Context: an optimization exercise on an open-source flow, tuned for small area and a short achievable clock period. The choices shown serve that exercise and are no tape-out recipe. Where RTL was checked, it was by simulation tests only, not by an equivalence proof against the original. The series may have gaps, and a smaller design here may also do less where the tests do not look. No functional check of the RTL was part of runs 2 to 4 and 7 to 10. Power figures rest on the tool's default switching activity, not on a simulated workload.

### design/flow/config.mk
export PLATFORM = sky130hd
export DESIGN_NAME = mips_pipeline
export DESIGN_NICKNAME = mips_pipeline
export VERILOG_FILES = /design/flow/design.v
export SDC_FILE = /design/flow/constraint.sdc
export NUM_CORES = 4
export LEC_CHECK = 0
export CAP_MARGIN = 20
export CORE_MARGIN = 2
export CORE_UTILIZATION = 40
export SLEW_MARGIN = 20
### design/flow/constraint.sdc
create_clock -name core_clock -period 14.5 [get_ports {clk}]
set_input_delay 2.9000 -clock core_clock [delete_from_list [all_inputs] [get_ports {clk}]]
set_output_delay 2.9000 -clock core_clock [all_outputs]
set_load 0.01 [all_outputs]
### design/flow/design.v
module sign_extend( immed_in, ext_immed_out );
	input[15:0] immed_in;
	output[31:0] ext_immed_out;
	assign ext_immed_out = { {16{immed_in[15]}}, immed_in };
endmodule
module unsign_extend( immed_in, ext_immed_out );
	input[15:0] immed_in;
	output[31:0] ext_immed_out;
	assign ext_immed_out = { 16'd0, immed_in };
endmodule
module mux2( sel, a, b, y );
    parameter bitwidth=32;
    input sel;
    input  [bitwidth-1:0] a, b;
    output [bitwidth-1:0] y;
    assign y = sel ? b : a;
endmodule
module MUX3x1( output_data, signal, alu, hi, lo );
  input [1:0]signal;
  input [31:0]alu, hi, lo;
  output [31:0]output_data;
  assign output_data = ( signal == 2'b00 )?hi:( ( signal == 2'b01 )?lo:alu );
endmodule
module TwoToOneMux(out, sel, in1, in0);
output out;
input sel, in1, in0;
assign out = sel ? in1 : in0 ;
endmodule
module Shifter(out, B, A);
input [0:31]A, B;
output [0:31]out;
wire [0:31]w1, w2, w3, w4;
TwoToOneMux TTOM10(w1[0], B[31], A[1], A[0]);
TwoToOneMux TTOM11(w1[1], B[31], A[2], A[1]);
TwoToOneMux TTOM12(w1[2], B[31], A[3], A[2]);
TwoToOneMux TTOM13(w1[3], B[31], A[4], A[3]);
TwoToOneMux TTOM14(w1[4], B[31], A[5], A[4]);
TwoToOneMux TTOM15(w1[5], B[31], A[6], A[5]);
TwoToOneMux TTOM16(w1[6], B[31], A[7], A[6]);
TwoToOneMux TTOM17(w1[7], B[31], A[8], A[7]);
TwoToOneMux TTOM18(w1[8], B[31], A[9], A[8]);
TwoToOneMux TTOM19(w1[9], B[31], A[10], A[9]);
TwoToOneMux TTOM110(w1[10], B[31], A[11], A[10]);
TwoToOneMux TTOM111(w1[11], B[31], A[12], A[11]);
TwoToOneMux TTOM112(w1[12], B[31], A[13], A[12]);
TwoToOneMux TTOM113(w1[13], B[31], A[14], A[13]);
TwoToOneMux TTOM114(w1[14], B[31], A[15], A[14]);
TwoToOneMux TTOM115(w1[15], B[31], A[16], A[15]);
TwoToOneMux TTOM116(w1[16], B[31], A[17], A[16]);
TwoToOneMux TTOM117(w1[17], B[31], A[18], A[17]);
TwoToOneMux TTOM118(w1[18], B[31], A[19], A[18]);
TwoToOneMux TTOM119(w1[19], B[31], A[20], A[19]);
TwoToOneMux TTOM120(w1[20], B[31], A[21], A[20]);
TwoToOneMux TTOM121(w1[21], B[31], A[22], A[21]);
TwoToOneMux TTOM122(w1[22], B[31], A[23], A[22]);
TwoToOneMux TTOM123(w1[23], B[31], A[24], A[23]);
TwoToOneMux TTOM124(w1[24], B[31], A[25], A[24]);
TwoToOneMux TTOM125(w1[25], B[31], A[26], A[25]);
TwoToOneMux TTOM126(w1[26], B[31], A[27], A[26]);
TwoToOneMux TTOM127(w1[27], B[31], A[28], A[27]);
TwoToOneMux TTOM128(w1[28], B[31], A[29], A[28]);
TwoToOneMux TTOM129(w1[29], B[31], A[30], A[29]);
TwoToOneMux TTOM130(w1[30], B[31], A[31], A[30]);
TwoToOneMux TTOM131(w1[31], B[31], 1'b0, A[31]);
TwoToOneMux TTOM20(w2[0], B[30], w1[2], w1[0]);
TwoToOneMux TTOM21(w2[1], B[30], w1[3], w1[1]);
TwoToOneMux TTOM22(w2[2], B[30], w1[4], w1[2]);
TwoToOneMux TTOM23(w2[3], B[30], w1[5], w1[3]);
TwoToOneMux TTOM24(w2[4], B[30], w1[6], w1[4]);
TwoToOneMux TTOM25(w2[5], B[30], w1[7], w1[5]);
TwoToOneMux TTOM26(w2[6], B[30], w1[8], w1[6]);
TwoToOneMux TTOM27(w2[7], B[30], w1[9], w1[7]);
TwoToOneMux TTOM28(w2[8], B[30], w1[10], w1[8]);
TwoToOneMux TTOM29(w2[9], B[30], w1[11], w1[9]);
TwoToOneMux TTOM210(w2[10], B[30], w1[12], w1[10]);
TwoToOneMux TTOM211(w2[11], B[30], w1[13], w1[11]);
TwoToOneMux TTOM212(w2[12], B[30], w1[14], w1[12]);
TwoToOneMux TTOM213(w2[13], B[30], w1[15], w1[13]);
TwoToOneMux TTOM214(w2[14], B[30], w1[16], w1[14]);
TwoToOneMux TTOM215(w2[15], B[30], w1[17], w1[15]);
TwoToOneMux TTOM216(w2[16], B[30], w1[18], w1[16]);
TwoToOneMux TTOM217(w2[17], B[30], w1[19], w1[17]);
TwoToOneMux TTOM218(w2[18], B[30], w1[20], w1[18]);
TwoToOneMux TTOM219(w2[19], B[30], w1[21], w1[19]);
TwoToOneMux TTOM220(w2[20], B[30], w1[22], w1[20]);
TwoToOneMux TTOM221(w2[21], B[30], w1[23], w1[21]);
TwoToOneMux TTOM222(w2[22], B[30], w1[24], w1[22]);
TwoToOneMux TTOM223(w2[23], B[30], w1[25], w1[23]);
TwoToOneMux TTOM224(w2[24], B[30], w1[26], w1[24]);
TwoToOneMux TTOM225(w2[25], B[30], w1[27], w1[25]);
TwoToOneMux TTOM226(w2[26], B[30], w1[28], w1[26]);
TwoToOneMux TTOM227(w2[27], B[30], w1[29], w1[27]);
TwoToOneMux TTOM228(w2[28], B[30], w1[30], w1[28]);
TwoToOneMux TTOM229(w2[29], B[30], w1[31], w1[29]);
TwoToOneMux TTOM230(w2[30], B[30], 1'b0, w1[30]);
TwoToOneMux TTOM231(w2[31], B[30], 1'b0, w1[31]);
TwoToOneMux TTOM30(w3[0], B[29], w2[4], w2[0]);
TwoToOneMux TTOM31(w3[1], B[29], w2[5], w2[1]);
TwoToOneMux TTOM32(w3[2], B[29], w2[6], w2[2]);
TwoToOneMux TTOM33(w3[3], B[29], w2[7], w2[3]);
TwoToOneMux TTOM34(w3[4], B[29], w2[8], w2[4]);
TwoToOneMux TTOM35(w3[5], B[29], w2[9], w2[5]);
TwoToOneMux TTOM36(w3[6], B[29], w2[10], w2[6]);
TwoToOneMux TTOM37(w3[7], B[29], w2[11], w2[7]);
TwoToOneMux TTOM38(w3[8], B[29], w2[12], w2[8]);
TwoToOneMux TTOM39(w3[9], B[29], w2[13], w2[9]);
TwoToOneMux TTOM310(w3[10], B[29], w2[14], w2[10]);
TwoToOneMux TTOM311(w3[11], B[29], w2[15], w2[11]);
TwoToOneMux TTOM312(w3[12], B[29], w2[16], w2[12]);
TwoToOneMux TTOM313(w3[13], B[29], w2[17], w2[13]);
TwoToOneMux TTOM314(w3[14], B[29], w2[18], w2[14]);
TwoToOneMux TTOM315(w3[15], B[29], w2[19], w2[15]);
TwoToOneMux TTOM316(w3[16], B[29], w2[20], w2[16]);
TwoToOneMux TTOM317(w3[17], B[29], w2[21], w2[17]);
TwoToOneMux TTOM318(w3[18], B[29], w2[22], w2[18]);
TwoToOneMux TTOM319(w3[19], B[29], w2[23], w2[19]);
TwoToOneMux TTOM320(w3[20], B[29], w2[24], w2[20]);
TwoToOneMux TTOM321(w3[21], B[29], w2[25], w2[21]);
TwoToOneMux TTOM322(w3[22], B[29], w2[26], w2[22]);
TwoToOneMux TTOM323(w3[23], B[29], w2[27], w2[23]);
TwoToOneMux TTOM324(w3[24], B[29], w2[28], w2[24]);
TwoToOneMux TTOM325(w3[25], B[29], w2[29], w2[25]);
TwoToOneMux TTOM326(w3[26], B[29], w2[30], w2[26]);
TwoToOneMux TTOM327(w3[27], B[29], w2[31], w2[27]);
TwoToOneMux TTOM328(w3[28], B[29], 1'b0, w2[28]);
TwoToOneMux TTOM329(w3[29], B[29], 1'b0, w2[29]);
TwoToOneMux TTOM330(w3[30], B[29], 1'b0, w2[30]);
TwoToOneMux TTOM331(w3[31], B[29], 1'b0, w2[31]);
TwoToOneMux TTOM40(w4[0], B[28], w3[8], w3[0]);
TwoToOneMux TTOM41(w4[1], B[28], w3[9], w3[1]);
TwoToOneMux TTOM42(w4[2], B[28], w3[10], w3[2]);
TwoToOneMux TTOM43(w4[3], B[28], w3[11], w3[3]);
TwoToOneMux TTOM44(w4[4], B[28], w3[12], w3[4]);
TwoToOneMux TTOM45(w4[5], B[28], w3[13], w3[5]);
TwoToOneMux TTOM46(w4[6], B[28], w3[14], w3[6]);
TwoToOneMux TTOM47(w4[7], B[28], w3[15], w3[7]);
TwoToOneMux TTOM48(w4[8], B[28], w3[16], w3[8]);
TwoToOneMux TTOM49(w4[9], B[28], w3[17], w3[9]);
TwoToOneMux TTOM410(w4[10], B[28], w3[18], w3[10]);
TwoToOneMux TTOM411(w4[11], B[28], w3[19], w3[11]);
TwoToOneMux TTOM412(w4[12], B[28], w3[20], w3[12]);
TwoToOneMux TTOM413(w4[13], B[28], w3[21], w3[13]);
TwoToOneMux TTOM414(w4[14], B[28], w3[22], w3[14]);
TwoToOneMux TTOM415(w4[15], B[28], w3[23], w3[15]);
TwoToOneMux TTOM416(w4[16], B[28], w3[24], w3[16]);
TwoToOneMux TTOM417(w4[17], B[28], w3[25], w3[17]);
TwoToOneMux TTOM418(w4[18], B[28], w3[26], w3[18]);
TwoToOneMux TTOM419(w4[19], B[28], w3[27], w3[19]);
TwoToOneMux TTOM420(w4[20], B[28], w3[28], w3[20]);
TwoToOneMux TTOM421(w4[21], B[28], w3[29], w3[21]);
TwoToOneMux TTOM422(w4[22], B[28], w3[30], w3[22]);
TwoToOneMux TTOM423(w4[23], B[28], w3[31], w3[23]);
TwoToOneMux TTOM424(w4[24], B[28], 1'b0, w3[24]);
TwoToOneMux TTOM425(w4[25], B[28], 1'b0, w3[25]);
TwoToOneMux TTOM426(w4[26], B[28], 1'b0, w3[26]);
TwoToOneMux TTOM427(w4[27], B[28], 1'b0, w3[27]);
TwoToOneMux TTOM428(w4[28], B[28], 1'b0, w3[28]);
TwoToOneMux TTOM429(w4[29], B[28], 1'b0, w3[29]);
TwoToOneMux TTOM430(w4[30], B[28], 1'b0, w3[30]);
TwoToOneMux TTOM431(w4[31], B[28], 1'b0, w3[31]);
TwoToOneMux TTOM50(out[0], B[27], w4[16], w4[0]);
TwoToOneMux TTOM51(out[1], B[27], w4[17], w4[1]);
TwoToOneMux TTOM52(out[2], B[27], w4[18], w4[2]);
TwoToOneMux TTOM53(out[3], B[27], w4[19], w4[3]);
TwoToOneMux TTOM54(out[4], B[27], w4[20], w4[4]);
TwoToOneMux TTOM55(out[5], B[27], w4[21], w4[5]);
TwoToOneMux TTOM56(out[6], B[27], w4[22], w4[6]);
TwoToOneMux TTOM57(out[7], B[27], w4[23], w4[7]);
TwoToOneMux TTOM58(out[8], B[27], w4[24], w4[8]);
TwoToOneMux TTOM59(out[9], B[27], w4[25], w4[9]);
TwoToOneMux TTOM510(out[10], B[27], w4[26], w4[10]);
TwoToOneMux TTOM511(out[11], B[27], w4[27], w4[11]);
TwoToOneMux TTOM512(out[12], B[27], w4[28], w4[12]);
TwoToOneMux TTOM513(out[13], B[27], w4[29], w4[13]);
TwoToOneMux TTOM514(out[14], B[27], w4[30], w4[14]);
TwoToOneMux TTOM515(out[15], B[27], w4[31], w4[15]);
TwoToOneMux TTOM516(out[16], B[27], 1'b0, w4[16]);
TwoToOneMux TTOM517(out[17], B[27], 1'b0, w4[17]);
TwoToOneMux TTOM518(out[18], B[27], 1'b0, w4[18]);
TwoToOneMux TTOM519(out[19], B[27], 1'b0, w4[19]);
TwoToOneMux TTOM520(out[20], B[27], 1'b0, w4[20]);
TwoToOneMux TTOM521(out[21], B[27], 1'b0, w4[21]);
TwoToOneMux TTOM522(out[22], B[27], 1'b0, w4[22]);
TwoToOneMux TTOM523(out[23], B[27], 1'b0, w4[23]);
TwoToOneMux TTOM524(out[24], B[27], 1'b0, w4[24]);
TwoToOneMux TTOM525(out[25], B[27], 1'b0, w4[25]);
TwoToOneMux TTOM526(out[26], B[27], 1'b0, w4[26]);
TwoToOneMux TTOM527(out[27], B[27], 1'b0, w4[27]);
TwoToOneMux TTOM528(out[28], B[27], 1'b0, w4[28]);
TwoToOneMux TTOM529(out[29], B[27], 1'b0, w4[29]);
TwoToOneMux TTOM530(out[30], B[27], 1'b0, w4[30]);
TwoToOneMux TTOM531(out[31], B[27], 1'b0, w4[31]);
endmodule
module	bitFullAdder( Sum, Cout, A, B, Cin );
input A, B, Cin;
output Sum, Cout;
wire Sum, Cout, w1, w2, w3;
xor xor_ABCin( Sum, A, B, Cin );
or or_AB( w1, A, B );
and and_w1Cin( w2, w1, Cin );
and and_AB( w3, A, B );
or or_w2w3( Cout, w2, w3 );
endmodule
module bMUX4x1( output_data, sel, And, Or, Fa, Slt );
  input [2:0]sel;
  input And, Or, Fa, Slt;
  output output_data;
  assign output_data = sel[2]?Slt:( sel[1]?Fa:( sel[0]?Or:And ));
endmodule
module bALU( S, Cout, Set, A, B, Cin, Binv, ctrl, less, MSB );
  input A, B, Cin;
  input [2:0]ctrl;
  input Binv, less, MSB;
  output S, Cout, Set;
  wire Set, Cout, S;
  wire B2FA, andAB_output, orAB_output, FA_output;
  and and_AB( andAB_output, A, B );
  or or_AB( orAB_output, A, B ) ;
  xor xor_BinvB( B2FA, B, Binv );
  bitFullAdder bFA( FA_output, Cout, A, B2FA, Cin );
  and and_MSB( Set, FA_output, MSB );
  bMUX4x1 mux4x1( S, ctrl, andAB_output, orAB_output, FA_output, less );
endmodule
module ALU32( result, zero, dataA, dataB, signal );
	input [31:0]dataA;
	input [31:0]dataB;
	input [2:0]signal;
	output [31:0]result;
	output zero;
	wire Binv, set;
	wire [30:0]tmp;
	wire [31:0]cout;
	assign Binv = ( signal == 3'b011 )? 1'b1 :( signal == 3'b100 )? 1'b1 : 1'b0;
	assign zero = ( result == 32'd0 )? 1'b1 : 1'b0;
	bALU alu0( .S(result[0]), .Cout(cout[0]), .Set(tmp[0]), .A(dataA[0]), .B(dataB[0]), .Cin(Binv), .Binv(Binv), .ctrl(signal), .less(set), .MSB(1'b0));
	bALU alu1( .S(result[1]), .Cout(cout[1]), .Set(tmp[1]), .A(dataA[1]), .B(dataB[1]), .Cin(cout[0]), .Binv(Binv), .ctrl(signal), .less(1'b0), .MSB(1'b0));
	bALU alu2( .S(result[2]), .Cout(cout[2]), .Set(tmp[2]), .A(dataA[2]), .B(dataB[2]), .Cin(cout[1]), .Binv(Binv), .ctrl(signal), .less(1'b0), .MSB(1'b0));
	bALU alu3( .S(result[3]), .Cout(cout[3]), .Set(tmp[3]), .A(dataA[3]), .B(dataB[3]), .Cin(cout[2]), .Binv(Binv), .ctrl(signal), .less(1'b0), .MSB(1'b0));
	bALU alu4( .S(result[4]), .Cout(cout[4]), .Set(tmp[4]), .A(dataA[4]), .B(dataB[4]), .Cin(cout[3]), .Binv(Binv), .ctrl(signal), .less(1'b0), .MSB(1'b0));
	bALU alu5( .S(result[5]), .Cout(cout[5]), .Set(tmp[5]), .A(dataA[5]), .B(dataB[5]), .Cin(cout[4]), .Binv(Binv), .ctrl(signal), .less(1'b0), .MSB(1'b0));
	bALU alu6( .S(result[6]), .Cout(cout[6]), .Set(tmp[6]), .A(dataA[6]), .B(dataB[6]), .Cin(cout[5]), .Binv(Binv), .ctrl(signal), .less(1'b0), .MSB(1'b0));
	bALU alu7( .S(result[7]), .Cout(cout[7]), .Set(tmp[7]), .A(dataA[7]), .B(dataB[7]), .Cin(cout[6]), .Binv(Binv), .ctrl(signal), .less(1'b0), .MSB(1'b0));
	bALU alu8( .S(result[8]), .Cout(cout[8]), .Set(tmp[8]), .A(dataA[8]), .B(dataB[8]), .Cin(cout[7]), .Binv(Binv), .ctrl(signal), .less(1'b0), .MSB(1'b0));
	bALU alu9( .S(result[9]), .Cout(cout[9]), .Set(tmp[9]), .A(dataA[9]), .B(dataB[9]), .Cin(cout[8]), .Binv(Binv), .ctrl(signal), .less(1'b0), .MSB(1'b0));
	bALU alu10( .S(result[10]), .Cout(cout[10]), .Set(tmp[10]), .A(dataA[10]), .B(dataB[10]), .Cin(cout[9]), .Binv(Binv), .ctrl(signal), .less(1'b0), .MSB(1'b0));
	bALU alu11( .S(result[11]), .Cout(cout[11]), .Set(tmp[11]), .A(dataA[11]), .B(dataB[11]), .Cin(cout[10]), .Binv(Binv), .ctrl(signal), .less(1'b0), .MSB(1'b0));
	bALU alu12( .S(result[12]), .Cout(cout[12]), .Set(tmp[12]), .A(dataA[12]), .B(dataB[12]), .Cin(cout[11]), .Binv(Binv), .ctrl(signal), .less(1'b0), .MSB(1'b0));
	bALU alu13( .S(result[13]), .Cout(cout[13]), .Set(tmp[13]), .A(dataA[13]), .B(dataB[13]), .Cin(cout[12]), .Binv(Binv), .ctrl(signal), .less(1'b0), .MSB(1'b0));
	bALU alu14( .S(result[14]), .Cout(cout[14]), .Set(tmp[14]), .A(dataA[14]), .B(dataB[14]), .Cin(cout[13]), .Binv(Binv), .ctrl(signal), .less(1'b0), .MSB(1'b0));
	bALU alu15( .S(result[15]), .Cout(cout[15]), .Set(tmp[15]), .A(dataA[15]), .B(dataB[15]), .Cin(cout[14]), .Binv(Binv), .ctrl(signal), .less(1'b0), .MSB(1'b0));
	bALU alu16( .S(result[16]), .Cout(cout[16]), .Set(tmp[16]), .A(dataA[16]), .B(dataB[16]), .Cin(cout[15]), .Binv(Binv), .ctrl(signal), .less(1'b0), .MSB(1'b0));
	bALU alu17( .S(result[17]), .Cout(cout[17]), .Set(tmp[17]), .A(dataA[17]), .B(dataB[17]), .Cin(cout[16]), .Binv(Binv), .ctrl(signal), .less(1'b0), .MSB(1'b0));
	bALU alu18( .S(result[18]), .Cout(cout[18]), .Set(tmp[18]), .A(dataA[18]), .B(dataB[18]), .Cin(cout[17]), .Binv(Binv), .ctrl(signal), .less(1'b0), .MSB(1'b0));
	bALU alu19( .S(result[19]), .Cout(cout[19]), .Set(tmp[19]), .A(dataA[19]), .B(dataB[19]), .Cin(cout[18]), .Binv(Binv), .ctrl(signal), .less(1'b0), .MSB(1'b0));
	bALU alu20( .S(result[20]), .Cout(cout[20]), .Set(tmp[20]), .A(dataA[20]), .B(dataB[20]), .Cin(cout[19]), .Binv(Binv), .ctrl(signal), .less(1'b0), .MSB(1'b0));
	bALU alu21( .S(result[21]), .Cout(cout[21]), .Set(tmp[21]), .A(dataA[21]), .B(dataB[21]), .Cin(cout[20]), .Binv(Binv), .ctrl(signal), .less(1'b0), .MSB(1'b0));
	bALU alu22( .S(result[22]), .Cout(cout[22]), .Set(tmp[22]), .A(dataA[22]), .B(dataB[22]), .Cin(cout[21]), .Binv(Binv), .ctrl(signal), .less(1'b0), .MSB(1'b0));
	bALU alu23( .S(result[23]), .Cout(cout[23]), .Set(tmp[23]), .A(dataA[23]), .B(dataB[23]), .Cin(cout[22]), .Binv(Binv), .ctrl(signal), .less(1'b0), .MSB(1'b0));
	bALU alu24( .S(result[24]), .Cout(cout[24]), .Set(tmp[24]), .A(dataA[24]), .B(dataB[24]), .Cin(cout[23]), .Binv(Binv), .ctrl(signal), .less(1'b0), .MSB(1'b0));
	bALU alu25( .S(result[25]), .Cout(cout[25]), .Set(tmp[25]), .A(dataA[25]), .B(dataB[25]), .Cin(cout[24]), .Binv(Binv), .ctrl(signal), .less(1'b0), .MSB(1'b0));
	bALU alu26( .S(result[26]), .Cout(cout[26]), .Set(tmp[26]), .A(dataA[26]), .B(dataB[26]), .Cin(cout[25]), .Binv(Binv), .ctrl(signal), .less(1'b0), .MSB(1'b0));
	bALU alu27( .S(result[27]), .Cout(cout[27]), .Set(tmp[27]), .A(dataA[27]), .B(dataB[27]), .Cin(cout[26]), .Binv(Binv), .ctrl(signal), .less(1'b0), .MSB(1'b0));
	bALU alu28( .S(result[28]), .Cout(cout[28]), .Set(tmp[28]), .A(dataA[28]), .B(dataB[28]), .Cin(cout[27]), .Binv(Binv), .ctrl(signal), .less(1'b0), .MSB(1'b0));
	bALU alu29( .S(result[29]), .Cout(cout[29]), .Set(tmp[29]), .A(dataA[29]), .B(dataB[29]), .Cin(cout[28]), .Binv(Binv), .ctrl(signal), .less(1'b0), .MSB(1'b0));
	bALU alu30( .S(result[30]), .Cout(cout[30]), .Set(tmp[30]), .A(dataA[30]), .B(dataB[30]), .Cin(cout[29]), .Binv(Binv), .ctrl(signal), .less(1'b0), .MSB(1'b0));
	bALU alu31( .S(result[31]), .Cout(cout[31]), .Set(set), .A(dataA[31]), .B(dataB[31]), .Cin(cout[30]), .Binv(Binv), .ctrl(signal), .less(1'b0), .MSB(1'b1));
endmodule
module TotalALU( Output, dataA, dataB, signal, Zero, shamt );
	input [31:0] dataA ;
	input [31:0] dataB ;
	input [2:0] signal ;
	input [4:0] shamt ;
	output [31:0] Output ;
	output Zero;
	wire [31:0] ALUOut, ShifterOut, Ex_shamt ;
	assign Ex_shamt = { 27'd0, shamt };
	ALU32 ALU32( .result(ALUOut), .dataA(dataA), .dataB(dataB), .signal(signal), .zero(Zero) );
	Shifter Shifter( .out(ShifterOut), .B(Ex_shamt), .A(dataB) );
	assign Output = ( signal == 3'b101 )? ShifterOut : ALUOut;
endmodule
module add32(a, b, result);
  input [31:0] a, b;
  output [31:0] result;
  assign result = a + b;
endmodule
module reg32 ( clk, rst, en_reg, d_in, d_out );
    input clk, rst, en_reg;
    input[31:0]	d_in;
    output[31:0] d_out;
    reg [31:0] d_out;
    always @( posedge clk ) begin
        if ( rst )
			d_out <= 32'b0;
        else if ( en_reg && d_in != 32'd0 )
			d_out <= d_in;
    end
endmodule
module reg_file( clk, RegWrite, RN1, RN2, WN, WD, RD1, RD2 );
	input clk;
	input RegWrite;
	input[4:0] RN1, RN2, WN;
	input[31:0] WD;
	output[31:0] RD1, RD2;
	reg[31:0] file_array[31:1];
	assign RD1 = ( RN1 == 0 ) ? 32'd0 : file_array[RN1];
	assign RD2 = ( RN2 == 0 ) ? 32'd0 : file_array[RN2];
	always @( posedge clk ) begin
		if ( RegWrite && (WN != 0) )
			file_array[WN] <= WD;
	end
endmodule
module ifid( PCout, InstructionOut, clk, rst, PCin, InstructionIn );
	output reg [31:0] PCout, InstructionOut;
	input[31:0] PCin, InstructionIn;
	input clk, rst;
	always@(posedge clk) begin
		if ( rst ) begin
			PCout <= 32'd0;
			InstructionOut <= 32'd0;
		end
		else begin
			PCout <= PCin;
			InstructionOut <= InstructionIn;
		end
	end
endmodule
module idex(RegWriteO, MemtoRegO, MemReadO, MemWriteO, BranchO, ALUOpO, RegDstO, ALUSrcO, PCO, RD1O, RD2O, EXTNDEDImmO, rtO, rdO, functO, shamtO,
	    RegWriteI, MemtoRegI, MemReadI, MemWriteI, BranchI, ALUOpI, RegDstI, ALUSrcI, PCI, RD1I, RD2I, EXTNDEDImmI, rtI, rdI, functI, shamtI, clk, rst);
	output reg RegWriteO, MemtoRegO, MemReadO, MemWriteO, BranchO, RegDstO, ALUSrcO;
	input RegWriteI, MemtoRegI, MemReadI, MemWriteI, BranchI, RegDstI, ALUSrcI, clk, rst;
	output reg [1:0] ALUOpO;
	input [1:0] ALUOpI;
	output reg [31:0] PCO, RD1O, RD2O, EXTNDEDImmO;
	input [31:0] PCI, RD1I, RD2I, EXTNDEDImmI;
	output reg [4:0] rtO, rdO;
	input [4:0] rtI, rdI;
	output reg [5:0]functO;
	input [5:0]functI;
	output reg [4:0]shamtO;
	input [4:0]shamtI;
	always@(posedge clk) begin
		if ( rst ) begin
			RegWriteO <= 1'b0;
			MemtoRegO <= 1'b0;
			MemReadO <= 1'b0;
			MemWriteO <= 1'b0;
			BranchO <= 1'b0;
			RegDstO <= 1'b0;
			ALUSrcO <= 1'b0;
			ALUOpO <= 2'b0;
			PCO <= 32'd0;
			RD1O <= 32'd0;
			RD2O <= 32'd0;
			EXTNDEDImmO <= 32'd0;
			rtO <= 5'd0;
			rdO <= 5'd0;
			functO <= 6'd0;
			shamtO <= 5'd0;
		end
		else begin
			RegWriteO <= RegWriteI;
			MemtoRegO <= MemtoRegI;
			MemReadO <= MemReadI;
			MemWriteO <= MemWriteI;
			BranchO <= BranchI;
			RegDstO <= RegDstI;
			ALUSrcO <= ALUSrcI;
			ALUOpO <= ALUOpI;
			PCO <= PCI;
			RD1O <= RD1I;
			RD2O <= RD2I;
			EXTNDEDImmO <= EXTNDEDImmI;
			rtO <= rtI;
			rdO <= rdI;
			functO <= functI;
			shamtO <= shamtI;
		end
	end
endmodule
module exmem( RegWriteO, MemtoRegO, MemReadO, MemWriteO, BranchO, PCO, zeroO, ALUtoDataMemAddrO, RD2toDataMemWDO, WNO, jrO, 
	      RegWriteI, MemtoRegI, MemReadI, MemWriteI, BranchI, PCI, zeroI, ALUtoDataMemAddrI, RD2toDataMemWDI, WNI, jrI, clk, rst );
	output reg RegWriteO, MemtoRegO, MemReadO, MemWriteO, BranchO, zeroO;
	input RegWriteI, MemtoRegI, MemReadI, MemWriteI, BranchI, zeroI, clk, rst;
	output reg [31:0] PCO, ALUtoDataMemAddrO, RD2toDataMemWDO;
	input [31:0] PCI, ALUtoDataMemAddrI, RD2toDataMemWDI;
	output reg [4:0] WNO;
	input [4:0] WNI;
	output reg jrO;
	input jrI;
	always@( posedge clk ) begin
		if ( rst ) begin
			RegWriteO <= 1'b0;
			MemtoRegO <= 1'b0;
			MemReadO <= 1'b0;
			MemWriteO <= 1'b0;
			BranchO <= 1'b0;
			zeroO <= 1'b0;
			PCO <= 32'd0;
			ALUtoDataMemAddrO <= 32'd0;
			RD2toDataMemWDO <= 32'd0;
			WNO <= 5'd0;
			jrO <= 1'b0;
		end
		else begin
			RegWriteO <= RegWriteI;
			MemtoRegO <= MemtoRegI;
			MemReadO <= MemReadI;
			MemWriteO <= MemWriteI;
			BranchO <= BranchI;
			zeroO <= zeroI;
			PCO <= PCI;
			ALUtoDataMemAddrO <= ALUtoDataMemAddrI;
			RD2toDataMemWDO <= RD2toDataMemWDI;
			WNO <= WNI;
			jrO <= jrI;
		end
	end
endmodule
module memwb( RegWriteO, MemtoRegO, DataMemRDO, ALUResultO, WNO,
	      RegWriteI, MemtoRegI, DataMemRDI, ALUResultI, WNI, clk, rst );
	output reg RegWriteO, MemtoRegO;
	input RegWriteI, MemtoRegI, clk, rst;
	output reg [31:0] DataMemRDO, ALUResultO;
	input [31:0] DataMemRDI, ALUResultI;
	output reg [4:0] WNO;
	input [4:0] WNI;
	always@(posedge clk) begin
		if ( rst ) begin
			RegWriteO <= 1'b0;
			MemtoRegO <= 1'b0;
			DataMemRDO <= 32'd0;
			ALUResultO <= 32'd0;
			WNO <= 5'd0;
		end
		else begin
			RegWriteO <= RegWriteI;
			MemtoRegO <= MemtoRegI;
			DataMemRDO <= DataMemRDI;
			ALUResultO <= ALUResultI;
			WNO <= WNI;
		end
	end
endmodule
module control_single( RegDst, ALUOP, ALUSrc, Branch, MemRead, MemWrite, Regwrite, MemToReg, Jump, opcode, Sign ) ;
    input [5:0]opcode ;
    output reg RegDst, ALUSrc, Branch, MemRead, MemWrite, Regwrite, MemToReg, Jump, Sign ;
	output reg [1:0]ALUOP ;
    parameter R_FORMAT = 6'd0 ;
    parameter LW = 6'd35 ;
    parameter SW = 6'd43 ;
    parameter BEQ = 6'd4 ;
	parameter J = 6'd2 ;
	parameter ANDI = 6'd12;
    always @( opcode ) begin
        case ( opcode )
          R_FORMAT : 
          begin
              RegDst = 1'b1 ; ALUOP = 2'b10 ; ALUSrc = 1'b0; Branch = 1'b0 ; Sign = 1'b1;
              MemRead = 1'b0 ; MemWrite = 1'b0 ; Regwrite = 1'b1 ; MemToReg = 1'b0 ; Jump = 1'b0 ;
          end
          LW :
          begin
              RegDst = 1'b0 ; ALUOP = 2'b00 ; ALUSrc = 1'b1 ; Branch = 1'b0 ; Sign = 1'b1;
              MemRead = 1'b1 ; MemWrite = 1'b0 ; Regwrite = 1'b1 ; MemToReg = 1'b1 ; Jump = 1'b0 ;
          end
          SW :
          begin
              RegDst = 1'b0 ; ALUOP = 2'b00 ; ALUSrc = 1'b1 ; Branch = 1'b0 ; Sign = 1'b1;
              MemRead = 1'b0 ; MemWrite = 1'b1 ; Regwrite = 1'b0 ; MemToReg = 1'b0 ; Jump = 1'b0 ;
          end
          BEQ :
          begin
              RegDst = 1'b0 ; ALUOP = 2'b01 ; ALUSrc = 1'b0 ; Branch = 1'b1 ; Sign = 1'b1;
              MemRead = 1'b0 ; MemWrite = 1'b0 ; Regwrite = 1'b0 ; MemToReg = 1'b0 ; Jump = 1'b0 ;
          end
          J :
          begin
              RegDst = 1'b0 ; ALUOP = 2'b00 ; ALUSrc = 1'b0 ; Branch = 1'b0 ; Sign = 1'b1;
              MemRead = 1'b0 ; MemWrite = 1'b0 ; Regwrite = 1'b0 ; MemToReg = 1'b0 ; Jump = 1'b1 ;
          end
          ANDI :
          begin
              RegDst = 1'b0 ; ALUOP = 2'b11 ; ALUSrc = 1'b1 ; Branch = 1'b0 ; Sign = 1'b0;
              MemRead = 1'b0 ; MemWrite = 1'b0 ; Regwrite = 1'b1 ; MemToReg = 1'b0 ; Jump = 1'b0 ;
          end
          default
          begin
              RegDst = 1'b0 ; ALUOP = 2'b00 ; ALUSrc = 1'b0 ; Branch = 1'b0 ; Sign = 1'b1;
              MemRead = 1'b0 ; MemWrite = 1'b0 ; Regwrite = 1'b0 ; MemToReg = 1'b0 ; Jump = 1'b0 ;
          end
        endcase
    end
endmodule
module alu_ctl(ALUOp, Funct, ALUOperation, JumpReg, DIVOperation, HILOOperation);
    input [1:0] ALUOp;
    input [5:0] Funct;
    output [2:0] ALUOperation;
	output [1:0] HILOOperation;
	output DIVOperation;
	output JumpReg;
	reg		DIVOperation;
	reg	   [1:0]HILOOperation;
	reg		JumpReg;
    reg    [2:0] ALUOperation;
	parameter F_sll = 6'd0;
	parameter F_jr = 6'd8;
    parameter F_add = 6'd32;
    parameter F_sub = 6'd34;
    parameter F_and = 6'd36;
    parameter F_or  = 6'd37;
    parameter F_slt = 6'd42;
	parameter F_divu = 6'd27;
	parameter F_mfhi = 6'd16;
	parameter F_mflo = 6'd18;
    parameter ALU_and = 3'b000;
    parameter ALU_or  = 3'b001;
	parameter ALU_add = 3'b010;
    parameter ALU_sub = 3'b011;
    parameter ALU_slt = 3'b100;
	parameter ALU_sll = 3'b101;
    always @(ALUOp or Funct)
    begin
        case (ALUOp) 
            2'b00 : ALUOperation = ALU_add;
            2'b01 : ALUOperation = ALU_sub;
			2'b11 : ALUOperation = ALU_and;  
            2'b10 : case (Funct) 
                        F_add : ALUOperation = ALU_add;
                        F_sub : ALUOperation = ALU_sub;
                        F_and : ALUOperation = ALU_and;
                        F_or  : ALUOperation = ALU_or;
                        F_slt : ALUOperation = ALU_slt;
						F_sll : ALUOperation = ALU_sll;
						F_jr : ALUOperation = ALU_add;
                        default ALUOperation = ALU_and;
                    endcase
            default ALUOperation = ALU_and;
        endcase
		if( ALUOp == 2'b10 && Funct == F_divu )
			DIVOperation = 1'b1;
		else
			DIVOperation = 1'b0;
		if( ALUOp == 2'b10 && Funct == F_mfhi )
			HILOOperation = 2'b00;
		else if( ALUOp == 2'b10 && Funct == F_mflo )
			HILOOperation = 2'b01;
		else
			HILOOperation = 2'b10;
		if( ALUOp == 2'b10 && Funct == F_jr ) 
			JumpReg = 1'b1;
		else
			JumpReg = 1'b0;
    end
endmodule
module divider( Divout, Done, Diviend, Divsor, Signal, reset, clk ) ;
input [31:0]Diviend ;
input [31:0]Divsor ;
input Signal ;
input reset ;
input clk ;
output [63:0]Divout ;
output Done ;
reg [63:0]DIVR ;
reg [63:0]REM ;
reg [31:0]QUOT ;
reg [5:0]counter ;
reg busy ;
wire [63:0] divr_cur = Signal ? { Divsor, 32'b0 } : DIVR ;
wire [63:0] rem_cur  = Signal ? { 32'b0, Diviend } : REM ;
wire [31:0] quot_cur = Signal ? 32'b0 : QUOT ;
wire [5:0]  cnt_cur  = Signal ? 6'd0 : counter ;
wire [64:0] diff = { 1'b0, rem_cur } - { 1'b0, divr_cur } ;
wire ge = ~diff[64] ;
wire [63:0] rem_nxt = ge ? diff[63:0] : rem_cur ;
wire [31:0] quot_nxt = { quot_cur[30:0], ge } ;
wire active = Signal | busy ;
assign Done = active && ( cnt_cur == 6'd32 ) ;
assign Divout = { rem_nxt[31:0], quot_nxt } ;
always@( posedge clk )
 begin
  if ( reset )
  begin
    DIVR <= 64'b0 ;
    REM <= 64'b0 ;
    QUOT <= 32'b0 ;
	counter <= 6'b000000 ;
    busy <= 1'b0 ;
  end
  else if ( active )
  begin
    DIVR <= divr_cur >> 1 ;
    REM <= rem_nxt ;
    QUOT <= quot_nxt ;
    counter <= cnt_cur + 6'd1 ;
    busy <= ( cnt_cur != 6'd32 ) ;
  end
end
endmodule
module hilo( HI, LO, Divans, load, reset, clk ) ;
input [63:0]Divans ;
input load ;
input reset ;
input clk ;
reg [63:0]HILO ;
output [31:0]HI ;
output [31:0]LO ;
always@( posedge clk )
begin
  if ( reset )
    HILO <= 64'b0 ;
  else if ( load )
    HILO <= Divans ;
end
assign HI = HILO[63:32] ;
assign LO = HILO[31:0] ;
endmodule
module mips_pipeline( clk, rst, imem_addr, imem_rdata, dmem_addr, dmem_wdata, dmem_we, dmem_re, dmem_rdata, wb_we, wb_wn, wb_wd );
	input clk, rst;
	output [31:0] imem_addr;
	input  [31:0] imem_rdata;
	output [31:0] dmem_addr, dmem_wdata;
	output dmem_we, dmem_re;
	input  [31:0] dmem_rdata;
	output wb_we;
	output [4:0] wb_wn;
	output [31:0] wb_wd;
	wire[31:0] IF_instr, ID_instr;
	wire [5:0] ID_opcode, ID_funct, EX_funct;
    wire [4:0] ID_rs, ID_rt, ID_rd, ID_shamt, EX_shamt,  EX_rt, EX_rd;
    wire [15:0] ID_immed;
    wire [31:0] sign_ext_imm, unsign_ext_imm, ID_extend_immed, EX_extend_immed, b_offset;
    wire [25:0] jumpoffset;
    wire [4:0] EX_rfile_wn, MEM_rfile_wn, WB_rfile_wn;
    wire [31:0] ID_rfile_rd1, EX_rfile_rd1, ID_rfile_rd2, EX_rfile_rd2, MEM_rfile_rd2, WB_rfile_wd, EX_alu_b, EX_alu_out, MEM_alu_out, WB_alu_out, pc_next,
                pc, MEM_dmem_rdata, WB_dmem_rdata,  jump_addr, branch_addr;
	wire [31:0] IF_pc_incr, jr_pc_incr, ID_pc_incr, EX_pc_incr, EX_b_tgt, MEM_b_tgt;
	wire [31:0] HI_MUX, LO_MUX, ALU_MUX;
    wire ID_RegWrite, EX_RegWrite, MEM_RegWrite, WB_RegWrite, ID_Branch, EX_Branch, MEM_Branch,  PCSrc, ID_RegDst, EX_RegDst, ID_MemtoReg, EX_MemtoReg, MEM_MemtoReg, WB_MemtoReg;
	wire ID_MemRead, EX_MemRead, MEM_MemRead, ID_MemWrite, EX_MemWrite, MEM_MemWrite, ID_ALUSrc, EX_ALUSrc, EX_Zero, MEM_Zero, Jump, ID_sign, EX_jr, MEM_jr;
    wire [1:0] ID_ALUOp, EX_ALUOp;
    wire [2:0] Operation;
	wire DIVOp, DivDone;
	wire [1:0]HILOOp;
	wire [63:0] DivAns ;
    assign ID_opcode = ID_instr[31:26];
    assign ID_rs = ID_instr[25:21];
    assign ID_rt = ID_instr[20:16];
    assign ID_rd = ID_instr[15:11];
    assign ID_shamt = ID_instr[10:6];
    assign ID_funct = ID_instr[5:0];
    assign ID_immed = ID_instr[15:0];
    assign jumpoffset = ID_instr[25:0];
    assign b_offset = ( EX_extend_immed + 32'd3 ) << 2;
	assign jump_addr = { IF_pc_incr[31:28], jumpoffset << 2 };
	assign imem_addr = pc;
	assign IF_instr = imem_rdata;
	assign dmem_addr = MEM_alu_out;
	assign dmem_wdata = MEM_rfile_rd2;
	assign dmem_we = MEM_MemWrite;
	assign dmem_re = MEM_MemRead;
	assign MEM_dmem_rdata = dmem_rdata;
	assign wb_we = WB_RegWrite && ( WB_rfile_wn != 5'd0 );
	assign wb_wn = WB_rfile_wn;
	assign wb_wd = WB_rfile_wd;
	reg32 PC( .clk(clk), .rst(rst), .en_reg(1'b1), .d_in(pc_next), .d_out(pc) );
	ifid IFID( .PCout(ID_pc_incr), .InstructionOut(ID_instr), .clk(clk), .rst(rst), .PCin(IF_pc_incr), .InstructionIn(IF_instr) );
	idex IDEX( 	.RegWriteO(EX_RegWrite), .MemtoRegO(EX_MemtoReg), .MemReadO(EX_MemRead), .MemWriteO(EX_MemWrite), .BranchO(EX_Branch), .ALUOpO(EX_ALUOp), .RegDstO(EX_RegDst), .ALUSrcO(EX_ALUSrc),
				.PCO(EX_pc_incr), .RD1O(EX_rfile_rd1), .RD2O(EX_rfile_rd2), .EXTNDEDImmO(EX_extend_immed), .rtO(EX_rt), .rdO(EX_rd), .functO(EX_funct), .shamtO(EX_shamt), 
				.RegWriteI(ID_RegWrite), .MemtoRegI(ID_MemtoReg), .MemReadI(ID_MemRead), .MemWriteI(ID_MemWrite), .BranchI(ID_Branch), .ALUOpI(ID_ALUOp), .RegDstI(ID_RegDst), .ALUSrcI(ID_ALUSrc), 
				.PCI(ID_pc_incr), .RD1I(ID_rfile_rd1), .RD2I(ID_rfile_rd2), .EXTNDEDImmI(ID_extend_immed), .rtI(ID_rt), .rdI(ID_rd), .functI(ID_funct), .shamtI(ID_shamt), .clk(clk), .rst(rst) );
	exmem EXMEM( 	.RegWriteO(MEM_RegWrite), .MemtoRegO(MEM_MemtoReg), .MemReadO(MEM_MemRead), .MemWriteO(MEM_MemWrite), .BranchO(MEM_Branch), .PCO(MEM_b_tgt), .jrO(MEM_jr),  
					.zeroO(MEM_Zero), .ALUtoDataMemAddrO(MEM_alu_out), .RD2toDataMemWDO(MEM_rfile_rd2), .WNO(MEM_rfile_wn), 
					.RegWriteI(EX_RegWrite), .MemtoRegI(EX_MemtoReg), .MemReadI(EX_MemRead), .MemWriteI(EX_MemWrite), .BranchI(EX_Branch), .PCI(EX_b_tgt), .jrI(EX_jr), 
					.zeroI(EX_Zero), .ALUtoDataMemAddrI(EX_alu_out), .RD2toDataMemWDI(EX_rfile_rd2), .WNI(EX_rfile_wn), .clk(clk), .rst(rst) );
	memwb MEMWB( 	.RegWriteO(WB_RegWrite), .MemtoRegO(WB_MemtoReg), .DataMemRDO(WB_dmem_rdata), .ALUResultO(WB_alu_out), .WNO(WB_rfile_wn),
					.RegWriteI(MEM_RegWrite), .MemtoRegI(MEM_MemtoReg), .DataMemRDI(MEM_dmem_rdata), .ALUResultI(MEM_alu_out), .WNI(MEM_rfile_wn), .clk(clk), .rst(rst) );
	sign_extend SignExt( .immed_in(ID_immed), .ext_immed_out(sign_ext_imm) );
	unsign_extend UnSignExt( .immed_in(ID_immed), .ext_immed_out(unsign_ext_imm) );
	add32 PCADD( .a(pc), .b(32'd4), .result(IF_pc_incr) );
    add32 BRADD( .a(EX_pc_incr), .b(b_offset), .result(EX_b_tgt) );
    TotalALU ALU( .signal(Operation), .dataA(EX_rfile_rd1), .dataB(EX_alu_b), .Output(ALU_MUX), .Zero(EX_Zero), .shamt(EX_shamt) );
    divider DIVIDER( .Divout(DivAns), .Done(DivDone), .Diviend(EX_rfile_rd1), .Divsor(EX_alu_b), .Signal(DIVOp), .reset(rst), .clk(clk) );
    hilo HILO( .HI(HI_MUX), .LO(LO_MUX), .Divans(DivAns), .load(DivDone), .reset(rst), .clk(clk) );
	MUX3x1 ALU_HI_LO_MUX( .output_data(EX_alu_out), .signal(HILOOp), .alu(ALU_MUX), .hi(HI_MUX), .lo(LO_MUX) );
    and BR_AND(PCSrc, MEM_Branch, MEM_Zero);
    mux2 #(5) RFMUX( .sel(EX_RegDst), .a(EX_rt), .b(EX_rd), .y(EX_rfile_wn) );
	mux2 #(32) EXTMUX( .sel(ID_sign), .a(unsign_ext_imm), .b(sign_ext_imm), .y(ID_extend_immed) ) ;
    mux2 #(32) PCMUX( .sel(PCSrc), .a(jr_pc_incr), .b(MEM_b_tgt), .y(branch_addr) );
	mux2 #(32) JRMUX( .sel(MEM_jr), .a(IF_pc_incr), .b(MEM_alu_out), .y(jr_pc_incr) ); 
	mux2 #(32) JMUX( .sel(Jump), .a(branch_addr), .b(jump_addr), .y(pc_next) );
    mux2 #(32) ALUMUX( .sel(EX_ALUSrc), .a(EX_rfile_rd2), .b(EX_extend_immed), .y(EX_alu_b) );
    mux2 #(32) WRMUX( .sel(WB_MemtoReg), .a(WB_alu_out), .b(WB_dmem_rdata), .y(WB_rfile_wd) );
    control_single CTL(.opcode(ID_opcode), .RegDst(ID_RegDst), .ALUSrc(ID_ALUSrc), .MemToReg(ID_MemtoReg), 
                       .Regwrite(ID_RegWrite), .MemRead(ID_MemRead), .MemWrite(ID_MemWrite), .Branch(ID_Branch), 
                       .Jump(Jump), .ALUOP(ID_ALUOp), .Sign(ID_sign));
    alu_ctl ALUCTL( .ALUOp(EX_ALUOp), .Funct(EX_funct), .ALUOperation(Operation), .JumpReg(EX_jr), .DIVOperation(DIVOp), .HILOOperation(HILOOp) );
	reg_file RegFile( .clk(clk), .RegWrite(WB_RegWrite), .RN1(ID_rs), .RN2(ID_rt), .WN(WB_rfile_wn), 
					  .WD(WB_rfile_wd), .RD1(ID_rfile_rd1), .RD2(ID_rfile_rd2) );
endmodule
### design/flow/run.sh
#!/bin/bash
# synth_recipe.tcl (not shown) runs the flow's synth.tcl, then flattens the netlist and writes it again
# the make line also repeats each setting of config.mk as NAME=value (left out here)
make -C /OpenROAD-flow-scripts/flow DESIGN_CONFIG=/design/flow/config.mk WORK_HOME=/design/flow/orfs CLKGATE_MAP_FILE= SYNTH_SCRIPT=/design/flow/synth_recipe.tcl finish
==> metrics.cfg, run 1 <==
[cts]
tritoncts_num_sinks = 1621
cts_made_buffers = 175
cts_resized = 9
clk_pin_slew_ns = 0.06
clock_path_buffers = 3
cts_tree = yes
root_buffer = clkbuf_16
clk_latency_ns = 0.84
htree_levels = 4
post-cts-setup-buffers = 0
postCtsHoldBufs = 0

[floorplanning]
fp.dieW_um = 446
start_util_pct = 40.2
tap_cells = 2542
dieArea_um2 = 199000
die_h_um = 446
core_region_area_um2 = 194000

[worst_setup_path]
critPathLaunchType = flop
rr_endpoint = EXMEM.ALUtoDataMemAddrO[0]$_SDFF_PP0_
worstSetupPathType = reg2reg
max_stage_delay_ns = 0.43
critPathArrivalTime_ns = 14.75
crit_path_start = IDEX.functO[1]$_SDFF_PP0_
r2r_cells = 50
critical-path-slowest-cell = fa_2
cp_max_fo = 6
crit_buf_inv = 6
end_kind = flop
reg2reg_from = IDEX.functO[1]$_SDFF_PP0_
rrSetupSlack_ns = 0.44
cpMostUsedCell = fa_2
cp.required_ns = 15.19
crit_family = adder cells

[power_and_ir_drop]
pwr-share-comb_pct = 10.7
p_int_mw = 7.99
top_power_group = sequential cells
pwr.group.sequential_mw = 5.15
power_frac_clock_pct = 41.4
p_seq_share_pct = 47.9
pg_comb_mw = 1.15
leakage_nw = 30.3
power_clock_mw = 4.46
ir_drop_v = 0.000146
sw_frac_of_total_pct = 25.7

[placed_design]
io_buffer_count = 201
placedCellCount = 8620
dp_hpwl_um = 172000
gp_routability_congestion = 0.944

[synth]
synth-simple-area-share_pct = 9.56
syn_area_um2 = 78100
synth_edf_count = 992
synthTopCellsByCount = edfxtp_1 (992), dfxtp_1 (629), nor2_1 (609)
synth_seq_cells = 1621
synthTopCellsByArea = edfxtp_1 (38%), dfxtp_1 (16%), mux4_2 (13%), mux2i_1 (5.5%), nor2_1 (2.9%)
yosys-mux-area-fraction_pct = 19.8
synth.avg_cell_area_um2 = 12.7
synth_most_common_cell = edfxtp_1
ys_types = 92
syn_nets = 6369
synth-seq-area-share_pct = 54.3
synth_top_family_by_area = multiplexers
synthArstFlopShare_pct = 0
yosysTopAreaCell = edfxtp_1
ys.flop_type = edfxtp_1
synth-xor-area-share_pct = 1.66
synth_compound_area_share_pct = 9.56
synthCells = 6169
ys_warn_count = 10
synth_top_cell_area_share_pct = 38.2
synth_fa_ha_area_share_pct = 2.48

[final_layout]
regArea_um2 = 42400
clockBufferCount = 249
n_all_buffers = 364
nNonClkInverters = 66
drive_gt1_share_pct = 16.8
top_regs = RegFile.file_array (992), DIVIDER.REM (64), HILO.HILO (64)
largest_register_ffs = 992
area_delta_synth_final_pct = 13.7
buf_share_pct = 3.68
n_antenna_cell = 8
largest_class = sequential cells
sh_seq_area_pct = 47.8
stdcell_count = 8948
clock_cell_area_share_pct = 6.39
nets = 6456
largest-register = RegFile.file_array
seq_cell_count = 1621
multi_input_gates = 4028
multiInputGateArea_um2 = 34000
n_fill_cell = 17349
multi_input_area_share_pct = 38.3

[timing]
slew_viol_final = 0
hold_ws_ns = 0.424
worst_pin_slew_ns = 1.12
period_needed_ns = 14.06
maxSlewHeadroom_pct = 24.3
hold_viol_final = 0
max_freq_mhz = 71.1
finalClockSkew_ns = 0.0437
setup-tns-final_ns = 0
period_share_pct = 97.0
setup_viol = 0

[grt]
grt_first_pass_wirelength_um = 382000
grt_max_degree = 103
grt_pass1_vias = 52821
grt-ovfl-total = 0
antenna_found_initial = 17
grtUsageTotal_pct = 26.6

[routing]
drc = 0
wl_per_cell_um = 29.9
drtPass1Iterations = 8
drtAntennaViolNets = 0
vias_per_cell = 6.05
detail_route.iter0.violations = 5651
num_vias = 54096

[job]
maxCapViolations = 0

[run_status]
outcome = no timing/DRC/antenna violations

[hold_path]
holdPathEnd = IDEX.PCO[18]$_SDFF_PP0_
min_path_type = reg2reg
hp-start = IFID.PCout[18]$_SDFF_PP0_
hold_depth = 1

[run 1: through the flow]
stage | util, % | setup WS (ns) | power (mW) | area, µm²
finish | 45.7 | 0.441 | 10.8 | 88800
global route | 45.7 | -0.00226 | 11.1 | 88800
CTS | 45.7 | 0.00180 | 10.8 | 88800
detailed placement | 42.7 | -0.371 | 6.38 | 83100
global placement | 42.7 | -0.327 | 6.37 | 83100
floorplan | - | 0.0312 | 5.82 | 78100
[run 1: cells in the final DEF, fill, tap and decap left out, types with 17 or more instances in the layout]
master           count
clkbuf_1            53
a21boi_0            17
a22o_1              17
mux2_2              61
nor2_4              33
a21oi_1            394
a211oi_1            58
and2_1              62
a31oi_1             18
xor2_1              54
a2bb2oi_1           22
mux2i_1            428
edfxtp_1           992
buf_4              161
clkdlybuf4s50_1    200
dfxtp_1            613
nand4_1             45
inv_1               59
ha_1               100
clkinv_2            27
nand3_1            108
a221oi_1            42
o211ai_1           103
nand2_1            446
a22oi_1             40
o221ai_1            27
a21o_1              38
fa_2                27
o21ai_0            220
o21a_1              29
nor2_1             576
xnor2_1             94
mux4_2             463
nor3_1              47
clkbuf_16          179
nor2b_1            202
[run 1: per-layer routing]
layer | GRT usage, % | routed length (µm) | vias up
li1 | - | - | 23571
met1 | 35.0 | 106000 | 27585
met2 | 42.4 | 126000 | 2420
met3 | 4.44 | 20800 | 516
met4 | 13.5 | 14400 | 4
met5 | 0 | 28 | -
[run 1: worst max-delay path by stage]
stage	endpoint	slack (ns)	cells past startpoint
floorplan	EXMEM.ALUtoDataMemAddrO[0]$_SDFF_PP0_	0.03	52
global placement	EXMEM.ALUtoDataMemAddrO[0]$_SDFF_PP0_	-0.33	50
detailed placement	EXMEM.ALUtoDataMemAddrO[0]$_SDFF_PP0_	-0.37	50
CTS	EXMEM.ALUtoDataMemAddrO[0]$_SDFF_PP0_	0.002	50
global route	EXMEM.ALUtoDataMemAddrO[0]$_SDFF_PP0_	-0.002	50
finish	EXMEM.ALUtoDataMemAddrO[0]$_SDFF_PP0_	0.44	50
[run 1: worst register-to-register path: cells and delay by family, from the launching register on]
| family | cells | cell delay [ns] |
|---|---|---|
| simple gates | 3 | 0.21 |
| fa+ha+maj | 31 | 11.01 |
| buf+inv | 6 | 0.47 |
| mux | 2 | 0.47 |
| compound gates | 4 | 0.84 |
| xor+xnor | 4 | 0.57 |
| flops | 1 | 0.34 |
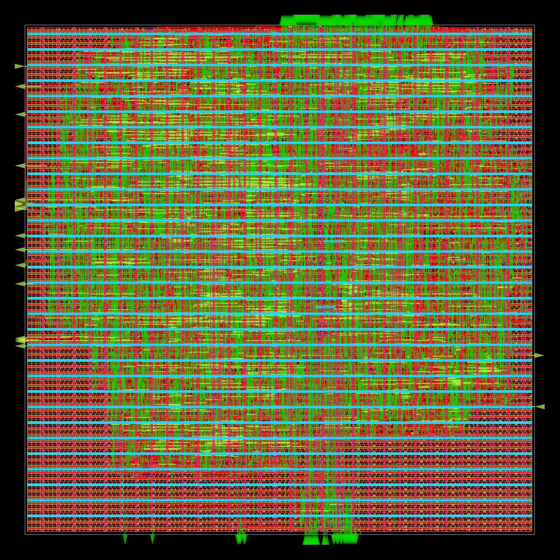
(run_1/final_all.png)
fin util: 45.7%
WL final: 267000 µm
# rows: 162
Ports: 202

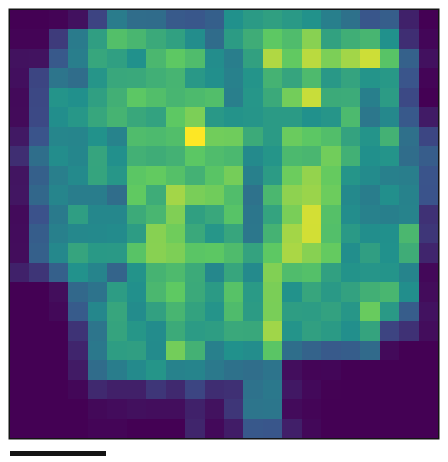
(run_1/wire_density.png)
Scale bar: 100 µm. The die is cut into 22 by 22 equal tiles; dark purple is low, yellow is high, scaled to the fullest tile. Values are wire area over tile area, all layers added.
The fullest tile reaches 0.53. The mean over all tiles is 0.22. The densest ninth of the die: middle. 14% of the tiles are nearly empty. 46% of the tiles are over half the peak.

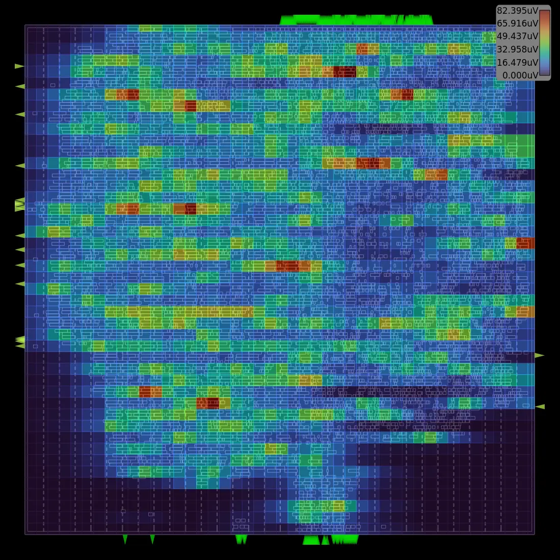
(run_1/final_ir_drop.png)
switching power: 2.77 mW
PD cells: 121 nW/µm²

==> run_1/metal_stack.png <==
Two of the layers only.
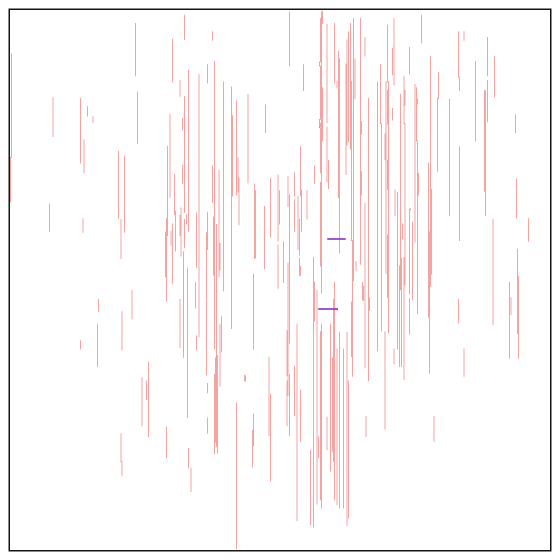

==> run 2: a larger rewrite; changed files in full <==
==> design/flow/design.v <==
module mips_pipeline( clk, rst, imem_addr, imem_rdata, dmem_addr, dmem_wdata, dmem_we, dmem_re, dmem_rdata, wb_we, wb_wn, wb_wd );
	input clk, rst;
	output [31:0] imem_addr;
	input  [31:0] imem_rdata;
	output [31:0] dmem_addr, dmem_wdata;
	output dmem_we, dmem_re;
	input  [31:0] dmem_rdata;
	output wb_we;
	output [4:0] wb_wn;
	output [31:0] wb_wd;
	reg [31:0] pc;
	reg [31:0] id_pc;
	reg [31:0] id_ir;
	reg [31:0] ex_a, ex_b, ex_x;
	reg [4:0]  ex_wn;
	reg        ex_we, ex_mrd, ex_mwr, ex_br, ex_jr, ex_div;
	reg        ex_sub, ex_sum, ex_and, ex_or, ex_slt, ex_sll, ex_hi, ex_lo, ex_tgt;
	reg [31:0] mem_out, mem_sd;
	reg [4:0]  mem_wn;
	reg        mem_we, mem_mrd, mem_mwr, mem_redir;
	reg [31:0] wb_d;
	reg [4:0]  wb_n;
	reg        wb_e;
	reg [31:0] rf [1:31];
	reg [31:0] dv_r, dv_q, dv_d;
	reg [4:0]  dv_cnt;
	reg        dv_busy;
	reg [31:0] hi, lo;
	assign imem_addr  = pc;
	assign dmem_addr  = mem_out;
	assign dmem_wdata = mem_sd;
	assign dmem_we    = mem_mwr;
	assign dmem_re    = mem_mrd;
	assign wb_we      = wb_e;
	assign wb_wn      = wb_n;
	assign wb_wd      = wb_d;
	wire [5:0]  op  = id_ir[31:26];
	wire [4:0]  rs  = id_ir[25:21];
	wire [4:0]  rt  = id_ir[20:16];
	wire [4:0]  rd  = id_ir[15:11];
	wire [5:0]  fn  = id_ir[5:0];
	wire [15:0] imm = id_ir[15:0];
	wire is_r    = ( op == 6'd0 );
	wire is_lw   = ( op == 6'd35 );
	wire is_sw   = ( op == 6'd43 );
	wire is_beq  = ( op == 6'd4 );
	wire is_j    = ( op == 6'd2 );
	wire is_andi = ( op == 6'd12 );
	wire f_add  = ( fn == 6'd32 ) | ( fn == 6'd8 );
	wire f_sub  = ( fn == 6'd34 );
	wire f_or   = ( fn == 6'd37 );
	wire f_slt  = ( fn == 6'd42 );
	wire f_sll  = ( fn == 6'd0 );
	wire f_hi   = ( fn == 6'd16 );
	wire f_lo   = ( fn == 6'd18 );
	wire f_and  = ~( f_add | f_sub | f_or | f_slt | f_sll | f_hi | f_lo );
	wire [4:0] id_wn = is_r ? rd : rt;
	wire id_we = ( is_r | is_lw | is_andi ) & ( id_wn != 5'd0 );
	wire [31:0] rs_v = ( rs == 5'd0 ) ? 32'd0 : rf[rs];
	wire [31:0] rt_v = ( rt == 5'd0 ) ? 32'd0 : rf[rt];
	wire use_imm = is_lw | is_sw | is_andi;
	wire [31:0] ext_imm = { {16{imm[15] & ~is_andi}}, imm };
	wire [31:0] id_tgt = id_pc + { {14{imm[15]}}, imm, 2'b00 } + 32'd16;
	wire [31:0] sum = ex_a + ( ex_b ^ {32{ex_sub}} ) + { 31'd0, ex_sub };
	wire [31:0] shl = ex_b << ex_x[4:0];
	wire        eq  = ( ex_a == ex_b );
	wire [31:0] ex_out = ( {32{ex_sum}} & sum )
	                   | ( {32{ex_and}} & ( ex_a & ex_b ) )
	                   | ( {32{ex_or}}  & ( ex_a | ex_b ) )
	                   | ( {32{ex_slt}} & { 31'd0, sum[31] } )
	                   | ( {32{ex_sll}} & shl )
	                   | ( {32{ex_hi}}  & hi )
	                   | ( {32{ex_lo}}  & lo )
	                   | ( {32{ex_tgt}} & ex_x );
	wire [32:0] dv_t  = { dv_r, dv_q[31] } - { 1'b0, dv_d };
	wire        dv_ge = ~dv_t[32];
	wire [31:0] dv_rn = dv_ge ? dv_t[31:0] : { dv_r[30:0], dv_q[31] };
	wire [31:0] dv_qn = { dv_q[30:0], dv_ge };
	wire        dv_last = dv_busy & ( dv_cnt == 5'd31 );
	wire [31:0] pc4   = pc + 32'd4;
	wire [31:0] jaddr = { 2'b00, pc4[31:28], id_ir[23:0], 2'b00 };
	wire [31:0] pc_nx = is_j ? jaddr : ( mem_redir ? mem_out : pc4 );
	always @( posedge clk ) begin
		if ( rst )
			pc <= 32'd0;
		else if ( pc_nx != 32'd0 )
			pc <= pc_nx;
	end
	always @( posedge clk ) begin
		id_pc <= pc;
		id_ir[25:0] <= imem_rdata[25:0];
		if ( rst )
			id_ir[31:26] <= 6'h3f;	 
		else
			id_ir[31:26] <= imem_rdata[31:26];
	end
	always @( posedge clk ) begin
		ex_a  <= rs_v;
		ex_b  <= use_imm ? ext_imm : rt_v;
		ex_x  <= is_sw ? rt_v : ( is_beq ? id_tgt : { 27'd0, id_ir[10:6] } );
		ex_wn <= id_wn;
		ex_sub <= is_r & ( f_sub | f_slt );
		ex_sum <= is_lw | is_sw | ( is_r & ( f_add | f_sub ) );
		ex_and <= is_andi | ( is_r & f_and );
		ex_or  <= is_r & f_or;
		ex_slt <= is_r & f_slt;
		ex_sll <= is_r & f_sll;
		ex_hi  <= is_r & f_hi;
		ex_lo  <= is_r & f_lo;
		ex_tgt <= is_beq;
		if ( rst ) begin
			ex_we  <= 1'b0;
			ex_mrd <= 1'b0;
			ex_mwr <= 1'b0;
			ex_br  <= 1'b0;
			ex_jr  <= 1'b0;
			ex_div <= 1'b0;
		end
		else begin
			ex_we  <= id_we;
			ex_mrd <= is_lw;
			ex_mwr <= is_sw;
			ex_br  <= is_beq;
			ex_jr  <= is_r & ( fn == 6'd8 );
			ex_div <= is_r & ( fn == 6'd27 );
		end
	end
	always @( posedge clk ) begin
		mem_out <= ex_out;
		mem_sd  <= ex_x;
		mem_wn  <= ex_wn;
		if ( rst ) begin
			mem_we    <= 1'b0;
			mem_mrd   <= 1'b0;
			mem_mwr   <= 1'b0;
			mem_redir <= 1'b0;
		end
		else begin
			mem_we    <= ex_we;
			mem_mrd   <= ex_mrd;
			mem_mwr   <= ex_mwr;
			mem_redir <= ( ex_br & eq ) | ex_jr;
		end
	end
	always @( posedge clk ) begin
		wb_d <= mem_mrd ? dmem_rdata : mem_out;
		wb_n <= mem_wn;
		if ( rst )
			wb_e <= 1'b0;
		else
			wb_e <= mem_we;
	end
	always @( posedge clk ) begin
		if ( wb_e )
			rf[wb_n] <= wb_d;
	end
	always @( posedge clk ) begin
		if ( rst )
			dv_busy <= 1'b0;
		else if ( ex_div )
			dv_busy <= 1'b1;
		else if ( dv_last )
			dv_busy <= 1'b0;
		if ( ex_div ) begin
			dv_r   <= 32'd0;
			dv_q   <= ex_a;
			dv_d   <= ex_b;
			dv_cnt <= 5'd0;
		end
		else if ( dv_busy ) begin
			dv_r   <= dv_rn;
			dv_q   <= dv_qn;
			dv_cnt <= dv_cnt + 5'd1;
		end
	end
	always @( posedge clk ) begin
		if ( rst ) begin
			hi <= 32'd0;
			lo <= 32'd0;
		end
		else if ( dv_last & ~ex_div ) begin
			hi <= dv_rn;
			lo <= dv_qn;
		end
	end
endmodule
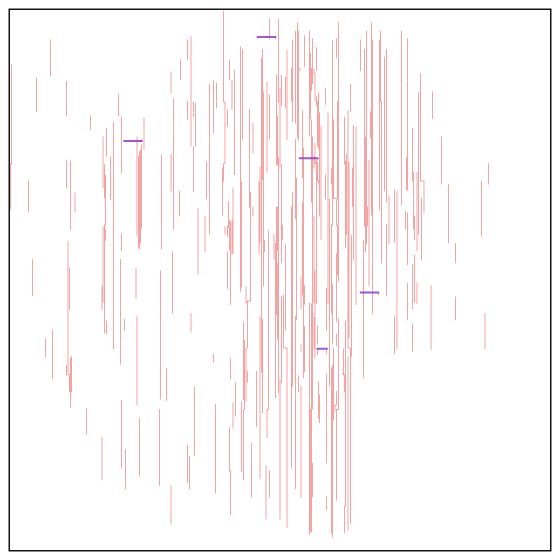
(run_2/metal_stack.png)
Two of the layers only.
Key: red = met4 [wire length 16700 µm]; purple = met5 [wire length 62.6 µm]
WL final: 247000 µm
Wirelength per Cell: 31.9 µm
total track usage: 27.0%
vias: 48524

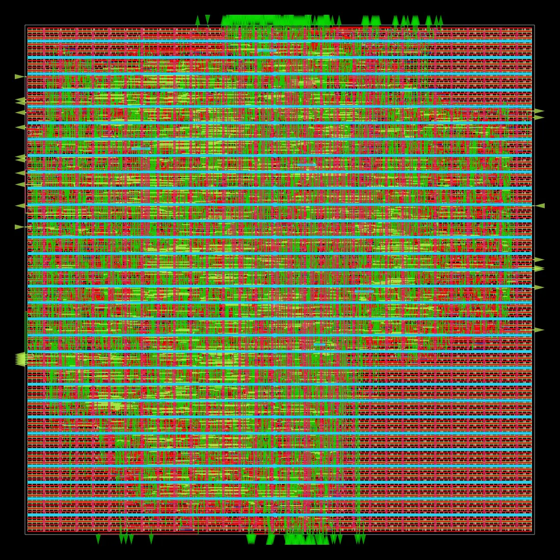
(run_2/final_all.png)
fin util: 46.1%
# rows: 154
Die Y-Extent: 424 µm
final instance area: 81000 µm²

==> metrics.cfg, run 2 <==
[run_status]
outcome = no timing/DRC/antenna violations  ; unchanged

[worst_setup_path]
crit_buf_inv = 1  ; was 6
critPathLaunchType = flop  ; unchanged
r2r_cells = 7  ; was 50
rrSetupSlack_ns = 9.44  ; was 0.44 ns
critPathArrivalTime_ns = 2.66  ; was 14.75 ns
path_depth = 1  ; was 50
reg2reg_from = id_ir[16]$_DFF_P_  ; was IDEX.functO[1]$_SDFF_PP0_
crit_family = flip-flops  ; was adder cells
cp.required_ns = 11.60  ; was 15.19 ns
worstSetupPathType = reg2out  ; was reg2reg
rr_endpoint = ex_x[13]$_DFF_P_  ; was EXMEM.ALUtoDataMemAddrO[0]$_SDFF_PP0_
max_stage_delay_ns = 0.98  ; was 0.43 ns
cp_max_fo = 32  ; was 6
critical-path-slowest-cell = dfxtp_1  ; was fa_2
end_kind = primary output  ; was flop

[cts]
cts_made_buffers = 162  ; was 175
tritoncts_num_sinks = 1481  ; was 1621
clock_path_buffers = 3  ; unchanged
root_buffer = clkbuf_16  ; unchanged
postCtsHoldBufs = 0  ; unchanged
post-cts-setup-buffers = 0  ; unchanged
htree_levels = 4  ; unchanged
cts_resized = 0  ; was 9
clk_pin_slew_ns = 0.06  ; about the same
clk_latency_ns = 0.83  ; was 0.84 ns

[synth]
syn_nets = 5386  ; was 6369
synth_edf_count = 1056  ; was 992
synth-seq-area-share_pct = 57.0  ; was 54.3%
synth_seq_cells = 1481  ; was 1621
yosysTopAreaCell = edfxtp_1  ; unchanged
synthArstFlopShare_pct = 0  ; unchanged
synthCells = 5124  ; was 6169
synthTopCellsByArea = edfxtp_1 (45%), mux4_2 (13%), dfxtp_1 (12%), mux2i_1 (4.6%), ha_1 (3.4%)  ; was edfxtp_1 (38%), dfxtp_1 (16%), mux4_2 (13%), mux2i_1 (5.5%), nor2_1 (2.9%)
synth.avg_cell_area_um2 = 13.8  ; was 12.7 µm²
syn_area_um2 = 70600  ; was 78100 µm²
synth_top_cell_area_share_pct = 44.9  ; was 38.2%
ys.flop_type = edfxtp_1  ; unchanged
ys_types = 90  ; was 92

[routing]
drc = 0  ; unchanged
drtAntennaViolNets = 0  ; unchanged
vias_per_cell = 6.25  ; was 6.05
drtPass1Iterations = 6  ; was 8
detail_route.iter0.violations = 6150  ; was 5651

[timing]
hold_ws_ns = 0.328  ; was 0.424 ns
hold_viol_final = 0  ; unchanged
finalClockSkew_ns = 0.0357  ; was 0.0437 ns
setup-tns-final_ns = 0  ; unchanged
period_needed_ns = 5.56  ; was 14.06 ns
layout_setup_ws_ns = 8.94  ; was 0.441 ns
maxSlewHeadroom_pct = 22.9  ; was 24.3%
worst_pin_slew_ns = 1.16  ; was 1.12 ns
period_share_pct = 38.4  ; was 97.0%
setup_viol = 0  ; unchanged

[hold_path]
hp-start = mem_wn[2]$_DFF_P_  ; was IFID.PCout[18]$_SDFF_PP0_
min_path_type = reg2reg  ; unchanged
hold_depth = 0  ; was 1

[placed_design]
io_buffer_count = 201  ; unchanged
place_ws_ns = 9.36  ; was -0.371 ns
gp_routability_congestion = 0.965  ; was 0.944
dpl_cell_area_um2 = 75500  ; was 83100 µm²
dp_hpwl_um = 156000  ; was 172000 µm

[floorplanning]
start_util_pct = 40.2  ; about the same
core_region_area_um2 = 176000  ; was 194000 µm²
fp.dieW_um = 424  ; was 446 µm
dieArea_um2 = 180000  ; was 199000 µm²
io_pins = 202  ; unchanged

[final_layout]
area_delta_synth_final_pct = 14.7  ; was 13.7%
multiInputGateArea_um2 = 28800  ; was 34000 µm²
nets = 5538  ; was 6456
n_fill_cell = 15470  ; was 17349
final_common_cell = edfxtp_1  ; unchanged
drive_gt1_share_pct = 18.1  ; was 16.8%
largest_register_ffs = 992  ; unchanged
largest-register = rf  ; was RegFile.file_array
regArea_um2 = 40300  ; was 42400 µm²

[power_and_ir_drop]
ir_drop_v = 0.000136  ; was 0.000146 V
sw_frac_of_total_pct = 24.6  ; was 25.7%
pwr-share-comb_pct = 8.6  ; was 10.7%
leakage_nw = 29.5  ; was 30.3 nW
p_seq_share_pct = 47.7  ; was 47.9%

[grt]
grt_max_degree = 106  ; was 103
grt-ovfl-total = 0  ; unchanged
antenna_found_initial = 11  ; was 17
grt_first_pass_wirelength_um = 349000  ; was 382000 µm

[job]
maxCapViolations = 0  ; unchanged

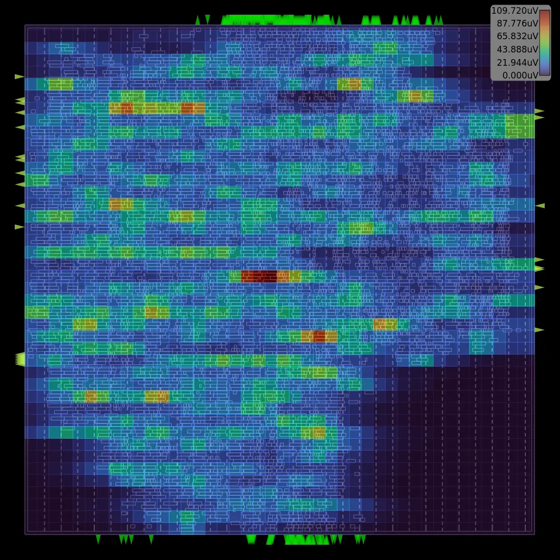
(run_2/final_ir_drop.png)
Pint: 7.38 mW
PD cells: 121 nW/µm²
switching power: 2.40 mW
Pwr Total: 9.79 mW

-- run 2: changes by cell type in the layout (fill, tap and decap cells not counted), moves of 93 or more --
cell / before / now
dfxtp_1: 613 / 408
mux2i_1: 428 / 327
nor2b_1: 202 / 20
nand2_1: 446 / 230
nor2_1: 576 / 240
ha_1: 100 / 193
-- run 2: power by group through the flow --
stage                     clock [mW]  sequential (mW)  combinational, mW
after floorplan                    0             4.68              0.571
after global placement             0             4.75              0.822
after detailed placement           0             4.75              0.830
after global routing            4.49             4.67              0.904
after CTS                       4.33             4.66              0.834
final                           4.27             4.67              0.845
-- run 2: worst max-delay path by stage --
stage | start | endpoint | slack, ns
after floorplan | rst | lo[22]$_SDFFE_PP0P_ | 10.52
after global placement | id_ir[16]$_DFF_P_ | ex_x[14]$_DFF_P_ | 9.44
after detailed placement | id_ir[16]$_DFF_P_ | ex_x[14]$_DFF_P_ | 9.36
after CTS | wb_d[19]$_DFF_P_ | wb_wd[19] | 8.87
after global routing | wb_d[19]$_DFF_P_ | wb_wd[19] | 8.75
final | wb_d[19]$_DFF_P_ | wb_wd[19] | 8.94
-- run 2: logic make-up (layout without fill, tap and decap cells) --
logic type / Yosys count / count (layout) / share of synthesized area, %
simple gates: 824 / 824 / 5.47
xor+xnor: 130 / 130 / 1.64
flops: 1481 / 1481 / 57.0
fa+ha+maj: 196 / 196 / 3.50
buf+inv: 477 / 767 / 2.65
compound gates: 1184 / 1184 / 10.7
mux: 832 / 832 / 19.0
other cells: 0 / 4 / 0
-- run 2: layout make-up --
cell class                 count  area share [%]
antenna                        4          0.0124
clock buffer                 199            5.40
clock inverter               103            1.36
inverter                     137           0.635
multi-input combinational   3166            35.6
sequential                  1481            49.7
tap                         2340            3.61
timing repair buffer         328            3.73
-- run 2: per-stage QoR --
stage / std cells / total power, mW / utilization [%]
2_1_floorplan: 5124 / 5.25 / -
3_3_place_gp: 7451 / 5.58 / 43.0
3_5_place_dp: 7451 / 5.58 / 43.0
4_1_cts: 7753 / 9.83 / 46.1
5_1_grt: 7757 / 10.1 / 46.1
6_report: 7758 / 9.79 / 46.1
-- run 2: metal layers --
metal	up-vias	track usage, %	wire [µm]
li1	20590	-	-
met4	10	16.0	16700
met5	-	0	62
met2	2586	43.5	116000
met3	622	5.08	20600
met1	24716	34.1	93900
==> run_2/clock_map.png <==
Scale bar: 100 µm.
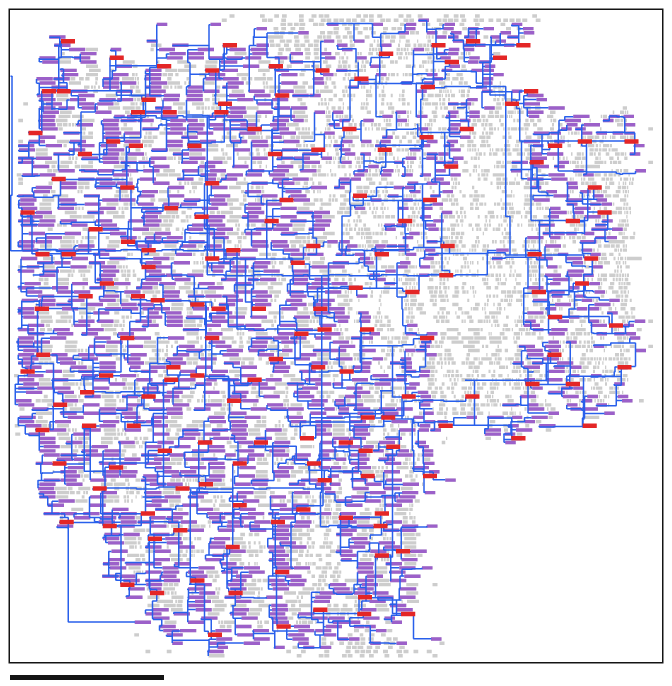

## Run 3: what changed since run 2
--- a/design/flow/design.v
+++ b/design/flow/design.v
@@ -82,2 +82,4 @@
 	wire [31:0] pc_nx = is_j ? jaddr : ( mem_redir ? mem_out : pc4 );
+	wire pc_hold = is_j ? ( ( pc[31:28] == { 4{&pc[27:2]} } ) & ( id_ir[23:0] == 24'd0 ) )
+	                    : ( mem_redir ? ( mem_out == 32'd0 ) : ( pc == 32'hfffffffc ) );
 	always @( posedge clk ) begin
@@ -85,3 +87,3 @@
 			pc <= 32'd0;
-		else if ( pc_nx != 32'd0 )
+		else if ( ~pc_hold )
 			pc <= pc_nx;
@@ -163,13 +165,7 @@
 			dv_busy <= 1'b0;
-		if ( ex_div ) begin
-			dv_r   <= 32'd0;
-			dv_q   <= ex_a;
-			dv_d   <= ex_b;
-			dv_cnt <= 5'd0;
-		end
-		else if ( dv_busy ) begin
-			dv_r   <= dv_rn;
-			dv_q   <= dv_qn;
-			dv_cnt <= dv_cnt + 5'd1;
-		end
+		dv_r   <= ex_div ? 32'd0 : dv_rn;
+		dv_q   <= ex_div ? ex_a : dv_qn;
+		dv_cnt <= ex_div ? 5'd0 : dv_cnt + 5'd1;
+		if ( ex_div )
+			dv_d <= ex_b;
 	end
==> design/flow/flow/run.sh (new file) <==
#!/bin/bash
# Standard ORFS layout (standard.sh) with a setup margin for timing repair.
bash standard.sh SETUP_SLACK_MARGIN=10.5 finish > standard.log 2>&1
==> design/flow/standard.sh (new file) <==
#!/bin/bash
# synth_recipe.tcl (not shown) runs the flow's synth.tcl, then flattens the netlist and writes it again
# the make line also repeats each setting of config.mk as NAME=value (left out here)
make -C /OpenROAD-flow-scripts/flow DESIGN_CONFIG=/design/flow/config.mk WORK_HOME=/design/flow/orfs CLKGATE_MAP_FILE= SYNTH_SCRIPT=/design/flow/synth_recipe.tcl "${@:-finish}"
removed: design/flow/run.sh
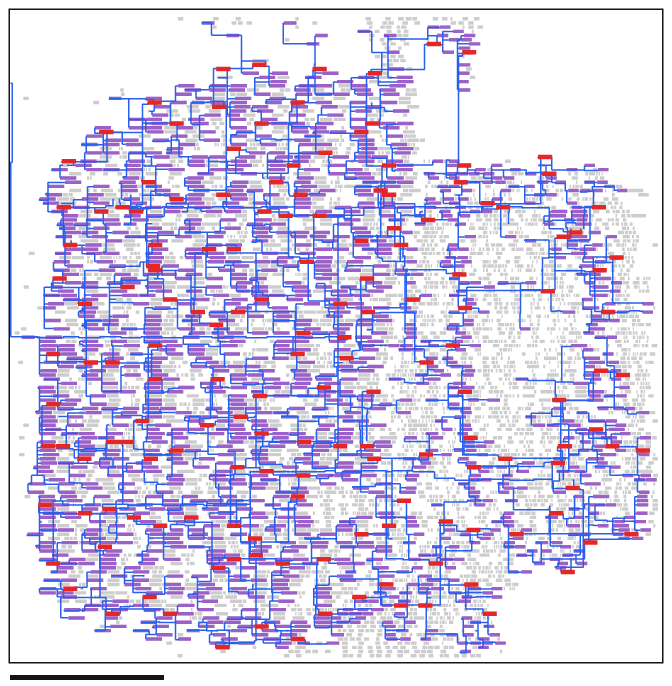
(run_3/clock_map.png)
Scale bar: 100 µm.
Key: blue = clock wires [length 18500 µm]; purple = flip-flops [count 1481]; red = cells driving clock nets [count 160]
Position of the flops: all over the die.

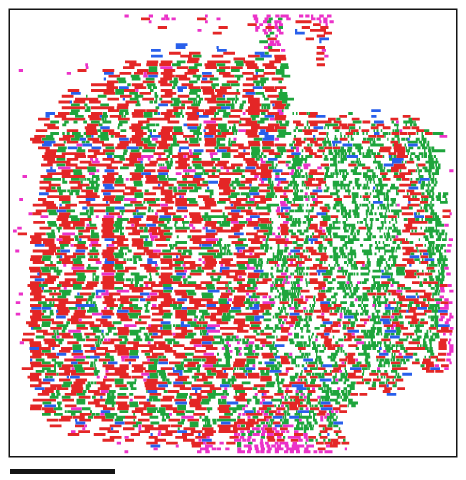
(run_3/cell_classes.png)
Scale bar: 100 µm.
Key: blue = clock drivers and dummy loads [cells 301]; green = all other logic [cells 3247]; magenta = other buffers and delay cells [cells 499]; red = flip-flops [cells 1481]

==> metrics.cfg, run 3 <==
[timing]
hold_viol_final = 0  ; unchanged
finalClockSkew_ns = 0.0513  ; was 0.0357 ns
maxSlewHeadroom_pct = 23.9  ; was 22.9%
max_freq_mhz = 230  ; was 180 MHz
setup_viol = 0  ; unchanged
period_needed_ns = 4.35  ; was 5.56 ns
slew_viol_final = 0  ; unchanged
setup-tns-final_ns = 0  ; unchanged

[worst_setup_path]
r2r_cells = 9  ; was 7
cp_max_fo = 2  ; was 32
max_stage_delay_ns = 0.36  ; was 0.98 ns
cp.required_ns = 11.60  ; about the same
path_depth = 2  ; was 1
critical-path-slowest-cell = dfxtp_4  ; was dfxtp_1
end_kind = primary output  ; unchanged
crit_family = flip-flops  ; unchanged

[floorplanning]
die_h_um = 423  ; was 424 µm
num_rows = 153  ; was 154
start_util_pct = 40.4  ; was 40.2%
core_region_area_um2 = 174000  ; was 176000 µm²
dieArea_um2 = 179000  ; was 180000 µm²

[cts]
clock_path_buffers = 3  ; unchanged
root_buffer = clkbuf_16  ; unchanged
cts_tree = yes  ; unchanged
cts_made_buffers = 160  ; was 162
clk_pin_slew_ns = 0.06  ; about the same
clk_latency_ns = 0.84  ; was 0.83 ns

[grt]
use_met2_pct = 44.6  ; was 43.5%
grt_busiest_layer = met2  ; unchanged
grt-ovfl-total = 0  ; unchanged
grt.met1_usage_pct = 36.1  ; was 34.1%
grtUsageTotal_pct = 28.1  ; was 27.0%
grt_first_pass_wirelength_um = 359000  ; was 349000 µm
grt_pass1_vias = 47665  ; was 47210
antenna_found_initial = 10  ; was 11

[synth]
synthArstFlopShare_pct = 0  ; unchanged
yosysTopAreaCell = edfxtp_1  ; unchanged
syn_nets = 5325  ; was 5386
synth-simple-area-share_pct = 5.63  ; was 5.47%
synth_fa_ha_area_share_pct = 3.52  ; was 3.50%
synthTopCellsByCount = edfxtp_1 (1024), dfxtp_1 (457), mux4_2 (435)  ; was edfxtp_1 (1056), dfxtp_1 (425), mux4_2 (398)
synth_top_family_by_area = multiplexers  ; unchanged
synthCells = 5063  ; was 5124
ys_types = 86  ; was 90
yosys-mux-area-fraction_pct = 20.3  ; was 19.0%
synth_seq_cells = 1481  ; unchanged
synthTopCellsByArea = edfxtp_1 (44%), mux4_2 (14%), dfxtp_1 (13%), mux2i_1 (4.5%), ha_1 (3.4%)  ; was edfxtp_1 (45%), mux4_2 (13%), dfxtp_1 (12%), mux2i_1 (4.6%), ha_1 (3.4%)
syn_area_um2 = 70300  ; was 70600 µm²
synth_compound_area_share_pct = 9.51  ; was 10.7%

[final_layout]
drive_gt1_share_pct = 26.3  ; was 18.1%
largest_register_ffs = 992  ; unchanged
most-common-layout-cells = edfxtp_1 (1024), mux4_2 (435), a21oi_1 (319), mux2i_1 (316), dfxtp_1 (312)  ; was edfxtp_1 (1056), dfxtp_1 (408), mux4_2 (398), a21oi_1 (365), mux2i_1 (327)
area_delta_synth_final_pct = 18.7  ; was 14.7%
final_common_cell = edfxtp_1  ; unchanged
largest-register = rf  ; unchanged
nets = 5651  ; was 5538

[power_and_ir_drop]
power_frac_clock_pct = 39.4  ; was 43.7%
ir_drop_v = 0.0000978  ; was 0.000136 V
leakage_nw = 30.9  ; was 29.5 nW

[placed_design]
dp_hpwl_um = 151000  ; was 156000 µm
gp_routability_congestion = 0.932  ; was 0.965

[job]
maxCapViolations = 0  ; unchanged

[run_status]
outcome = no timing/DRC/antenna violations  ; unchanged

[routing]
num_vias = 48866  ; was 48524
drtAntennaViolNets = 0  ; unchanged
vias_per_cell = 6.22  ; was 6.25
wl_per_cell_um = 32.7  ; was 31.9 µm

[hold_path]
hold_depth = 0  ; unchanged

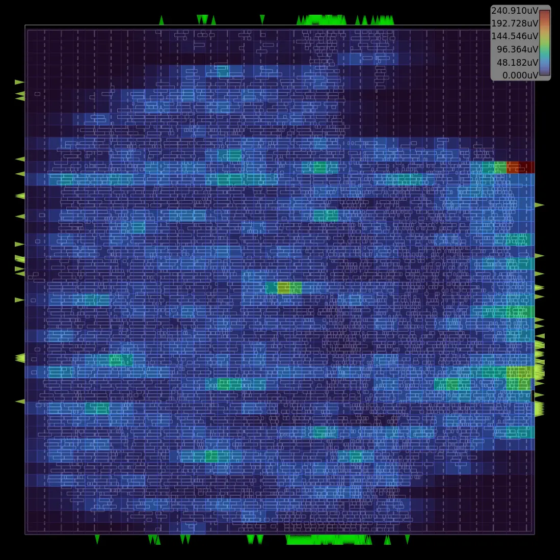
(run_3/final_ir_drop.png)
PD cells: 129 nW/µm²
Pint: 7.79 mW

## run 3: cell families (layout without fill, tap and decap cells)
group	Yosys count	count (layout)
AO/OA/AOI/OAI	1063	1063
XOR/XNOR	134	134
adder cells (fa/ha/maj)	196	196
buffers and inverters	472	937
flip-flops	1481	1481
multiplexers	865	865
other	0	7
AND/OR/NAND/NOR	852	852
## run 3: repair_timing
action                     in CTS  in global routing
cloned                         17                  0
hold buffers                    0                  0
buffers inserted              144                 10
setup endpoints to repair     279                201
resized for setup             996                 41
pin swaps                       1                  0
## run 3: power groups by stage
stage	logic, mW	clock network (mW)	registers [mW]
6_report	1.71	4.23	4.79
5_1_grt	1.86	4.45	4.80
4_1_cts	1.68	4.28	4.78
3_5_place_dp	1.60	0	4.90
3_3_place_gp	1.59	0	4.90
2_1_floorplan	1.20	0	4.81
## run 3: cell type report
cell class,count,area [µm²]
Multi-Input combinational cell,3110,28900
Clock inverter,81,1010
Inverter,137,514
Tap cell,2325,2910
Timing Repair Buffer,499,5300
Fill cell,15056,90800
Clock buffer,220,4450
Sequential cell,1481,40300
Antenna cell,7,17.5
## run 3: worst paths after layout
check / slack [ns] / end / from
setup / recovery: 10.15 / wb_wd[2] / wb_d[2]$_DFF_P_
hold / removal: 0.32 / mem_wn[4]$_DFF_P_ / ex_wn[4]$_DFF_P_
setup reg to reg: 10.57 / ex_x[27]$_DFF_P_ / id_ir[18]$_DFF_P_
hold reg to reg: 0.32 / mem_wn[4]$_DFF_P_ / ex_wn[4]$_DFF_P_
## run 3: through the flow
step / instance area, µm² / power (mW) / util [%] / hold WS (ns) / setup WS [ns]
5_1_grt: 83400 / 11.1 / 47.9 / 0.328 / 10.12
3_5_place_dp: 75300 / 6.51 / 43.2 / 0.316 / 9.73
6_report: 83400 / 10.7 / 47.9 / 0.320 / 10.15
3_3_place_gp: 75200 / 6.50 / 43.2 / 0.312 / 9.75
4_1_cts: 83200 / 10.7 / 47.7 / 0.313 / 10.12
2_1_floorplan: 70300 / 6.01 / - / 0.310 / 10.62
## run 3: metal layers
layer,share of wire (%),up-vias
li1,-,20551
met1,38,24877
met2,46,2822
met3,9.7,614
met4,6.2,2
met5,0.0051,-
==> run_3/wire_density.png <==
Scale bar: 100 µm. The die is cut into 21 by 21 equal tiles; dark purple is low, yellow is high, scaled to the fullest tile. Values are wire area over tile area, all layers added.
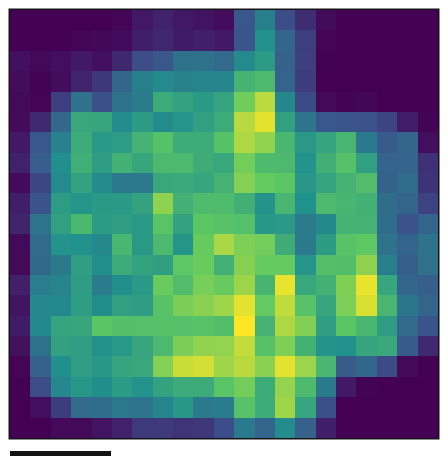

## Run 4: what changed since run 3
==> design/flow/flow/run.sh (replaced) <==
#!/bin/bash
# Standard ORFS layout (standard.sh), with plain buffers on the ports
# and a setup margin for timing repair.
export BUFFER_PORTS_ARGS="-buffer_cell sky130_fd_sc_hd__buf_4"
bash standard.sh SETUP_SLACK_MARGIN=10.5 finish > standard.log 2>&1
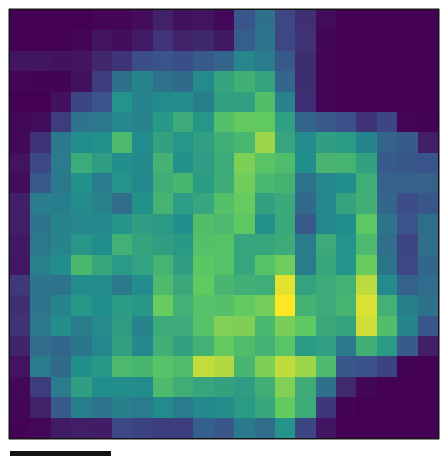
(run_4/wire_density.png)
Scale bar: 100 µm. The die is cut into 21 by 21 equal tiles; dark purple is low, yellow is high, scaled to the fullest tile. Values are wire area over tile area, all layers added.
The fullest tile reaches 0.63. 14% of the tiles are nearly empty. The emptiest ninth of the die: top right. 39% of the tiles are over half the peak. The mean over all tiles is 0.25.
Wirelength per Cell: 33.0 µm
total track usage: 28.4%

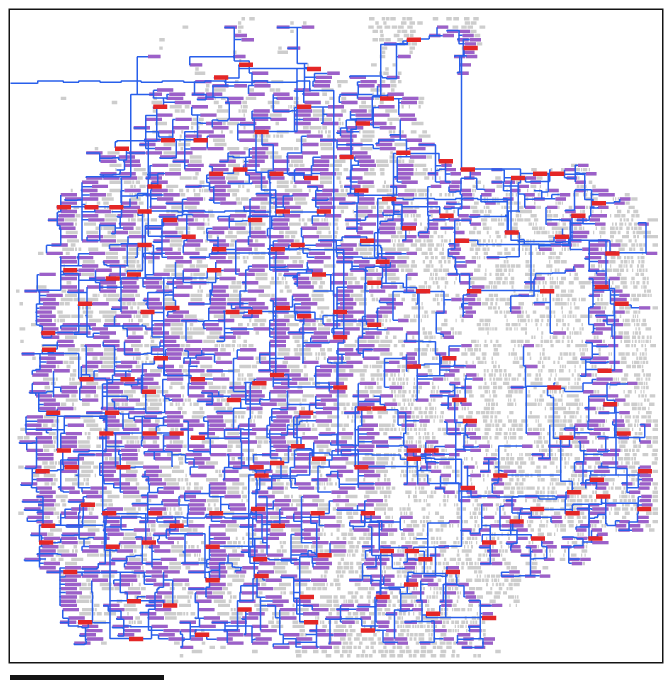
(run_4/clock_map.png)
Scale bar: 100 µm.
Key: blue = clock wires [length 18900 µm]; red = cells driving clock nets [count 162]; purple = flip-flops [count 1481]
Position of the flops: all over the die.
Worst Skew: 0.0438 ns
clock network power share: 39.3%
Clock group: 4.22 mW
Skew-Pair Late Insertion Delay: 0.84 ns

==> metrics.cfg, run 4 <==
[synth]
synthArstFlopShare_pct = 0  ; unchanged
synth_top_cell_area_share_pct = 43.7  ; unchanged
ys.flop_type = edfxtp_1  ; unchanged
synthCells = 5063  ; unchanged
syn_area_um2 = 70300  ; unchanged
ys_types = 86  ; unchanged
synth_most_common_cell = edfxtp_1  ; unchanged
synthTopCellsByCount = edfxtp_1 (1024), dfxtp_1 (457), mux4_2 (435)  ; unchanged
synth_edf_count = 1024  ; unchanged
synthTopCellsByArea = edfxtp_1 (44%), mux4_2 (14%), dfxtp_1 (13%), mux2i_1 (4.5%), ha_1 (3.4%)  ; unchanged
synth-seq-area-share_pct = 56.8  ; unchanged
ys_warn_count = 1  ; unchanged
yosysTopAreaCell = edfxtp_1  ; unchanged
synth.avg_cell_area_um2 = 13.9  ; unchanged
synth_seq_cells = 1481  ; unchanged
syn_nets = 5325  ; unchanged

[power_and_ir_drop]
p_int_mw = 7.76  ; was 7.79 mW
sw_frac_of_total_pct = 27.7  ; was 27.4%
leakage_nw = 30.8  ; was 30.9 nW
p_per_area_nw_per_um2 = 129  ; about the same
ir_drop_v = 0.000150  ; was 0.0000978 V
pwr-share-comb_pct = 15.9  ; about the same
switchingPower_mw = 2.97  ; was 2.94 mW
total_power_mw = 10.7  ; about the same
p_seq_share_pct = 44.8  ; was 44.6%

[job]
maxCapViolations = 0  ; unchanged

[timing]
hold_viol_final = 0  ; unchanged
rsz0062_at_grt = true  ; unchanged
worst_pin_slew_ns = 1.12  ; was 1.13 ns
period_share_pct = 30.1  ; was 30.0%
maxSlewHeadroom_pct = 25.4  ; was 23.9%
setup_viol = 0  ; unchanged
max_freq_mhz = 229  ; was 230 MHz
period_needed_ns = 4.36  ; was 4.35 ns
setup-tns-final_ns = 0  ; unchanged
slew_viol_final = 0  ; unchanged

[floorplanning]
die_h_um = 423  ; unchanged
start_util_pct = 40.4  ; unchanged
io_pins = 202  ; unchanged
dieArea_um2 = 179000  ; unchanged
core_region_area_um2 = 174000  ; unchanged
fp.dieW_um = 423  ; unchanged

[grt]
grt_first_pass_wirelength_um = 362000  ; was 359000 µm
antenna_found_initial = 15  ; was 10
grt_max_degree = 138  ; was 152
grt-ovfl-total = 0  ; unchanged
grt_pass1_vias = 47930  ; was 47665

[worst_setup_path]
cp_max_fo = 2  ; unchanged
r2r_cells = 7  ; was 9
reg2reg_from = id_ir[19]$_DFF_P_  ; was id_ir[18]$_DFF_P_
critPathArrivalTime_ns = 1.46  ; was 1.45 ns
worstSetupPathType = reg2out  ; unchanged
rr_endpoint = ex_b[0]$_DFF_P_  ; was ex_x[27]$_DFF_P_
crit_end = wb_wd[4]  ; was wb_wd[2]
critPathLaunchType = flop  ; unchanged
end_kind = primary output  ; unchanged
rrSetupSlack_ns = 10.51  ; was 10.57 ns
crit_path_start = wb_d[4]$_DFF_P_  ; was wb_d[2]$_DFF_P_
cp.required_ns = 11.60  ; about the same

[hold_path]
hp-start = ex_wn[0]$_DFF_P_  ; was ex_wn[4]$_DFF_P_
hold_depth = 0  ; unchanged
min_path_type = reg2reg  ; unchanged

[routing]
detail_route.wirelength_um = 259000  ; was 257000 µm
drtPass1Iterations = 8  ; was 6
detail_route.iter0.violations = 6404  ; was 6423
drc = 0  ; unchanged
drtAntennaViolNets = 0  ; unchanged
num_vias = 48991  ; was 48866
vias_per_cell = 6.25  ; was 6.22

[placed_design]
io_buffer_count = 201  ; unchanged
gp_routability_congestion = 0.917  ; was 0.932
dpl_cell_area_um2 = 74600  ; was 75300 µm²
dp_hpwl_um = 152000  ; was 151000 µm

[final_layout]
largest_register_ffs = 992  ; unchanged
largest-register = rf  ; unchanged
final_common_cell = edfxtp_1  ; unchanged
area_delta_synth_final_pct = 18.3  ; was 18.7%
n_fill_cell = 15217  ; was 15056
most-common-layout-cells = edfxtp_1 (1024), mux4_2 (435), a21oi_1 (318), mux2i_1 (315), dfxtp_1 (302)  ; was edfxtp_1 (1024), mux4_2 (435), a21oi_1 (319), mux2i_1 (316), dfxtp_1 (312)
drive_gt1_share_pct = 27.5  ; was 26.3%
nets = 5638  ; was 5651

[cts]
cts_tree = yes  ; unchanged
clk_pin_slew_ns = 0.06  ; about the same
root_buffer = clkbuf_16  ; unchanged
clock_path_buffers = 3  ; unchanged
cts_made_buffers = 162  ; was 160
htree_levels = 4  ; unchanged
tritoncts_num_sinks = 1481  ; unchanged

[run_status]
outcome = no timing/DRC/antenna violations  ; unchanged

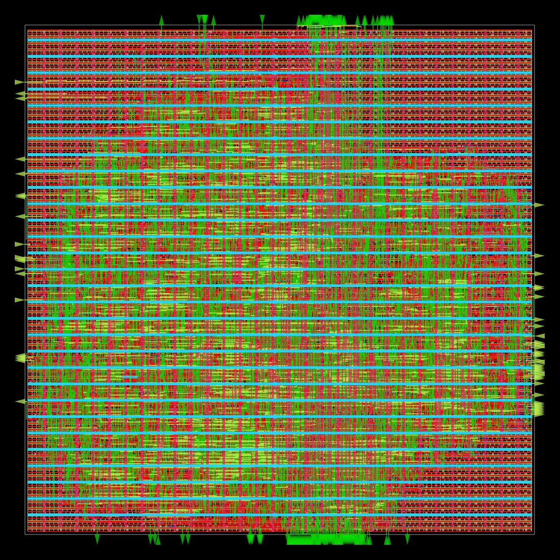
(run_4/final_all.png)
final instance area: 83200 µm²
# rows: 153

run 4: repair_timing:
action	4_1_cts	5_1_grt
setup buffers	146	6
setup endpoints to repair	294	215
gates cloned	17	0
resized for setup	445	27
hold buffers	0	0
run 4: worst min path at each step:
stage / to
after floorplan: mem_wn[0]$_DFF_P_
after global placement: wb_n[3]$_DFF_P_
after detailed placement: wb_n[4]$_DFF_P_
after CTS: wb_n[3]$_DFF_P_
after global routing: mem_wn[0]$_DFF_P_
final: mem_wn[0]$_DFF_P_
run 4: logic make-up after synthesis:
family / share of synthesized area (%)
XOR/XNOR: 1.70
flip-flops: 56.8
AND/OR/NAND/NOR: 5.63
adder cells (fa/ha/maj): 3.52
buffers and inverters: 2.63
multiplexers: 20.3
AO/OA/AOI/OAI: 9.51
run 4: critical path, stage by stage (launching register included):
cell     delay (ns)
dfxtp_4        0.35
buf_12         0.14
buf_6          0.12
run 4: power by group through the flow:
stage	clock network, mW	registers [mW]	logic (mW)
after global placement	0	4.92	1.58
after detailed placement	0	4.92	1.59
after CTS	4.26	4.80	1.68
after floorplan	0	4.81	1.20
final	4.22	4.81	1.70
after global routing	4.43	4.82	1.84
run 4: cell type report:
| type | instances | area, µm² | area share, % |
|---|---|---|---|
| inverters | 137 | 514 | 0.618 |
| multi-input cells | 3111 | 28900 | 34.8 |
| flip-flops and latches | 1481 | 40400 | 48.5 |
| well taps | 2325 | 2910 | 3.50 |
| clock buffers | 219 | 4480 | 5.39 |
| repair buffers | 483 | 5000 | 6.01 |
| clock inverters | 81 | 945 | 1.14 |
| diodes | 6 | 15.0 | 0.0181 |
run 4: stage by stage:
stage	worst slack (ns)	instances	utilization (%)	hold slack (ns)
2_1_floorplan	10.62	5063	-	0.310
3_3_place_gp	9.54	7366	42.8	0.315
3_5_place_dp	9.57	7367	42.8	0.312
4_1_cts	10.11	7830	47.6	0.326
5_1_grt	10.11	7837	47.7	0.334
6_report	10.14	7843	47.7	0.331
run 4: layer usage:
metal | vias up | wire [µm] | global-route usage [%] | part of all wire, %
met2 | 2855 | 119000 | 44.5 | 46
li1 | 20520 | - | - | -
met4 | 2 | 15900 | 15.6 | 6.1
met3 | 616 | 24600 | 5.56 | 9.5
met5 | - | 11 | 0 | 0.0042
met1 | 24998 | 99100 | 37.2 | 38
==> run_4/cell_classes.png <==
Scale bar: 100 µm.
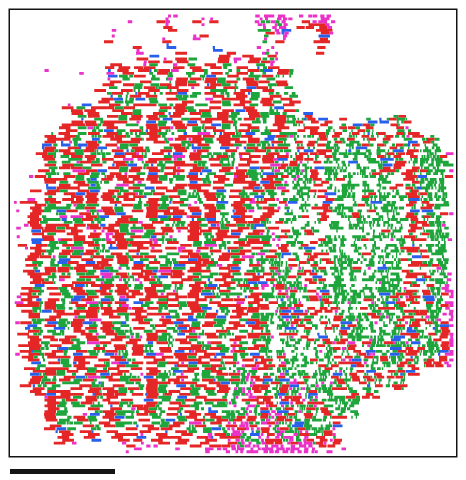

## Run 5: what changed since run 4
--- a/design/flow/design.v
+++ b/design/flow/design.v
@@ -28,2 +28,3 @@
 	reg [31:0] hi, lo;
+	reg        dv_pend, hilo_z;	 
 	assign imem_addr  = pc;
@@ -71,4 +72,4 @@
 	                   | ( {32{ex_sll}} & shl )
-	                   | ( {32{ex_hi}}  & hi )
-	                   | ( {32{ex_lo}}  & lo )
+	                   | ( {32{ex_hi}}  & hi_v )
+	                   | ( {32{ex_lo}}  & lo_v )
 	                   | ( {32{ex_tgt}} & ex_x );
@@ -78,3 +79,8 @@
 	wire [31:0] dv_qn = { dv_q[30:0], dv_ge };
-	wire        dv_last = dv_busy & ( dv_cnt == 5'd31 );
+	wire        dv_b0 = ( ex_b[31:1] == 31'd0 );
+	wire        dv_ge1 = dv_b0 & ( ~ex_b[0] | ex_a[31] );	 
+	wire        dv_r1  = ex_a[31] & ~( dv_b0 & ex_b[0] );	 
+	wire        dv_end = dv_busy & ( dv_cnt == 5'd30 );
+	wire [31:0] hi_v = hilo_z ? 32'd0 : hi;
+	wire [31:0] lo_v = hilo_z ? 32'd0 : lo;
 	wire [31:0] pc4   = pc + 32'd4;
@@ -159,10 +165,12 @@
 	always @( posedge clk ) begin
-		if ( rst )
+		if ( rst ) begin
 			dv_busy <= 1'b0;
-		else if ( ex_div )
-			dv_busy <= 1'b1;
-		else if ( dv_last )
-			dv_busy <= 1'b0;
-		dv_r   <= ex_div ? 32'd0 : dv_rn;
-		dv_q   <= ex_div ? ex_a : dv_qn;
+			dv_pend <= 1'b0;
+		end
+		else begin
+			dv_busy <= ex_div | ( dv_busy & ~dv_end );
+			dv_pend <= ~ex_div & dv_end;
+		end
+		dv_r   <= ex_div ? { 31'd0, dv_r1 } : dv_rn;
+		dv_q   <= ex_div ? { ex_a[30:0], dv_ge1 } : dv_qn;
 		dv_cnt <= ex_div ? 5'd0 : dv_cnt + 5'd1;
@@ -171,10 +179,11 @@
 	end
+	wire hilo_ld = dv_pend & ~ex_div & ~rst;
 	always @( posedge clk ) begin
-		if ( rst ) begin
-			hi <= 32'd0;
-			lo <= 32'd0;
-		end
-		else if ( dv_last & ~ex_div ) begin
-			hi <= dv_rn;
-			lo <= dv_qn;
+		if ( rst )
+			hilo_z <= 1'b1;
+		else if ( hilo_ld )
+			hilo_z <= 1'b0;
+		if ( hilo_ld ) begin
+			hi <= dv_r;
+			lo <= dv_q;
 		end
==> design/flow/flow/run.sh (replaced) <==
#!/bin/bash
# Standard ORFS layout (standard.sh) with a setup margin for timing repair.
bash standard.sh SETUP_SLACK_MARGIN=10.5 finish > standard.log 2>&1
--- a/design/flow/config.mk
+++ b/design/flow/config.mk
@@ -9,3 +9,5 @@
 export CORE_MARGIN = 2
-export CORE_UTILIZATION = 40
+export CORE_UTILIZATION = 65
+export CTS_CLUSTER_DIAMETER = 60
+export CTS_CLUSTER_SIZE = 25
 export SLEW_MARGIN = 20
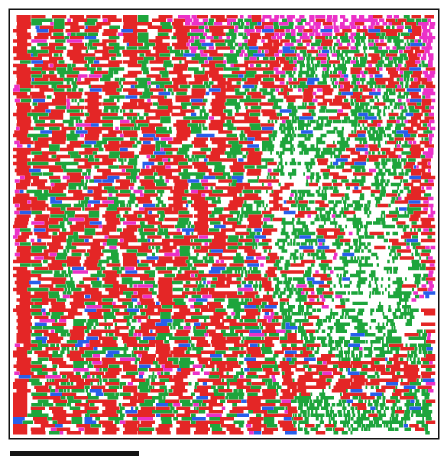
(run_5/cell_classes.png)
Scale bar: 100 µm.
core box area: 107000 µm²
# rows: 120

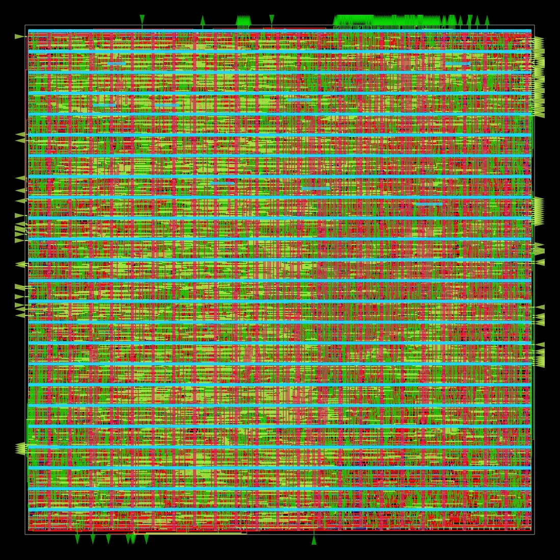
(run_5/final_all.png)
Die Y-Extent: 333 µm
fin util: 75.3%
die area: 111000 µm²
die width: 333 µm

==> metrics.cfg, run 5 <==
[run_status]
outcome = no timing/DRC/antenna violations  ; unchanged

[cts]
clk_latency_ns = 0.76  ; was 0.84 ns
postCtsHoldBufs = 0  ; unchanged
root_buffer = clkbuf_16  ; unchanged
clk_pin_slew_ns = 0.09  ; was 0.06 ns
cts_tree = yes  ; unchanged
cts_made_buffers = 112  ; was 162
tritoncts_num_sinks = 1483  ; was 1481
htree_levels = 3  ; was 4
clock_path_buffers = 3  ; unchanged

[synth]
syn_area_um2 = 70300  ; about the same
synth_most_common_cell = edfxtp_1  ; unchanged
synth-seq-area-share_pct = 57.7  ; was 56.8%
synth.avg_cell_area_um2 = 14.2  ; was 13.9 µm²
ys_types = 84  ; was 86
synth_seq_cells = 1483  ; was 1481
synth_edf_count = 1088  ; was 1024
syn_nets = 5213  ; was 5325
yosysTopAreaCell = edfxtp_1  ; unchanged
synth_top_cell_area_share_pct = 46.5  ; was 43.7%
synthArstFlopShare_pct = 0  ; unchanged
synthTopCellsByCount = edfxtp_1 (1088), mux4_2 (415), dfxtp_1 (395)  ; was edfxtp_1 (1024), dfxtp_1 (457), mux4_2 (435)
ys.flop_type = edfxtp_1  ; unchanged
synthTopCellsByArea = edfxtp_1 (46%), mux4_2 (13%), dfxtp_1 (11%), mux2i_1 (5.0%), ha_1 (3.4%)  ; was edfxtp_1 (44%), mux4_2 (14%), dfxtp_1 (13%), mux2i_1 (4.5%), ha_1 (3.4%)
synthCells = 4951  ; was 5063
ys_warn_count = 1  ; unchanged

[timing]
maxSlewHeadroom_pct = 15.8  ; was 25.4%
period_share_pct = 29.6  ; was 30.1%
hold_ws_ns = 0.332  ; was 0.331 ns
period_needed_ns = 4.29  ; was 4.36 ns
worst_pin_slew_ns = 1.25  ; was 1.12 ns
layout_setup_ws_ns = 10.21  ; was 10.14 ns
max_freq_mhz = 233  ; was 229 MHz
finalClockSkew_ns = 0.0538  ; was 0.0438 ns
setup_viol = 0  ; unchanged
setup-tns-final_ns = 0  ; unchanged
rsz0062_at_grt = true  ; unchanged
hold_viol_final = 0  ; unchanged
slew_viol_final = 0  ; unchanged

[worst_setup_path]
critPathArrivalTime_ns = 1.39  ; was 1.46 ns
rrSetupSlack_ns = 10.41  ; was 10.51 ns
cp.required_ns = 11.60  ; about the same
cp_max_fo = 2  ; unchanged
end_kind = primary output  ; unchanged
r2r_cells = 9  ; was 7
critPathLaunchType = flop  ; unchanged
worstSetupPathType = reg2out  ; unchanged

[routing]
drc = 0  ; unchanged
drtAntennaViolNets = 0  ; unchanged
vias_per_cell = 7.40  ; was 6.25
detail_route.iter0.violations = 7874  ; was 6404
wl_per_cell_um = 37.1  ; was 33.0 µm
drtPass1Iterations = 6  ; was 8
detail_route.wirelength_um = 250000  ; was 259000 µm
num_vias = 49939  ; was 48991

[placed_design]
io_buffer_count = 201  ; unchanged
place_ws_ns = 9.74  ; was 9.57 ns
gp_routability_congestion = 1.06  ; was 0.917
placedCellCount = 6357  ; was 7367
dp_hpwl_um = 146000  ; was 152000 µm
dpl_cell_area_um2 = 74000  ; was 74600 µm²

[final_layout]
area_delta_synth_final_pct = 14.8  ; was 18.3%
largest-register = rf  ; unchanged
stdcell_count = 6751  ; was 7843
largest_register_ffs = 992  ; unchanged
final_common_cell = edfxtp_1  ; unchanged
drive_gt1_share_pct = 25.8  ; was 27.5%
most-common-layout-cells = edfxtp_1 (1088), mux4_2 (415), mux2i_1 (349), a21oi_1 (273), dfxtp_1 (256)  ; was edfxtp_1 (1024), mux4_2 (435), a21oi_1 (318), mux2i_1 (315), dfxtp_1 (302)
design_area_um2 = 80700  ; was 83200 µm²
nets = 5504  ; was 5638

[power_and_ir_drop]
total_power_mw = 9.91  ; was 10.7 mW
leakage_nw = 30.1  ; was 30.8 nW
ir_drop_v = 0.000138  ; was 0.000150 V

[floorplanning]
start_util_pct = 65.6  ; was 40.4%
io_pins = 202  ; unchanged

[hold_path]
hold_depth = 0  ; unchanged
min_path_type = reg2reg  ; unchanged

[grt]
grt_pass1_vias = 47744  ; was 47930
grt_max_degree = 164  ; was 138
grt_first_pass_wirelength_um = 348000  ; was 362000 µm
grt-ovfl-total = 0  ; unchanged
antenna_found_initial = 17  ; was 15
grtUsageTotal_pct = 44.7  ; was 28.4%

[job]
maxCapViolations = 0  ; unchanged

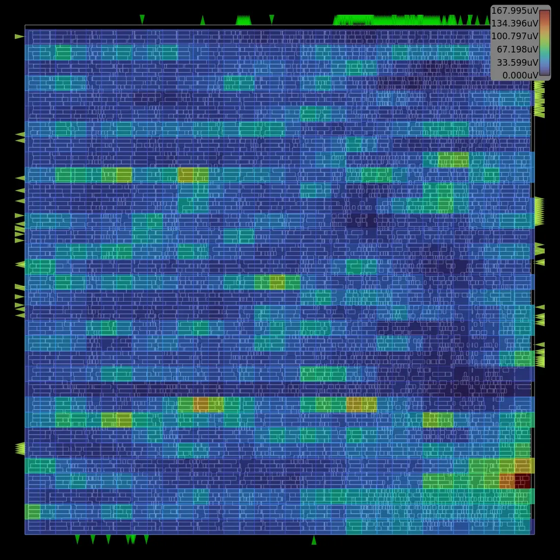
(run_5/final_ir_drop.png)
switching power: 2.91 mW
Pint: 7.00 mW
PD cells: 123 nW/µm²

## run 5: changes by cell type after synthesis, sizes merged, moves of 17 or more
| cell | change |
|---|---|
| nand2 | -90 |
| edfxtp | +64 |
| dfxtp | -62 |
| a21oi | -44 |
| mux2i | +31 |
| clkbuf | -28 |
| nor3 | +27 |
| nor3b | -27 |
| mux4 | -20 |
| a22oi | +17 |
## run 5: final timing paths
check,startpoint,end
worst min-delay path,mem_wn[1]$_DFF_P_,wb_n[1]$_DFF_P_
worst min register to register,mem_wn[1]$_DFF_P_,wb_n[1]$_DFF_P_
worst max register to register,id_ir[18]$_DFF_P_,ex_b[22]$_DFF_P_
worst max-delay path,wb_d[10]$_DFF_P_,wb_wd[10]
## run 5: area by class of cell
class                   count  area [µm²]
well taps                1403        1760
flip-flops and latches   1483       41000
multi-input cells        3023       28300
clock buffers             125        2900
diodes                      7        17.5
clock inverters            88        1100
inverters                 134         503
fillers                  6561       26500
repair buffers            488        5120
## run 5: cell families (layout without fill, tap and decap cells)
group           after synthesis  count (layout)  share of synthesized area [%]
fa+ha+maj                   196             196                           3.52
compound gates             1024            1024                           9.23
other cells                   0               7                              0
buf+inv                     446             835                           2.59
simple gates                790             791                           5.21
flops                      1483            1483                           57.7
mux                         879             879                           20.1
xor+xnor                    133             133                           1.66
## run 5: report_power, final
group | switching (mW) | internal (mW) | total (mW)
registers | 0.206 | 4.67 | 4.88
clock network | 1.75 | 1.60 | 3.34
logic | 0.961 | 0.725 | 1.69
## run 5: critical path: stages (launching register included)
cell	delay [ns]
dfxtp_4	0.37
buf_12	0.14
buf_6	0.12
## run 5: per-layer routing
| metal | track usage (%) | wire length (µm) |
|---|---|---|
| met1 | 57.3 | 83400 |
| met2 | 66.5 | 111000 |
| met3 | 13.0 | 35000 |
| met4 | 29.8 | 20600 |
| met5 | 0 | 111 |
## run 5: timing repair
item | CTS | global route
gates cloned | 16 | 3
pin swaps | 1 | 1
buffers inserted | 142 | 12
resized for setup | 978 | 41
endpoints found under the setup margin | 235 | 189
==> run_5/wire_density.png <==
Scale bar: 100 µm. The die is cut into 33 by 33 equal tiles; dark purple is low, yellow is high, scaled to the fullest tile. Values are wire area over tile area, all layers added.
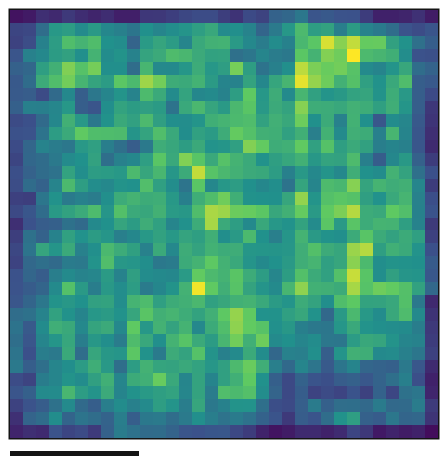

## Run 6: what changed since run 5
--- a/design/flow/config.mk
+++ b/design/flow/config.mk
@@ -10,4 +10,5 @@
 export CORE_UTILIZATION = 65
-export CTS_CLUSTER_DIAMETER = 60
-export CTS_CLUSTER_SIZE = 25
+export CTS_BUF_LIST = sky130_fd_sc_hd__clkbuf_16
+export CTS_CLUSTER_DIAMETER = 100
+export CTS_CLUSTER_SIZE = 30
 export SLEW_MARGIN = 20
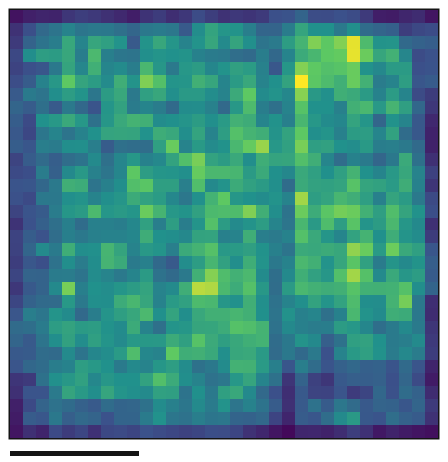
(run_6/wire_density.png)
Scale bar: 100 µm. The die is cut into 33 by 33 equal tiles; dark purple is low, yellow is high, scaled to the fullest tile. Values are wire area over tile area, all layers added.
The emptiest ninth of the die: bottom right. 42% of the tiles are over half the peak. The fullest tile reaches 0.88.

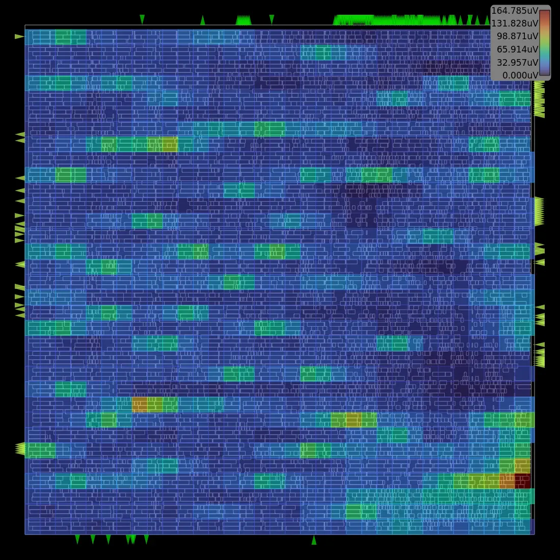
(run_6/final_ir_drop.png)
Pwr Total: 8.58 mW
Pint: 6.12 mW
PD cells: 110 nW/µm²
switching power: 2.46 mW

==> metrics.cfg, run 6 <==
[cts]
cts_tree = yes  ; unchanged
tritoncts_num_sinks = 1483  ; unchanged
cts_made_buffers = 56  ; was 112
clk_latency_ns = 0.75  ; was 0.76 ns
clk_pin_slew_ns = 0.12  ; was 0.09 ns
clock_path_buffers = 3  ; unchanged
htree_levels = 2  ; was 3
postCtsHoldBufs = 0  ; unchanged

[grt]
antenna_found_initial = 13  ; was 17
grt-ovfl-total = 0  ; unchanged
grt_max_degree = 164  ; unchanged
grtUsageTotal_pct = 44.1  ; was 44.7%
grt_first_pass_wirelength_um = 344000  ; was 348000 µm

[timing]
hold_viol_final = 0  ; unchanged
period_needed_ns = 4.29  ; about the same
maxSlewHeadroom_pct = 19.3  ; was 15.8%
setup_viol = 0  ; unchanged
worst_pin_slew_ns = 1.18  ; was 1.25 ns
rsz0062_at_grt = true  ; unchanged
finalClockSkew_ns = 0.0339  ; was 0.0538 ns
slew_viol_final = 0  ; unchanged
setup-tns-final_ns = 0  ; unchanged

[synth]
synthTopCellsByCount = edfxtp_1 (1088), mux4_2 (415), dfxtp_1 (395)  ; unchanged
synth.avg_cell_area_um2 = 14.2  ; unchanged
ys_warn_count = 1  ; unchanged
ys.flop_type = edfxtp_1  ; unchanged
synth_edf_count = 1088  ; unchanged
synthCells = 4951  ; unchanged
synth_most_common_cell = edfxtp_1  ; unchanged
synth_seq_cells = 1483  ; unchanged
yosysTopAreaCell = edfxtp_1  ; unchanged
synth_top_cell_area_share_pct = 46.5  ; unchanged
ys_types = 84  ; unchanged
syn_nets = 5213  ; unchanged
synthTopCellsByArea = edfxtp_1 (46%), mux4_2 (13%), dfxtp_1 (11%), mux2i_1 (5.0%), ha_1 (3.4%)  ; unchanged
syn_area_um2 = 70300  ; unchanged

[routing]
vias_per_cell = 7.42  ; was 7.40
detail_route.wirelength_um = 247000  ; was 250000 µm
drtAntennaViolNets = 0  ; unchanged
drc = 0  ; unchanged
detail_route.iter0.violations = 8103  ; was 7874
num_vias = 49157  ; was 49939
drtPass1Iterations = 6  ; unchanged
wl_per_cell_um = 37.3  ; was 37.1 µm

[run_status]
outcome = no timing/DRC/antenna violations  ; unchanged

[worst_setup_path]
cp.required_ns = 11.60  ; about the same
crit_buf_inv = 2  ; unchanged
critPathLaunchType = flop  ; unchanged
critPathArrivalTime_ns = 1.39  ; about the same
end_kind = primary output  ; unchanged
critical-path-slowest-cell = dfxtp_4  ; unchanged
worstSetupPathType = reg2out  ; unchanged
crit_family = flip-flops  ; unchanged

[power_and_ir_drop]
top_power_group = sequential cells  ; unchanged
pg_comb_mw = 1.68  ; was 1.69 mW
power_frac_clock_pct = 23.6  ; was 33.7%
pwr.group.sequential_mw = 4.88  ; about the same
power_clock_mw = 2.02  ; was 3.34 mW
ir_drop_v = 0.000137  ; was 0.000138 V
pwr-share-comb_pct = 19.6  ; was 17.0%
leakage_nw = 29.0  ; was 30.1 nW

[floorplanning]
dieArea_um2 = 111000  ; unchanged
fp.dieW_um = 333  ; unchanged
die_h_um = 333  ; unchanged
io_pins = 202  ; unchanged
num_rows = 120  ; unchanged
start_util_pct = 65.6  ; unchanged

[final_layout]
nets = 5439  ; was 5504
n_fill_cell = 6866  ; was 6561
stdcell_count = 6627  ; was 6751
largest-register = rf  ; unchanged
regArea_um2 = 41000  ; about the same
most-common-layout-cells = edfxtp_1 (1088), mux4_2 (415), mux2i_1 (349), a21oi_1 (273), dfxtp_1 (255)  ; was edfxtp_1 (1088), mux4_2 (415), mux2i_1 (349), a21oi_1 (273), dfxtp_1 (256)
area_delta_synth_final_pct = 11.3  ; was 14.8%
largest_register_ffs = 992  ; unchanged
multiInputGateArea_um2 = 28300  ; about the same

[job]
maxCapViolations = 0  ; unchanged

[placed_design]
io_buffer_count = 201  ; unchanged
dpl_cell_area_um2 = 74000  ; unchanged
placedCellCount = 6357  ; unchanged
dp_hpwl_um = 146000  ; unchanged
gp_routability_congestion = 1.06  ; unchanged

[hold_path]
min_path_type = reg2reg  ; unchanged

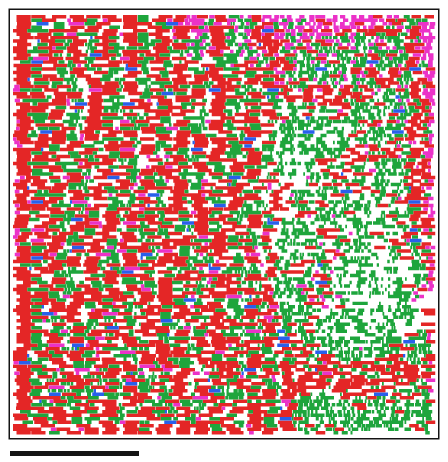
(run_6/cell_classes.png)
Scale bar: 100 µm.
final instance area: 78300 µm²
Seq area share: 52.4%
fin util: 73.0%

==> run 6: cell counts after synthesis <==
Identical to the previous run, type by type.
==> run 6: area by class of cell <==
class / instances / area share [%]
tap: 1403 / 2.24
sequential: 1483 / 52.4
multi-input combinational: 3023 / 36.2
clock inverter: 46 / 0.291
timing repair buffer: 479 / 6.46
antenna: 3 / 0.00959
clock buffer: 56 / 1.79
inverter: 134 / 0.643
==> run 6: timing repair <==
action	CTS	global route
resized for setup	979	36
pin swaps	1	1
cloned	17	2
setup buffers	141	5
endpoints found under the setup margin	216	243
==> run 6: stage by stage <==
step           utilization (%)  hold slack [ns]  total power, mW  worst slack [ns]
4_1_cts                   72.8            0.331             8.53             10.20
6_report                  73.0            0.332             8.58             10.21
5_1_grt                   73.0            0.332             8.84             10.19
2_1_floorplan                -            0.310             6.04              9.34
3_3_place_gp              69.1            0.313             6.53              9.77
3_5_place_dp              69.1            0.314             6.55              9.74
==> run 6: logic make-up (layout without fill, tap and decap cells) <==
kind of cell / after synthesis / after routing / share of synthesized area [%]
and+or+nand+nor: 790 / 791 / 5.21
xor gates and xnor gates: 133 / 133 / 1.66
DFF: 1483 / 1483 / 57.7
buffers and inverters: 446 / 715 / 2.59
adders and majority gates: 196 / 196 / 3.52
muxes: 879 / 879 / 20.1
AOI/OAI and AO/OA: 1024 / 1024 / 9.23
other: 0 / 3 / 0
==> run 6: layer usage <==
| metal | track usage [%] | part of all wire (%) | vias up |
|---|---|---|---|
| met3 | 11.7 | 13 | 868 |
| met2 | 66.9 | 45 | 3994 |
| met5 | 0 | 0.041 | - |
| li1 | - | - | 19919 |
| met1 | 56.7 | 34 | 24362 |
| met4 | 28.1 | 7.9 | 14 |
==> run 6: final timing paths <==
| kind | start | end | slack [ns] | cells past startpoint |
|---|---|---|---|---|
| min | mem_wn[3]$_DFF_P_ | wb_n[3]$_DFF_P_ | 0.33 | 0 |
| max | wb_d[25]$_DFF_P_ | wb_wd[25] | 10.21 | 2 |
| max reg2reg | id_ir[18]$_DFF_P_ | ex_b[1]$_DFF_P_ | 10.41 | 8 |
| min reg2reg | mem_wn[3]$_DFF_P_ | wb_n[3]$_DFF_P_ | 0.33 | 0 |
==> run_6/metal_stack.png <==
Two of the layers only.
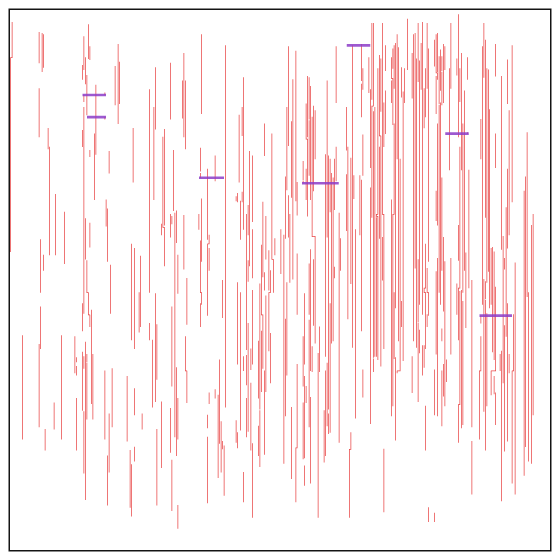

## Run 7: what changed since run 6
--- a/design/flow/design.v
+++ b/design/flow/design.v
@@ -20,3 +20,4 @@
 	reg        mem_we, mem_mrd, mem_mwr, mem_redir;
-	reg [31:0] wb_d;
+	reg [31:0] wb_d;	 
+	reg [31:0] wb_rd;	 
 	reg [4:0]  wb_n;
@@ -154,2 +155,4 @@
 		wb_d <= mem_mrd ? dmem_rdata : mem_out;
+		if ( mem_we )
+			wb_rd <= mem_mrd ? dmem_rdata : mem_out;
 		wb_n <= mem_wn;
@@ -162,3 +165,3 @@
 		if ( wb_e )
-			rf[wb_n] <= wb_d;
+			rf[wb_n] <= wb_rd;
 	end
@@ -179,3 +182,3 @@
 	end
-	wire hilo_ld = dv_pend & ~ex_div & ~rst;
+	wire hilo_ld = dv_pend & ~ex_div;
 	always @( posedge clk ) begin
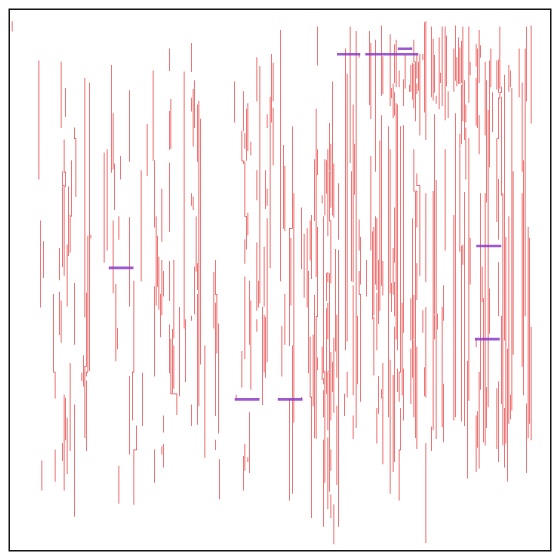
(run_7/metal_stack.png)
Two of the layers only.
Key: red = met4 [wire length 19400 µm]; purple = met5 [wire length 121 µm]

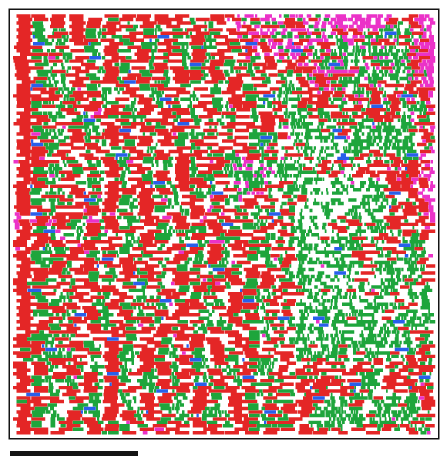
(run_7/cell_classes.png)
Scale bar: 100 µm.
Key: green = all other logic [cells 3363]; red = flip-flops [cells 1515]; magenta = other buffers and delay cells [cells 384]; blue = clock drivers and dummy loads [cells 106]
# rows: 121
fin util: 71.4%
core box area: 109000 µm²
final instance area: 77800 µm²
Seq area share: 53.9%

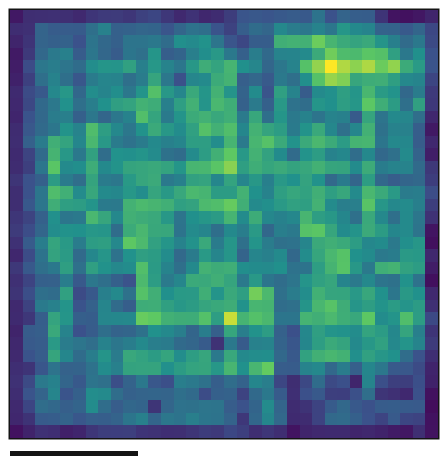
(run_7/wire_density.png)
Scale bar: 100 µm. The die is cut into 34 by 34 equal tiles; dark purple is low, yellow is high, scaled to the fullest tile. Values are wire area over tile area, all layers added.
vias: 50054
total track usage: 42.6%
WL final: 242000 µm

==> metrics.cfg, run 7 <==
[synth]
synth_seq_cells = 1515  ; was 1483
synthTopCellsByArea = edfxtp_1 (47%), dfxtp_1 (11%), mux4_2 (9.9%), mux2i_1 (5.9%), ha_1 (3.4%)  ; was edfxtp_1 (46%), mux4_2 (13%), dfxtp_1 (11%), mux2i_1 (5.0%), ha_1 (3.4%)
synth-seq-area-share_pct = 58.3  ; was 57.7%
ys_types = 75  ; was 84
synthCells = 5217  ; was 4951
synth_most_common_cell = edfxtp_1  ; unchanged
syn_nets = 5479  ; was 5213
syn_area_um2 = 71300  ; was 70300 µm²
synthArstFlopShare_pct = 0  ; unchanged
synth_edf_count = 1120  ; was 1088
yosysTopAreaCell = edfxtp_1  ; unchanged
ys.flop_type = edfxtp_1  ; unchanged
ys_warn_count = 1  ; unchanged
synth_top_cell_area_share_pct = 47.2  ; was 46.5%
synthTopCellsByCount = edfxtp_1 (1120), mux2i_1 (420), dfxtp_1 (395)  ; was edfxtp_1 (1088), mux4_2 (415), dfxtp_1 (395)
synth.avg_cell_area_um2 = 13.7  ; was 14.2 µm²

[cts]
clk_latency_ns = 0.77  ; was 0.75 ns
cts_made_buffers = 57  ; was 56
htree_levels = 2  ; unchanged
root_buffer = clkbuf_16  ; unchanged
clk_pin_slew_ns = 0.12  ; about the same
cts_tree = yes  ; unchanged
tritoncts_num_sinks = 1515  ; was 1483
clock_path_buffers = 3  ; unchanged

[final_layout]
nets = 5583  ; was 5439
largest_register_ffs = 992  ; unchanged
most-common-layout-cells = edfxtp_1 (1120), mux2i_1 (420), a21oi_1 (388), mux4_2 (314), dfxtp_1 (273)  ; was edfxtp_1 (1088), mux4_2 (415), mux2i_1 (349), a21oi_1 (273), dfxtp_1 (255)
area_delta_synth_final_pct = 9.07  ; was 11.3%
drive_gt1_share_pct = 19.7  ; was 23.6%
largest-register = rf  ; unchanged
final_common_cell = edfxtp_1  ; unchanged

[job]
maxCapViolations = 0  ; unchanged

[worst_setup_path]
end_kind = primary output  ; unchanged
cp_max_fo = 2  ; unchanged
max_stage_delay_ns = 0.47  ; was 0.37 ns
critPathArrivalTime_ns = 1.40  ; was 1.39 ns
critPathLaunchType = flop  ; unchanged
critical-path-slowest-cell = dfxtp_4  ; unchanged
crit_family = flip-flops  ; unchanged
cp.required_ns = 11.60  ; about the same
crit_buf_inv = 1  ; was 2
worstSetupPathType = reg2out  ; unchanged
path_cells = clkbuf_2  ; was buf_12, buf_6

[timing]
finalClockSkew_ns = 0.0458  ; was 0.0339 ns
period_needed_ns = 4.30  ; was 4.29 ns
period_share_pct = 29.7  ; was 29.6%
maxSlewHeadroom_pct = 11.3  ; was 19.3%
rsz0062_at_grt = true  ; unchanged
max_freq_mhz = 233  ; about the same
layout_setup_ws_ns = 10.20  ; was 10.21 ns
slew_viol_final = 0  ; unchanged
hold_viol_final = 0  ; unchanged
worst_pin_slew_ns = 1.32  ; was 1.18 ns
setup-tns-final_ns = 0  ; unchanged
setup_viol = 0  ; unchanged

[floorplanning]
fp.dieW_um = 335  ; was 333 µm
io_pins = 202  ; unchanged
die_h_um = 335  ; was 333 µm
start_util_pct = 65.5  ; was 65.6%
dieArea_um2 = 112000  ; was 111000 µm²

[power_and_ir_drop]
ir_drop_v = 0.000105  ; was 0.000137 V
leakage_nw = 27.8  ; was 29.0 nW
total_power_mw = 8.58  ; about the same
p_per_area_nw_per_um2 = 110  ; about the same

[routing]
detail_route.iter0.violations = 7838  ; was 8103
drtPass1Iterations = 6  ; unchanged
drtAntennaViolNets = 0  ; unchanged
vias_per_cell = 7.37  ; was 7.42
wl_per_cell_um = 35.7  ; was 37.3 µm
drc = 0  ; unchanged

[grt]
grt_max_degree = 118  ; was 164
grt-ovfl-total = 0  ; unchanged
antenna_found_initial = 16  ; was 13
grt_pass1_vias = 47281  ; was 46875
grt_first_pass_wirelength_um = 338000  ; was 344000 µm

[placed_design]
place_ws_ns = 9.67  ; was 9.74 ns
dp_hpwl_um = 145000  ; was 146000 µm
gp_routability_congestion = 1.04  ; was 1.06
io_buffer_count = 201  ; unchanged

[hold_path]
min_path_type = reg2reg  ; unchanged

[run_status]
outcome = no timing/DRC/antenna violations  ; unchanged

run 7: cells by family after synthesis:
family | synth area share [%]
flip-flops | 58.3
AO/OA/AOI/OAI | 10.7
multiplexers | 18.0
AND/OR/NAND/NOR | 5.27
buffers and inverters | 2.65
adder cells (fa/ha/maj) | 3.47
XOR/XNOR | 1.66
run 7: worst register-to-register path: stages, from the launching register on:
cell      delay, ns
dfxtp_2        0.34
buf_6          0.48
buf_4          0.36
inv_2          0.19
nand2_4        0.34
buf_8          0.52
o221ai_1       0.33
o22ai_1        0.20
a211oi_1       0.07
o21ai_0        0.89
o21ai_0        0.21
run 7: repair_timing:
| action | in CTS | in global routing |
|---|---|---|
| hold buffers | 0 | 0 |
| cloned | 3 | 1 |
| pin swaps | 2 | 2 |
| resized for setup | 856 | 51 |
| buffers inserted | 78 | 2 |
| endpoints found under the setup margin | 290 | 208 |
run 7: path summary, 6_finish.rpt:
path,slack [ns],from,endpoint,cells after the start
hold / removal,0.33,mem_wn[3]$_DFF_P_,wb_n[3]$_DFF_P_,0
hold reg to reg,0.33,mem_wn[3]$_DFF_P_,wb_n[3]$_DFF_P_,0
setup / recovery,10.20,mem_out[26]$_DFF_P_,dmem_addr[26],1
setup reg to reg,10.40,id_ir[18]$_DFF_P_,ex_b[28]$_DFF_P_,10
run 7: power by group:
| part | switching, mW | internal, mW |
|---|---|---|
| clock network | 1.34 | 0.756 |
| registers | 0.201 | 4.76 |
| logic | 0.868 | 0.667 |
| total | 2.40 | 6.18 |
run 7: per-stage QoR:
stage / util (%) / hold WS (ns) / instances / cell area, µm²
after floorplan: - / 0.310 / 5217 / 71300
after global placement: 68.7 / 0.310 / 6592 / 74800
after detailed placement: 68.7 / 0.313 / 6592 / 74800
after CTS: 71.2 / 0.332 / 6779 / 77500
after global routing: 71.4 / 0.337 / 6783 / 77700
final: 71.4 / 0.332 / 6791 / 77800
run 7: layout make-up:
type,count,area [µm²]
Antenna cell,9,22.5
Clock buffer,57,1430
Clock inverter,49,270
Fill cell,7326,31100
Inverter,139,522
Multi-Input combinational cell,3224,28300
Sequential cell,1515,41900
Tap cell,1414,1770
Timing Repair Buffer,384,3580
run 7: per-layer routing:
metal	share of wire, %	up-vias	track usage (%)
met3	13	881	11.3
li1	-	20589	-
met2	44	3755	62.7
met5	0.050	-	0
met1	35	24813	56.2
met4	8.0	16	28.1
==> run_7/clock_map.png <==
Scale bar: 100 µm.
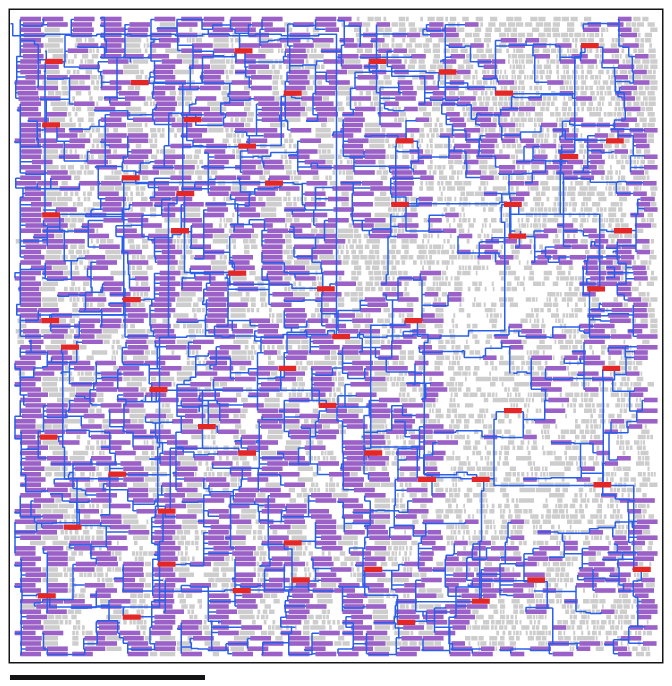

## Run 8: what changed since run 7
==> design/flow/flow/run.sh (replaced) <==
#!/bin/bash
# Standard ORFS layout (standard.sh), with small plain buffers on the
# ports and a setup margin for timing repair.
export BUFFER_PORTS_ARGS="-buffer_cell sky130_fd_sc_hd__buf_2"
bash standard.sh SETUP_SLACK_MARGIN=10.5 finish > standard.log 2>&1
--- a/design/flow/config.mk
+++ b/design/flow/config.mk
@@ -12,3 +12,3 @@
 export CTS_CLUSTER_DIAMETER = 100
-export CTS_CLUSTER_SIZE = 30
+export CTS_CLUSTER_SIZE = 24
 export SLEW_MARGIN = 20
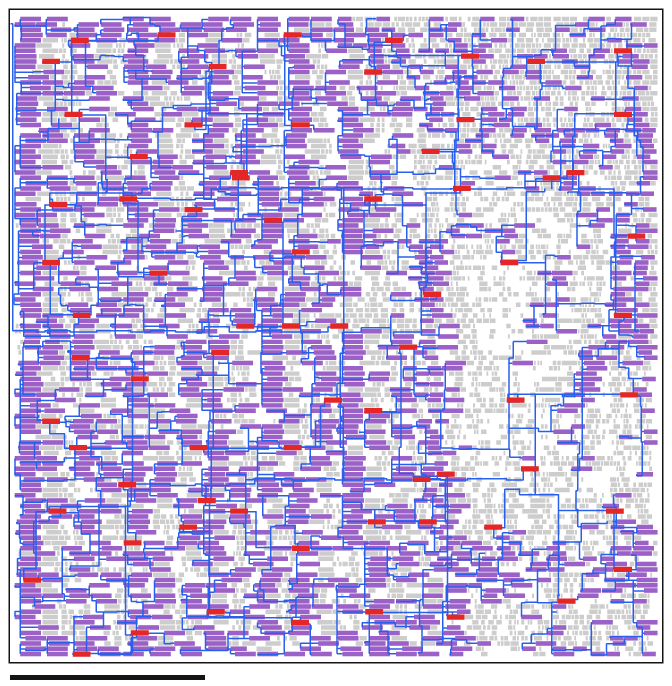
(run_8/clock_map.png)
Scale bar: 100 µm.
Key: red = cells driving clock nets [count 73]; blue = clock wires [length 15400 µm]; purple = flip-flops [count 1515]
Position of the flops: all over the die.
Worst Skew: 0.0277 ns
clock network power share: 26.6%

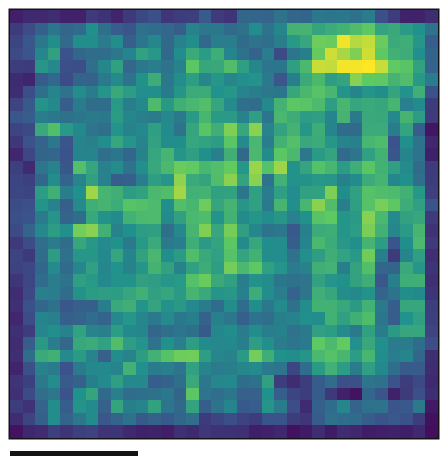
(run_8/wire_density.png)
Scale bar: 100 µm. The die is cut into 34 by 34 equal tiles; dark purple is low, yellow is high, scaled to the fullest tile. Values are wire area over tile area, all layers added.
total track usage: 42.2%
WL final: 239000 µm
vias: 49983
Wirelength per Cell: 35.2 µm

==> metrics.cfg, run 8 <==
[cts]
cts_made_buffers = 73  ; was 57
clock_path_buffers = 3  ; unchanged
htree_levels = 3  ; was 2
clk_latency_ns = 0.71  ; was 0.77 ns
cts_tree = yes  ; unchanged
postCtsHoldBufs = 0  ; unchanged
root_buffer = clkbuf_16  ; unchanged
tritoncts_num_sinks = 1515  ; unchanged
clk_pin_slew_ns = 0.10  ; was 0.12 ns

[worst_setup_path]
r2r_cells = 8  ; was 10
end_kind = primary output  ; unchanged
path_cells = buf_6  ; was clkbuf_2
path_depth = 1  ; unchanged
critPathLaunchType = flop  ; unchanged
reg2reg_from = id_ir[17]$_DFF_P_  ; was id_ir[18]$_DFF_P_
critical-path-slowest-cell = dfxtp_4  ; unchanged
critPathArrivalTime_ns = 1.32  ; was 1.40 ns
cp.required_ns = 11.60  ; about the same
crit_path_start = mem_out[23]$_DFF_P_  ; was mem_out[26]$_DFF_P_
max_stage_delay_ns = 0.48  ; was 0.47 ns
crit_end = dmem_addr[23]  ; was dmem_addr[26]
worstSetupPathType = reg2out  ; unchanged
rr_endpoint = ex_x[31]$_DFF_P_  ; was ex_b[28]$_DFF_P_
rrSetupSlack_ns = 10.41  ; was 10.40 ns
crit_family = flip-flops  ; unchanged
crit_buf_inv = 1  ; unchanged
cp_max_fo = 2  ; unchanged

[grt]
grt-ovfl-total = 0  ; unchanged
grt_pass1_vias = 47151  ; was 47281
grt_max_degree = 116  ; was 118
grt_first_pass_wirelength_um = 335000  ; was 338000 µm
antenna_found_initial = 17  ; was 16

[placed_design]
gp_routability_congestion = 1.00  ; was 1.04
place_ws_ns = 9.68  ; was 9.67 ns
placedCellCount = 6586  ; was 6592
dp_hpwl_um = 144000  ; was 145000 µm
io_buffer_count = 201  ; unchanged

[final_layout]
post-route-util_pct = 71.5  ; was 71.4%
largest_register_ffs = 992  ; unchanged
multiInputGateArea_um2 = 28200  ; was 28300 µm²
drive_gt1_share_pct = 20.8  ; was 19.7%
most-common-layout-cells = edfxtp_1 (1120), mux2i_1 (420), a21oi_1 (389), mux4_2 (314), dfxtp_1 (273)  ; was edfxtp_1 (1120), mux2i_1 (420), a21oi_1 (388), mux4_2 (314), dfxtp_1 (273)
n_fill_cell = 7269  ; was 7326
final_common_cell = edfxtp_1  ; unchanged
largest-register = rf  ; unchanged
regArea_um2 = 41900  ; unchanged
stdcell_count = 6808  ; was 6791
area_delta_synth_final_pct = 9.22  ; was 9.07%
nets = 5590  ; was 5583

[routing]
vias_per_cell = 7.34  ; was 7.37
drc = 0  ; unchanged
detail_route.iter0.violations = 8259  ; was 7838
drtAntennaViolNets = 0  ; unchanged
drtPass1Iterations = 6  ; unchanged

[timing]
worst_pin_slew_ns = 1.18  ; was 1.32 ns
hold_viol_final = 0  ; unchanged
setup_viol = 0  ; unchanged
max_freq_mhz = 237  ; was 233 MHz
maxSlewHeadroom_pct = 19.9  ; was 11.3%
slew_viol_final = 0  ; unchanged
rsz0062_at_grt = true  ; unchanged
setup-tns-final_ns = 0  ; unchanged
layout_setup_ws_ns = 10.28  ; was 10.20 ns
period_needed_ns = 4.22  ; was 4.30 ns
period_share_pct = 29.1  ; was 29.7%

[floorplanning]
io_pins = 202  ; unchanged
start_util_pct = 65.5  ; unchanged
core_region_area_um2 = 109000  ; unchanged
fp.dieW_um = 335  ; unchanged
num_rows = 121  ; unchanged
die_h_um = 335  ; unchanged
dieArea_um2 = 112000  ; unchanged

[synth]
syn_nets = 5479  ; unchanged
synth_most_common_cell = edfxtp_1  ; unchanged
synth.avg_cell_area_um2 = 13.7  ; unchanged
ys_types = 75  ; unchanged
synthTopCellsByCount = edfxtp_1 (1120), mux2i_1 (420), dfxtp_1 (395)  ; unchanged
ys.flop_type = edfxtp_1  ; unchanged
synthArstFlopShare_pct = 0  ; unchanged
syn_area_um2 = 71300  ; unchanged
yosysTopAreaCell = edfxtp_1  ; unchanged
synth_edf_count = 1120  ; unchanged
synth_seq_cells = 1515  ; unchanged
synth-seq-area-share_pct = 58.3  ; unchanged
synth_top_cell_area_share_pct = 47.2  ; unchanged
synthCells = 5217  ; unchanged
ys_warn_count = 1  ; unchanged
synthTopCellsByArea = edfxtp_1 (47%), dfxtp_1 (11%), mux4_2 (9.9%), mux2i_1 (5.9%), ha_1 (3.4%)  ; unchanged

[power_and_ir_drop]
ir_drop_v = 0.000124  ; was 0.000105 V
leakage_nw = 28.0  ; was 27.8 nW
p_per_area_nw_per_um2 = 114  ; was 110 nW/µm²

[run_status]
outcome = no timing/DRC/antenna violations  ; unchanged

[job]
maxCapViolations = 0  ; unchanged

[hold_path]
min_path_type = reg2reg  ; unchanged

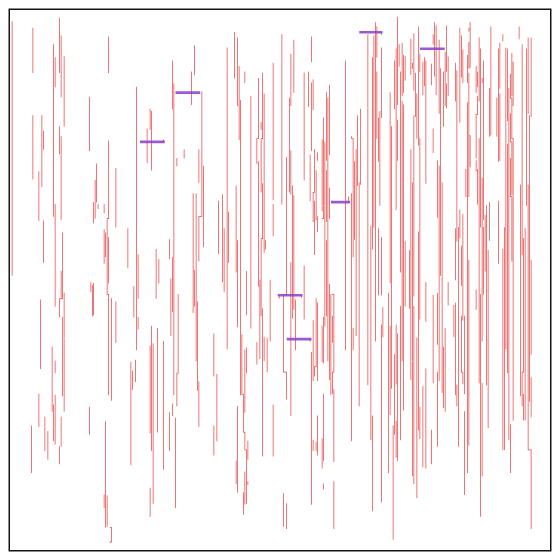
(run_8/metal_stack.png)
Two of the layers only.
Key: purple = met5 [wire length 92.0 µm]; red = met4 [wire length 19200 µm]

run 8: cell families (layout without fill, tap and decap cells):
family                   count (synthesis)  count (layout)  share of synthesized area, %
AO/OA/AOI/OAI                         1229            1229                          10.7
XOR/XNOR                               135             135                          1.66
adder cells (fa/ha/maj)                196             196                          3.47
buffers and inverters                  480             649                          2.65
flip-flops                            1515            1515                          58.3
multiplexers                           870             870                          18.0
other                                    0               7                             0
AND/OR/NAND/NOR                        792             793                          5.27
run 8: power by group:
group / switching (mW) / internal, mW
logic: 0.867 / 0.657
registers: 0.206 / 4.76
clock network: 1.38 / 0.971
run 8: layout make-up:
class / instances / share of cell area (%)
inverter: 139 / 0.670
tap: 1414 / 2.27
antenna: 7 / 0.0225
timing repair buffer: 376 / 4.14
multi-input combinational: 3223 / 36.3
sequential: 1515 / 53.8
clock inverter: 58 / 0.370
clock buffer: 76 / 2.44
run 8: worst min-delay path by stage:
stage / to / cells after the start / start
global placement: wb_n[0]$_DFF_P_ / 0 / mem_wn[0]$_DFF_P_
floorplan: mem_wn[0]$_DFF_P_ / 0 / ex_wn[0]$_DFF_P_
detailed placement: wb_n[2]$_DFF_P_ / 0 / mem_wn[2]$_DFF_P_
global route: wb_n[0]$_DFF_P_ / 0 / mem_wn[0]$_DFF_P_
finish: wb_n[3]$_DFF_P_ / 0 / mem_wn[3]$_DFF_P_
CTS: wb_n[2]$_DFF_P_ / 0 / mem_wn[2]$_DFF_P_
run 8: per-layer routing:
metal  global-route usage [%]  vias up  part of all wire, %
met1                     56.0    24860                   35
met2                     61.7     3695                   44
met5                        0        -                0.038
li1                         -    20614                    -
met4                     28.2       14                  8.0
met3                     11.0      800                   13
run 8: timing repair:
action                     in CTS  in global routing
pin swaps                       1                  0
setup buffers                  76                  2
setup endpoints to repair     268                201
resized for setup             295                 58
gates cloned                    3                  0
run 8: through the flow:
| step | total power [mW] | cell area (µm²) | hold slack, ns |
|---|---|---|---|
| detailed placement | 6.52 | 73800 | 0.312 |
| global route | 9.13 | 77800 | 0.334 |
| floorplan | 6.07 | 71300 | 0.310 |
| finish | 8.84 | 77900 | 0.330 |
| global placement | 6.50 | 73800 | 0.310 |
| CTS | 8.81 | 77600 | 0.329 |
==> run_8/final_all.png <==
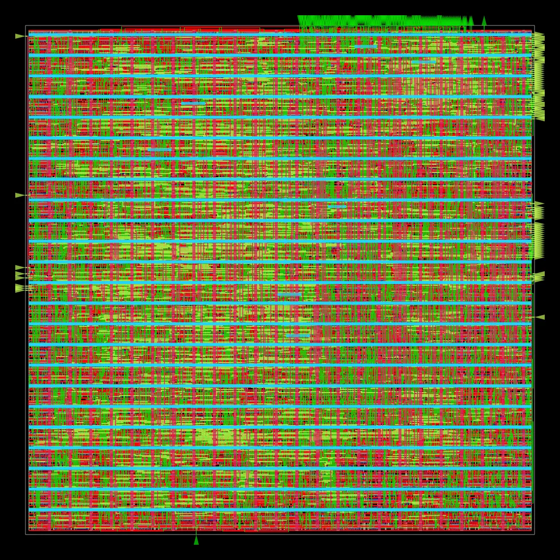

## Run 9: what changed since run 8
--- a/design/flow/design.v
+++ b/design/flow/design.v
@@ -60,4 +60,20 @@
 	wire id_we = ( is_r | is_lw | is_andi ) & ( id_wn != 5'd0 );
-	wire [31:0] rs_v = ( rs == 5'd0 ) ? 32'd0 : rf[rs];
-	wire [31:0] rt_v = ( rt == 5'd0 ) ? 32'd0 : rf[rt];
+	reg [31:0] rs_v, rt_v;
+	reg [31:0] rs_g, rt_g;
+	integer g, k;
+	always @* begin
+		rs_v = 32'd0;
+		rt_v = 32'd0;
+		for ( g = 0; g < 4; g = g + 1 ) begin
+			rs_g = 32'd0;
+			rt_g = 32'd0;
+			for ( k = 0; k < 8; k = k + 1 )
+				if ( g * 8 + k != 0 ) begin
+					rs_g = rs_g | ( {32{rs[2:0] == k}} & rf[g * 8 + k] );
+					rt_g = rt_g | ( {32{rt[2:0] == k}} & rf[g * 8 + k] );
+				end
+			rs_v = rs_v | ( {32{rs[4:3] == g}} & rs_g );
+			rt_v = rt_v | ( {32{rt[4:3] == g}} & rt_g );
+		end
+	end
 	wire use_imm = is_lw | is_sw | is_andi;
==> design/flow/flow/run.sh (replaced) <==
#!/bin/bash
# Standard ORFS layout (standard.sh) with a setup margin for timing repair.
bash standard.sh SETUP_SLACK_MARGIN=10.5 finish > standard.log 2>&1
--- a/design/flow/config.mk
+++ b/design/flow/config.mk
@@ -12,3 +12,3 @@
 export CTS_CLUSTER_DIAMETER = 100
-export CTS_CLUSTER_SIZE = 24
+export CTS_CLUSTER_SIZE = 30
 export SLEW_MARGIN = 20
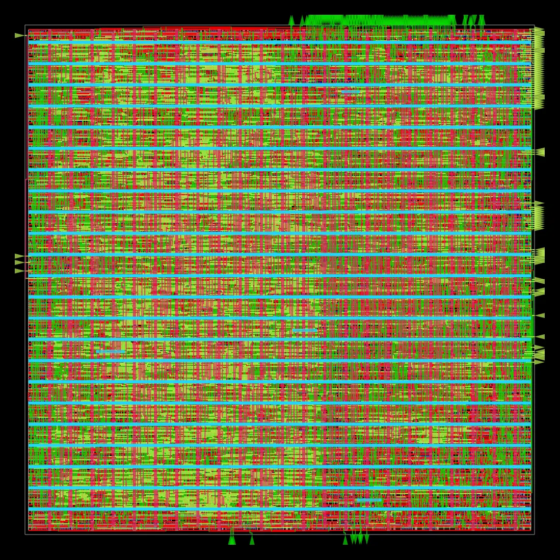
(run_9/final_all.png)
WL final: 267000 µm
final std cells w/o fill: 6912
die area: 107000 µm²
final instance area: 74500 µm²
# rows: 118

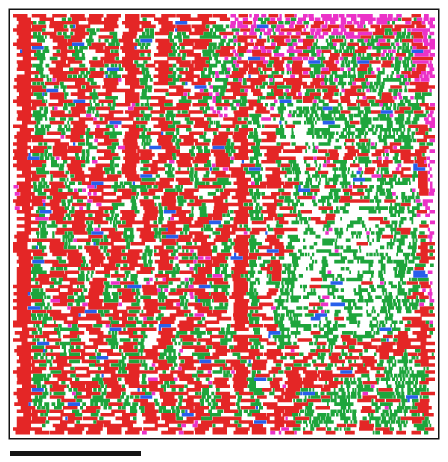
(run_9/cell_classes.png)
Scale bar: 100 µm.
Seq area share: 56.2%
fin util: 72.1%
core box area: 103000 µm²

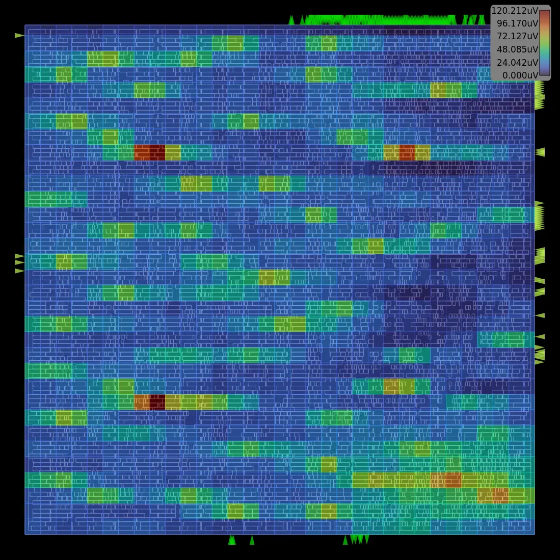
(run_9/final_ir_drop.png)
switching power: 2.49 mW
Pwr Total: 8.62 mW

==> metrics.cfg, run 9 <==
[cts]
htree_levels = 2  ; was 3
clk_pin_slew_ns = 0.12  ; was 0.10 ns
cts_made_buffers = 57  ; was 73
cts_tree = yes  ; unchanged
root_buffer = clkbuf_16  ; unchanged
clk_latency_ns = 0.78  ; was 0.71 ns
postCtsHoldBufs = 0  ; unchanged
tritoncts_num_sinks = 1515  ; unchanged
clock_path_buffers = 3  ; unchanged

[timing]
setup-tns-final_ns = 0  ; unchanged
hold_viol_final = 0  ; unchanged
worst_pin_slew_ns = 1.24  ; was 1.18 ns
layout_setup_ws_ns = 10.23  ; was 10.28 ns
maxSlewHeadroom_pct = 17.2  ; was 19.9%
period_needed_ns = 4.27  ; was 4.22 ns
setup_viol = 0  ; unchanged
rsz0062_at_grt = true  ; unchanged
slew_viol_final = 0  ; unchanged
period_share_pct = 29.5  ; was 29.1%
finalClockSkew_ns = 0.0494  ; was 0.0277 ns
max_freq_mhz = 234  ; was 237 MHz

[placed_design]
dp_hpwl_um = 160000  ; was 144000 µm
io_buffer_count = 201  ; unchanged
gp_routability_congestion = 1.07  ; was 1.00
placedCellCount = 6697  ; was 6586
dpl_cell_area_um2 = 71300  ; was 73800 µm²
place_ws_ns = 9.23  ; was 9.68 ns

[floorplanning]
fp.dieW_um = 327  ; was 335 µm
start_util_pct = 65.5  ; about the same
die_h_um = 327  ; was 335 µm
io_pins = 202  ; unchanged

[synth]
synth_edf_count = 1120  ; unchanged
synth_seq_cells = 1515  ; unchanged
synth_top_cell_area_share_pct = 49.7  ; was 47.2%
yosysTopAreaCell = edfxtp_1  ; unchanged
ys_types = 79  ; was 75
syn_nets = 5627  ; was 5479
yosys-mux-area-fraction_pct = 4.91  ; was 18.0%
ys_warn_count = 1  ; unchanged
synth_compound_area_share_pct = 18.1  ; was 10.7%
syn_area_um2 = 67700  ; was 71300 µm²
synth-simple-area-share_pct = 7.33  ; was 5.27%
synth-xor-area-share_pct = 1.76  ; was 1.66%
synth-seq-area-share_pct = 61.4  ; was 58.3%
synthTopCellsByArea = edfxtp_1 (50%), dfxtp_1 (12%), a22oi_1 (5.9%), ha_1 (3.6%), a221oi_1 (2.4%)  ; was edfxtp_1 (47%), dfxtp_1 (11%), mux4_2 (9.9%), mux2i_1 (5.9%), ha_1 (3.4%)
synth.avg_cell_area_um2 = 12.6  ; was 13.7 µm²
synthTopCellsByCount = edfxtp_1 (1120), a22oi_1 (530), dfxtp_1 (395)  ; was edfxtp_1 (1120), mux2i_1 (420), dfxtp_1 (395)
synth_top_family_by_area = compound AO/OA/AOI/OAI gates  ; was multiplexers
synth_most_common_cell = edfxtp_1  ; unchanged
synthCells = 5365  ; was 5217
ys.flop_type = edfxtp_1  ; unchanged
synth_fa_ha_area_share_pct = 3.66  ; was 3.47%
synthArstFlopShare_pct = 0  ; unchanged

[final_layout]
area_delta_synth_final_pct = 10.0  ; was 9.22%
largest_register_ffs = 992  ; unchanged
most-common-layout-cells = edfxtp_1 (1120), a22oi_1 (530), nand2_1 (330), dfxtp_1 (275), a21oi_1 (248)  ; was edfxtp_1 (1120), mux2i_1 (420), a21oi_1 (389), mux4_2 (314), dfxtp_1 (273)
largest-register = rf  ; unchanged
final_common_cell = edfxtp_1  ; unchanged
drive_gt1_share_pct = 14.6  ; was 20.8%
n_fill_cell = 7104  ; was 7269
nets = 5737  ; was 5590

[run_status]
outcome = no timing/DRC/antenna violations  ; unchanged

[worst_setup_path]
crit_path_start = mem_out[2]$_DFF_P_  ; was mem_out[23]$_DFF_P_
critical-path-slowest-cell = dfxtp_2  ; was dfxtp_4
cp.required_ns = 11.60  ; about the same
r2r_cells = 9  ; was 8
crit_end = dmem_addr[2]  ; was dmem_addr[23]
end_kind = primary output  ; unchanged
rr_endpoint = ex_a[9]$_DFF_P_  ; was ex_x[31]$_DFF_P_
max_stage_delay_ns = 0.36  ; was 0.48 ns
crit_family = flip-flops  ; unchanged
cp_max_fo = 2  ; unchanged
path_depth = 2  ; was 1
rrSetupSlack_ns = 10.33  ; was 10.41 ns
reg2reg_from = id_ir[21]$_DFF_P_  ; was id_ir[17]$_DFF_P_
critPathLaunchType = flop  ; unchanged
critPathArrivalTime_ns = 1.37  ; was 1.32 ns
path_cells = buf_8, buf_6  ; was buf_6
worstSetupPathType = reg2out  ; unchanged
crit_buf_inv = 2  ; was 1

[routing]
vias_per_cell = 7.79  ; was 7.34
drc = 0  ; unchanged
drtPass1Iterations = 9  ; was 6
drtAntennaViolNets = 0  ; unchanged
detail_route.iter0.violations = 10237  ; was 8259
num_vias = 53851  ; was 49983
wl_per_cell_um = 38.6  ; was 35.2 µm

[power_and_ir_drop]
p_per_area_nw_per_um2 = 116  ; was 114 nW/µm²
leakage_nw = 25.8  ; was 28.0 nW
sw_frac_of_total_pct = 28.8  ; was 27.8%
ir_drop_v = 0.000142  ; was 0.000124 V
pg_comb_mw = 1.56  ; was 1.52 mW
pwr.group.sequential_mw = 4.97  ; was 4.96 mW
power_clock_mw = 2.09  ; was 2.35 mW
p_seq_share_pct = 57.7  ; was 56.1%
top_power_group = sequential cells  ; unchanged
pwr-share-comb_pct = 18.1  ; was 17.2%
power_frac_clock_pct = 24.3  ; was 26.6%
p_int_mw = 6.14  ; was 6.38 mW

[grt]
grt_max_degree = 85  ; was 116
grt_pass1_vias = 49919  ; was 47151
grt_first_pass_wirelength_um = 366000  ; was 335000 µm
grt-ovfl-total = 0  ; unchanged
grtUsageTotal_pct = 48.6  ; was 42.2%
antenna_found_initial = 15  ; was 17

[job]
maxCapViolations = 0  ; unchanged

[hold_path]
min_path_type = reg2reg  ; unchanged

[run 9: worst register-to-register path: stages, from the launching register on]
cell	delay [ns]
dfxtp_4	0.53
buf_4	0.46
and3_4	0.58
buf_6	0.59
buf_4	0.58
a22o_1	0.25
a221oi_1	0.04
nand4_1	0.16
o31ai_1	0.10
o21ai_0	0.67
[run 9: how the worst min path moves through the flow]
stage,to,cells after the start,startpoint,slack (ns)
global placement,wb_n[3]$_DFF_P_,0,mem_wn[3]$_DFF_P_,0.32
finish,wb_n[2]$_DFF_P_,0,mem_wn[2]$_DFF_P_,0.34
detailed placement,mem_wn[4]$_DFF_P_,0,ex_wn[4]$_DFF_P_,0.31
CTS,wb_n[2]$_DFF_P_,0,mem_wn[2]$_DFF_P_,0.34
global route,wb_n[3]$_DFF_P_,0,mem_wn[3]$_DFF_P_,0.35
floorplan,mem_wn[0]$_DFF_P_,0,ex_wn[0]$_DFF_P_,0.31
[run 9: metrics by stage]
step           total power [mW]  hold WS [ns]
6_report                   8.62         0.339
5_1_grt                    8.85         0.347
4_1_cts                    8.52         0.341
3_5_place_dp               6.52         0.313
3_3_place_gp               6.50         0.315
2_1_floorplan              6.00         0.310
[run 9: cell type report]
type                            instances  area, µm²  share of cell area (%)
Sequential cell                      1515      41900                    56.2
Multi-Input combinational cell       3342      24800                    33.3
Timing Repair Buffer                  413       3760                    5.05
Tap cell                             1380       1730                    2.32
Clock buffer                           57       1430                    1.92
Inverter                              146        549                   0.737
Clock inverter                         47        272                   0.365
Antenna cell                           12       30.0                  0.0403
[run 9: cells by family after synthesis]
| kind of cell | count (synthesis) |
|---|---|
| AOI/OAI and AO/OA | 1712 |
| xor gates and xnor gates | 134 |
| DFF | 1515 |
| muxes | 259 |
| and+or+nand+nor | 1029 |
| adders and majority gates | 196 |
| buffers and inverters | 520 |
[run 9: metal layers]
metal | part of all wire [%] | vias to the layer above | GRT usage [%] | wire length (µm)
li1 | - | 21416 | - | -
met1 | 32 | 25640 | 59.3 | 84500
met2 | 42 | 5358 | 71.5 | 113000
met3 | 16 | 1429 | 15.4 | 41400
met4 | 10 | 8 | 38.9 | 27800
met5 | 0.020 | - | 0 | 54
[run 9: repair_timing]
action                                  4_1_cts  5_1_grt
gates resized for setup                     852       51
endpoints found under the setup margin      256      237
pin swaps                                     6        6
cloned                                       10        3
setup buffers                                77        9
==> run_9/clock_map.png <==
Scale bar: 100 µm.
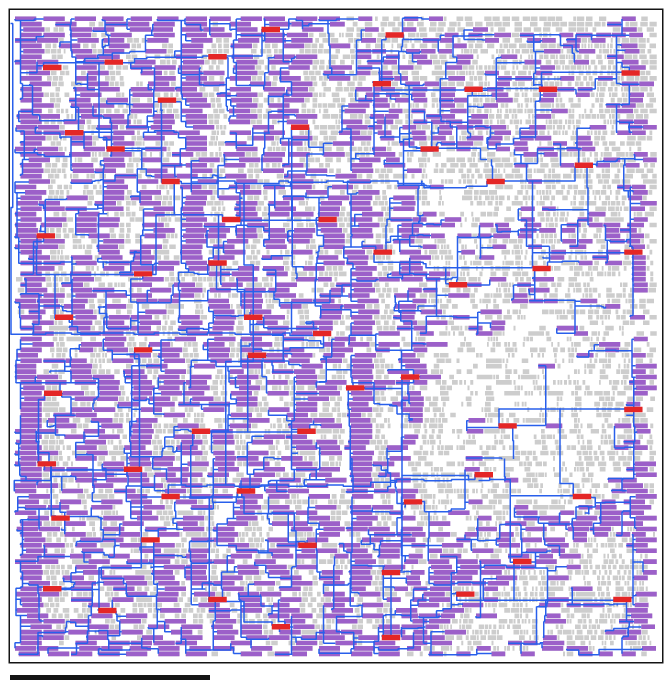

## Run 10: what changed since run 9
--- a/design/flow/design.v
+++ b/design/flow/design.v
@@ -11,3 +11,3 @@
 	reg [31:0] pc;
-	reg [31:0] id_pc;
+	reg [31:0] id_pc16;	 
 	reg [31:0] id_ir;
@@ -18,2 +18,4 @@
 	reg [31:0] mem_out, mem_sd;
+	reg [31:0] mem_addr;	 
+	reg        mem_ld;	 
 	reg [4:0]  mem_wn;
@@ -31,3 +33,3 @@
 	assign imem_addr  = pc;
-	assign dmem_addr  = mem_out;
+	assign dmem_addr  = mem_addr;
 	assign dmem_wdata = mem_sd;
@@ -80,3 +82,3 @@
 	wire [31:0] ext_imm = { {16{imm[15] & ~is_andi}}, imm };
-	wire [31:0] id_tgt = id_pc + { {14{imm[15]}}, imm, 2'b00 } + 32'd16;
+	wire [31:0] id_tgt = id_pc16 + { {14{imm[15]}}, imm, 2'b00 };
 	wire [31:0] sum = ex_a + ( ex_b ^ {32{ex_sub}} ) + { 31'd0, ex_sub };
@@ -114,3 +116,3 @@
 	always @( posedge clk ) begin
-		id_pc <= pc;
+		id_pc16 <= pc + 32'd16;
 		id_ir[25:0] <= imem_rdata[25:0];
@@ -154,2 +156,5 @@
 		mem_out <= ex_out;
+		if ( ex_mrd | ex_mwr )
+			mem_addr <= ex_out;
+		mem_ld  <= ex_mrd;
 		mem_sd  <= ex_x;
@@ -170,5 +175,5 @@
 	always @( posedge clk ) begin
-		wb_d <= mem_mrd ? dmem_rdata : mem_out;
+		wb_d <= mem_ld ? dmem_rdata : mem_out;
 		if ( mem_we )
-			wb_rd <= mem_mrd ? dmem_rdata : mem_out;
+			wb_rd <= mem_ld ? dmem_rdata : mem_out;
 		wb_n <= mem_wn;
==> design/flow/flow/run.sh (replaced) <==
#!/bin/bash
# Standard ORFS layout (standard.sh), with small plain buffers on the
# ports and a setup margin for timing repair.
export BUFFER_PORTS_ARGS="-buffer_cell sky130_fd_sc_hd__buf_2"
bash standard.sh SETUP_SLACK_MARGIN=10.5 finish > standard.log 2>&1
--- a/design/flow/config.mk
+++ b/design/flow/config.mk
@@ -9,6 +9,6 @@
 export CORE_MARGIN = 2
-export CORE_UTILIZATION = 65
+export CORE_UTILIZATION = 58
 export CTS_BUF_LIST = sky130_fd_sc_hd__clkbuf_16
 export CTS_CLUSTER_DIAMETER = 100
-export CTS_CLUSTER_SIZE = 30
+export CTS_CLUSTER_SIZE = 24
 export SLEW_MARGIN = 20
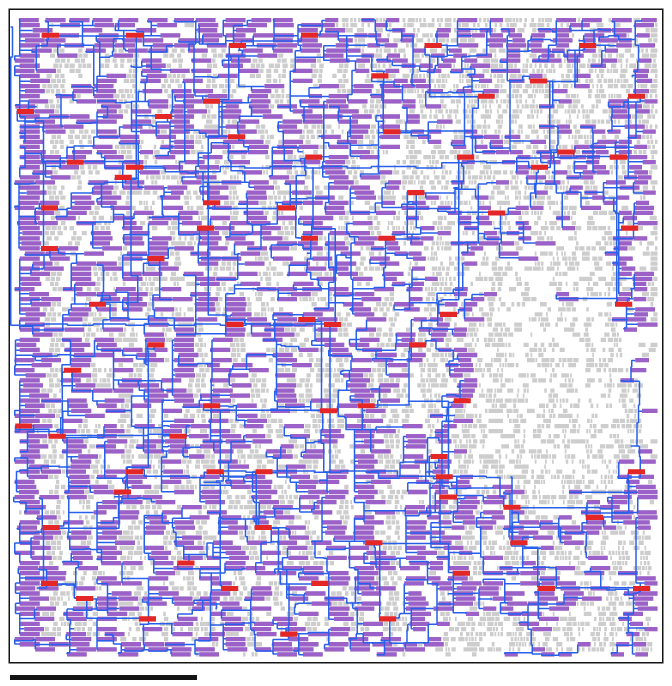
(run_10/clock_map.png)
Scale bar: 100 µm.
Clock group: 2.41 mW
Worst Skew: 0.0469 ns
clock network power share: 26.8%

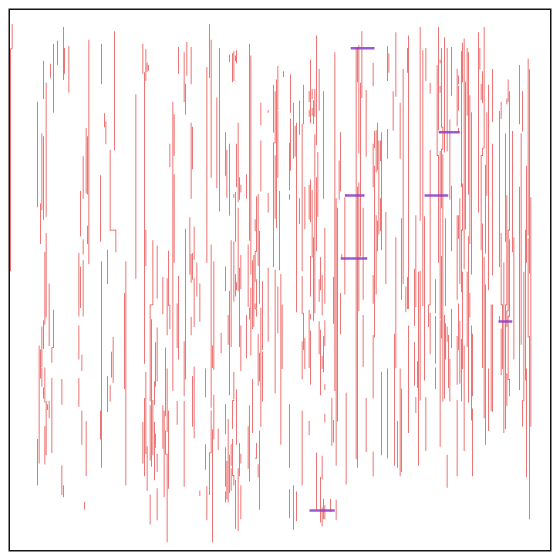
(run_10/metal_stack.png)
Two of the layers only.
Key: purple = met5 [wire length 88.3 µm]; red = met4 [wire length 21.1 mm]

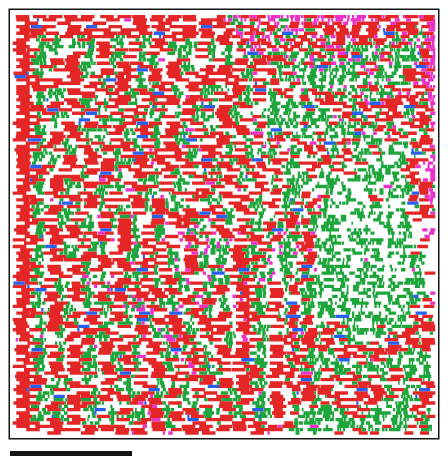
(run_10/cell_classes.png)
Scale bar: 100 µm.
fin util: 64.0%
final instance area: 75700 µm²
core box area: 118000 µm²
# rows: 126

==> metrics.cfg, run 10 <==
[worst_setup_path]
cp.required_ns = 11.60  ; about the same
critPathLaunchType = flop  ; unchanged
crit_buf_inv = 1  ; was 2
end_kind = primary output  ; unchanged
worstSetupPathType = reg2out  ; unchanged
critical-path-slowest-cell = edfxtp_1  ; was dfxtp_2
cp_max_fo = 1  ; was 2
max_stage_delay_ns = 0.54  ; was 0.36 ns
critPathArrivalTime_ns = 1.42  ; was 1.37 ns
crit_family = flip-flops  ; unchanged
path_cells = buf_2  ; was buf_8, buf_6

[routing]
detail_route.wirelength_um = 271000  ; was 267000 µm
num_vias = 53353  ; was 53851
drtAntennaViolNets = 0  ; unchanged
drtPass1Iterations = 6  ; was 9
drc = 0  ; unchanged
wl_per_cell_um = 37.8  ; was 38.6 µm
vias_per_cell = 7.45  ; was 7.79
detail_route.iter0.violations = 9650  ; was 10237

[final_layout]
largest-register = rf  ; unchanged
drive_gt1_share_pct = 14.8  ; was 14.6%
area_delta_synth_final_pct = 9.35  ; was 10.0%
most-common-layout-cells = edfxtp_1 (1152), a22oi_1 (563), nand2_1 (312), dfxtp_1 (301), a21oi_1 (244)  ; was edfxtp_1 (1120), a22oi_1 (530), nand2_1 (330), dfxtp_1 (275), a21oi_1 (248)
final_common_cell = edfxtp_1  ; unchanged
largest_register_ffs = 992  ; unchanged
nets = 5799  ; was 5737

[timing]
maxSlewHeadroom_pct = 17.1  ; was 17.2%
max_freq_mhz = 231  ; was 234 MHz
setup-tns-final_ns = 0  ; unchanged
setup_viol = 0  ; unchanged
layout_setup_ws_ns = 10.18  ; was 10.23 ns
period_share_pct = 29.8  ; was 29.5%
slew_viol_final = 0  ; unchanged
worst_pin_slew_ns = 1.23  ; was 1.24 ns
period_needed_ns = 4.32  ; was 4.27 ns
rsz0062_at_grt = true  ; unchanged
hold_viol_final = 0  ; unchanged

[floorplanning]
die_h_um = 349  ; was 327 µm
dieArea_um2 = 122000  ; was 107000 µm²
start_util_pct = 58.6  ; was 65.5%
io_pins = 202  ; unchanged
fp.dieW_um = 349  ; was 327 µm

[power_and_ir_drop]
ir_drop_v = 0.000142  ; about the same
leakage_nw = 26.5  ; was 25.8 nW
p_per_area_nw_per_um2 = 119  ; was 116 nW/µm²

[synth]
yosysTopAreaCell = edfxtp_1  ; unchanged
synthTopCellsByArea = edfxtp_1 (50%), dfxtp_1 (11%), a22oi_1 (6.1%), ha_1 (3.0%), a221oi_1 (2.4%)  ; was edfxtp_1 (50%), dfxtp_1 (12%), a22oi_1 (5.9%), ha_1 (3.6%), a221oi_1 (2.4%)
syn_area_um2 = 69200  ; was 67700 µm²
synth_compound_area_share_pct = 18.0  ; was 18.1%
synth.avg_cell_area_um2 = 12.6  ; about the same
synth_most_common_cell = edfxtp_1  ; unchanged
synth_top_cell_area_share_pct = 50.0  ; was 49.7%
synth_fa_ha_area_share_pct = 3.09  ; was 3.66%
ys_types = 84  ; was 79
synth_edf_count = 1152  ; was 1120
synthCells = 5500  ; was 5365
yosys-mux-area-fraction_pct = 5.23  ; was 4.91%
ys.flop_type = edfxtp_1  ; unchanged
syn_nets = 5735  ; was 5627
synth_seq_cells = 1548  ; was 1515
synth-xor-area-share_pct = 1.89  ; was 1.76%
synth-simple-area-share_pct = 7.31  ; was 7.33%
synthTopCellsByCount = edfxtp_1 (1152), a22oi_1 (563), dfxtp_1 (396)  ; was edfxtp_1 (1120), a22oi_1 (530), dfxtp_1 (395)
synth-seq-area-share_pct = 61.4  ; about the same
synthArstFlopShare_pct = 0  ; unchanged
synth_top_family_by_area = compound AO/OA/AOI/OAI gates  ; unchanged
ys_warn_count = 1  ; unchanged

[cts]
clock_path_buffers = 3  ; unchanged
cts_tree = yes  ; unchanged
postCtsHoldBufs = 0  ; unchanged
cts_made_buffers = 75  ; was 57
htree_levels = 3  ; was 2
clk_latency_ns = 0.73  ; was 0.78 ns
root_buffer = clkbuf_16  ; unchanged
tritoncts_num_sinks = 1548  ; was 1515
clk_pin_slew_ns = 0.10  ; was 0.12 ns

[grt]
grt-ovfl-total = 0  ; unchanged
antenna_found_initial = 18  ; was 15
grtUsageTotal_pct = 43.4  ; was 48.6%
grt_first_pass_wirelength_um = 374000  ; was 366000 µm
grt_pass1_vias = 49361  ; was 49919
grt_max_degree = 73  ; was 85

[placed_design]
place_ws_ns = 9.35  ; was 9.23 ns
gp_routability_congestion = 0.988  ; was 1.07
io_buffer_count = 201  ; unchanged
dp_hpwl_um = 169000  ; was 160000 µm

[job]
maxCapViolations = 0  ; unchanged

[hold_path]
min_path_type = reg2reg  ; unchanged

[run_status]
outcome = no timing/DRC/antenna violations  ; unchanged

==> run 10: final timing paths <==
| check | startpoint | to | slack (ns) | cells past startpoint |
|---|---|---|---|---|
| worst max-delay path | mem_addr[26]$_DFFE_PP_ | dmem_addr[26] | 10.18 | 1 |
| worst min-delay path | mem_wn[4]$_DFF_P_ | wb_n[4]$_DFF_P_ | 0.33 | 0 |
| worst max register to register | id_ir[23]$_DFF_P_ | ex_a[14]$_DFF_P_ | 10.51 | 8 |
| worst min register to register | mem_wn[4]$_DFF_P_ | wb_n[4]$_DFF_P_ | 0.33 | 0 |
==> run 10: through the flow <==
step	hold WS, ns	area (µm²)	power (mW)	std cells
after floorplan	0.310	69200	6.13	5500
after global placement	0.310	72000	6.61	6963
after detailed placement	0.312	72000	6.62	6963
after CTS	0.330	75300	8.96	7146
after global routing	0.344	75700	9.29	7161
final	0.331	75700	9.00	7166
==> run 10: cell families (layout without fill, tap and decap cells) <==
| kind of cell | Yosys count | in the layout |
|---|---|---|
| AOI/OAI and AO/OA | 1751 | 1751 |
| xor gates and xnor gates | 149 | 149 |
| adders and majority gates | 169 | 169 |
| buffers and inverters | 544 | 666 |
| DFF | 1548 | 1548 |
| muxes | 299 | 299 |
| other | 0 | 5 |
| and+or+nand+nor | 1040 | 1043 |
==> run 10: report_power, final <==
part	leakage, nW	internal, mW	switching (mW)
clock network	1.28	0.986	1.42
registers	13.7	4.87	0.214
logic	11.5	0.623	0.887
total	26.5	6.48	2.52
==> run 10: cell type report <==
cell class                      instances  area [µm²]
Tap cell                             1536        1920
Inverter                              147         552
Antenna cell                            5        12.5
Timing Repair Buffer                  381        3150
Sequential cell                      1548       42800
Multi-Input combinational cell       3411       25100
Clock inverter                         61         310
Clock buffer                           77        1930
Fill cell                            8996       42500
==> run 10: metal layers <==
metal / GRT usage [%] / vias up / wire length (µm)
li1: - / 21795 / -
met1: 56.1 / 26010 / 95200
met2: 65.6 / 4483 / 119000
met3: 11.1 / 1051 / 35400
met4: 27.3 / 14 / 21100
met5: 0 / - / 88
==> run 10: timing repair <==
item                                    CTS  global route
resized for setup                       239            58
gates cloned                              3             0
endpoints found under the setup margin  266           201
buffers inserted                         42             7
pin swaps                                 4             2
==> run_10/final_all.png <==
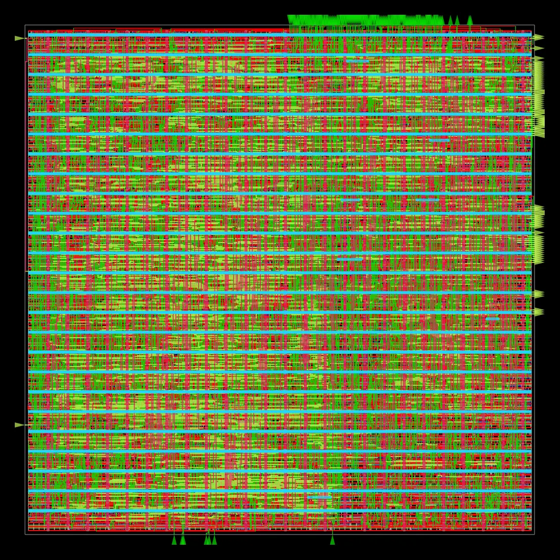

## Run 11: what changed since run 10
--- a/design/flow/design.v
+++ b/design/flow/design.v
@@ -63,4 +63,3 @@
 	reg [31:0] rs_v, rt_v;
-	reg [31:0] rs_g, rt_g;
-	integer g, k;
+	integer k;
 	always @* begin
@@ -68,12 +67,5 @@
 		rt_v = 32'd0;
-		for ( g = 0; g < 4; g = g + 1 ) begin
-			rs_g = 32'd0;
-			rt_g = 32'd0;
-			for ( k = 0; k < 8; k = k + 1 )
-				if ( g * 8 + k != 0 ) begin
-					rs_g = rs_g | ( {32{rs[2:0] == k}} & rf[g * 8 + k] );
-					rt_g = rt_g | ( {32{rt[2:0] == k}} & rf[g * 8 + k] );
-				end
-			rs_v = rs_v | ( {32{rs[4:3] == g}} & rs_g );
-			rt_v = rt_v | ( {32{rt[4:3] == g}} & rt_g );
+		for ( k = 1; k < 32; k = k + 1 ) begin
+			rs_v = rs_v | ( {32{rs == k}} & rf[k] );
+			rt_v = rt_v | ( {32{rt == k}} & rf[k] );
 		end
--- a/design/flow/config.mk
+++ b/design/flow/config.mk
@@ -9,3 +9,3 @@
 export CORE_MARGIN = 2
-export CORE_UTILIZATION = 58
+export CORE_UTILIZATION = 50
 export CTS_BUF_LIST = sky130_fd_sc_hd__clkbuf_16
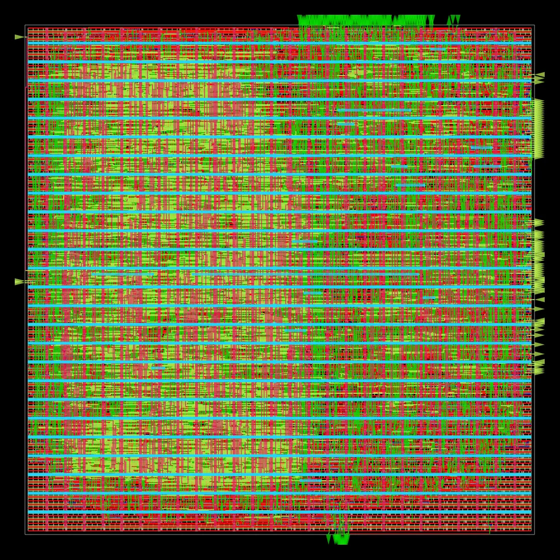
(run_11/final_all.png)
# rows: 134
fin util: 55.6%
WL final: 305000 µm
final std cells w/o fill: 7100

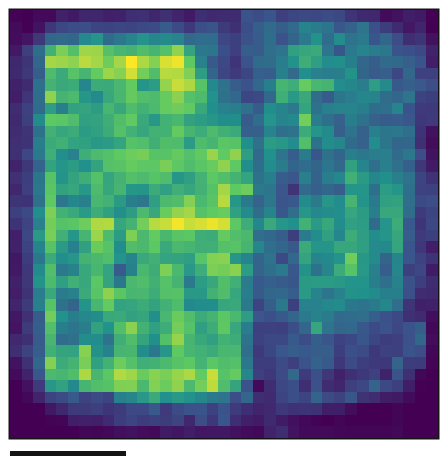
(run_11/wire_density.png)
Scale bar: 100 µm. The die is cut into 37 by 37 equal tiles; dark purple is low, yellow is high, scaled to the fullest tile. Values are wire area over tile area, all layers added.
The emptiest ninth of the die: bottom right. The densest ninth of the die: middle. 39% of the tiles are over half the peak. The mean over all tiles is 0.42.

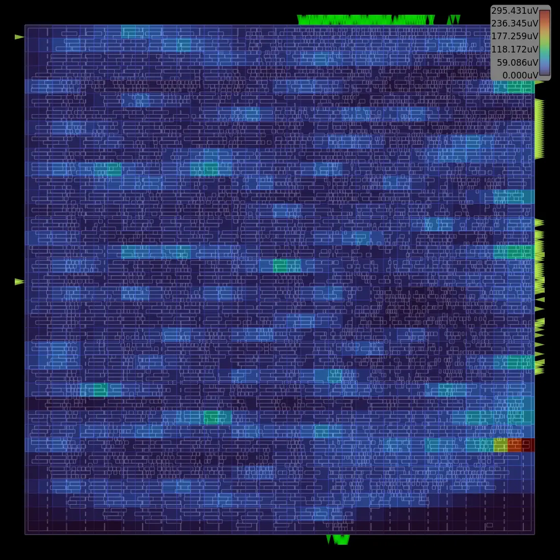
(run_11/final_ir_drop.png)
Pint: 6.44 mW
Pwr Total: 8.96 mW

==> metrics.cfg, run 11 <==
[worst_setup_path]
cp_max_fo = 1  ; unchanged
end_kind = primary output  ; unchanged
critPathLaunchType = flop  ; unchanged
cp.required_ns = 11.60  ; about the same
critical-path-slowest-cell = edfxtp_1  ; unchanged
crit_buf_inv = 1  ; unchanged
path_cells = buf_2  ; unchanged
max_stage_delay_ns = 0.50  ; was 0.54 ns
worstSetupPathType = reg2out  ; unchanged
critPathArrivalTime_ns = 1.43  ; was 1.42 ns
crit_family = flip-flops  ; unchanged

[synth]
ys_types = 86  ; was 84
synthCells = 5135  ; was 5500
ys_warn_count = 1  ; unchanged
synth_top_cell_area_share_pct = 51.8  ; was 50.0%
synth_fa_ha_area_share_pct = 3.07  ; was 3.09%
synth-xor-area-share_pct = 2.01  ; was 1.89%
synthArstFlopShare_pct = 0  ; unchanged
synth_top_family_by_area = compound AO/OA/AOI/OAI gates  ; unchanged
synth_edf_count = 1152  ; unchanged
synth_most_common_cell = edfxtp_1  ; unchanged
synth-seq-area-share_pct = 63.7  ; was 61.4%
syn_area_um2 = 66800  ; was 69200 µm²
yosysTopAreaCell = edfxtp_1  ; unchanged
yosys-mux-area-fraction_pct = 3.17  ; was 5.23%
synth_seq_cells = 1548  ; unchanged
syn_nets = 5363  ; was 5735
ys.flop_type = edfxtp_1  ; unchanged
synthTopCellsByCount = edfxtp_1 (1152), a22oi_1 (656), dfxtp_1 (396)  ; was edfxtp_1 (1152), a22oi_1 (563), dfxtp_1 (396)
synthTopCellsByArea = edfxtp_1 (52%), dfxtp_1 (12%), a22oi_1 (7.4%), ha_1 (3.0%), a221oi_1 (2.0%)  ; was edfxtp_1 (50%), dfxtp_1 (11%), a22oi_1 (6.1%), ha_1 (3.0%), a221oi_1 (2.4%)
synth_compound_area_share_pct = 17.3  ; was 18.0%
synth.avg_cell_area_um2 = 13.0  ; was 12.6 µm²
synth-simple-area-share_pct = 8.16  ; was 7.31%

[floorplanning]
core_region_area_um2 = 133000  ; was 118000 µm²
dieArea_um2 = 137000  ; was 122000 µm²
die_h_um = 369  ; was 349 µm
start_util_pct = 50.2  ; was 58.6%
fp.dieW_um = 369  ; was 349 µm
io_pins = 202  ; unchanged

[timing]
period_needed_ns = 4.33  ; was 4.32 ns
setup_viol = 0  ; unchanged
layout_setup_ws_ns = 10.17  ; was 10.18 ns
worst_pin_slew_ns = 1.31  ; was 1.23 ns
hold_viol_final = 0  ; unchanged
hold_ws_ns = 0.332  ; was 0.331 ns
slew_viol_final = 0  ; unchanged
max_freq_mhz = 231  ; about the same
setup-tns-final_ns = 0  ; unchanged
rsz0062_at_grt = true  ; unchanged
finalClockSkew_ns = 0.0575  ; was 0.0469 ns
period_share_pct = 29.9  ; was 29.8%
maxSlewHeadroom_pct = 12.4  ; was 17.1%

[placed_design]
io_buffer_count = 201  ; unchanged
gp_routability_congestion = 1.00  ; was 0.988
place_ws_ns = 10.38  ; was 9.35 ns
dp_hpwl_um = 181000  ; was 169000 µm

[final_layout]
largest-register = rf  ; unchanged
nets = 5512  ; was 5799
final_common_cell = edfxtp_1  ; unchanged
area_delta_synth_final_pct = 10.6  ; was 9.35%
drive_gt1_share_pct = 14.8  ; about the same
most-common-layout-cells = edfxtp_1 (1152), a22oi_1 (656), dfxtp_1 (320), nand2_1 (224), nand3_1 (189)  ; was edfxtp_1 (1152), a22oi_1 (563), nand2_1 (312), dfxtp_1 (301), a21oi_1 (244)
largest_register_ffs = 992  ; unchanged

[routing]
detail_route.iter0.violations = 11834  ; was 9650
drtPass1Iterations = 13  ; was 6
wl_per_cell_um = 42.9  ; was 37.8 µm
num_vias = 53778  ; was 53353
drc = 0  ; unchanged
drtAntennaViolNets = 0  ; unchanged
vias_per_cell = 7.57  ; was 7.45

[cts]
clk_latency_ns = 0.76  ; was 0.73 ns
cts_made_buffers = 76  ; was 75
clock_path_buffers = 3  ; unchanged
htree_levels = 3  ; unchanged
clk_pin_slew_ns = 0.10  ; about the same
root_buffer = clkbuf_16  ; unchanged
cts_tree = yes  ; unchanged
tritoncts_num_sinks = 1548  ; unchanged

[power_and_ir_drop]
p_per_area_nw_per_um2 = 121  ; was 119 nW/µm²
ir_drop_v = 0.000185  ; was 0.000142 V
leakage_nw = 25.7  ; was 26.5 nW

[job]
maxCapViolations = 0  ; unchanged

[grt]
grtUsageTotal_pct = 43.5  ; was 43.4%
grt_pass1_vias = 49611  ; was 49361
grt_first_pass_wirelength_um = 408000  ; was 374000 µm
grt_max_degree = 85  ; was 73
grt-ovfl-total = 0  ; unchanged
antenna_found_initial = 29  ; was 18

[run_status]
outcome = no timing/DRC/antenna violations  ; unchanged

[hold_path]
min_path_type = reg2reg  ; unchanged

[run 11: path summary, 6_finish.rpt]
kind	start	to	slack, ns	cells after the start
hold reg to reg	mem_wn[3]$_DFF_P_	wb_n[3]$_DFF_P_	0.33	0
hold / removal	mem_wn[3]$_DFF_P_	wb_n[3]$_DFF_P_	0.33	0
setup / recovery	mem_addr[0]$_DFFE_PP_	dmem_addr[0]	10.17	1
setup reg to reg	id_ir[22]$_DFF_P_	ex_a[10]$_DFF_P_	10.53	6
[run 11: layout make-up]
| type | count | area, µm² |
|---|---|---|
| Clock buffer | 77 | 1930 |
| Tap cell | 1768 | 2210 |
| Timing Repair Buffer | 386 | 2960 |
| Inverter | 131 | 492 |
| Clock inverter | 37 | 273 |
| Sequential cell | 1548 | 42700 |
| Multi-Input combinational cell | 3141 | 23300 |
| Fill cell | 10993 | 59100 |
| Antenna cell | 12 | 30.0 |
[run 11: report_power, final]
group	switching [mW]	internal, mW	total [mW]
Sequential	0.210	4.87	5.08
Clock	1.47	0.990	2.46
Combinational	0.841	0.574	1.41
Total	2.53	6.44	8.96
[run 11: metal layers]
| layer | up-vias | wire [µm] | GRT usage, % |
|---|---|---|---|
| met1 | 26036 | 102000 | 53.6 |
| met2 | 5435 | 129000 | 63.9 |
| met5 | - | 409 | 1.39 |
| met3 | 1565 | 48000 | 17.4 |
| li1 | 20712 | - | - |
| met4 | 30 | 25600 | 26.9 |
[run 11: cells by family (layout without fill, tap and decap cells)]
group,count (synthesis),in the layout
buf+inv,446,631
mux,181,181
compound gates,1554,1554
simple gates,1093,1093
xor+xnor,151,151
fa+ha+maj,162,162
other cells,0,12
flops,1548,1548
[run 11: per-stage QoR]
step           cell area (µm²)  std cells  total power [mW]
2_1_floorplan            66800       5135              6.06
3_3_place_gp             70500       6924              6.53
3_5_place_dp             70500       6925              6.54
4_1_cts                  73500       7076              8.91
5_1_grt                  73800       7089              9.23
6_report                 73900       7100              8.96
[run 11: repair_timing]
action / in CTS / in global routing
endpoints found under the setup margin: 138 / 158
pin swaps: 0 / 2
setup buffers: 37 / 2
hold buffers: 0 / 0
gates resized for setup: 169 / 30
==> run_11/cell_classes.png <==
Scale bar: 100 µm.
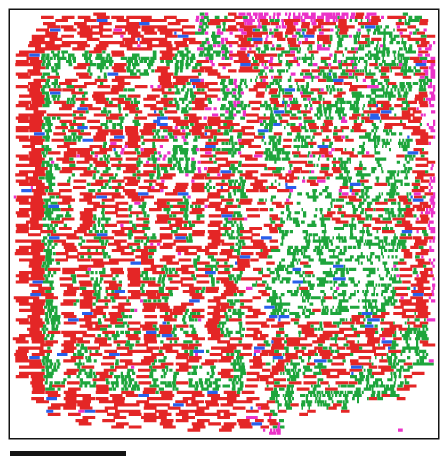

## Run 12: what changed since run 11
--- a/design/flow/design.v
+++ b/design/flow/design.v
@@ -11,3 +11,3 @@
 	reg [31:0] pc;
-	reg [31:0] id_pc16;	 
+	reg [31:0] id_pc;
 	reg [31:0] id_ir;
@@ -74,3 +74,3 @@
 	wire [31:0] ext_imm = { {16{imm[15] & ~is_andi}}, imm };
-	wire [31:0] id_tgt = id_pc16 + { {14{imm[15]}}, imm, 2'b00 };
+	wire [31:0] id_tgt = id_pc + { {14{imm[15]}}, imm, 2'b00 } + 32'd16;
 	wire [31:0] sum = ex_a + ( ex_b ^ {32{ex_sub}} ) + { 31'd0, ex_sub };
@@ -108,3 +108,3 @@
 	always @( posedge clk ) begin
-		id_pc16 <= pc + 32'd16;
+		id_pc <= pc;
 		id_ir[25:0] <= imem_rdata[25:0];
@@ -148,4 +148,3 @@
 		mem_out <= ex_out;
-		if ( ex_mrd | ex_mwr )
-			mem_addr <= ex_out;
+		mem_addr <= ex_out & {32{ex_mrd | ex_mwr}};
 		mem_ld  <= ex_mrd;
--- a/design/flow/config.mk
+++ b/design/flow/config.mk
@@ -9,3 +9,3 @@
 export CORE_MARGIN = 2
-export CORE_UTILIZATION = 50
+export CORE_UTILIZATION = 56
 export CTS_BUF_LIST = sky130_fd_sc_hd__clkbuf_16
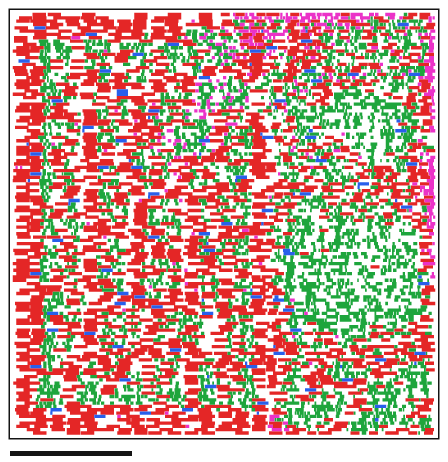
(run_12/cell_classes.png)
Scale bar: 100 µm.
Key: green = all other logic [cells 3416]; blue = clock drivers and dummy loads [cells 113]; magenta = other buffers and delay cells [cells 387]; red = flip-flops [cells 1548]

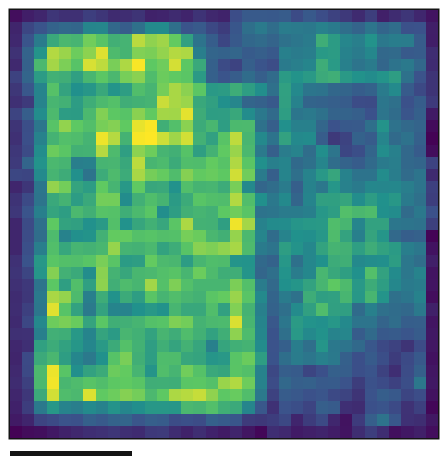
(run_12/wire_density.png)
Scale bar: 100 µm. The die is cut into 35 by 35 equal tiles; dark purple is low, yellow is high, scaled to the fullest tile. Values are wire area over tile area, all layers added.
Wirelength per Cell: 42.7 µm
WL final: 303000 µm
vias: 54370
total track usage: 48.2%

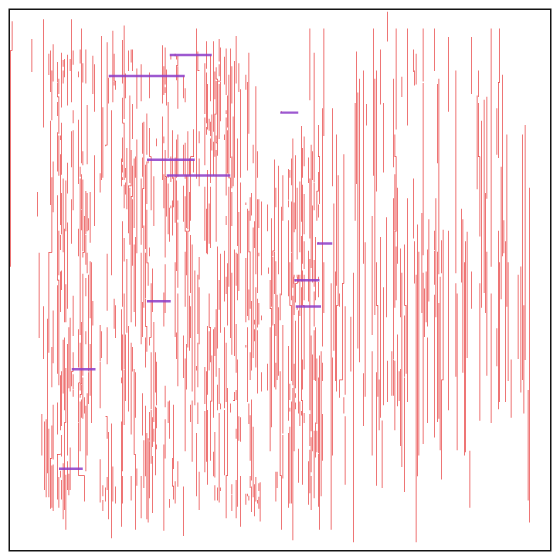
(run_12/metal_stack.png)
Two of the layers only.
Key: purple = met5 [wire length 232 µm]; red = met4 [wire length 29.2 mm]

==> metrics.cfg, run 12 <==
[cts]
cts_tree = yes  ; unchanged
clk_pin_slew_ns = 0.11  ; was 0.10 ns
htree_levels = 3  ; unchanged
clock_path_buffers = 3  ; unchanged
root_buffer = clkbuf_16  ; unchanged
tritoncts_num_sinks = 1548  ; unchanged
clk_latency_ns = 0.72  ; was 0.76 ns
cts_made_buffers = 75  ; was 76

[final_layout]
area_delta_synth_final_pct = 10.4  ; was 10.6%
largest-register = rf  ; unchanged
drive_gt1_share_pct = 15.2  ; was 14.8%
final_common_cell = edfxtp_1  ; unchanged
most-common-layout-cells = edfxtp_1 (1120), a22oi_1 (771), nand2_1 (344), dfxtp_1 (316), ha_1 (186)  ; was edfxtp_1 (1152), a22oi_1 (656), dfxtp_1 (320), nand2_1 (224), nand3_1 (189)
nets = 5683  ; was 5512
stdcell_count = 7088  ; was 7100
largest_register_ffs = 992  ; unchanged
design_area_um2 = 74200  ; was 73900 µm²

[floorplanning]
fp.dieW_um = 351  ; was 369 µm
core_region_area_um2 = 119000  ; was 133000 µm²
start_util_pct = 56.3  ; was 50.2%
dieArea_um2 = 123000  ; was 137000 µm²
die_h_um = 351  ; was 369 µm
num_rows = 127  ; was 134
io_pins = 202  ; unchanged

[hold_path]
hp-start = ex_wn[2]$_DFF_P_  ; was mem_wn[3]$_DFF_P_
holdPathEnd = mem_wn[2]$_DFF_P_  ; was wb_n[3]$_DFF_P_
hold_depth = 0  ; unchanged
min_path_type = reg2reg  ; unchanged

[power_and_ir_drop]
sw_frac_of_total_pct = 27.8  ; was 28.2%
p_per_area_nw_per_um2 = 119  ; was 121 nW/µm²
switchingPower_mw = 2.46  ; was 2.53 mW
p_int_mw = 6.40  ; was 6.44 mW
p_seq_share_pct = 57.2  ; was 56.7%
total_power_mw = 8.87  ; was 8.96 mW
leakage_nw = 26.2  ; was 25.7 nW
pwr-share-comb_pct = 15.8  ; about the same
ir_drop_v = 0.000110  ; was 0.000185 V
power_frac_clock_pct = 27.0  ; was 27.5%

[timing]
setup_viol = 0  ; unchanged
rsz0062_at_grt = true  ; unchanged
slew_viol_final = 0  ; unchanged
worst_pin_slew_ns = 1.34  ; was 1.31 ns
period_share_pct = 28.5  ; was 29.9%
hold_ws_ns = 0.301  ; was 0.332 ns
maxSlewHeadroom_pct = 10.1  ; was 12.4%
finalClockSkew_ns = 0.0427  ; was 0.0575 ns
max_freq_mhz = 242  ; was 231 MHz
period_needed_ns = 4.13  ; was 4.33 ns
setup-tns-final_ns = 0  ; unchanged
hold_viol_final = 0  ; unchanged

[worst_setup_path]
r2r_cells = 7  ; was 6
crit_family = flip-flops  ; unchanged
path_cells = buf_6  ; was buf_2
cp_max_fo = 3  ; was 1
reg2reg_from = id_ir[22]$_DFF_P_  ; unchanged
rrSetupSlack_ns = 10.38  ; was 10.53 ns
crit_buf_inv = 1  ; unchanged
critPathArrivalTime_ns = 1.23  ; was 1.43 ns
worstSetupPathType = reg2out  ; unchanged
end_kind = primary output  ; unchanged
max_stage_delay_ns = 0.42  ; was 0.50 ns
rr_endpoint = ex_a[5]$_DFF_P_  ; was ex_a[10]$_DFF_P_
critical-path-slowest-cell = dfxtp_4  ; was edfxtp_1
critPathLaunchType = flop  ; unchanged
cp.required_ns = 11.60  ; about the same

[job]
maxCapViolations = 0  ; unchanged

[routing]
met2WireLength_um = 126000  ; was 129000 µm
dr_wl_met3_um = 47500  ; was 48000 µm
top_layer_used = met5  ; unchanged
vias_per_cell = 7.67  ; was 7.57
drtPass1Iterations = 13  ; unchanged
m1WireLength_um = 99400  ; was 102000 µm
drtAntennaViolNets = 0  ; unchanged
detail_route.iter0.violations = 11874  ; was 11834
drc = 0  ; unchanged

[run_status]
outcome = no timing/DRC/antenna violations  ; unchanged

[synth]
synthTopCellsByCount = edfxtp_1 (1120), a22oi_1 (771), dfxtp_1 (428)  ; was edfxtp_1 (1152), a22oi_1 (656), dfxtp_1 (396)
synthArstFlopShare_pct = 0  ; unchanged
synth_top_cell_area_share_pct = 50.0  ; was 51.8%
syn_nets = 5534  ; was 5363
yosysTopAreaCell = edfxtp_1  ; unchanged
synth.avg_cell_area_um2 = 12.7  ; was 13.0 µm²
synthTopCellsByArea = edfxtp_1 (50%), dfxtp_1 (13%), a22oi_1 (8.6%), ha_1 (3.5%), nand2_1 (1.9%)  ; was edfxtp_1 (52%), dfxtp_1 (12%), a22oi_1 (7.4%), ha_1 (3.0%), a221oi_1 (2.0%)
ys_types = 91  ; was 86
synth_seq_cells = 1548  ; unchanged
synth_most_common_cell = edfxtp_1  ; unchanged
synthCells = 5279  ; was 5135
ys_warn_count = 1  ; unchanged
syn_area_um2 = 67200  ; was 66800 µm²
synth_edf_count = 1120  ; was 1152
ys.flop_type = edfxtp_1  ; unchanged
synth-seq-area-share_pct = 62.8  ; was 63.7%

[grt]
use_met2_pct = 69.9  ; was 63.9%
grt_use_met3_pct = 19.0  ; was 17.4%
grt.met1_usage_pct = 58.3  ; was 53.6%
grt_max_degree = 90  ; was 85
antenna_found_initial = 25  ; was 29
grt-ovfl-total = 0  ; unchanged
grt_busiest_layer = met2  ; unchanged
grt_first_pass_wirelength_um = 406000  ; was 408000 µm
grt_pass1_vias = 50073  ; was 49611

[placed_design]
dpl_cell_area_um2 = 70800  ; was 70500 µm²
placedCellCount = 6921  ; was 6925
gp_routability_congestion = 0.994  ; was 1.00
io_buffer_count = 201  ; unchanged
dp_hpwl_um = 181000  ; about the same

run 12: cell types whose count changed in the layout (fill, tap and decap cells not counted), moves of 32 or more:
cell and change:
a221oi_1 -45, a22o_1 -56, nand2_1 +120, edfxtp_1 -32
nand3_1 -47, dfxtp_2 +36, a22oi_1 +115, buf_2 -36
buf_6 +36, nor2b_1 +32
run 12: repair_timing:
action | in CTS | in global routing
endpoints found under the hold margin | 0 | 0
endpoints found under the setup margin | 136 | 143
gates resized for setup | 213 | 41
cloned | 0 | 0
setup buffers | 38 | 0
hold buffers | 0 | 0
run 12: power by group through the flow:
stage                     clock network [mW]  registers [mW]  logic, mW
after floorplan                            0            5.06      0.976
after global placement                     0            5.17       1.32
after detailed placement                   0            5.17       1.34
after CTS                               2.38            5.07       1.35
after global routing                    2.53            5.08       1.51
final                                   2.39            5.07       1.40
run 12: cell families (layout without fill, tap and decap cells):
family                   after synthesis  after routing  synth area share, %
AO/OA/AOI/OAI                       1564           1564                 17.2
AND/OR/NAND/NOR                     1236           1236                 9.17
buffers and inverters                465            650                 2.76
XOR/XNOR                             120            120                 1.56
flip-flops                          1548           1548                 62.8
adder cells (fa/ha/maj)              189            189                 3.55
other                                  0             12                    0
multiplexers                         157            157                 3.01
run 12: worst max path at each step:
stage | startpoint | endpoint | slack, ns | cells after the start
CTS | wb_d[6]$_DFF_P_ | wb_wd[6] | 10.36 | 1
global route | pc[18]$_SDFFE_PP0N_ | imem_addr[18] | 10.35 | 1
global placement | rst | ex_jr$_SDFF_PP0_ | 10.38 | 4
detailed placement | rst | ex_jr$_SDFF_PP0_ | 10.37 | 4
finish | pc[18]$_SDFFE_PP0N_ | imem_addr[18] | 10.37 | 1
floorplan | rst | ex_jr$_SDFF_PP0_ | 10.76 | 3
run 12: cell type report:
cell class                 instances  area, µm²
timing repair buffer             387       3140
multi-input combinational       3266      23900
inverter                         150        563
clock buffer                      77       1930
antenna                           12       30.0
clock inverter                    36        170
tap                             1612       2020
sequential                      1548      42400
fill                            9374      45300
run 12: metrics by stage:
| step | setup WS (ns) | util, % |
|---|---|---|
| 2_1_floorplan | 10.76 | - |
| 4_1_cts | 10.36 | 61.9 |
| 5_1_grt | 10.35 | 62.1 |
| 3_5_place_dp | 10.37 | 59.3 |
| 3_3_place_gp | 10.38 | 59.2 |
| 6_report | 10.37 | 62.1 |
==> run_12/final_ir_drop.png <==
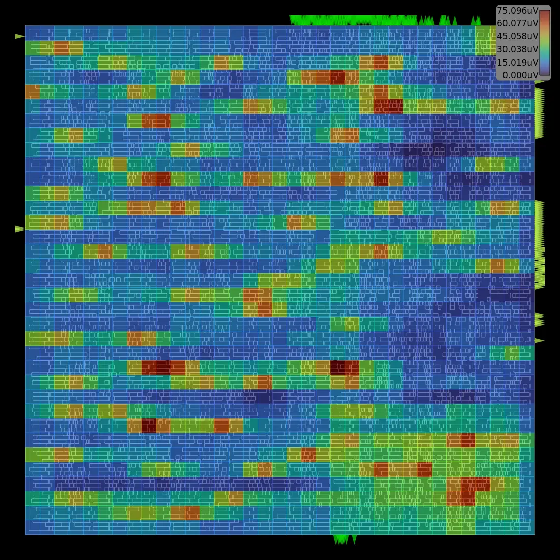

## Run 13: what changed since run 12
--- a/design/flow/config.mk
+++ b/design/flow/config.mk
@@ -9,3 +9,3 @@
 export CORE_MARGIN = 2
-export CORE_UTILIZATION = 56
+export CORE_UTILIZATION = 50
 export CTS_BUF_LIST = sky130_fd_sc_hd__clkbuf_16
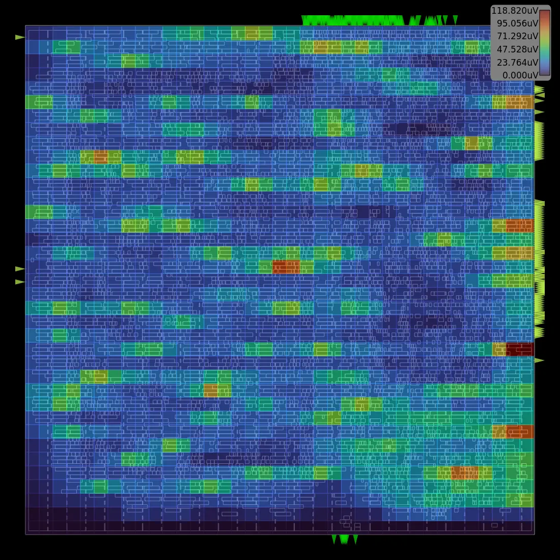
(run_13/final_ir_drop.png)
PD cells: 120 nW/µm²
Pint: 6.45 mW

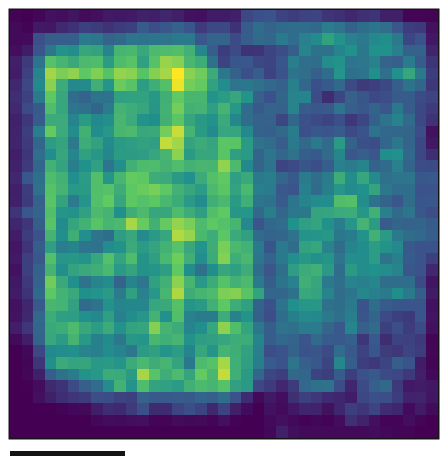
(run_13/wire_density.png)
Scale bar: 100 µm. The die is cut into 37 by 37 equal tiles; dark purple is low, yellow is high, scaled to the fullest tile. Values are wire area over tile area, all layers added.
The fullest tile reaches 1.1. The emptiest ninth of the die: bottom right. 5.2% of the tiles are nearly empty.
vias: 54373
total track usage: 43.1%

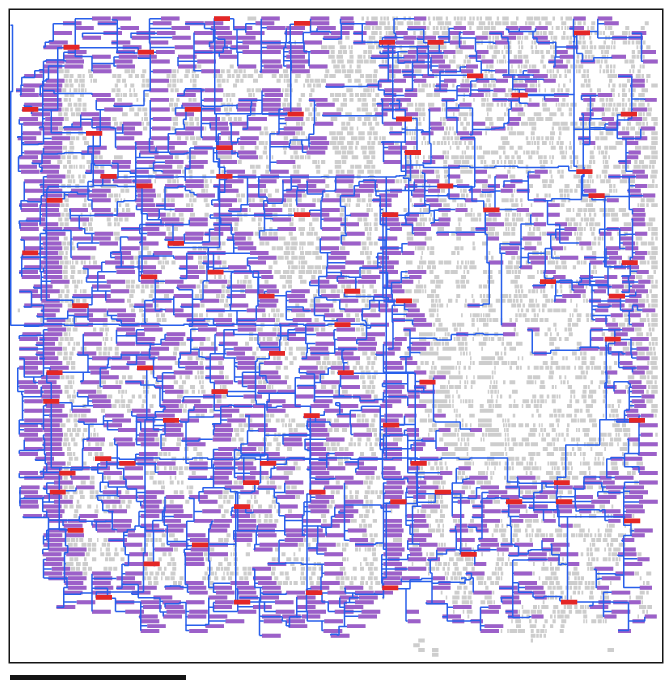
(run_13/clock_map.png)
Scale bar: 100 µm.
Key: blue = clock wires [length 16500 µm]; purple = flip-flops [count 1548]; red = cells driving clock nets [count 75]
Position of the flops: all over the die. There are 76 routed clock nets.
Clock group: 2.46 mW
Worst Skew: 0.0396 ns
Skew-Pair Late Insertion Delay: 0.75 ns
clock network power share: 27.5%

==> metrics.cfg, run 13 <==
[power_and_ir_drop]
pwr-share-comb_pct = 15.6  ; was 15.8%
p_seq_share_pct = 56.9  ; was 57.2%
switchingPower_mw = 2.50  ; was 2.46 mW
total_power_mw = 8.94  ; was 8.87 mW
leakage_nw = 26.2  ; about the same

[synth]
synth.avg_cell_area_um2 = 12.7  ; unchanged
synth_most_common_cell = edfxtp_1  ; unchanged
synth_edf_count = 1120  ; unchanged
synthArstFlopShare_pct = 0  ; unchanged
ys_warn_count = 1  ; unchanged
synth_top_cell_area_share_pct = 50.0  ; unchanged
synthCells = 5279  ; unchanged
synth_seq_cells = 1548  ; unchanged
yosysTopAreaCell = edfxtp_1  ; unchanged
ys_types = 91  ; unchanged
synthTopCellsByCount = edfxtp_1 (1120), a22oi_1 (771), dfxtp_1 (428)  ; unchanged
syn_nets = 5534  ; unchanged
synthTopCellsByArea = edfxtp_1 (50%), dfxtp_1 (13%), a22oi_1 (8.6%), ha_1 (3.5%), nand2_1 (1.9%)  ; unchanged
syn_area_um2 = 67200  ; unchanged

[timing]
period_needed_ns = 4.13  ; about the same
worst_pin_slew_ns = 1.27  ; was 1.34 ns
max_freq_mhz = 242  ; about the same
rsz0062_at_grt = true  ; unchanged
hold_viol_final = 0  ; unchanged
setup-tns-final_ns = 0  ; unchanged
period_share_pct = 28.5  ; about the same
slew_viol_final = 0  ; unchanged
hold_ws_ns = 0.334  ; was 0.301 ns
setup_viol = 0  ; unchanged

[floorplanning]
io_pins = 202  ; unchanged
num_rows = 134  ; was 127
start_util_pct = 50.4  ; was 56.3%
core_region_area_um2 = 133000  ; was 119000 µm²
dieArea_um2 = 137000  ; was 123000 µm²

[grt]
grt_max_degree = 82  ; was 90
antenna_found_initial = 25  ; unchanged
grt_first_pass_wirelength_um = 407000  ; was 406000 µm
grt-ovfl-total = 0  ; unchanged
grt_pass1_vias = 49959  ; was 50073

[cts]
cts_tree = yes  ; unchanged
root_buffer = clkbuf_16  ; unchanged
clock_path_buffers = 3  ; unchanged
cts_made_buffers = 75  ; unchanged
clk_pin_slew_ns = 0.10  ; was 0.11 ns

[run_status]
outcome = no timing/DRC/antenna violations  ; unchanged

[worst_setup_path]
critical-path-slowest-cell = dfxtp_4  ; unchanged
cp_max_fo = 1  ; was 3
critPathArrivalTime_ns = 1.23  ; about the same
worstSetupPathType = reg2out  ; unchanged
end_kind = primary output  ; unchanged
critPathLaunchType = flop  ; unchanged
cp.required_ns = 11.60  ; about the same
path_cells = buf_6  ; unchanged
crit_buf_inv = 1  ; unchanged
max_stage_delay_ns = 0.40  ; was 0.42 ns

[placed_design]
dp_hpwl_um = 180000  ; was 181000 µm
gp_routability_congestion = 0.986  ; was 0.994
io_buffer_count = 201  ; unchanged
dpl_cell_area_um2 = 70900  ; was 70800 µm²

[final_layout]
nets = 5681  ; was 5683
largest_register_ffs = 992  ; unchanged
largest-register = rf  ; unchanged
stdcell_count = 7245  ; was 7088
most-common-layout-cells = edfxtp_1 (1120), a22oi_1 (771), nand2_1 (344), dfxtp_1 (315), ha_1 (186)  ; was edfxtp_1 (1120), a22oi_1 (771), nand2_1 (344), dfxtp_1 (316), ha_1 (186)
area_delta_synth_final_pct = 10.9  ; was 10.4%
design_area_um2 = 74500  ; was 74200 µm²
multiInputGateArea_um2 = 23900  ; about the same
post-route-util_pct = 55.8  ; was 62.1%
drive_gt1_share_pct = 15.2  ; about the same
regArea_um2 = 42500  ; was 42400 µm²

[hold_path]
min_path_type = reg2reg  ; unchanged

[routing]
drc = 0  ; unchanged
wl_per_cell_um = 42.0  ; was 42.7 µm
drtAntennaViolNets = 0  ; unchanged
vias_per_cell = 7.50  ; was 7.67
drtPass1Iterations = 9  ; was 13

[job]
maxCapViolations = 0  ; unchanged

## run 13: changes by cell type in the layout (fill, tap and decap cells not counted), sizes merged
cell	before	now
inv	183	176
diode	12	16
clkinvlp	2	1
bufinv	0	1
buf	387	385
clkinv	1	5
clkbuf	77	79
## run 13: final cells by class
class	instances	share of cell area, %
timing repair buffer	385	4.22
tap	1768	2.97
multi-input combinational	3266	32.1
inverter	150	0.755
sequential	1548	57.0
clock inverter	33	0.295
antenna	16	0.0537
clock buffer	79	2.65
## run 13: final timing paths
check	start	endpoint	slack [ns]	cells after the start
worst min-delay path	mem_wn[3]$_DFF_P_	wb_n[3]$_DFF_P_	0.33	0
worst max register to register	id_ir[22]$_DFF_P_	ex_a[16]$_DFF_P_	10.41	7
worst min register to register	mem_wn[3]$_DFF_P_	wb_n[3]$_DFF_P_	0.33	0
worst max-delay path	wb_d[6]$_DFF_P_	wb_wd[6]	10.37	1
## run 13: cells by family (layout without fill, tap and decap cells)
family | Yosys count | count (layout) | synth area share, %
compound gates | 1564 | 1564 | 17.2
buf+inv | 465 | 647 | 2.76
xor+xnor | 120 | 120 | 1.56
simple gates | 1236 | 1236 | 9.17
flops | 1548 | 1548 | 62.8
fa+ha+maj | 189 | 189 | 3.55
other cells | 0 | 16 | 0
mux | 157 | 157 | 3.01
## run 13: what timing repair did
action                                  CTS  global route
resized for setup                       219            44
endpoints found under the hold margin     0             0
endpoints found under the setup margin  136           173
setup buffers                            38             2
## run 13: power by group through the flow
stage | logic, mW | clock network (mW) | registers, mW
final | 1.40 | 2.46 | 5.09
after global routing | 1.50 | 2.60 | 5.09
after CTS | 1.35 | 2.45 | 5.08
after detailed placement | 1.33 | 0 | 5.19
after global placement | 1.32 | 0 | 5.18
after floorplan | 0.976 | 0 | 5.06
## run 13: metal layers
| layer | share of wire (%) | track usage, % |
|---|---|---|
| met3 | 16 | 17.0 |
| met5 | 0.10 | 0.315 |
| met2 | 42 | 63.3 |
| met1 | 34 | 53.1 |
| met4 | 8.2 | 27.4 |
==> run_13/cell_classes.png <==
Scale bar: 100 µm.
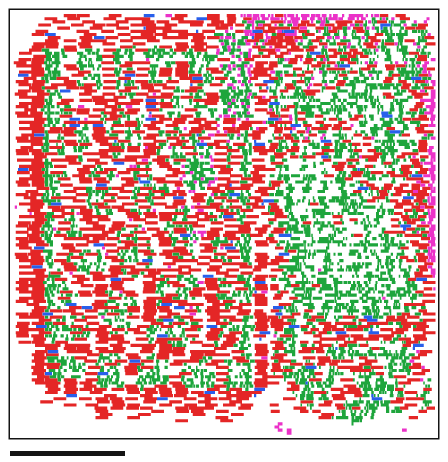

## Run 14: what changed since run 13
==> design/flow/flow/run.sh (replaced) <==
#!/bin/bash
# Standard ORFS layout (standard.sh), with small plain buffers on the
# ports and a setup margin for timing repair.
export BUFFER_PORTS_ARGS="-buffer_cell sky130_fd_sc_hd__buf_2"
bash standard.sh SETUP_SLACK_MARGIN=10.4 finish > standard.log 2>&1
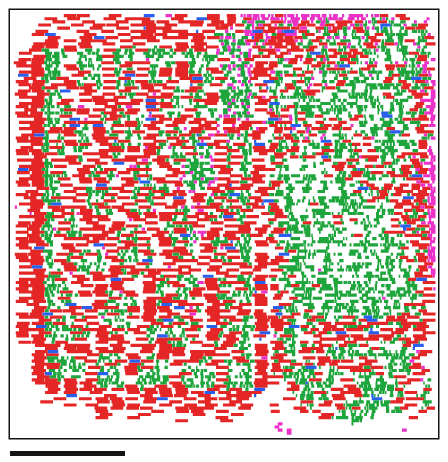
(run_14/cell_classes.png)
Scale bar: 100 µm.
fin util: 55.8%
core box area: 133000 µm²

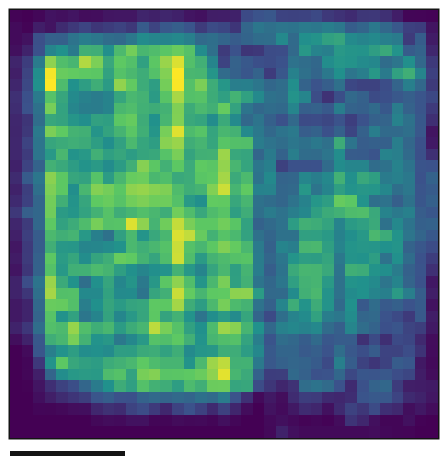
(run_14/wire_density.png)
Scale bar: 100 µm. The die is cut into 37 by 37 equal tiles; dark purple is low, yellow is high, scaled to the fullest tile. Values are wire area over tile area, all layers added.
The densest ninth of the die: middle. The emptiest ninth of the die: bottom right. The mean over all tiles is 0.41. The fullest tile reaches 0.98. 40% of the tiles are over half the peak. 4.9% of the tiles are nearly empty.

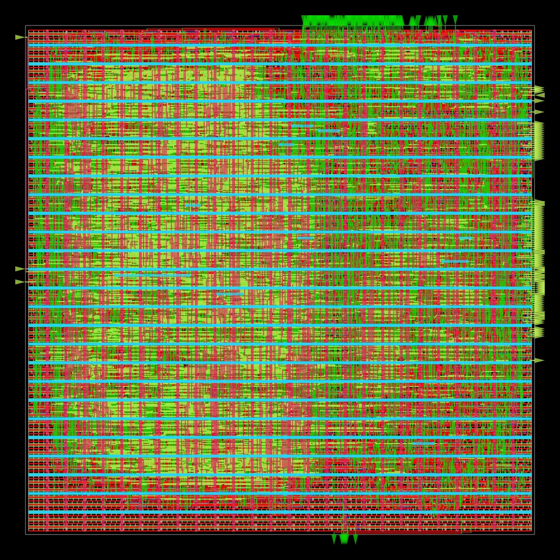
(run_14/final_all.png)
die width: 371 µm
final std cells w/o fill: 7242
Die Y-Extent: 371 µm

==> metrics.cfg, run 14 <==
[synth]
ys_warn_count = 1  ; unchanged
ys.flop_type = edfxtp_1  ; unchanged
synth_seq_cells = 1548  ; unchanged
syn_nets = 5534  ; unchanged
syn_area_um2 = 67200  ; unchanged
synthCells = 5279  ; unchanged
synthTopCellsByCount = edfxtp_1 (1120), a22oi_1 (771), dfxtp_1 (428)  ; unchanged
synth_edf_count = 1120  ; unchanged
yosysTopAreaCell = edfxtp_1  ; unchanged
synthArstFlopShare_pct = 0  ; unchanged
synth_top_cell_area_share_pct = 50.0  ; unchanged
synth.avg_cell_area_um2 = 12.7  ; unchanged
synthTopCellsByArea = edfxtp_1 (50%), dfxtp_1 (13%), a22oi_1 (8.6%), ha_1 (3.5%), nand2_1 (1.9%)  ; unchanged
synth_most_common_cell = edfxtp_1  ; unchanged
ys_types = 91  ; unchanged
synth-seq-area-share_pct = 62.8  ; unchanged

[worst_setup_path]
path_cells = buf_6  ; unchanged
critPathLaunchType = flop  ; unchanged
worstSetupPathType = reg2out  ; unchanged
critPathArrivalTime_ns = 1.23  ; about the same
crit_buf_inv = 1  ; unchanged
cp.required_ns = 11.60  ; about the same
end_kind = primary output  ; unchanged
critical-path-slowest-cell = dfxtp_2  ; was dfxtp_4
max_stage_delay_ns = 0.39  ; was 0.40 ns
cp_max_fo = 1  ; unchanged
crit_family = flip-flops  ; unchanged

[routing]
drtAntennaViolNets = 0  ; unchanged
num_vias = 54434  ; was 54373
vias_per_cell = 7.52  ; was 7.50
wl_per_cell_um = 42.1  ; was 42.0 µm
drtPass1Iterations = 11  ; was 9
detail_route.wirelength_um = 305000  ; about the same
detail_route.iter0.violations = 11555  ; was 11691
drc = 0  ; unchanged

[run_status]
outcome = no timing/DRC/antenna violations  ; unchanged

[floorplanning]
io_pins = 202  ; unchanged
num_rows = 134  ; unchanged
start_util_pct = 50.4  ; unchanged
dieArea_um2 = 137000  ; unchanged

[timing]
layout_setup_ws_ns = 10.37  ; about the same
worst_pin_slew_ns = 1.31  ; was 1.27 ns
maxSlewHeadroom_pct = 12.5  ; was 15.3%
rsz0062_at_grt = true  ; unchanged
slew_viol_final = 0  ; unchanged
finalClockSkew_ns = 0.0429  ; was 0.0396 ns
setup-tns-final_ns = 0  ; unchanged
hold_viol_final = 0  ; unchanged
period_needed_ns = 4.13  ; about the same
max_freq_mhz = 242  ; about the same
setup_viol = 0  ; unchanged
hold_ws_ns = 0.335  ; was 0.334 ns
period_share_pct = 28.5  ; about the same

[cts]
cts_made_buffers = 75  ; unchanged
cts_tree = yes  ; unchanged
clk_pin_slew_ns = 0.11  ; was 0.10 ns
clock_path_buffers = 3  ; unchanged
clk_latency_ns = 0.75  ; about the same
tritoncts_num_sinks = 1548  ; unchanged
postCtsHoldBufs = 0  ; unchanged
root_buffer = clkbuf_16  ; unchanged
htree_levels = 3  ; unchanged

[power_and_ir_drop]
p_per_area_nw_per_um2 = 120  ; about the same
switchingPower_mw = 2.50  ; about the same
p_seq_share_pct = 56.8  ; was 56.9%
ir_drop_v = 0.000123  ; about the same
p_int_mw = 6.45  ; about the same
pwr-share-comb_pct = 15.6  ; about the same
leakage_nw = 26.2  ; about the same
sw_frac_of_total_pct = 28.0  ; was 27.9%
power_frac_clock_pct = 27.6  ; was 27.5%
total_power_mw = 8.95  ; was 8.94 mW

[placed_design]
io_buffer_count = 201  ; unchanged
gp_routability_congestion = 0.986  ; unchanged
placedCellCount = 7066  ; unchanged
dpl_cell_area_um2 = 70900  ; unchanged
place_ws_ns = 10.32  ; unchanged
dp_hpwl_um = 180000  ; unchanged

[final_layout]
largest-register = rf  ; unchanged
design_area_um2 = 74500  ; about the same
nets = 5681  ; unchanged
n_fill_cell = 11077  ; was 11074
largest_register_ffs = 992  ; unchanged
final_common_cell = edfxtp_1  ; unchanged
regArea_um2 = 42500  ; about the same
area_delta_synth_final_pct = 10.8  ; was 10.9%
most-common-layout-cells = edfxtp_1 (1120), a22oi_1 (771), nand2_1 (344), dfxtp_1 (316), ha_1 (186)  ; was edfxtp_1 (1120), a22oi_1 (771), nand2_1 (344), dfxtp_1 (315), ha_1 (186)
drive_gt1_share_pct = 15.2  ; about the same
multiInputGateArea_um2 = 23900  ; unchanged

[grt]
grt.met1_usage_pct = 53.1  ; about the same
grtUsageTotal_pct = 43.1  ; about the same
grt_pass1_vias = 49932  ; was 49959
grt-ovfl-total = 0  ; unchanged
grt_use_met3_pct = 17.0  ; about the same
antenna_found_initial = 25  ; unchanged
grt_first_pass_wirelength_um = 407000  ; about the same
grt_busiest_layer = met2  ; unchanged
grt_max_degree = 82  ; unchanged
use_met2_pct = 63.3  ; about the same

[hold_path]
min_path_type = reg2reg  ; unchanged

[job]
maxCapViolations = 0  ; unchanged

## run 14: cell counts after synthesis
Identical to the previous run, type by type.
## run 14: path summary, 6_finish.rpt
| check | from | end | slack [ns] | cells past startpoint |
|---|---|---|---|---|
| hold reg to reg | mem_wn[3]$_DFF_P_ | wb_n[3]$_DFF_P_ | 0.34 | 0 |
| hold / removal | mem_wn[3]$_DFF_P_ | wb_n[3]$_DFF_P_ | 0.34 | 0 |
| setup reg to reg | id_ir[22]$_DFF_P_ | ex_a[16]$_DFF_P_ | 10.39 | 7 |
| setup / recovery | mem_sd[3]$_DFF_P_ | dmem_wdata[3] | 10.37 | 1 |
## run 14: layer usage
metal	vias to the layer above	wire (µm)
met1	26311	103000
met4	20	24700
met2	5462	129000
li1	21148	-
met5	-	164
met3	1493	48500
## run 14: area by class of cell
type	instances	share of cell area (%)
well taps	1768	2.97
repair buffers	385	4.20
clock inverters	33	0.296
diodes	13	0.0437
flip-flops and latches	1548	57.0
inverters	150	0.756
multi-input cells	3266	32.1
clock buffers	79	2.65
## run 14: cells by family (layout without fill, tap and decap cells)
| logic type | Yosys count | in the layout | share of synthesized area, % |
|---|---|---|---|
| AOI/OAI and AO/OA | 1564 | 1564 | 17.2 |
| xor gates and xnor gates | 120 | 120 | 1.56 |
| adders and majority gates | 189 | 189 | 3.55 |
| buffers and inverters | 465 | 647 | 2.76 |
| DFF | 1548 | 1548 | 62.8 |
| muxes | 157 | 157 | 3.01 |
| other | 0 | 13 | 0 |
| and+or+nand+nor | 1236 | 1236 | 9.17 |
## run 14: power by group through the flow
| stage | clock network (mW) | logic (mW) | registers (mW) |
|---|---|---|---|
| global placement | 0 | 1.32 | 5.18 |
| CTS | 2.45 | 1.35 | 5.08 |
| global route | 2.60 | 1.50 | 5.09 |
| floorplan | 0 | 0.976 | 5.06 |
| finish | 2.47 | 1.40 | 5.09 |
| detailed placement | 0 | 1.33 | 5.19 |
## run 14: worst register-to-register path, stage by stage (launching register included)
cell	delay [ns]
dfxtp_1	0.78
nand2_1	0.64
nor2_4	0.96
buf_4	0.65
a22o_1	0.24
a221oi_1	0.05
nand3_1	0.11
or4_1	0.49
## run 14: repair_timing
action / 4_1_cts / 5_1_grt
setup buffers: 38 / 2
endpoints found under the setup margin: 92 / 119
hold endpoints to repair: 0 / 0
gates resized for setup: 199 / 58

## Gallery

Placement by cell class.
Scale bar: 100 µm.
picture 1
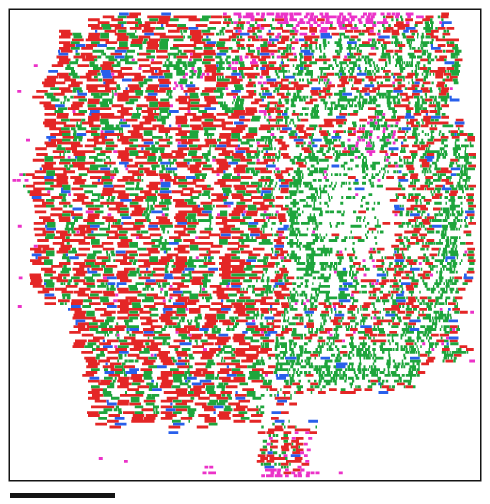
picture 2
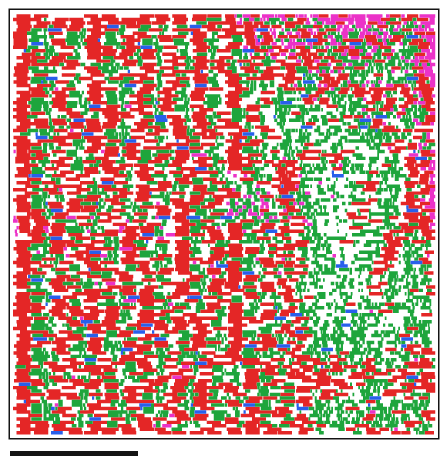
picture 3
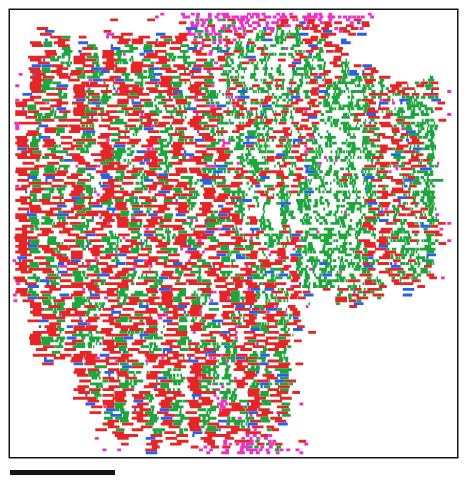
run 1: picture 1
run 2: picture 3
run 8: picture 2

Key to picture 2:
Key: blue = clock drivers and dummy loads [cells 134]; magenta = other buffers and delay cells [cells 376]; red = flip-flops [cells 1515]; green = all other logic [cells 3362]


==> layout pictures side by side <==
Routed clock nets over the placement.
Scale bar: 100 µm.
(a)
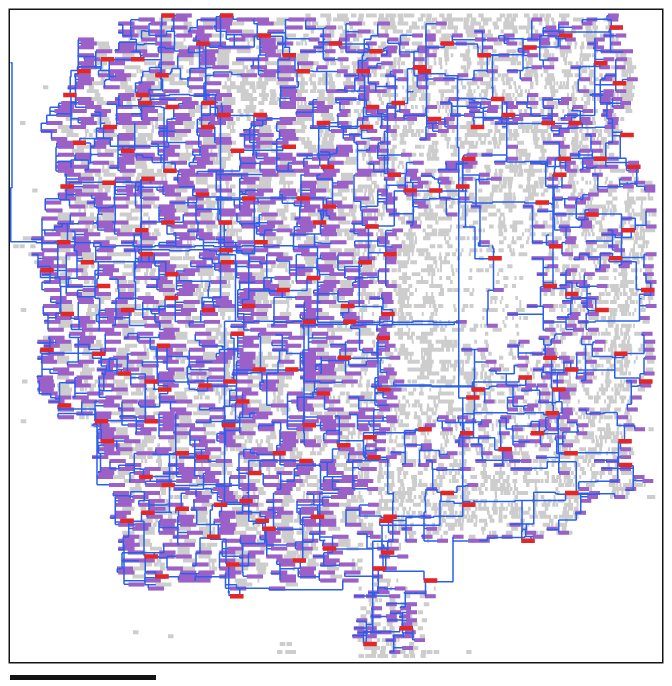
(b)
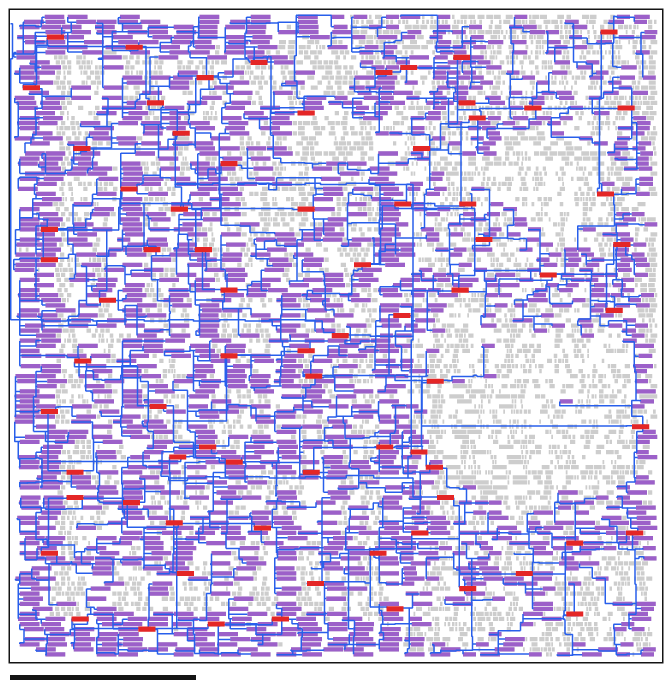
(c)
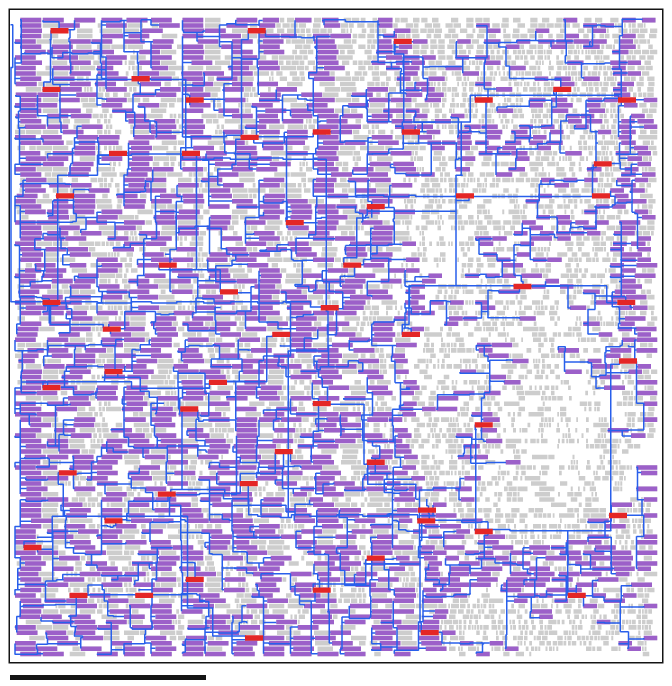
(d)
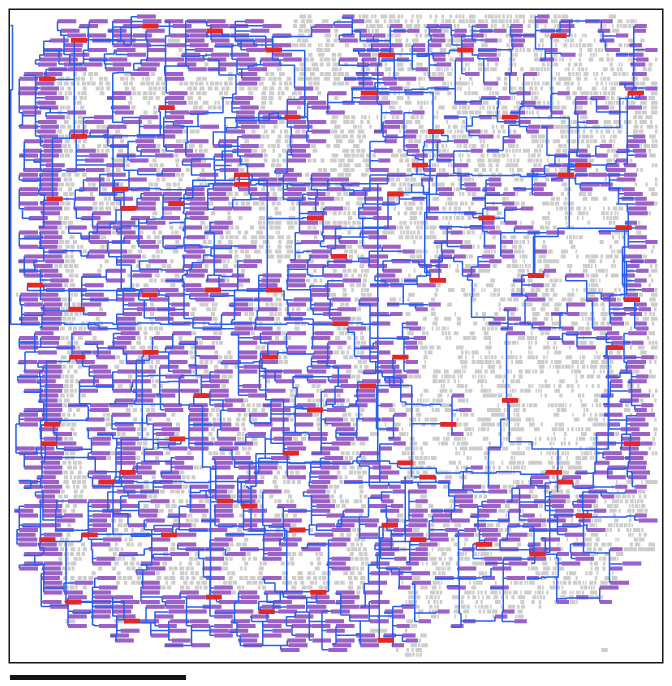
| picture | from |
|---|---|
| (b) | run 12 |
| (d) | run 11 |
| (a) | run 1 |
| (c) | run 6 |
Of these, largest die: (a)

## separate check: timing with driven ports
The results above use ideal ports. As a check the final layouts listed here were re-extracted and re-timed, cells and wires unchanged. Step 1 assumes that a clkbuf_16 drives the clock port and a buf_2 every other input. Step 2, shift: input delay + t, output delay - t, t = (earliest + latest rising clock arrival at the registers) / 2. This alone moves slack from input paths to output paths. a / b / c = ideal ports / drivers / drivers and shift; a / b = the first two.
run	shift t [ns]	slack for setup (ns)	latest minus earliest clock arrival (ns)	slew at the worst register clock pin (ns)
run 1	0.909	0.441 / 0.441 / 0.441	0.052 / 0.052	0.07 / 0.07
run 2	0.893	8.935 / 8.856 / 9.441	0.045 / 0.045	0.07 / 0.07
run 3	0.889	10.155 / 10.075 / 9.889	0.054 / 0.054	0.07 / 0.07
run 4	0.899	10.139 / 10.057 / 9.751	0.051 / 0.050	0.07 / 0.07
run 5	0.810	10.207 / 10.130 / 9.860	0.055 / 0.055	0.09 / 0.09
run 6	0.811	10.206 / 10.133 / 9.856	0.036 / 0.037	0.12 / 0.12
run 7	0.833	10.200 / 10.116 / 10.224	0.046 / 0.046	0.12 / 0.12
run 8	0.768	10.284 / 10.209 / 10.294	0.032 / 0.032	0.11 / 0.11
run 9	0.832	10.227 / 10.156 / 10.241	0.054 / 0.055	0.12 / 0.12
run 10	0.772	10.179 / 10.108 / 10.485	0.055 / 0.054	0.10 / 0.10
run 11	0.806	10.168 / 10.091 / 10.335	0.066 / 0.066	0.11 / 0.11
run 12	0.779	10.368 / 10.292 / 10.294	0.044 / 0.044	0.11 / 0.11
run 13	0.809	10.370 / 10.292 / 10.256	0.043 / 0.043	0.11 / 0.11
run 14	0.803	10.374 / 10.297 / 10.280	0.049 / 0.049	0.11 / 0.11
After both steps every run listed still meets setup and hold. The setup slack of run 4, which loses most, moves by -0.082 ns with the drivers and by -0.388 ns with both steps.
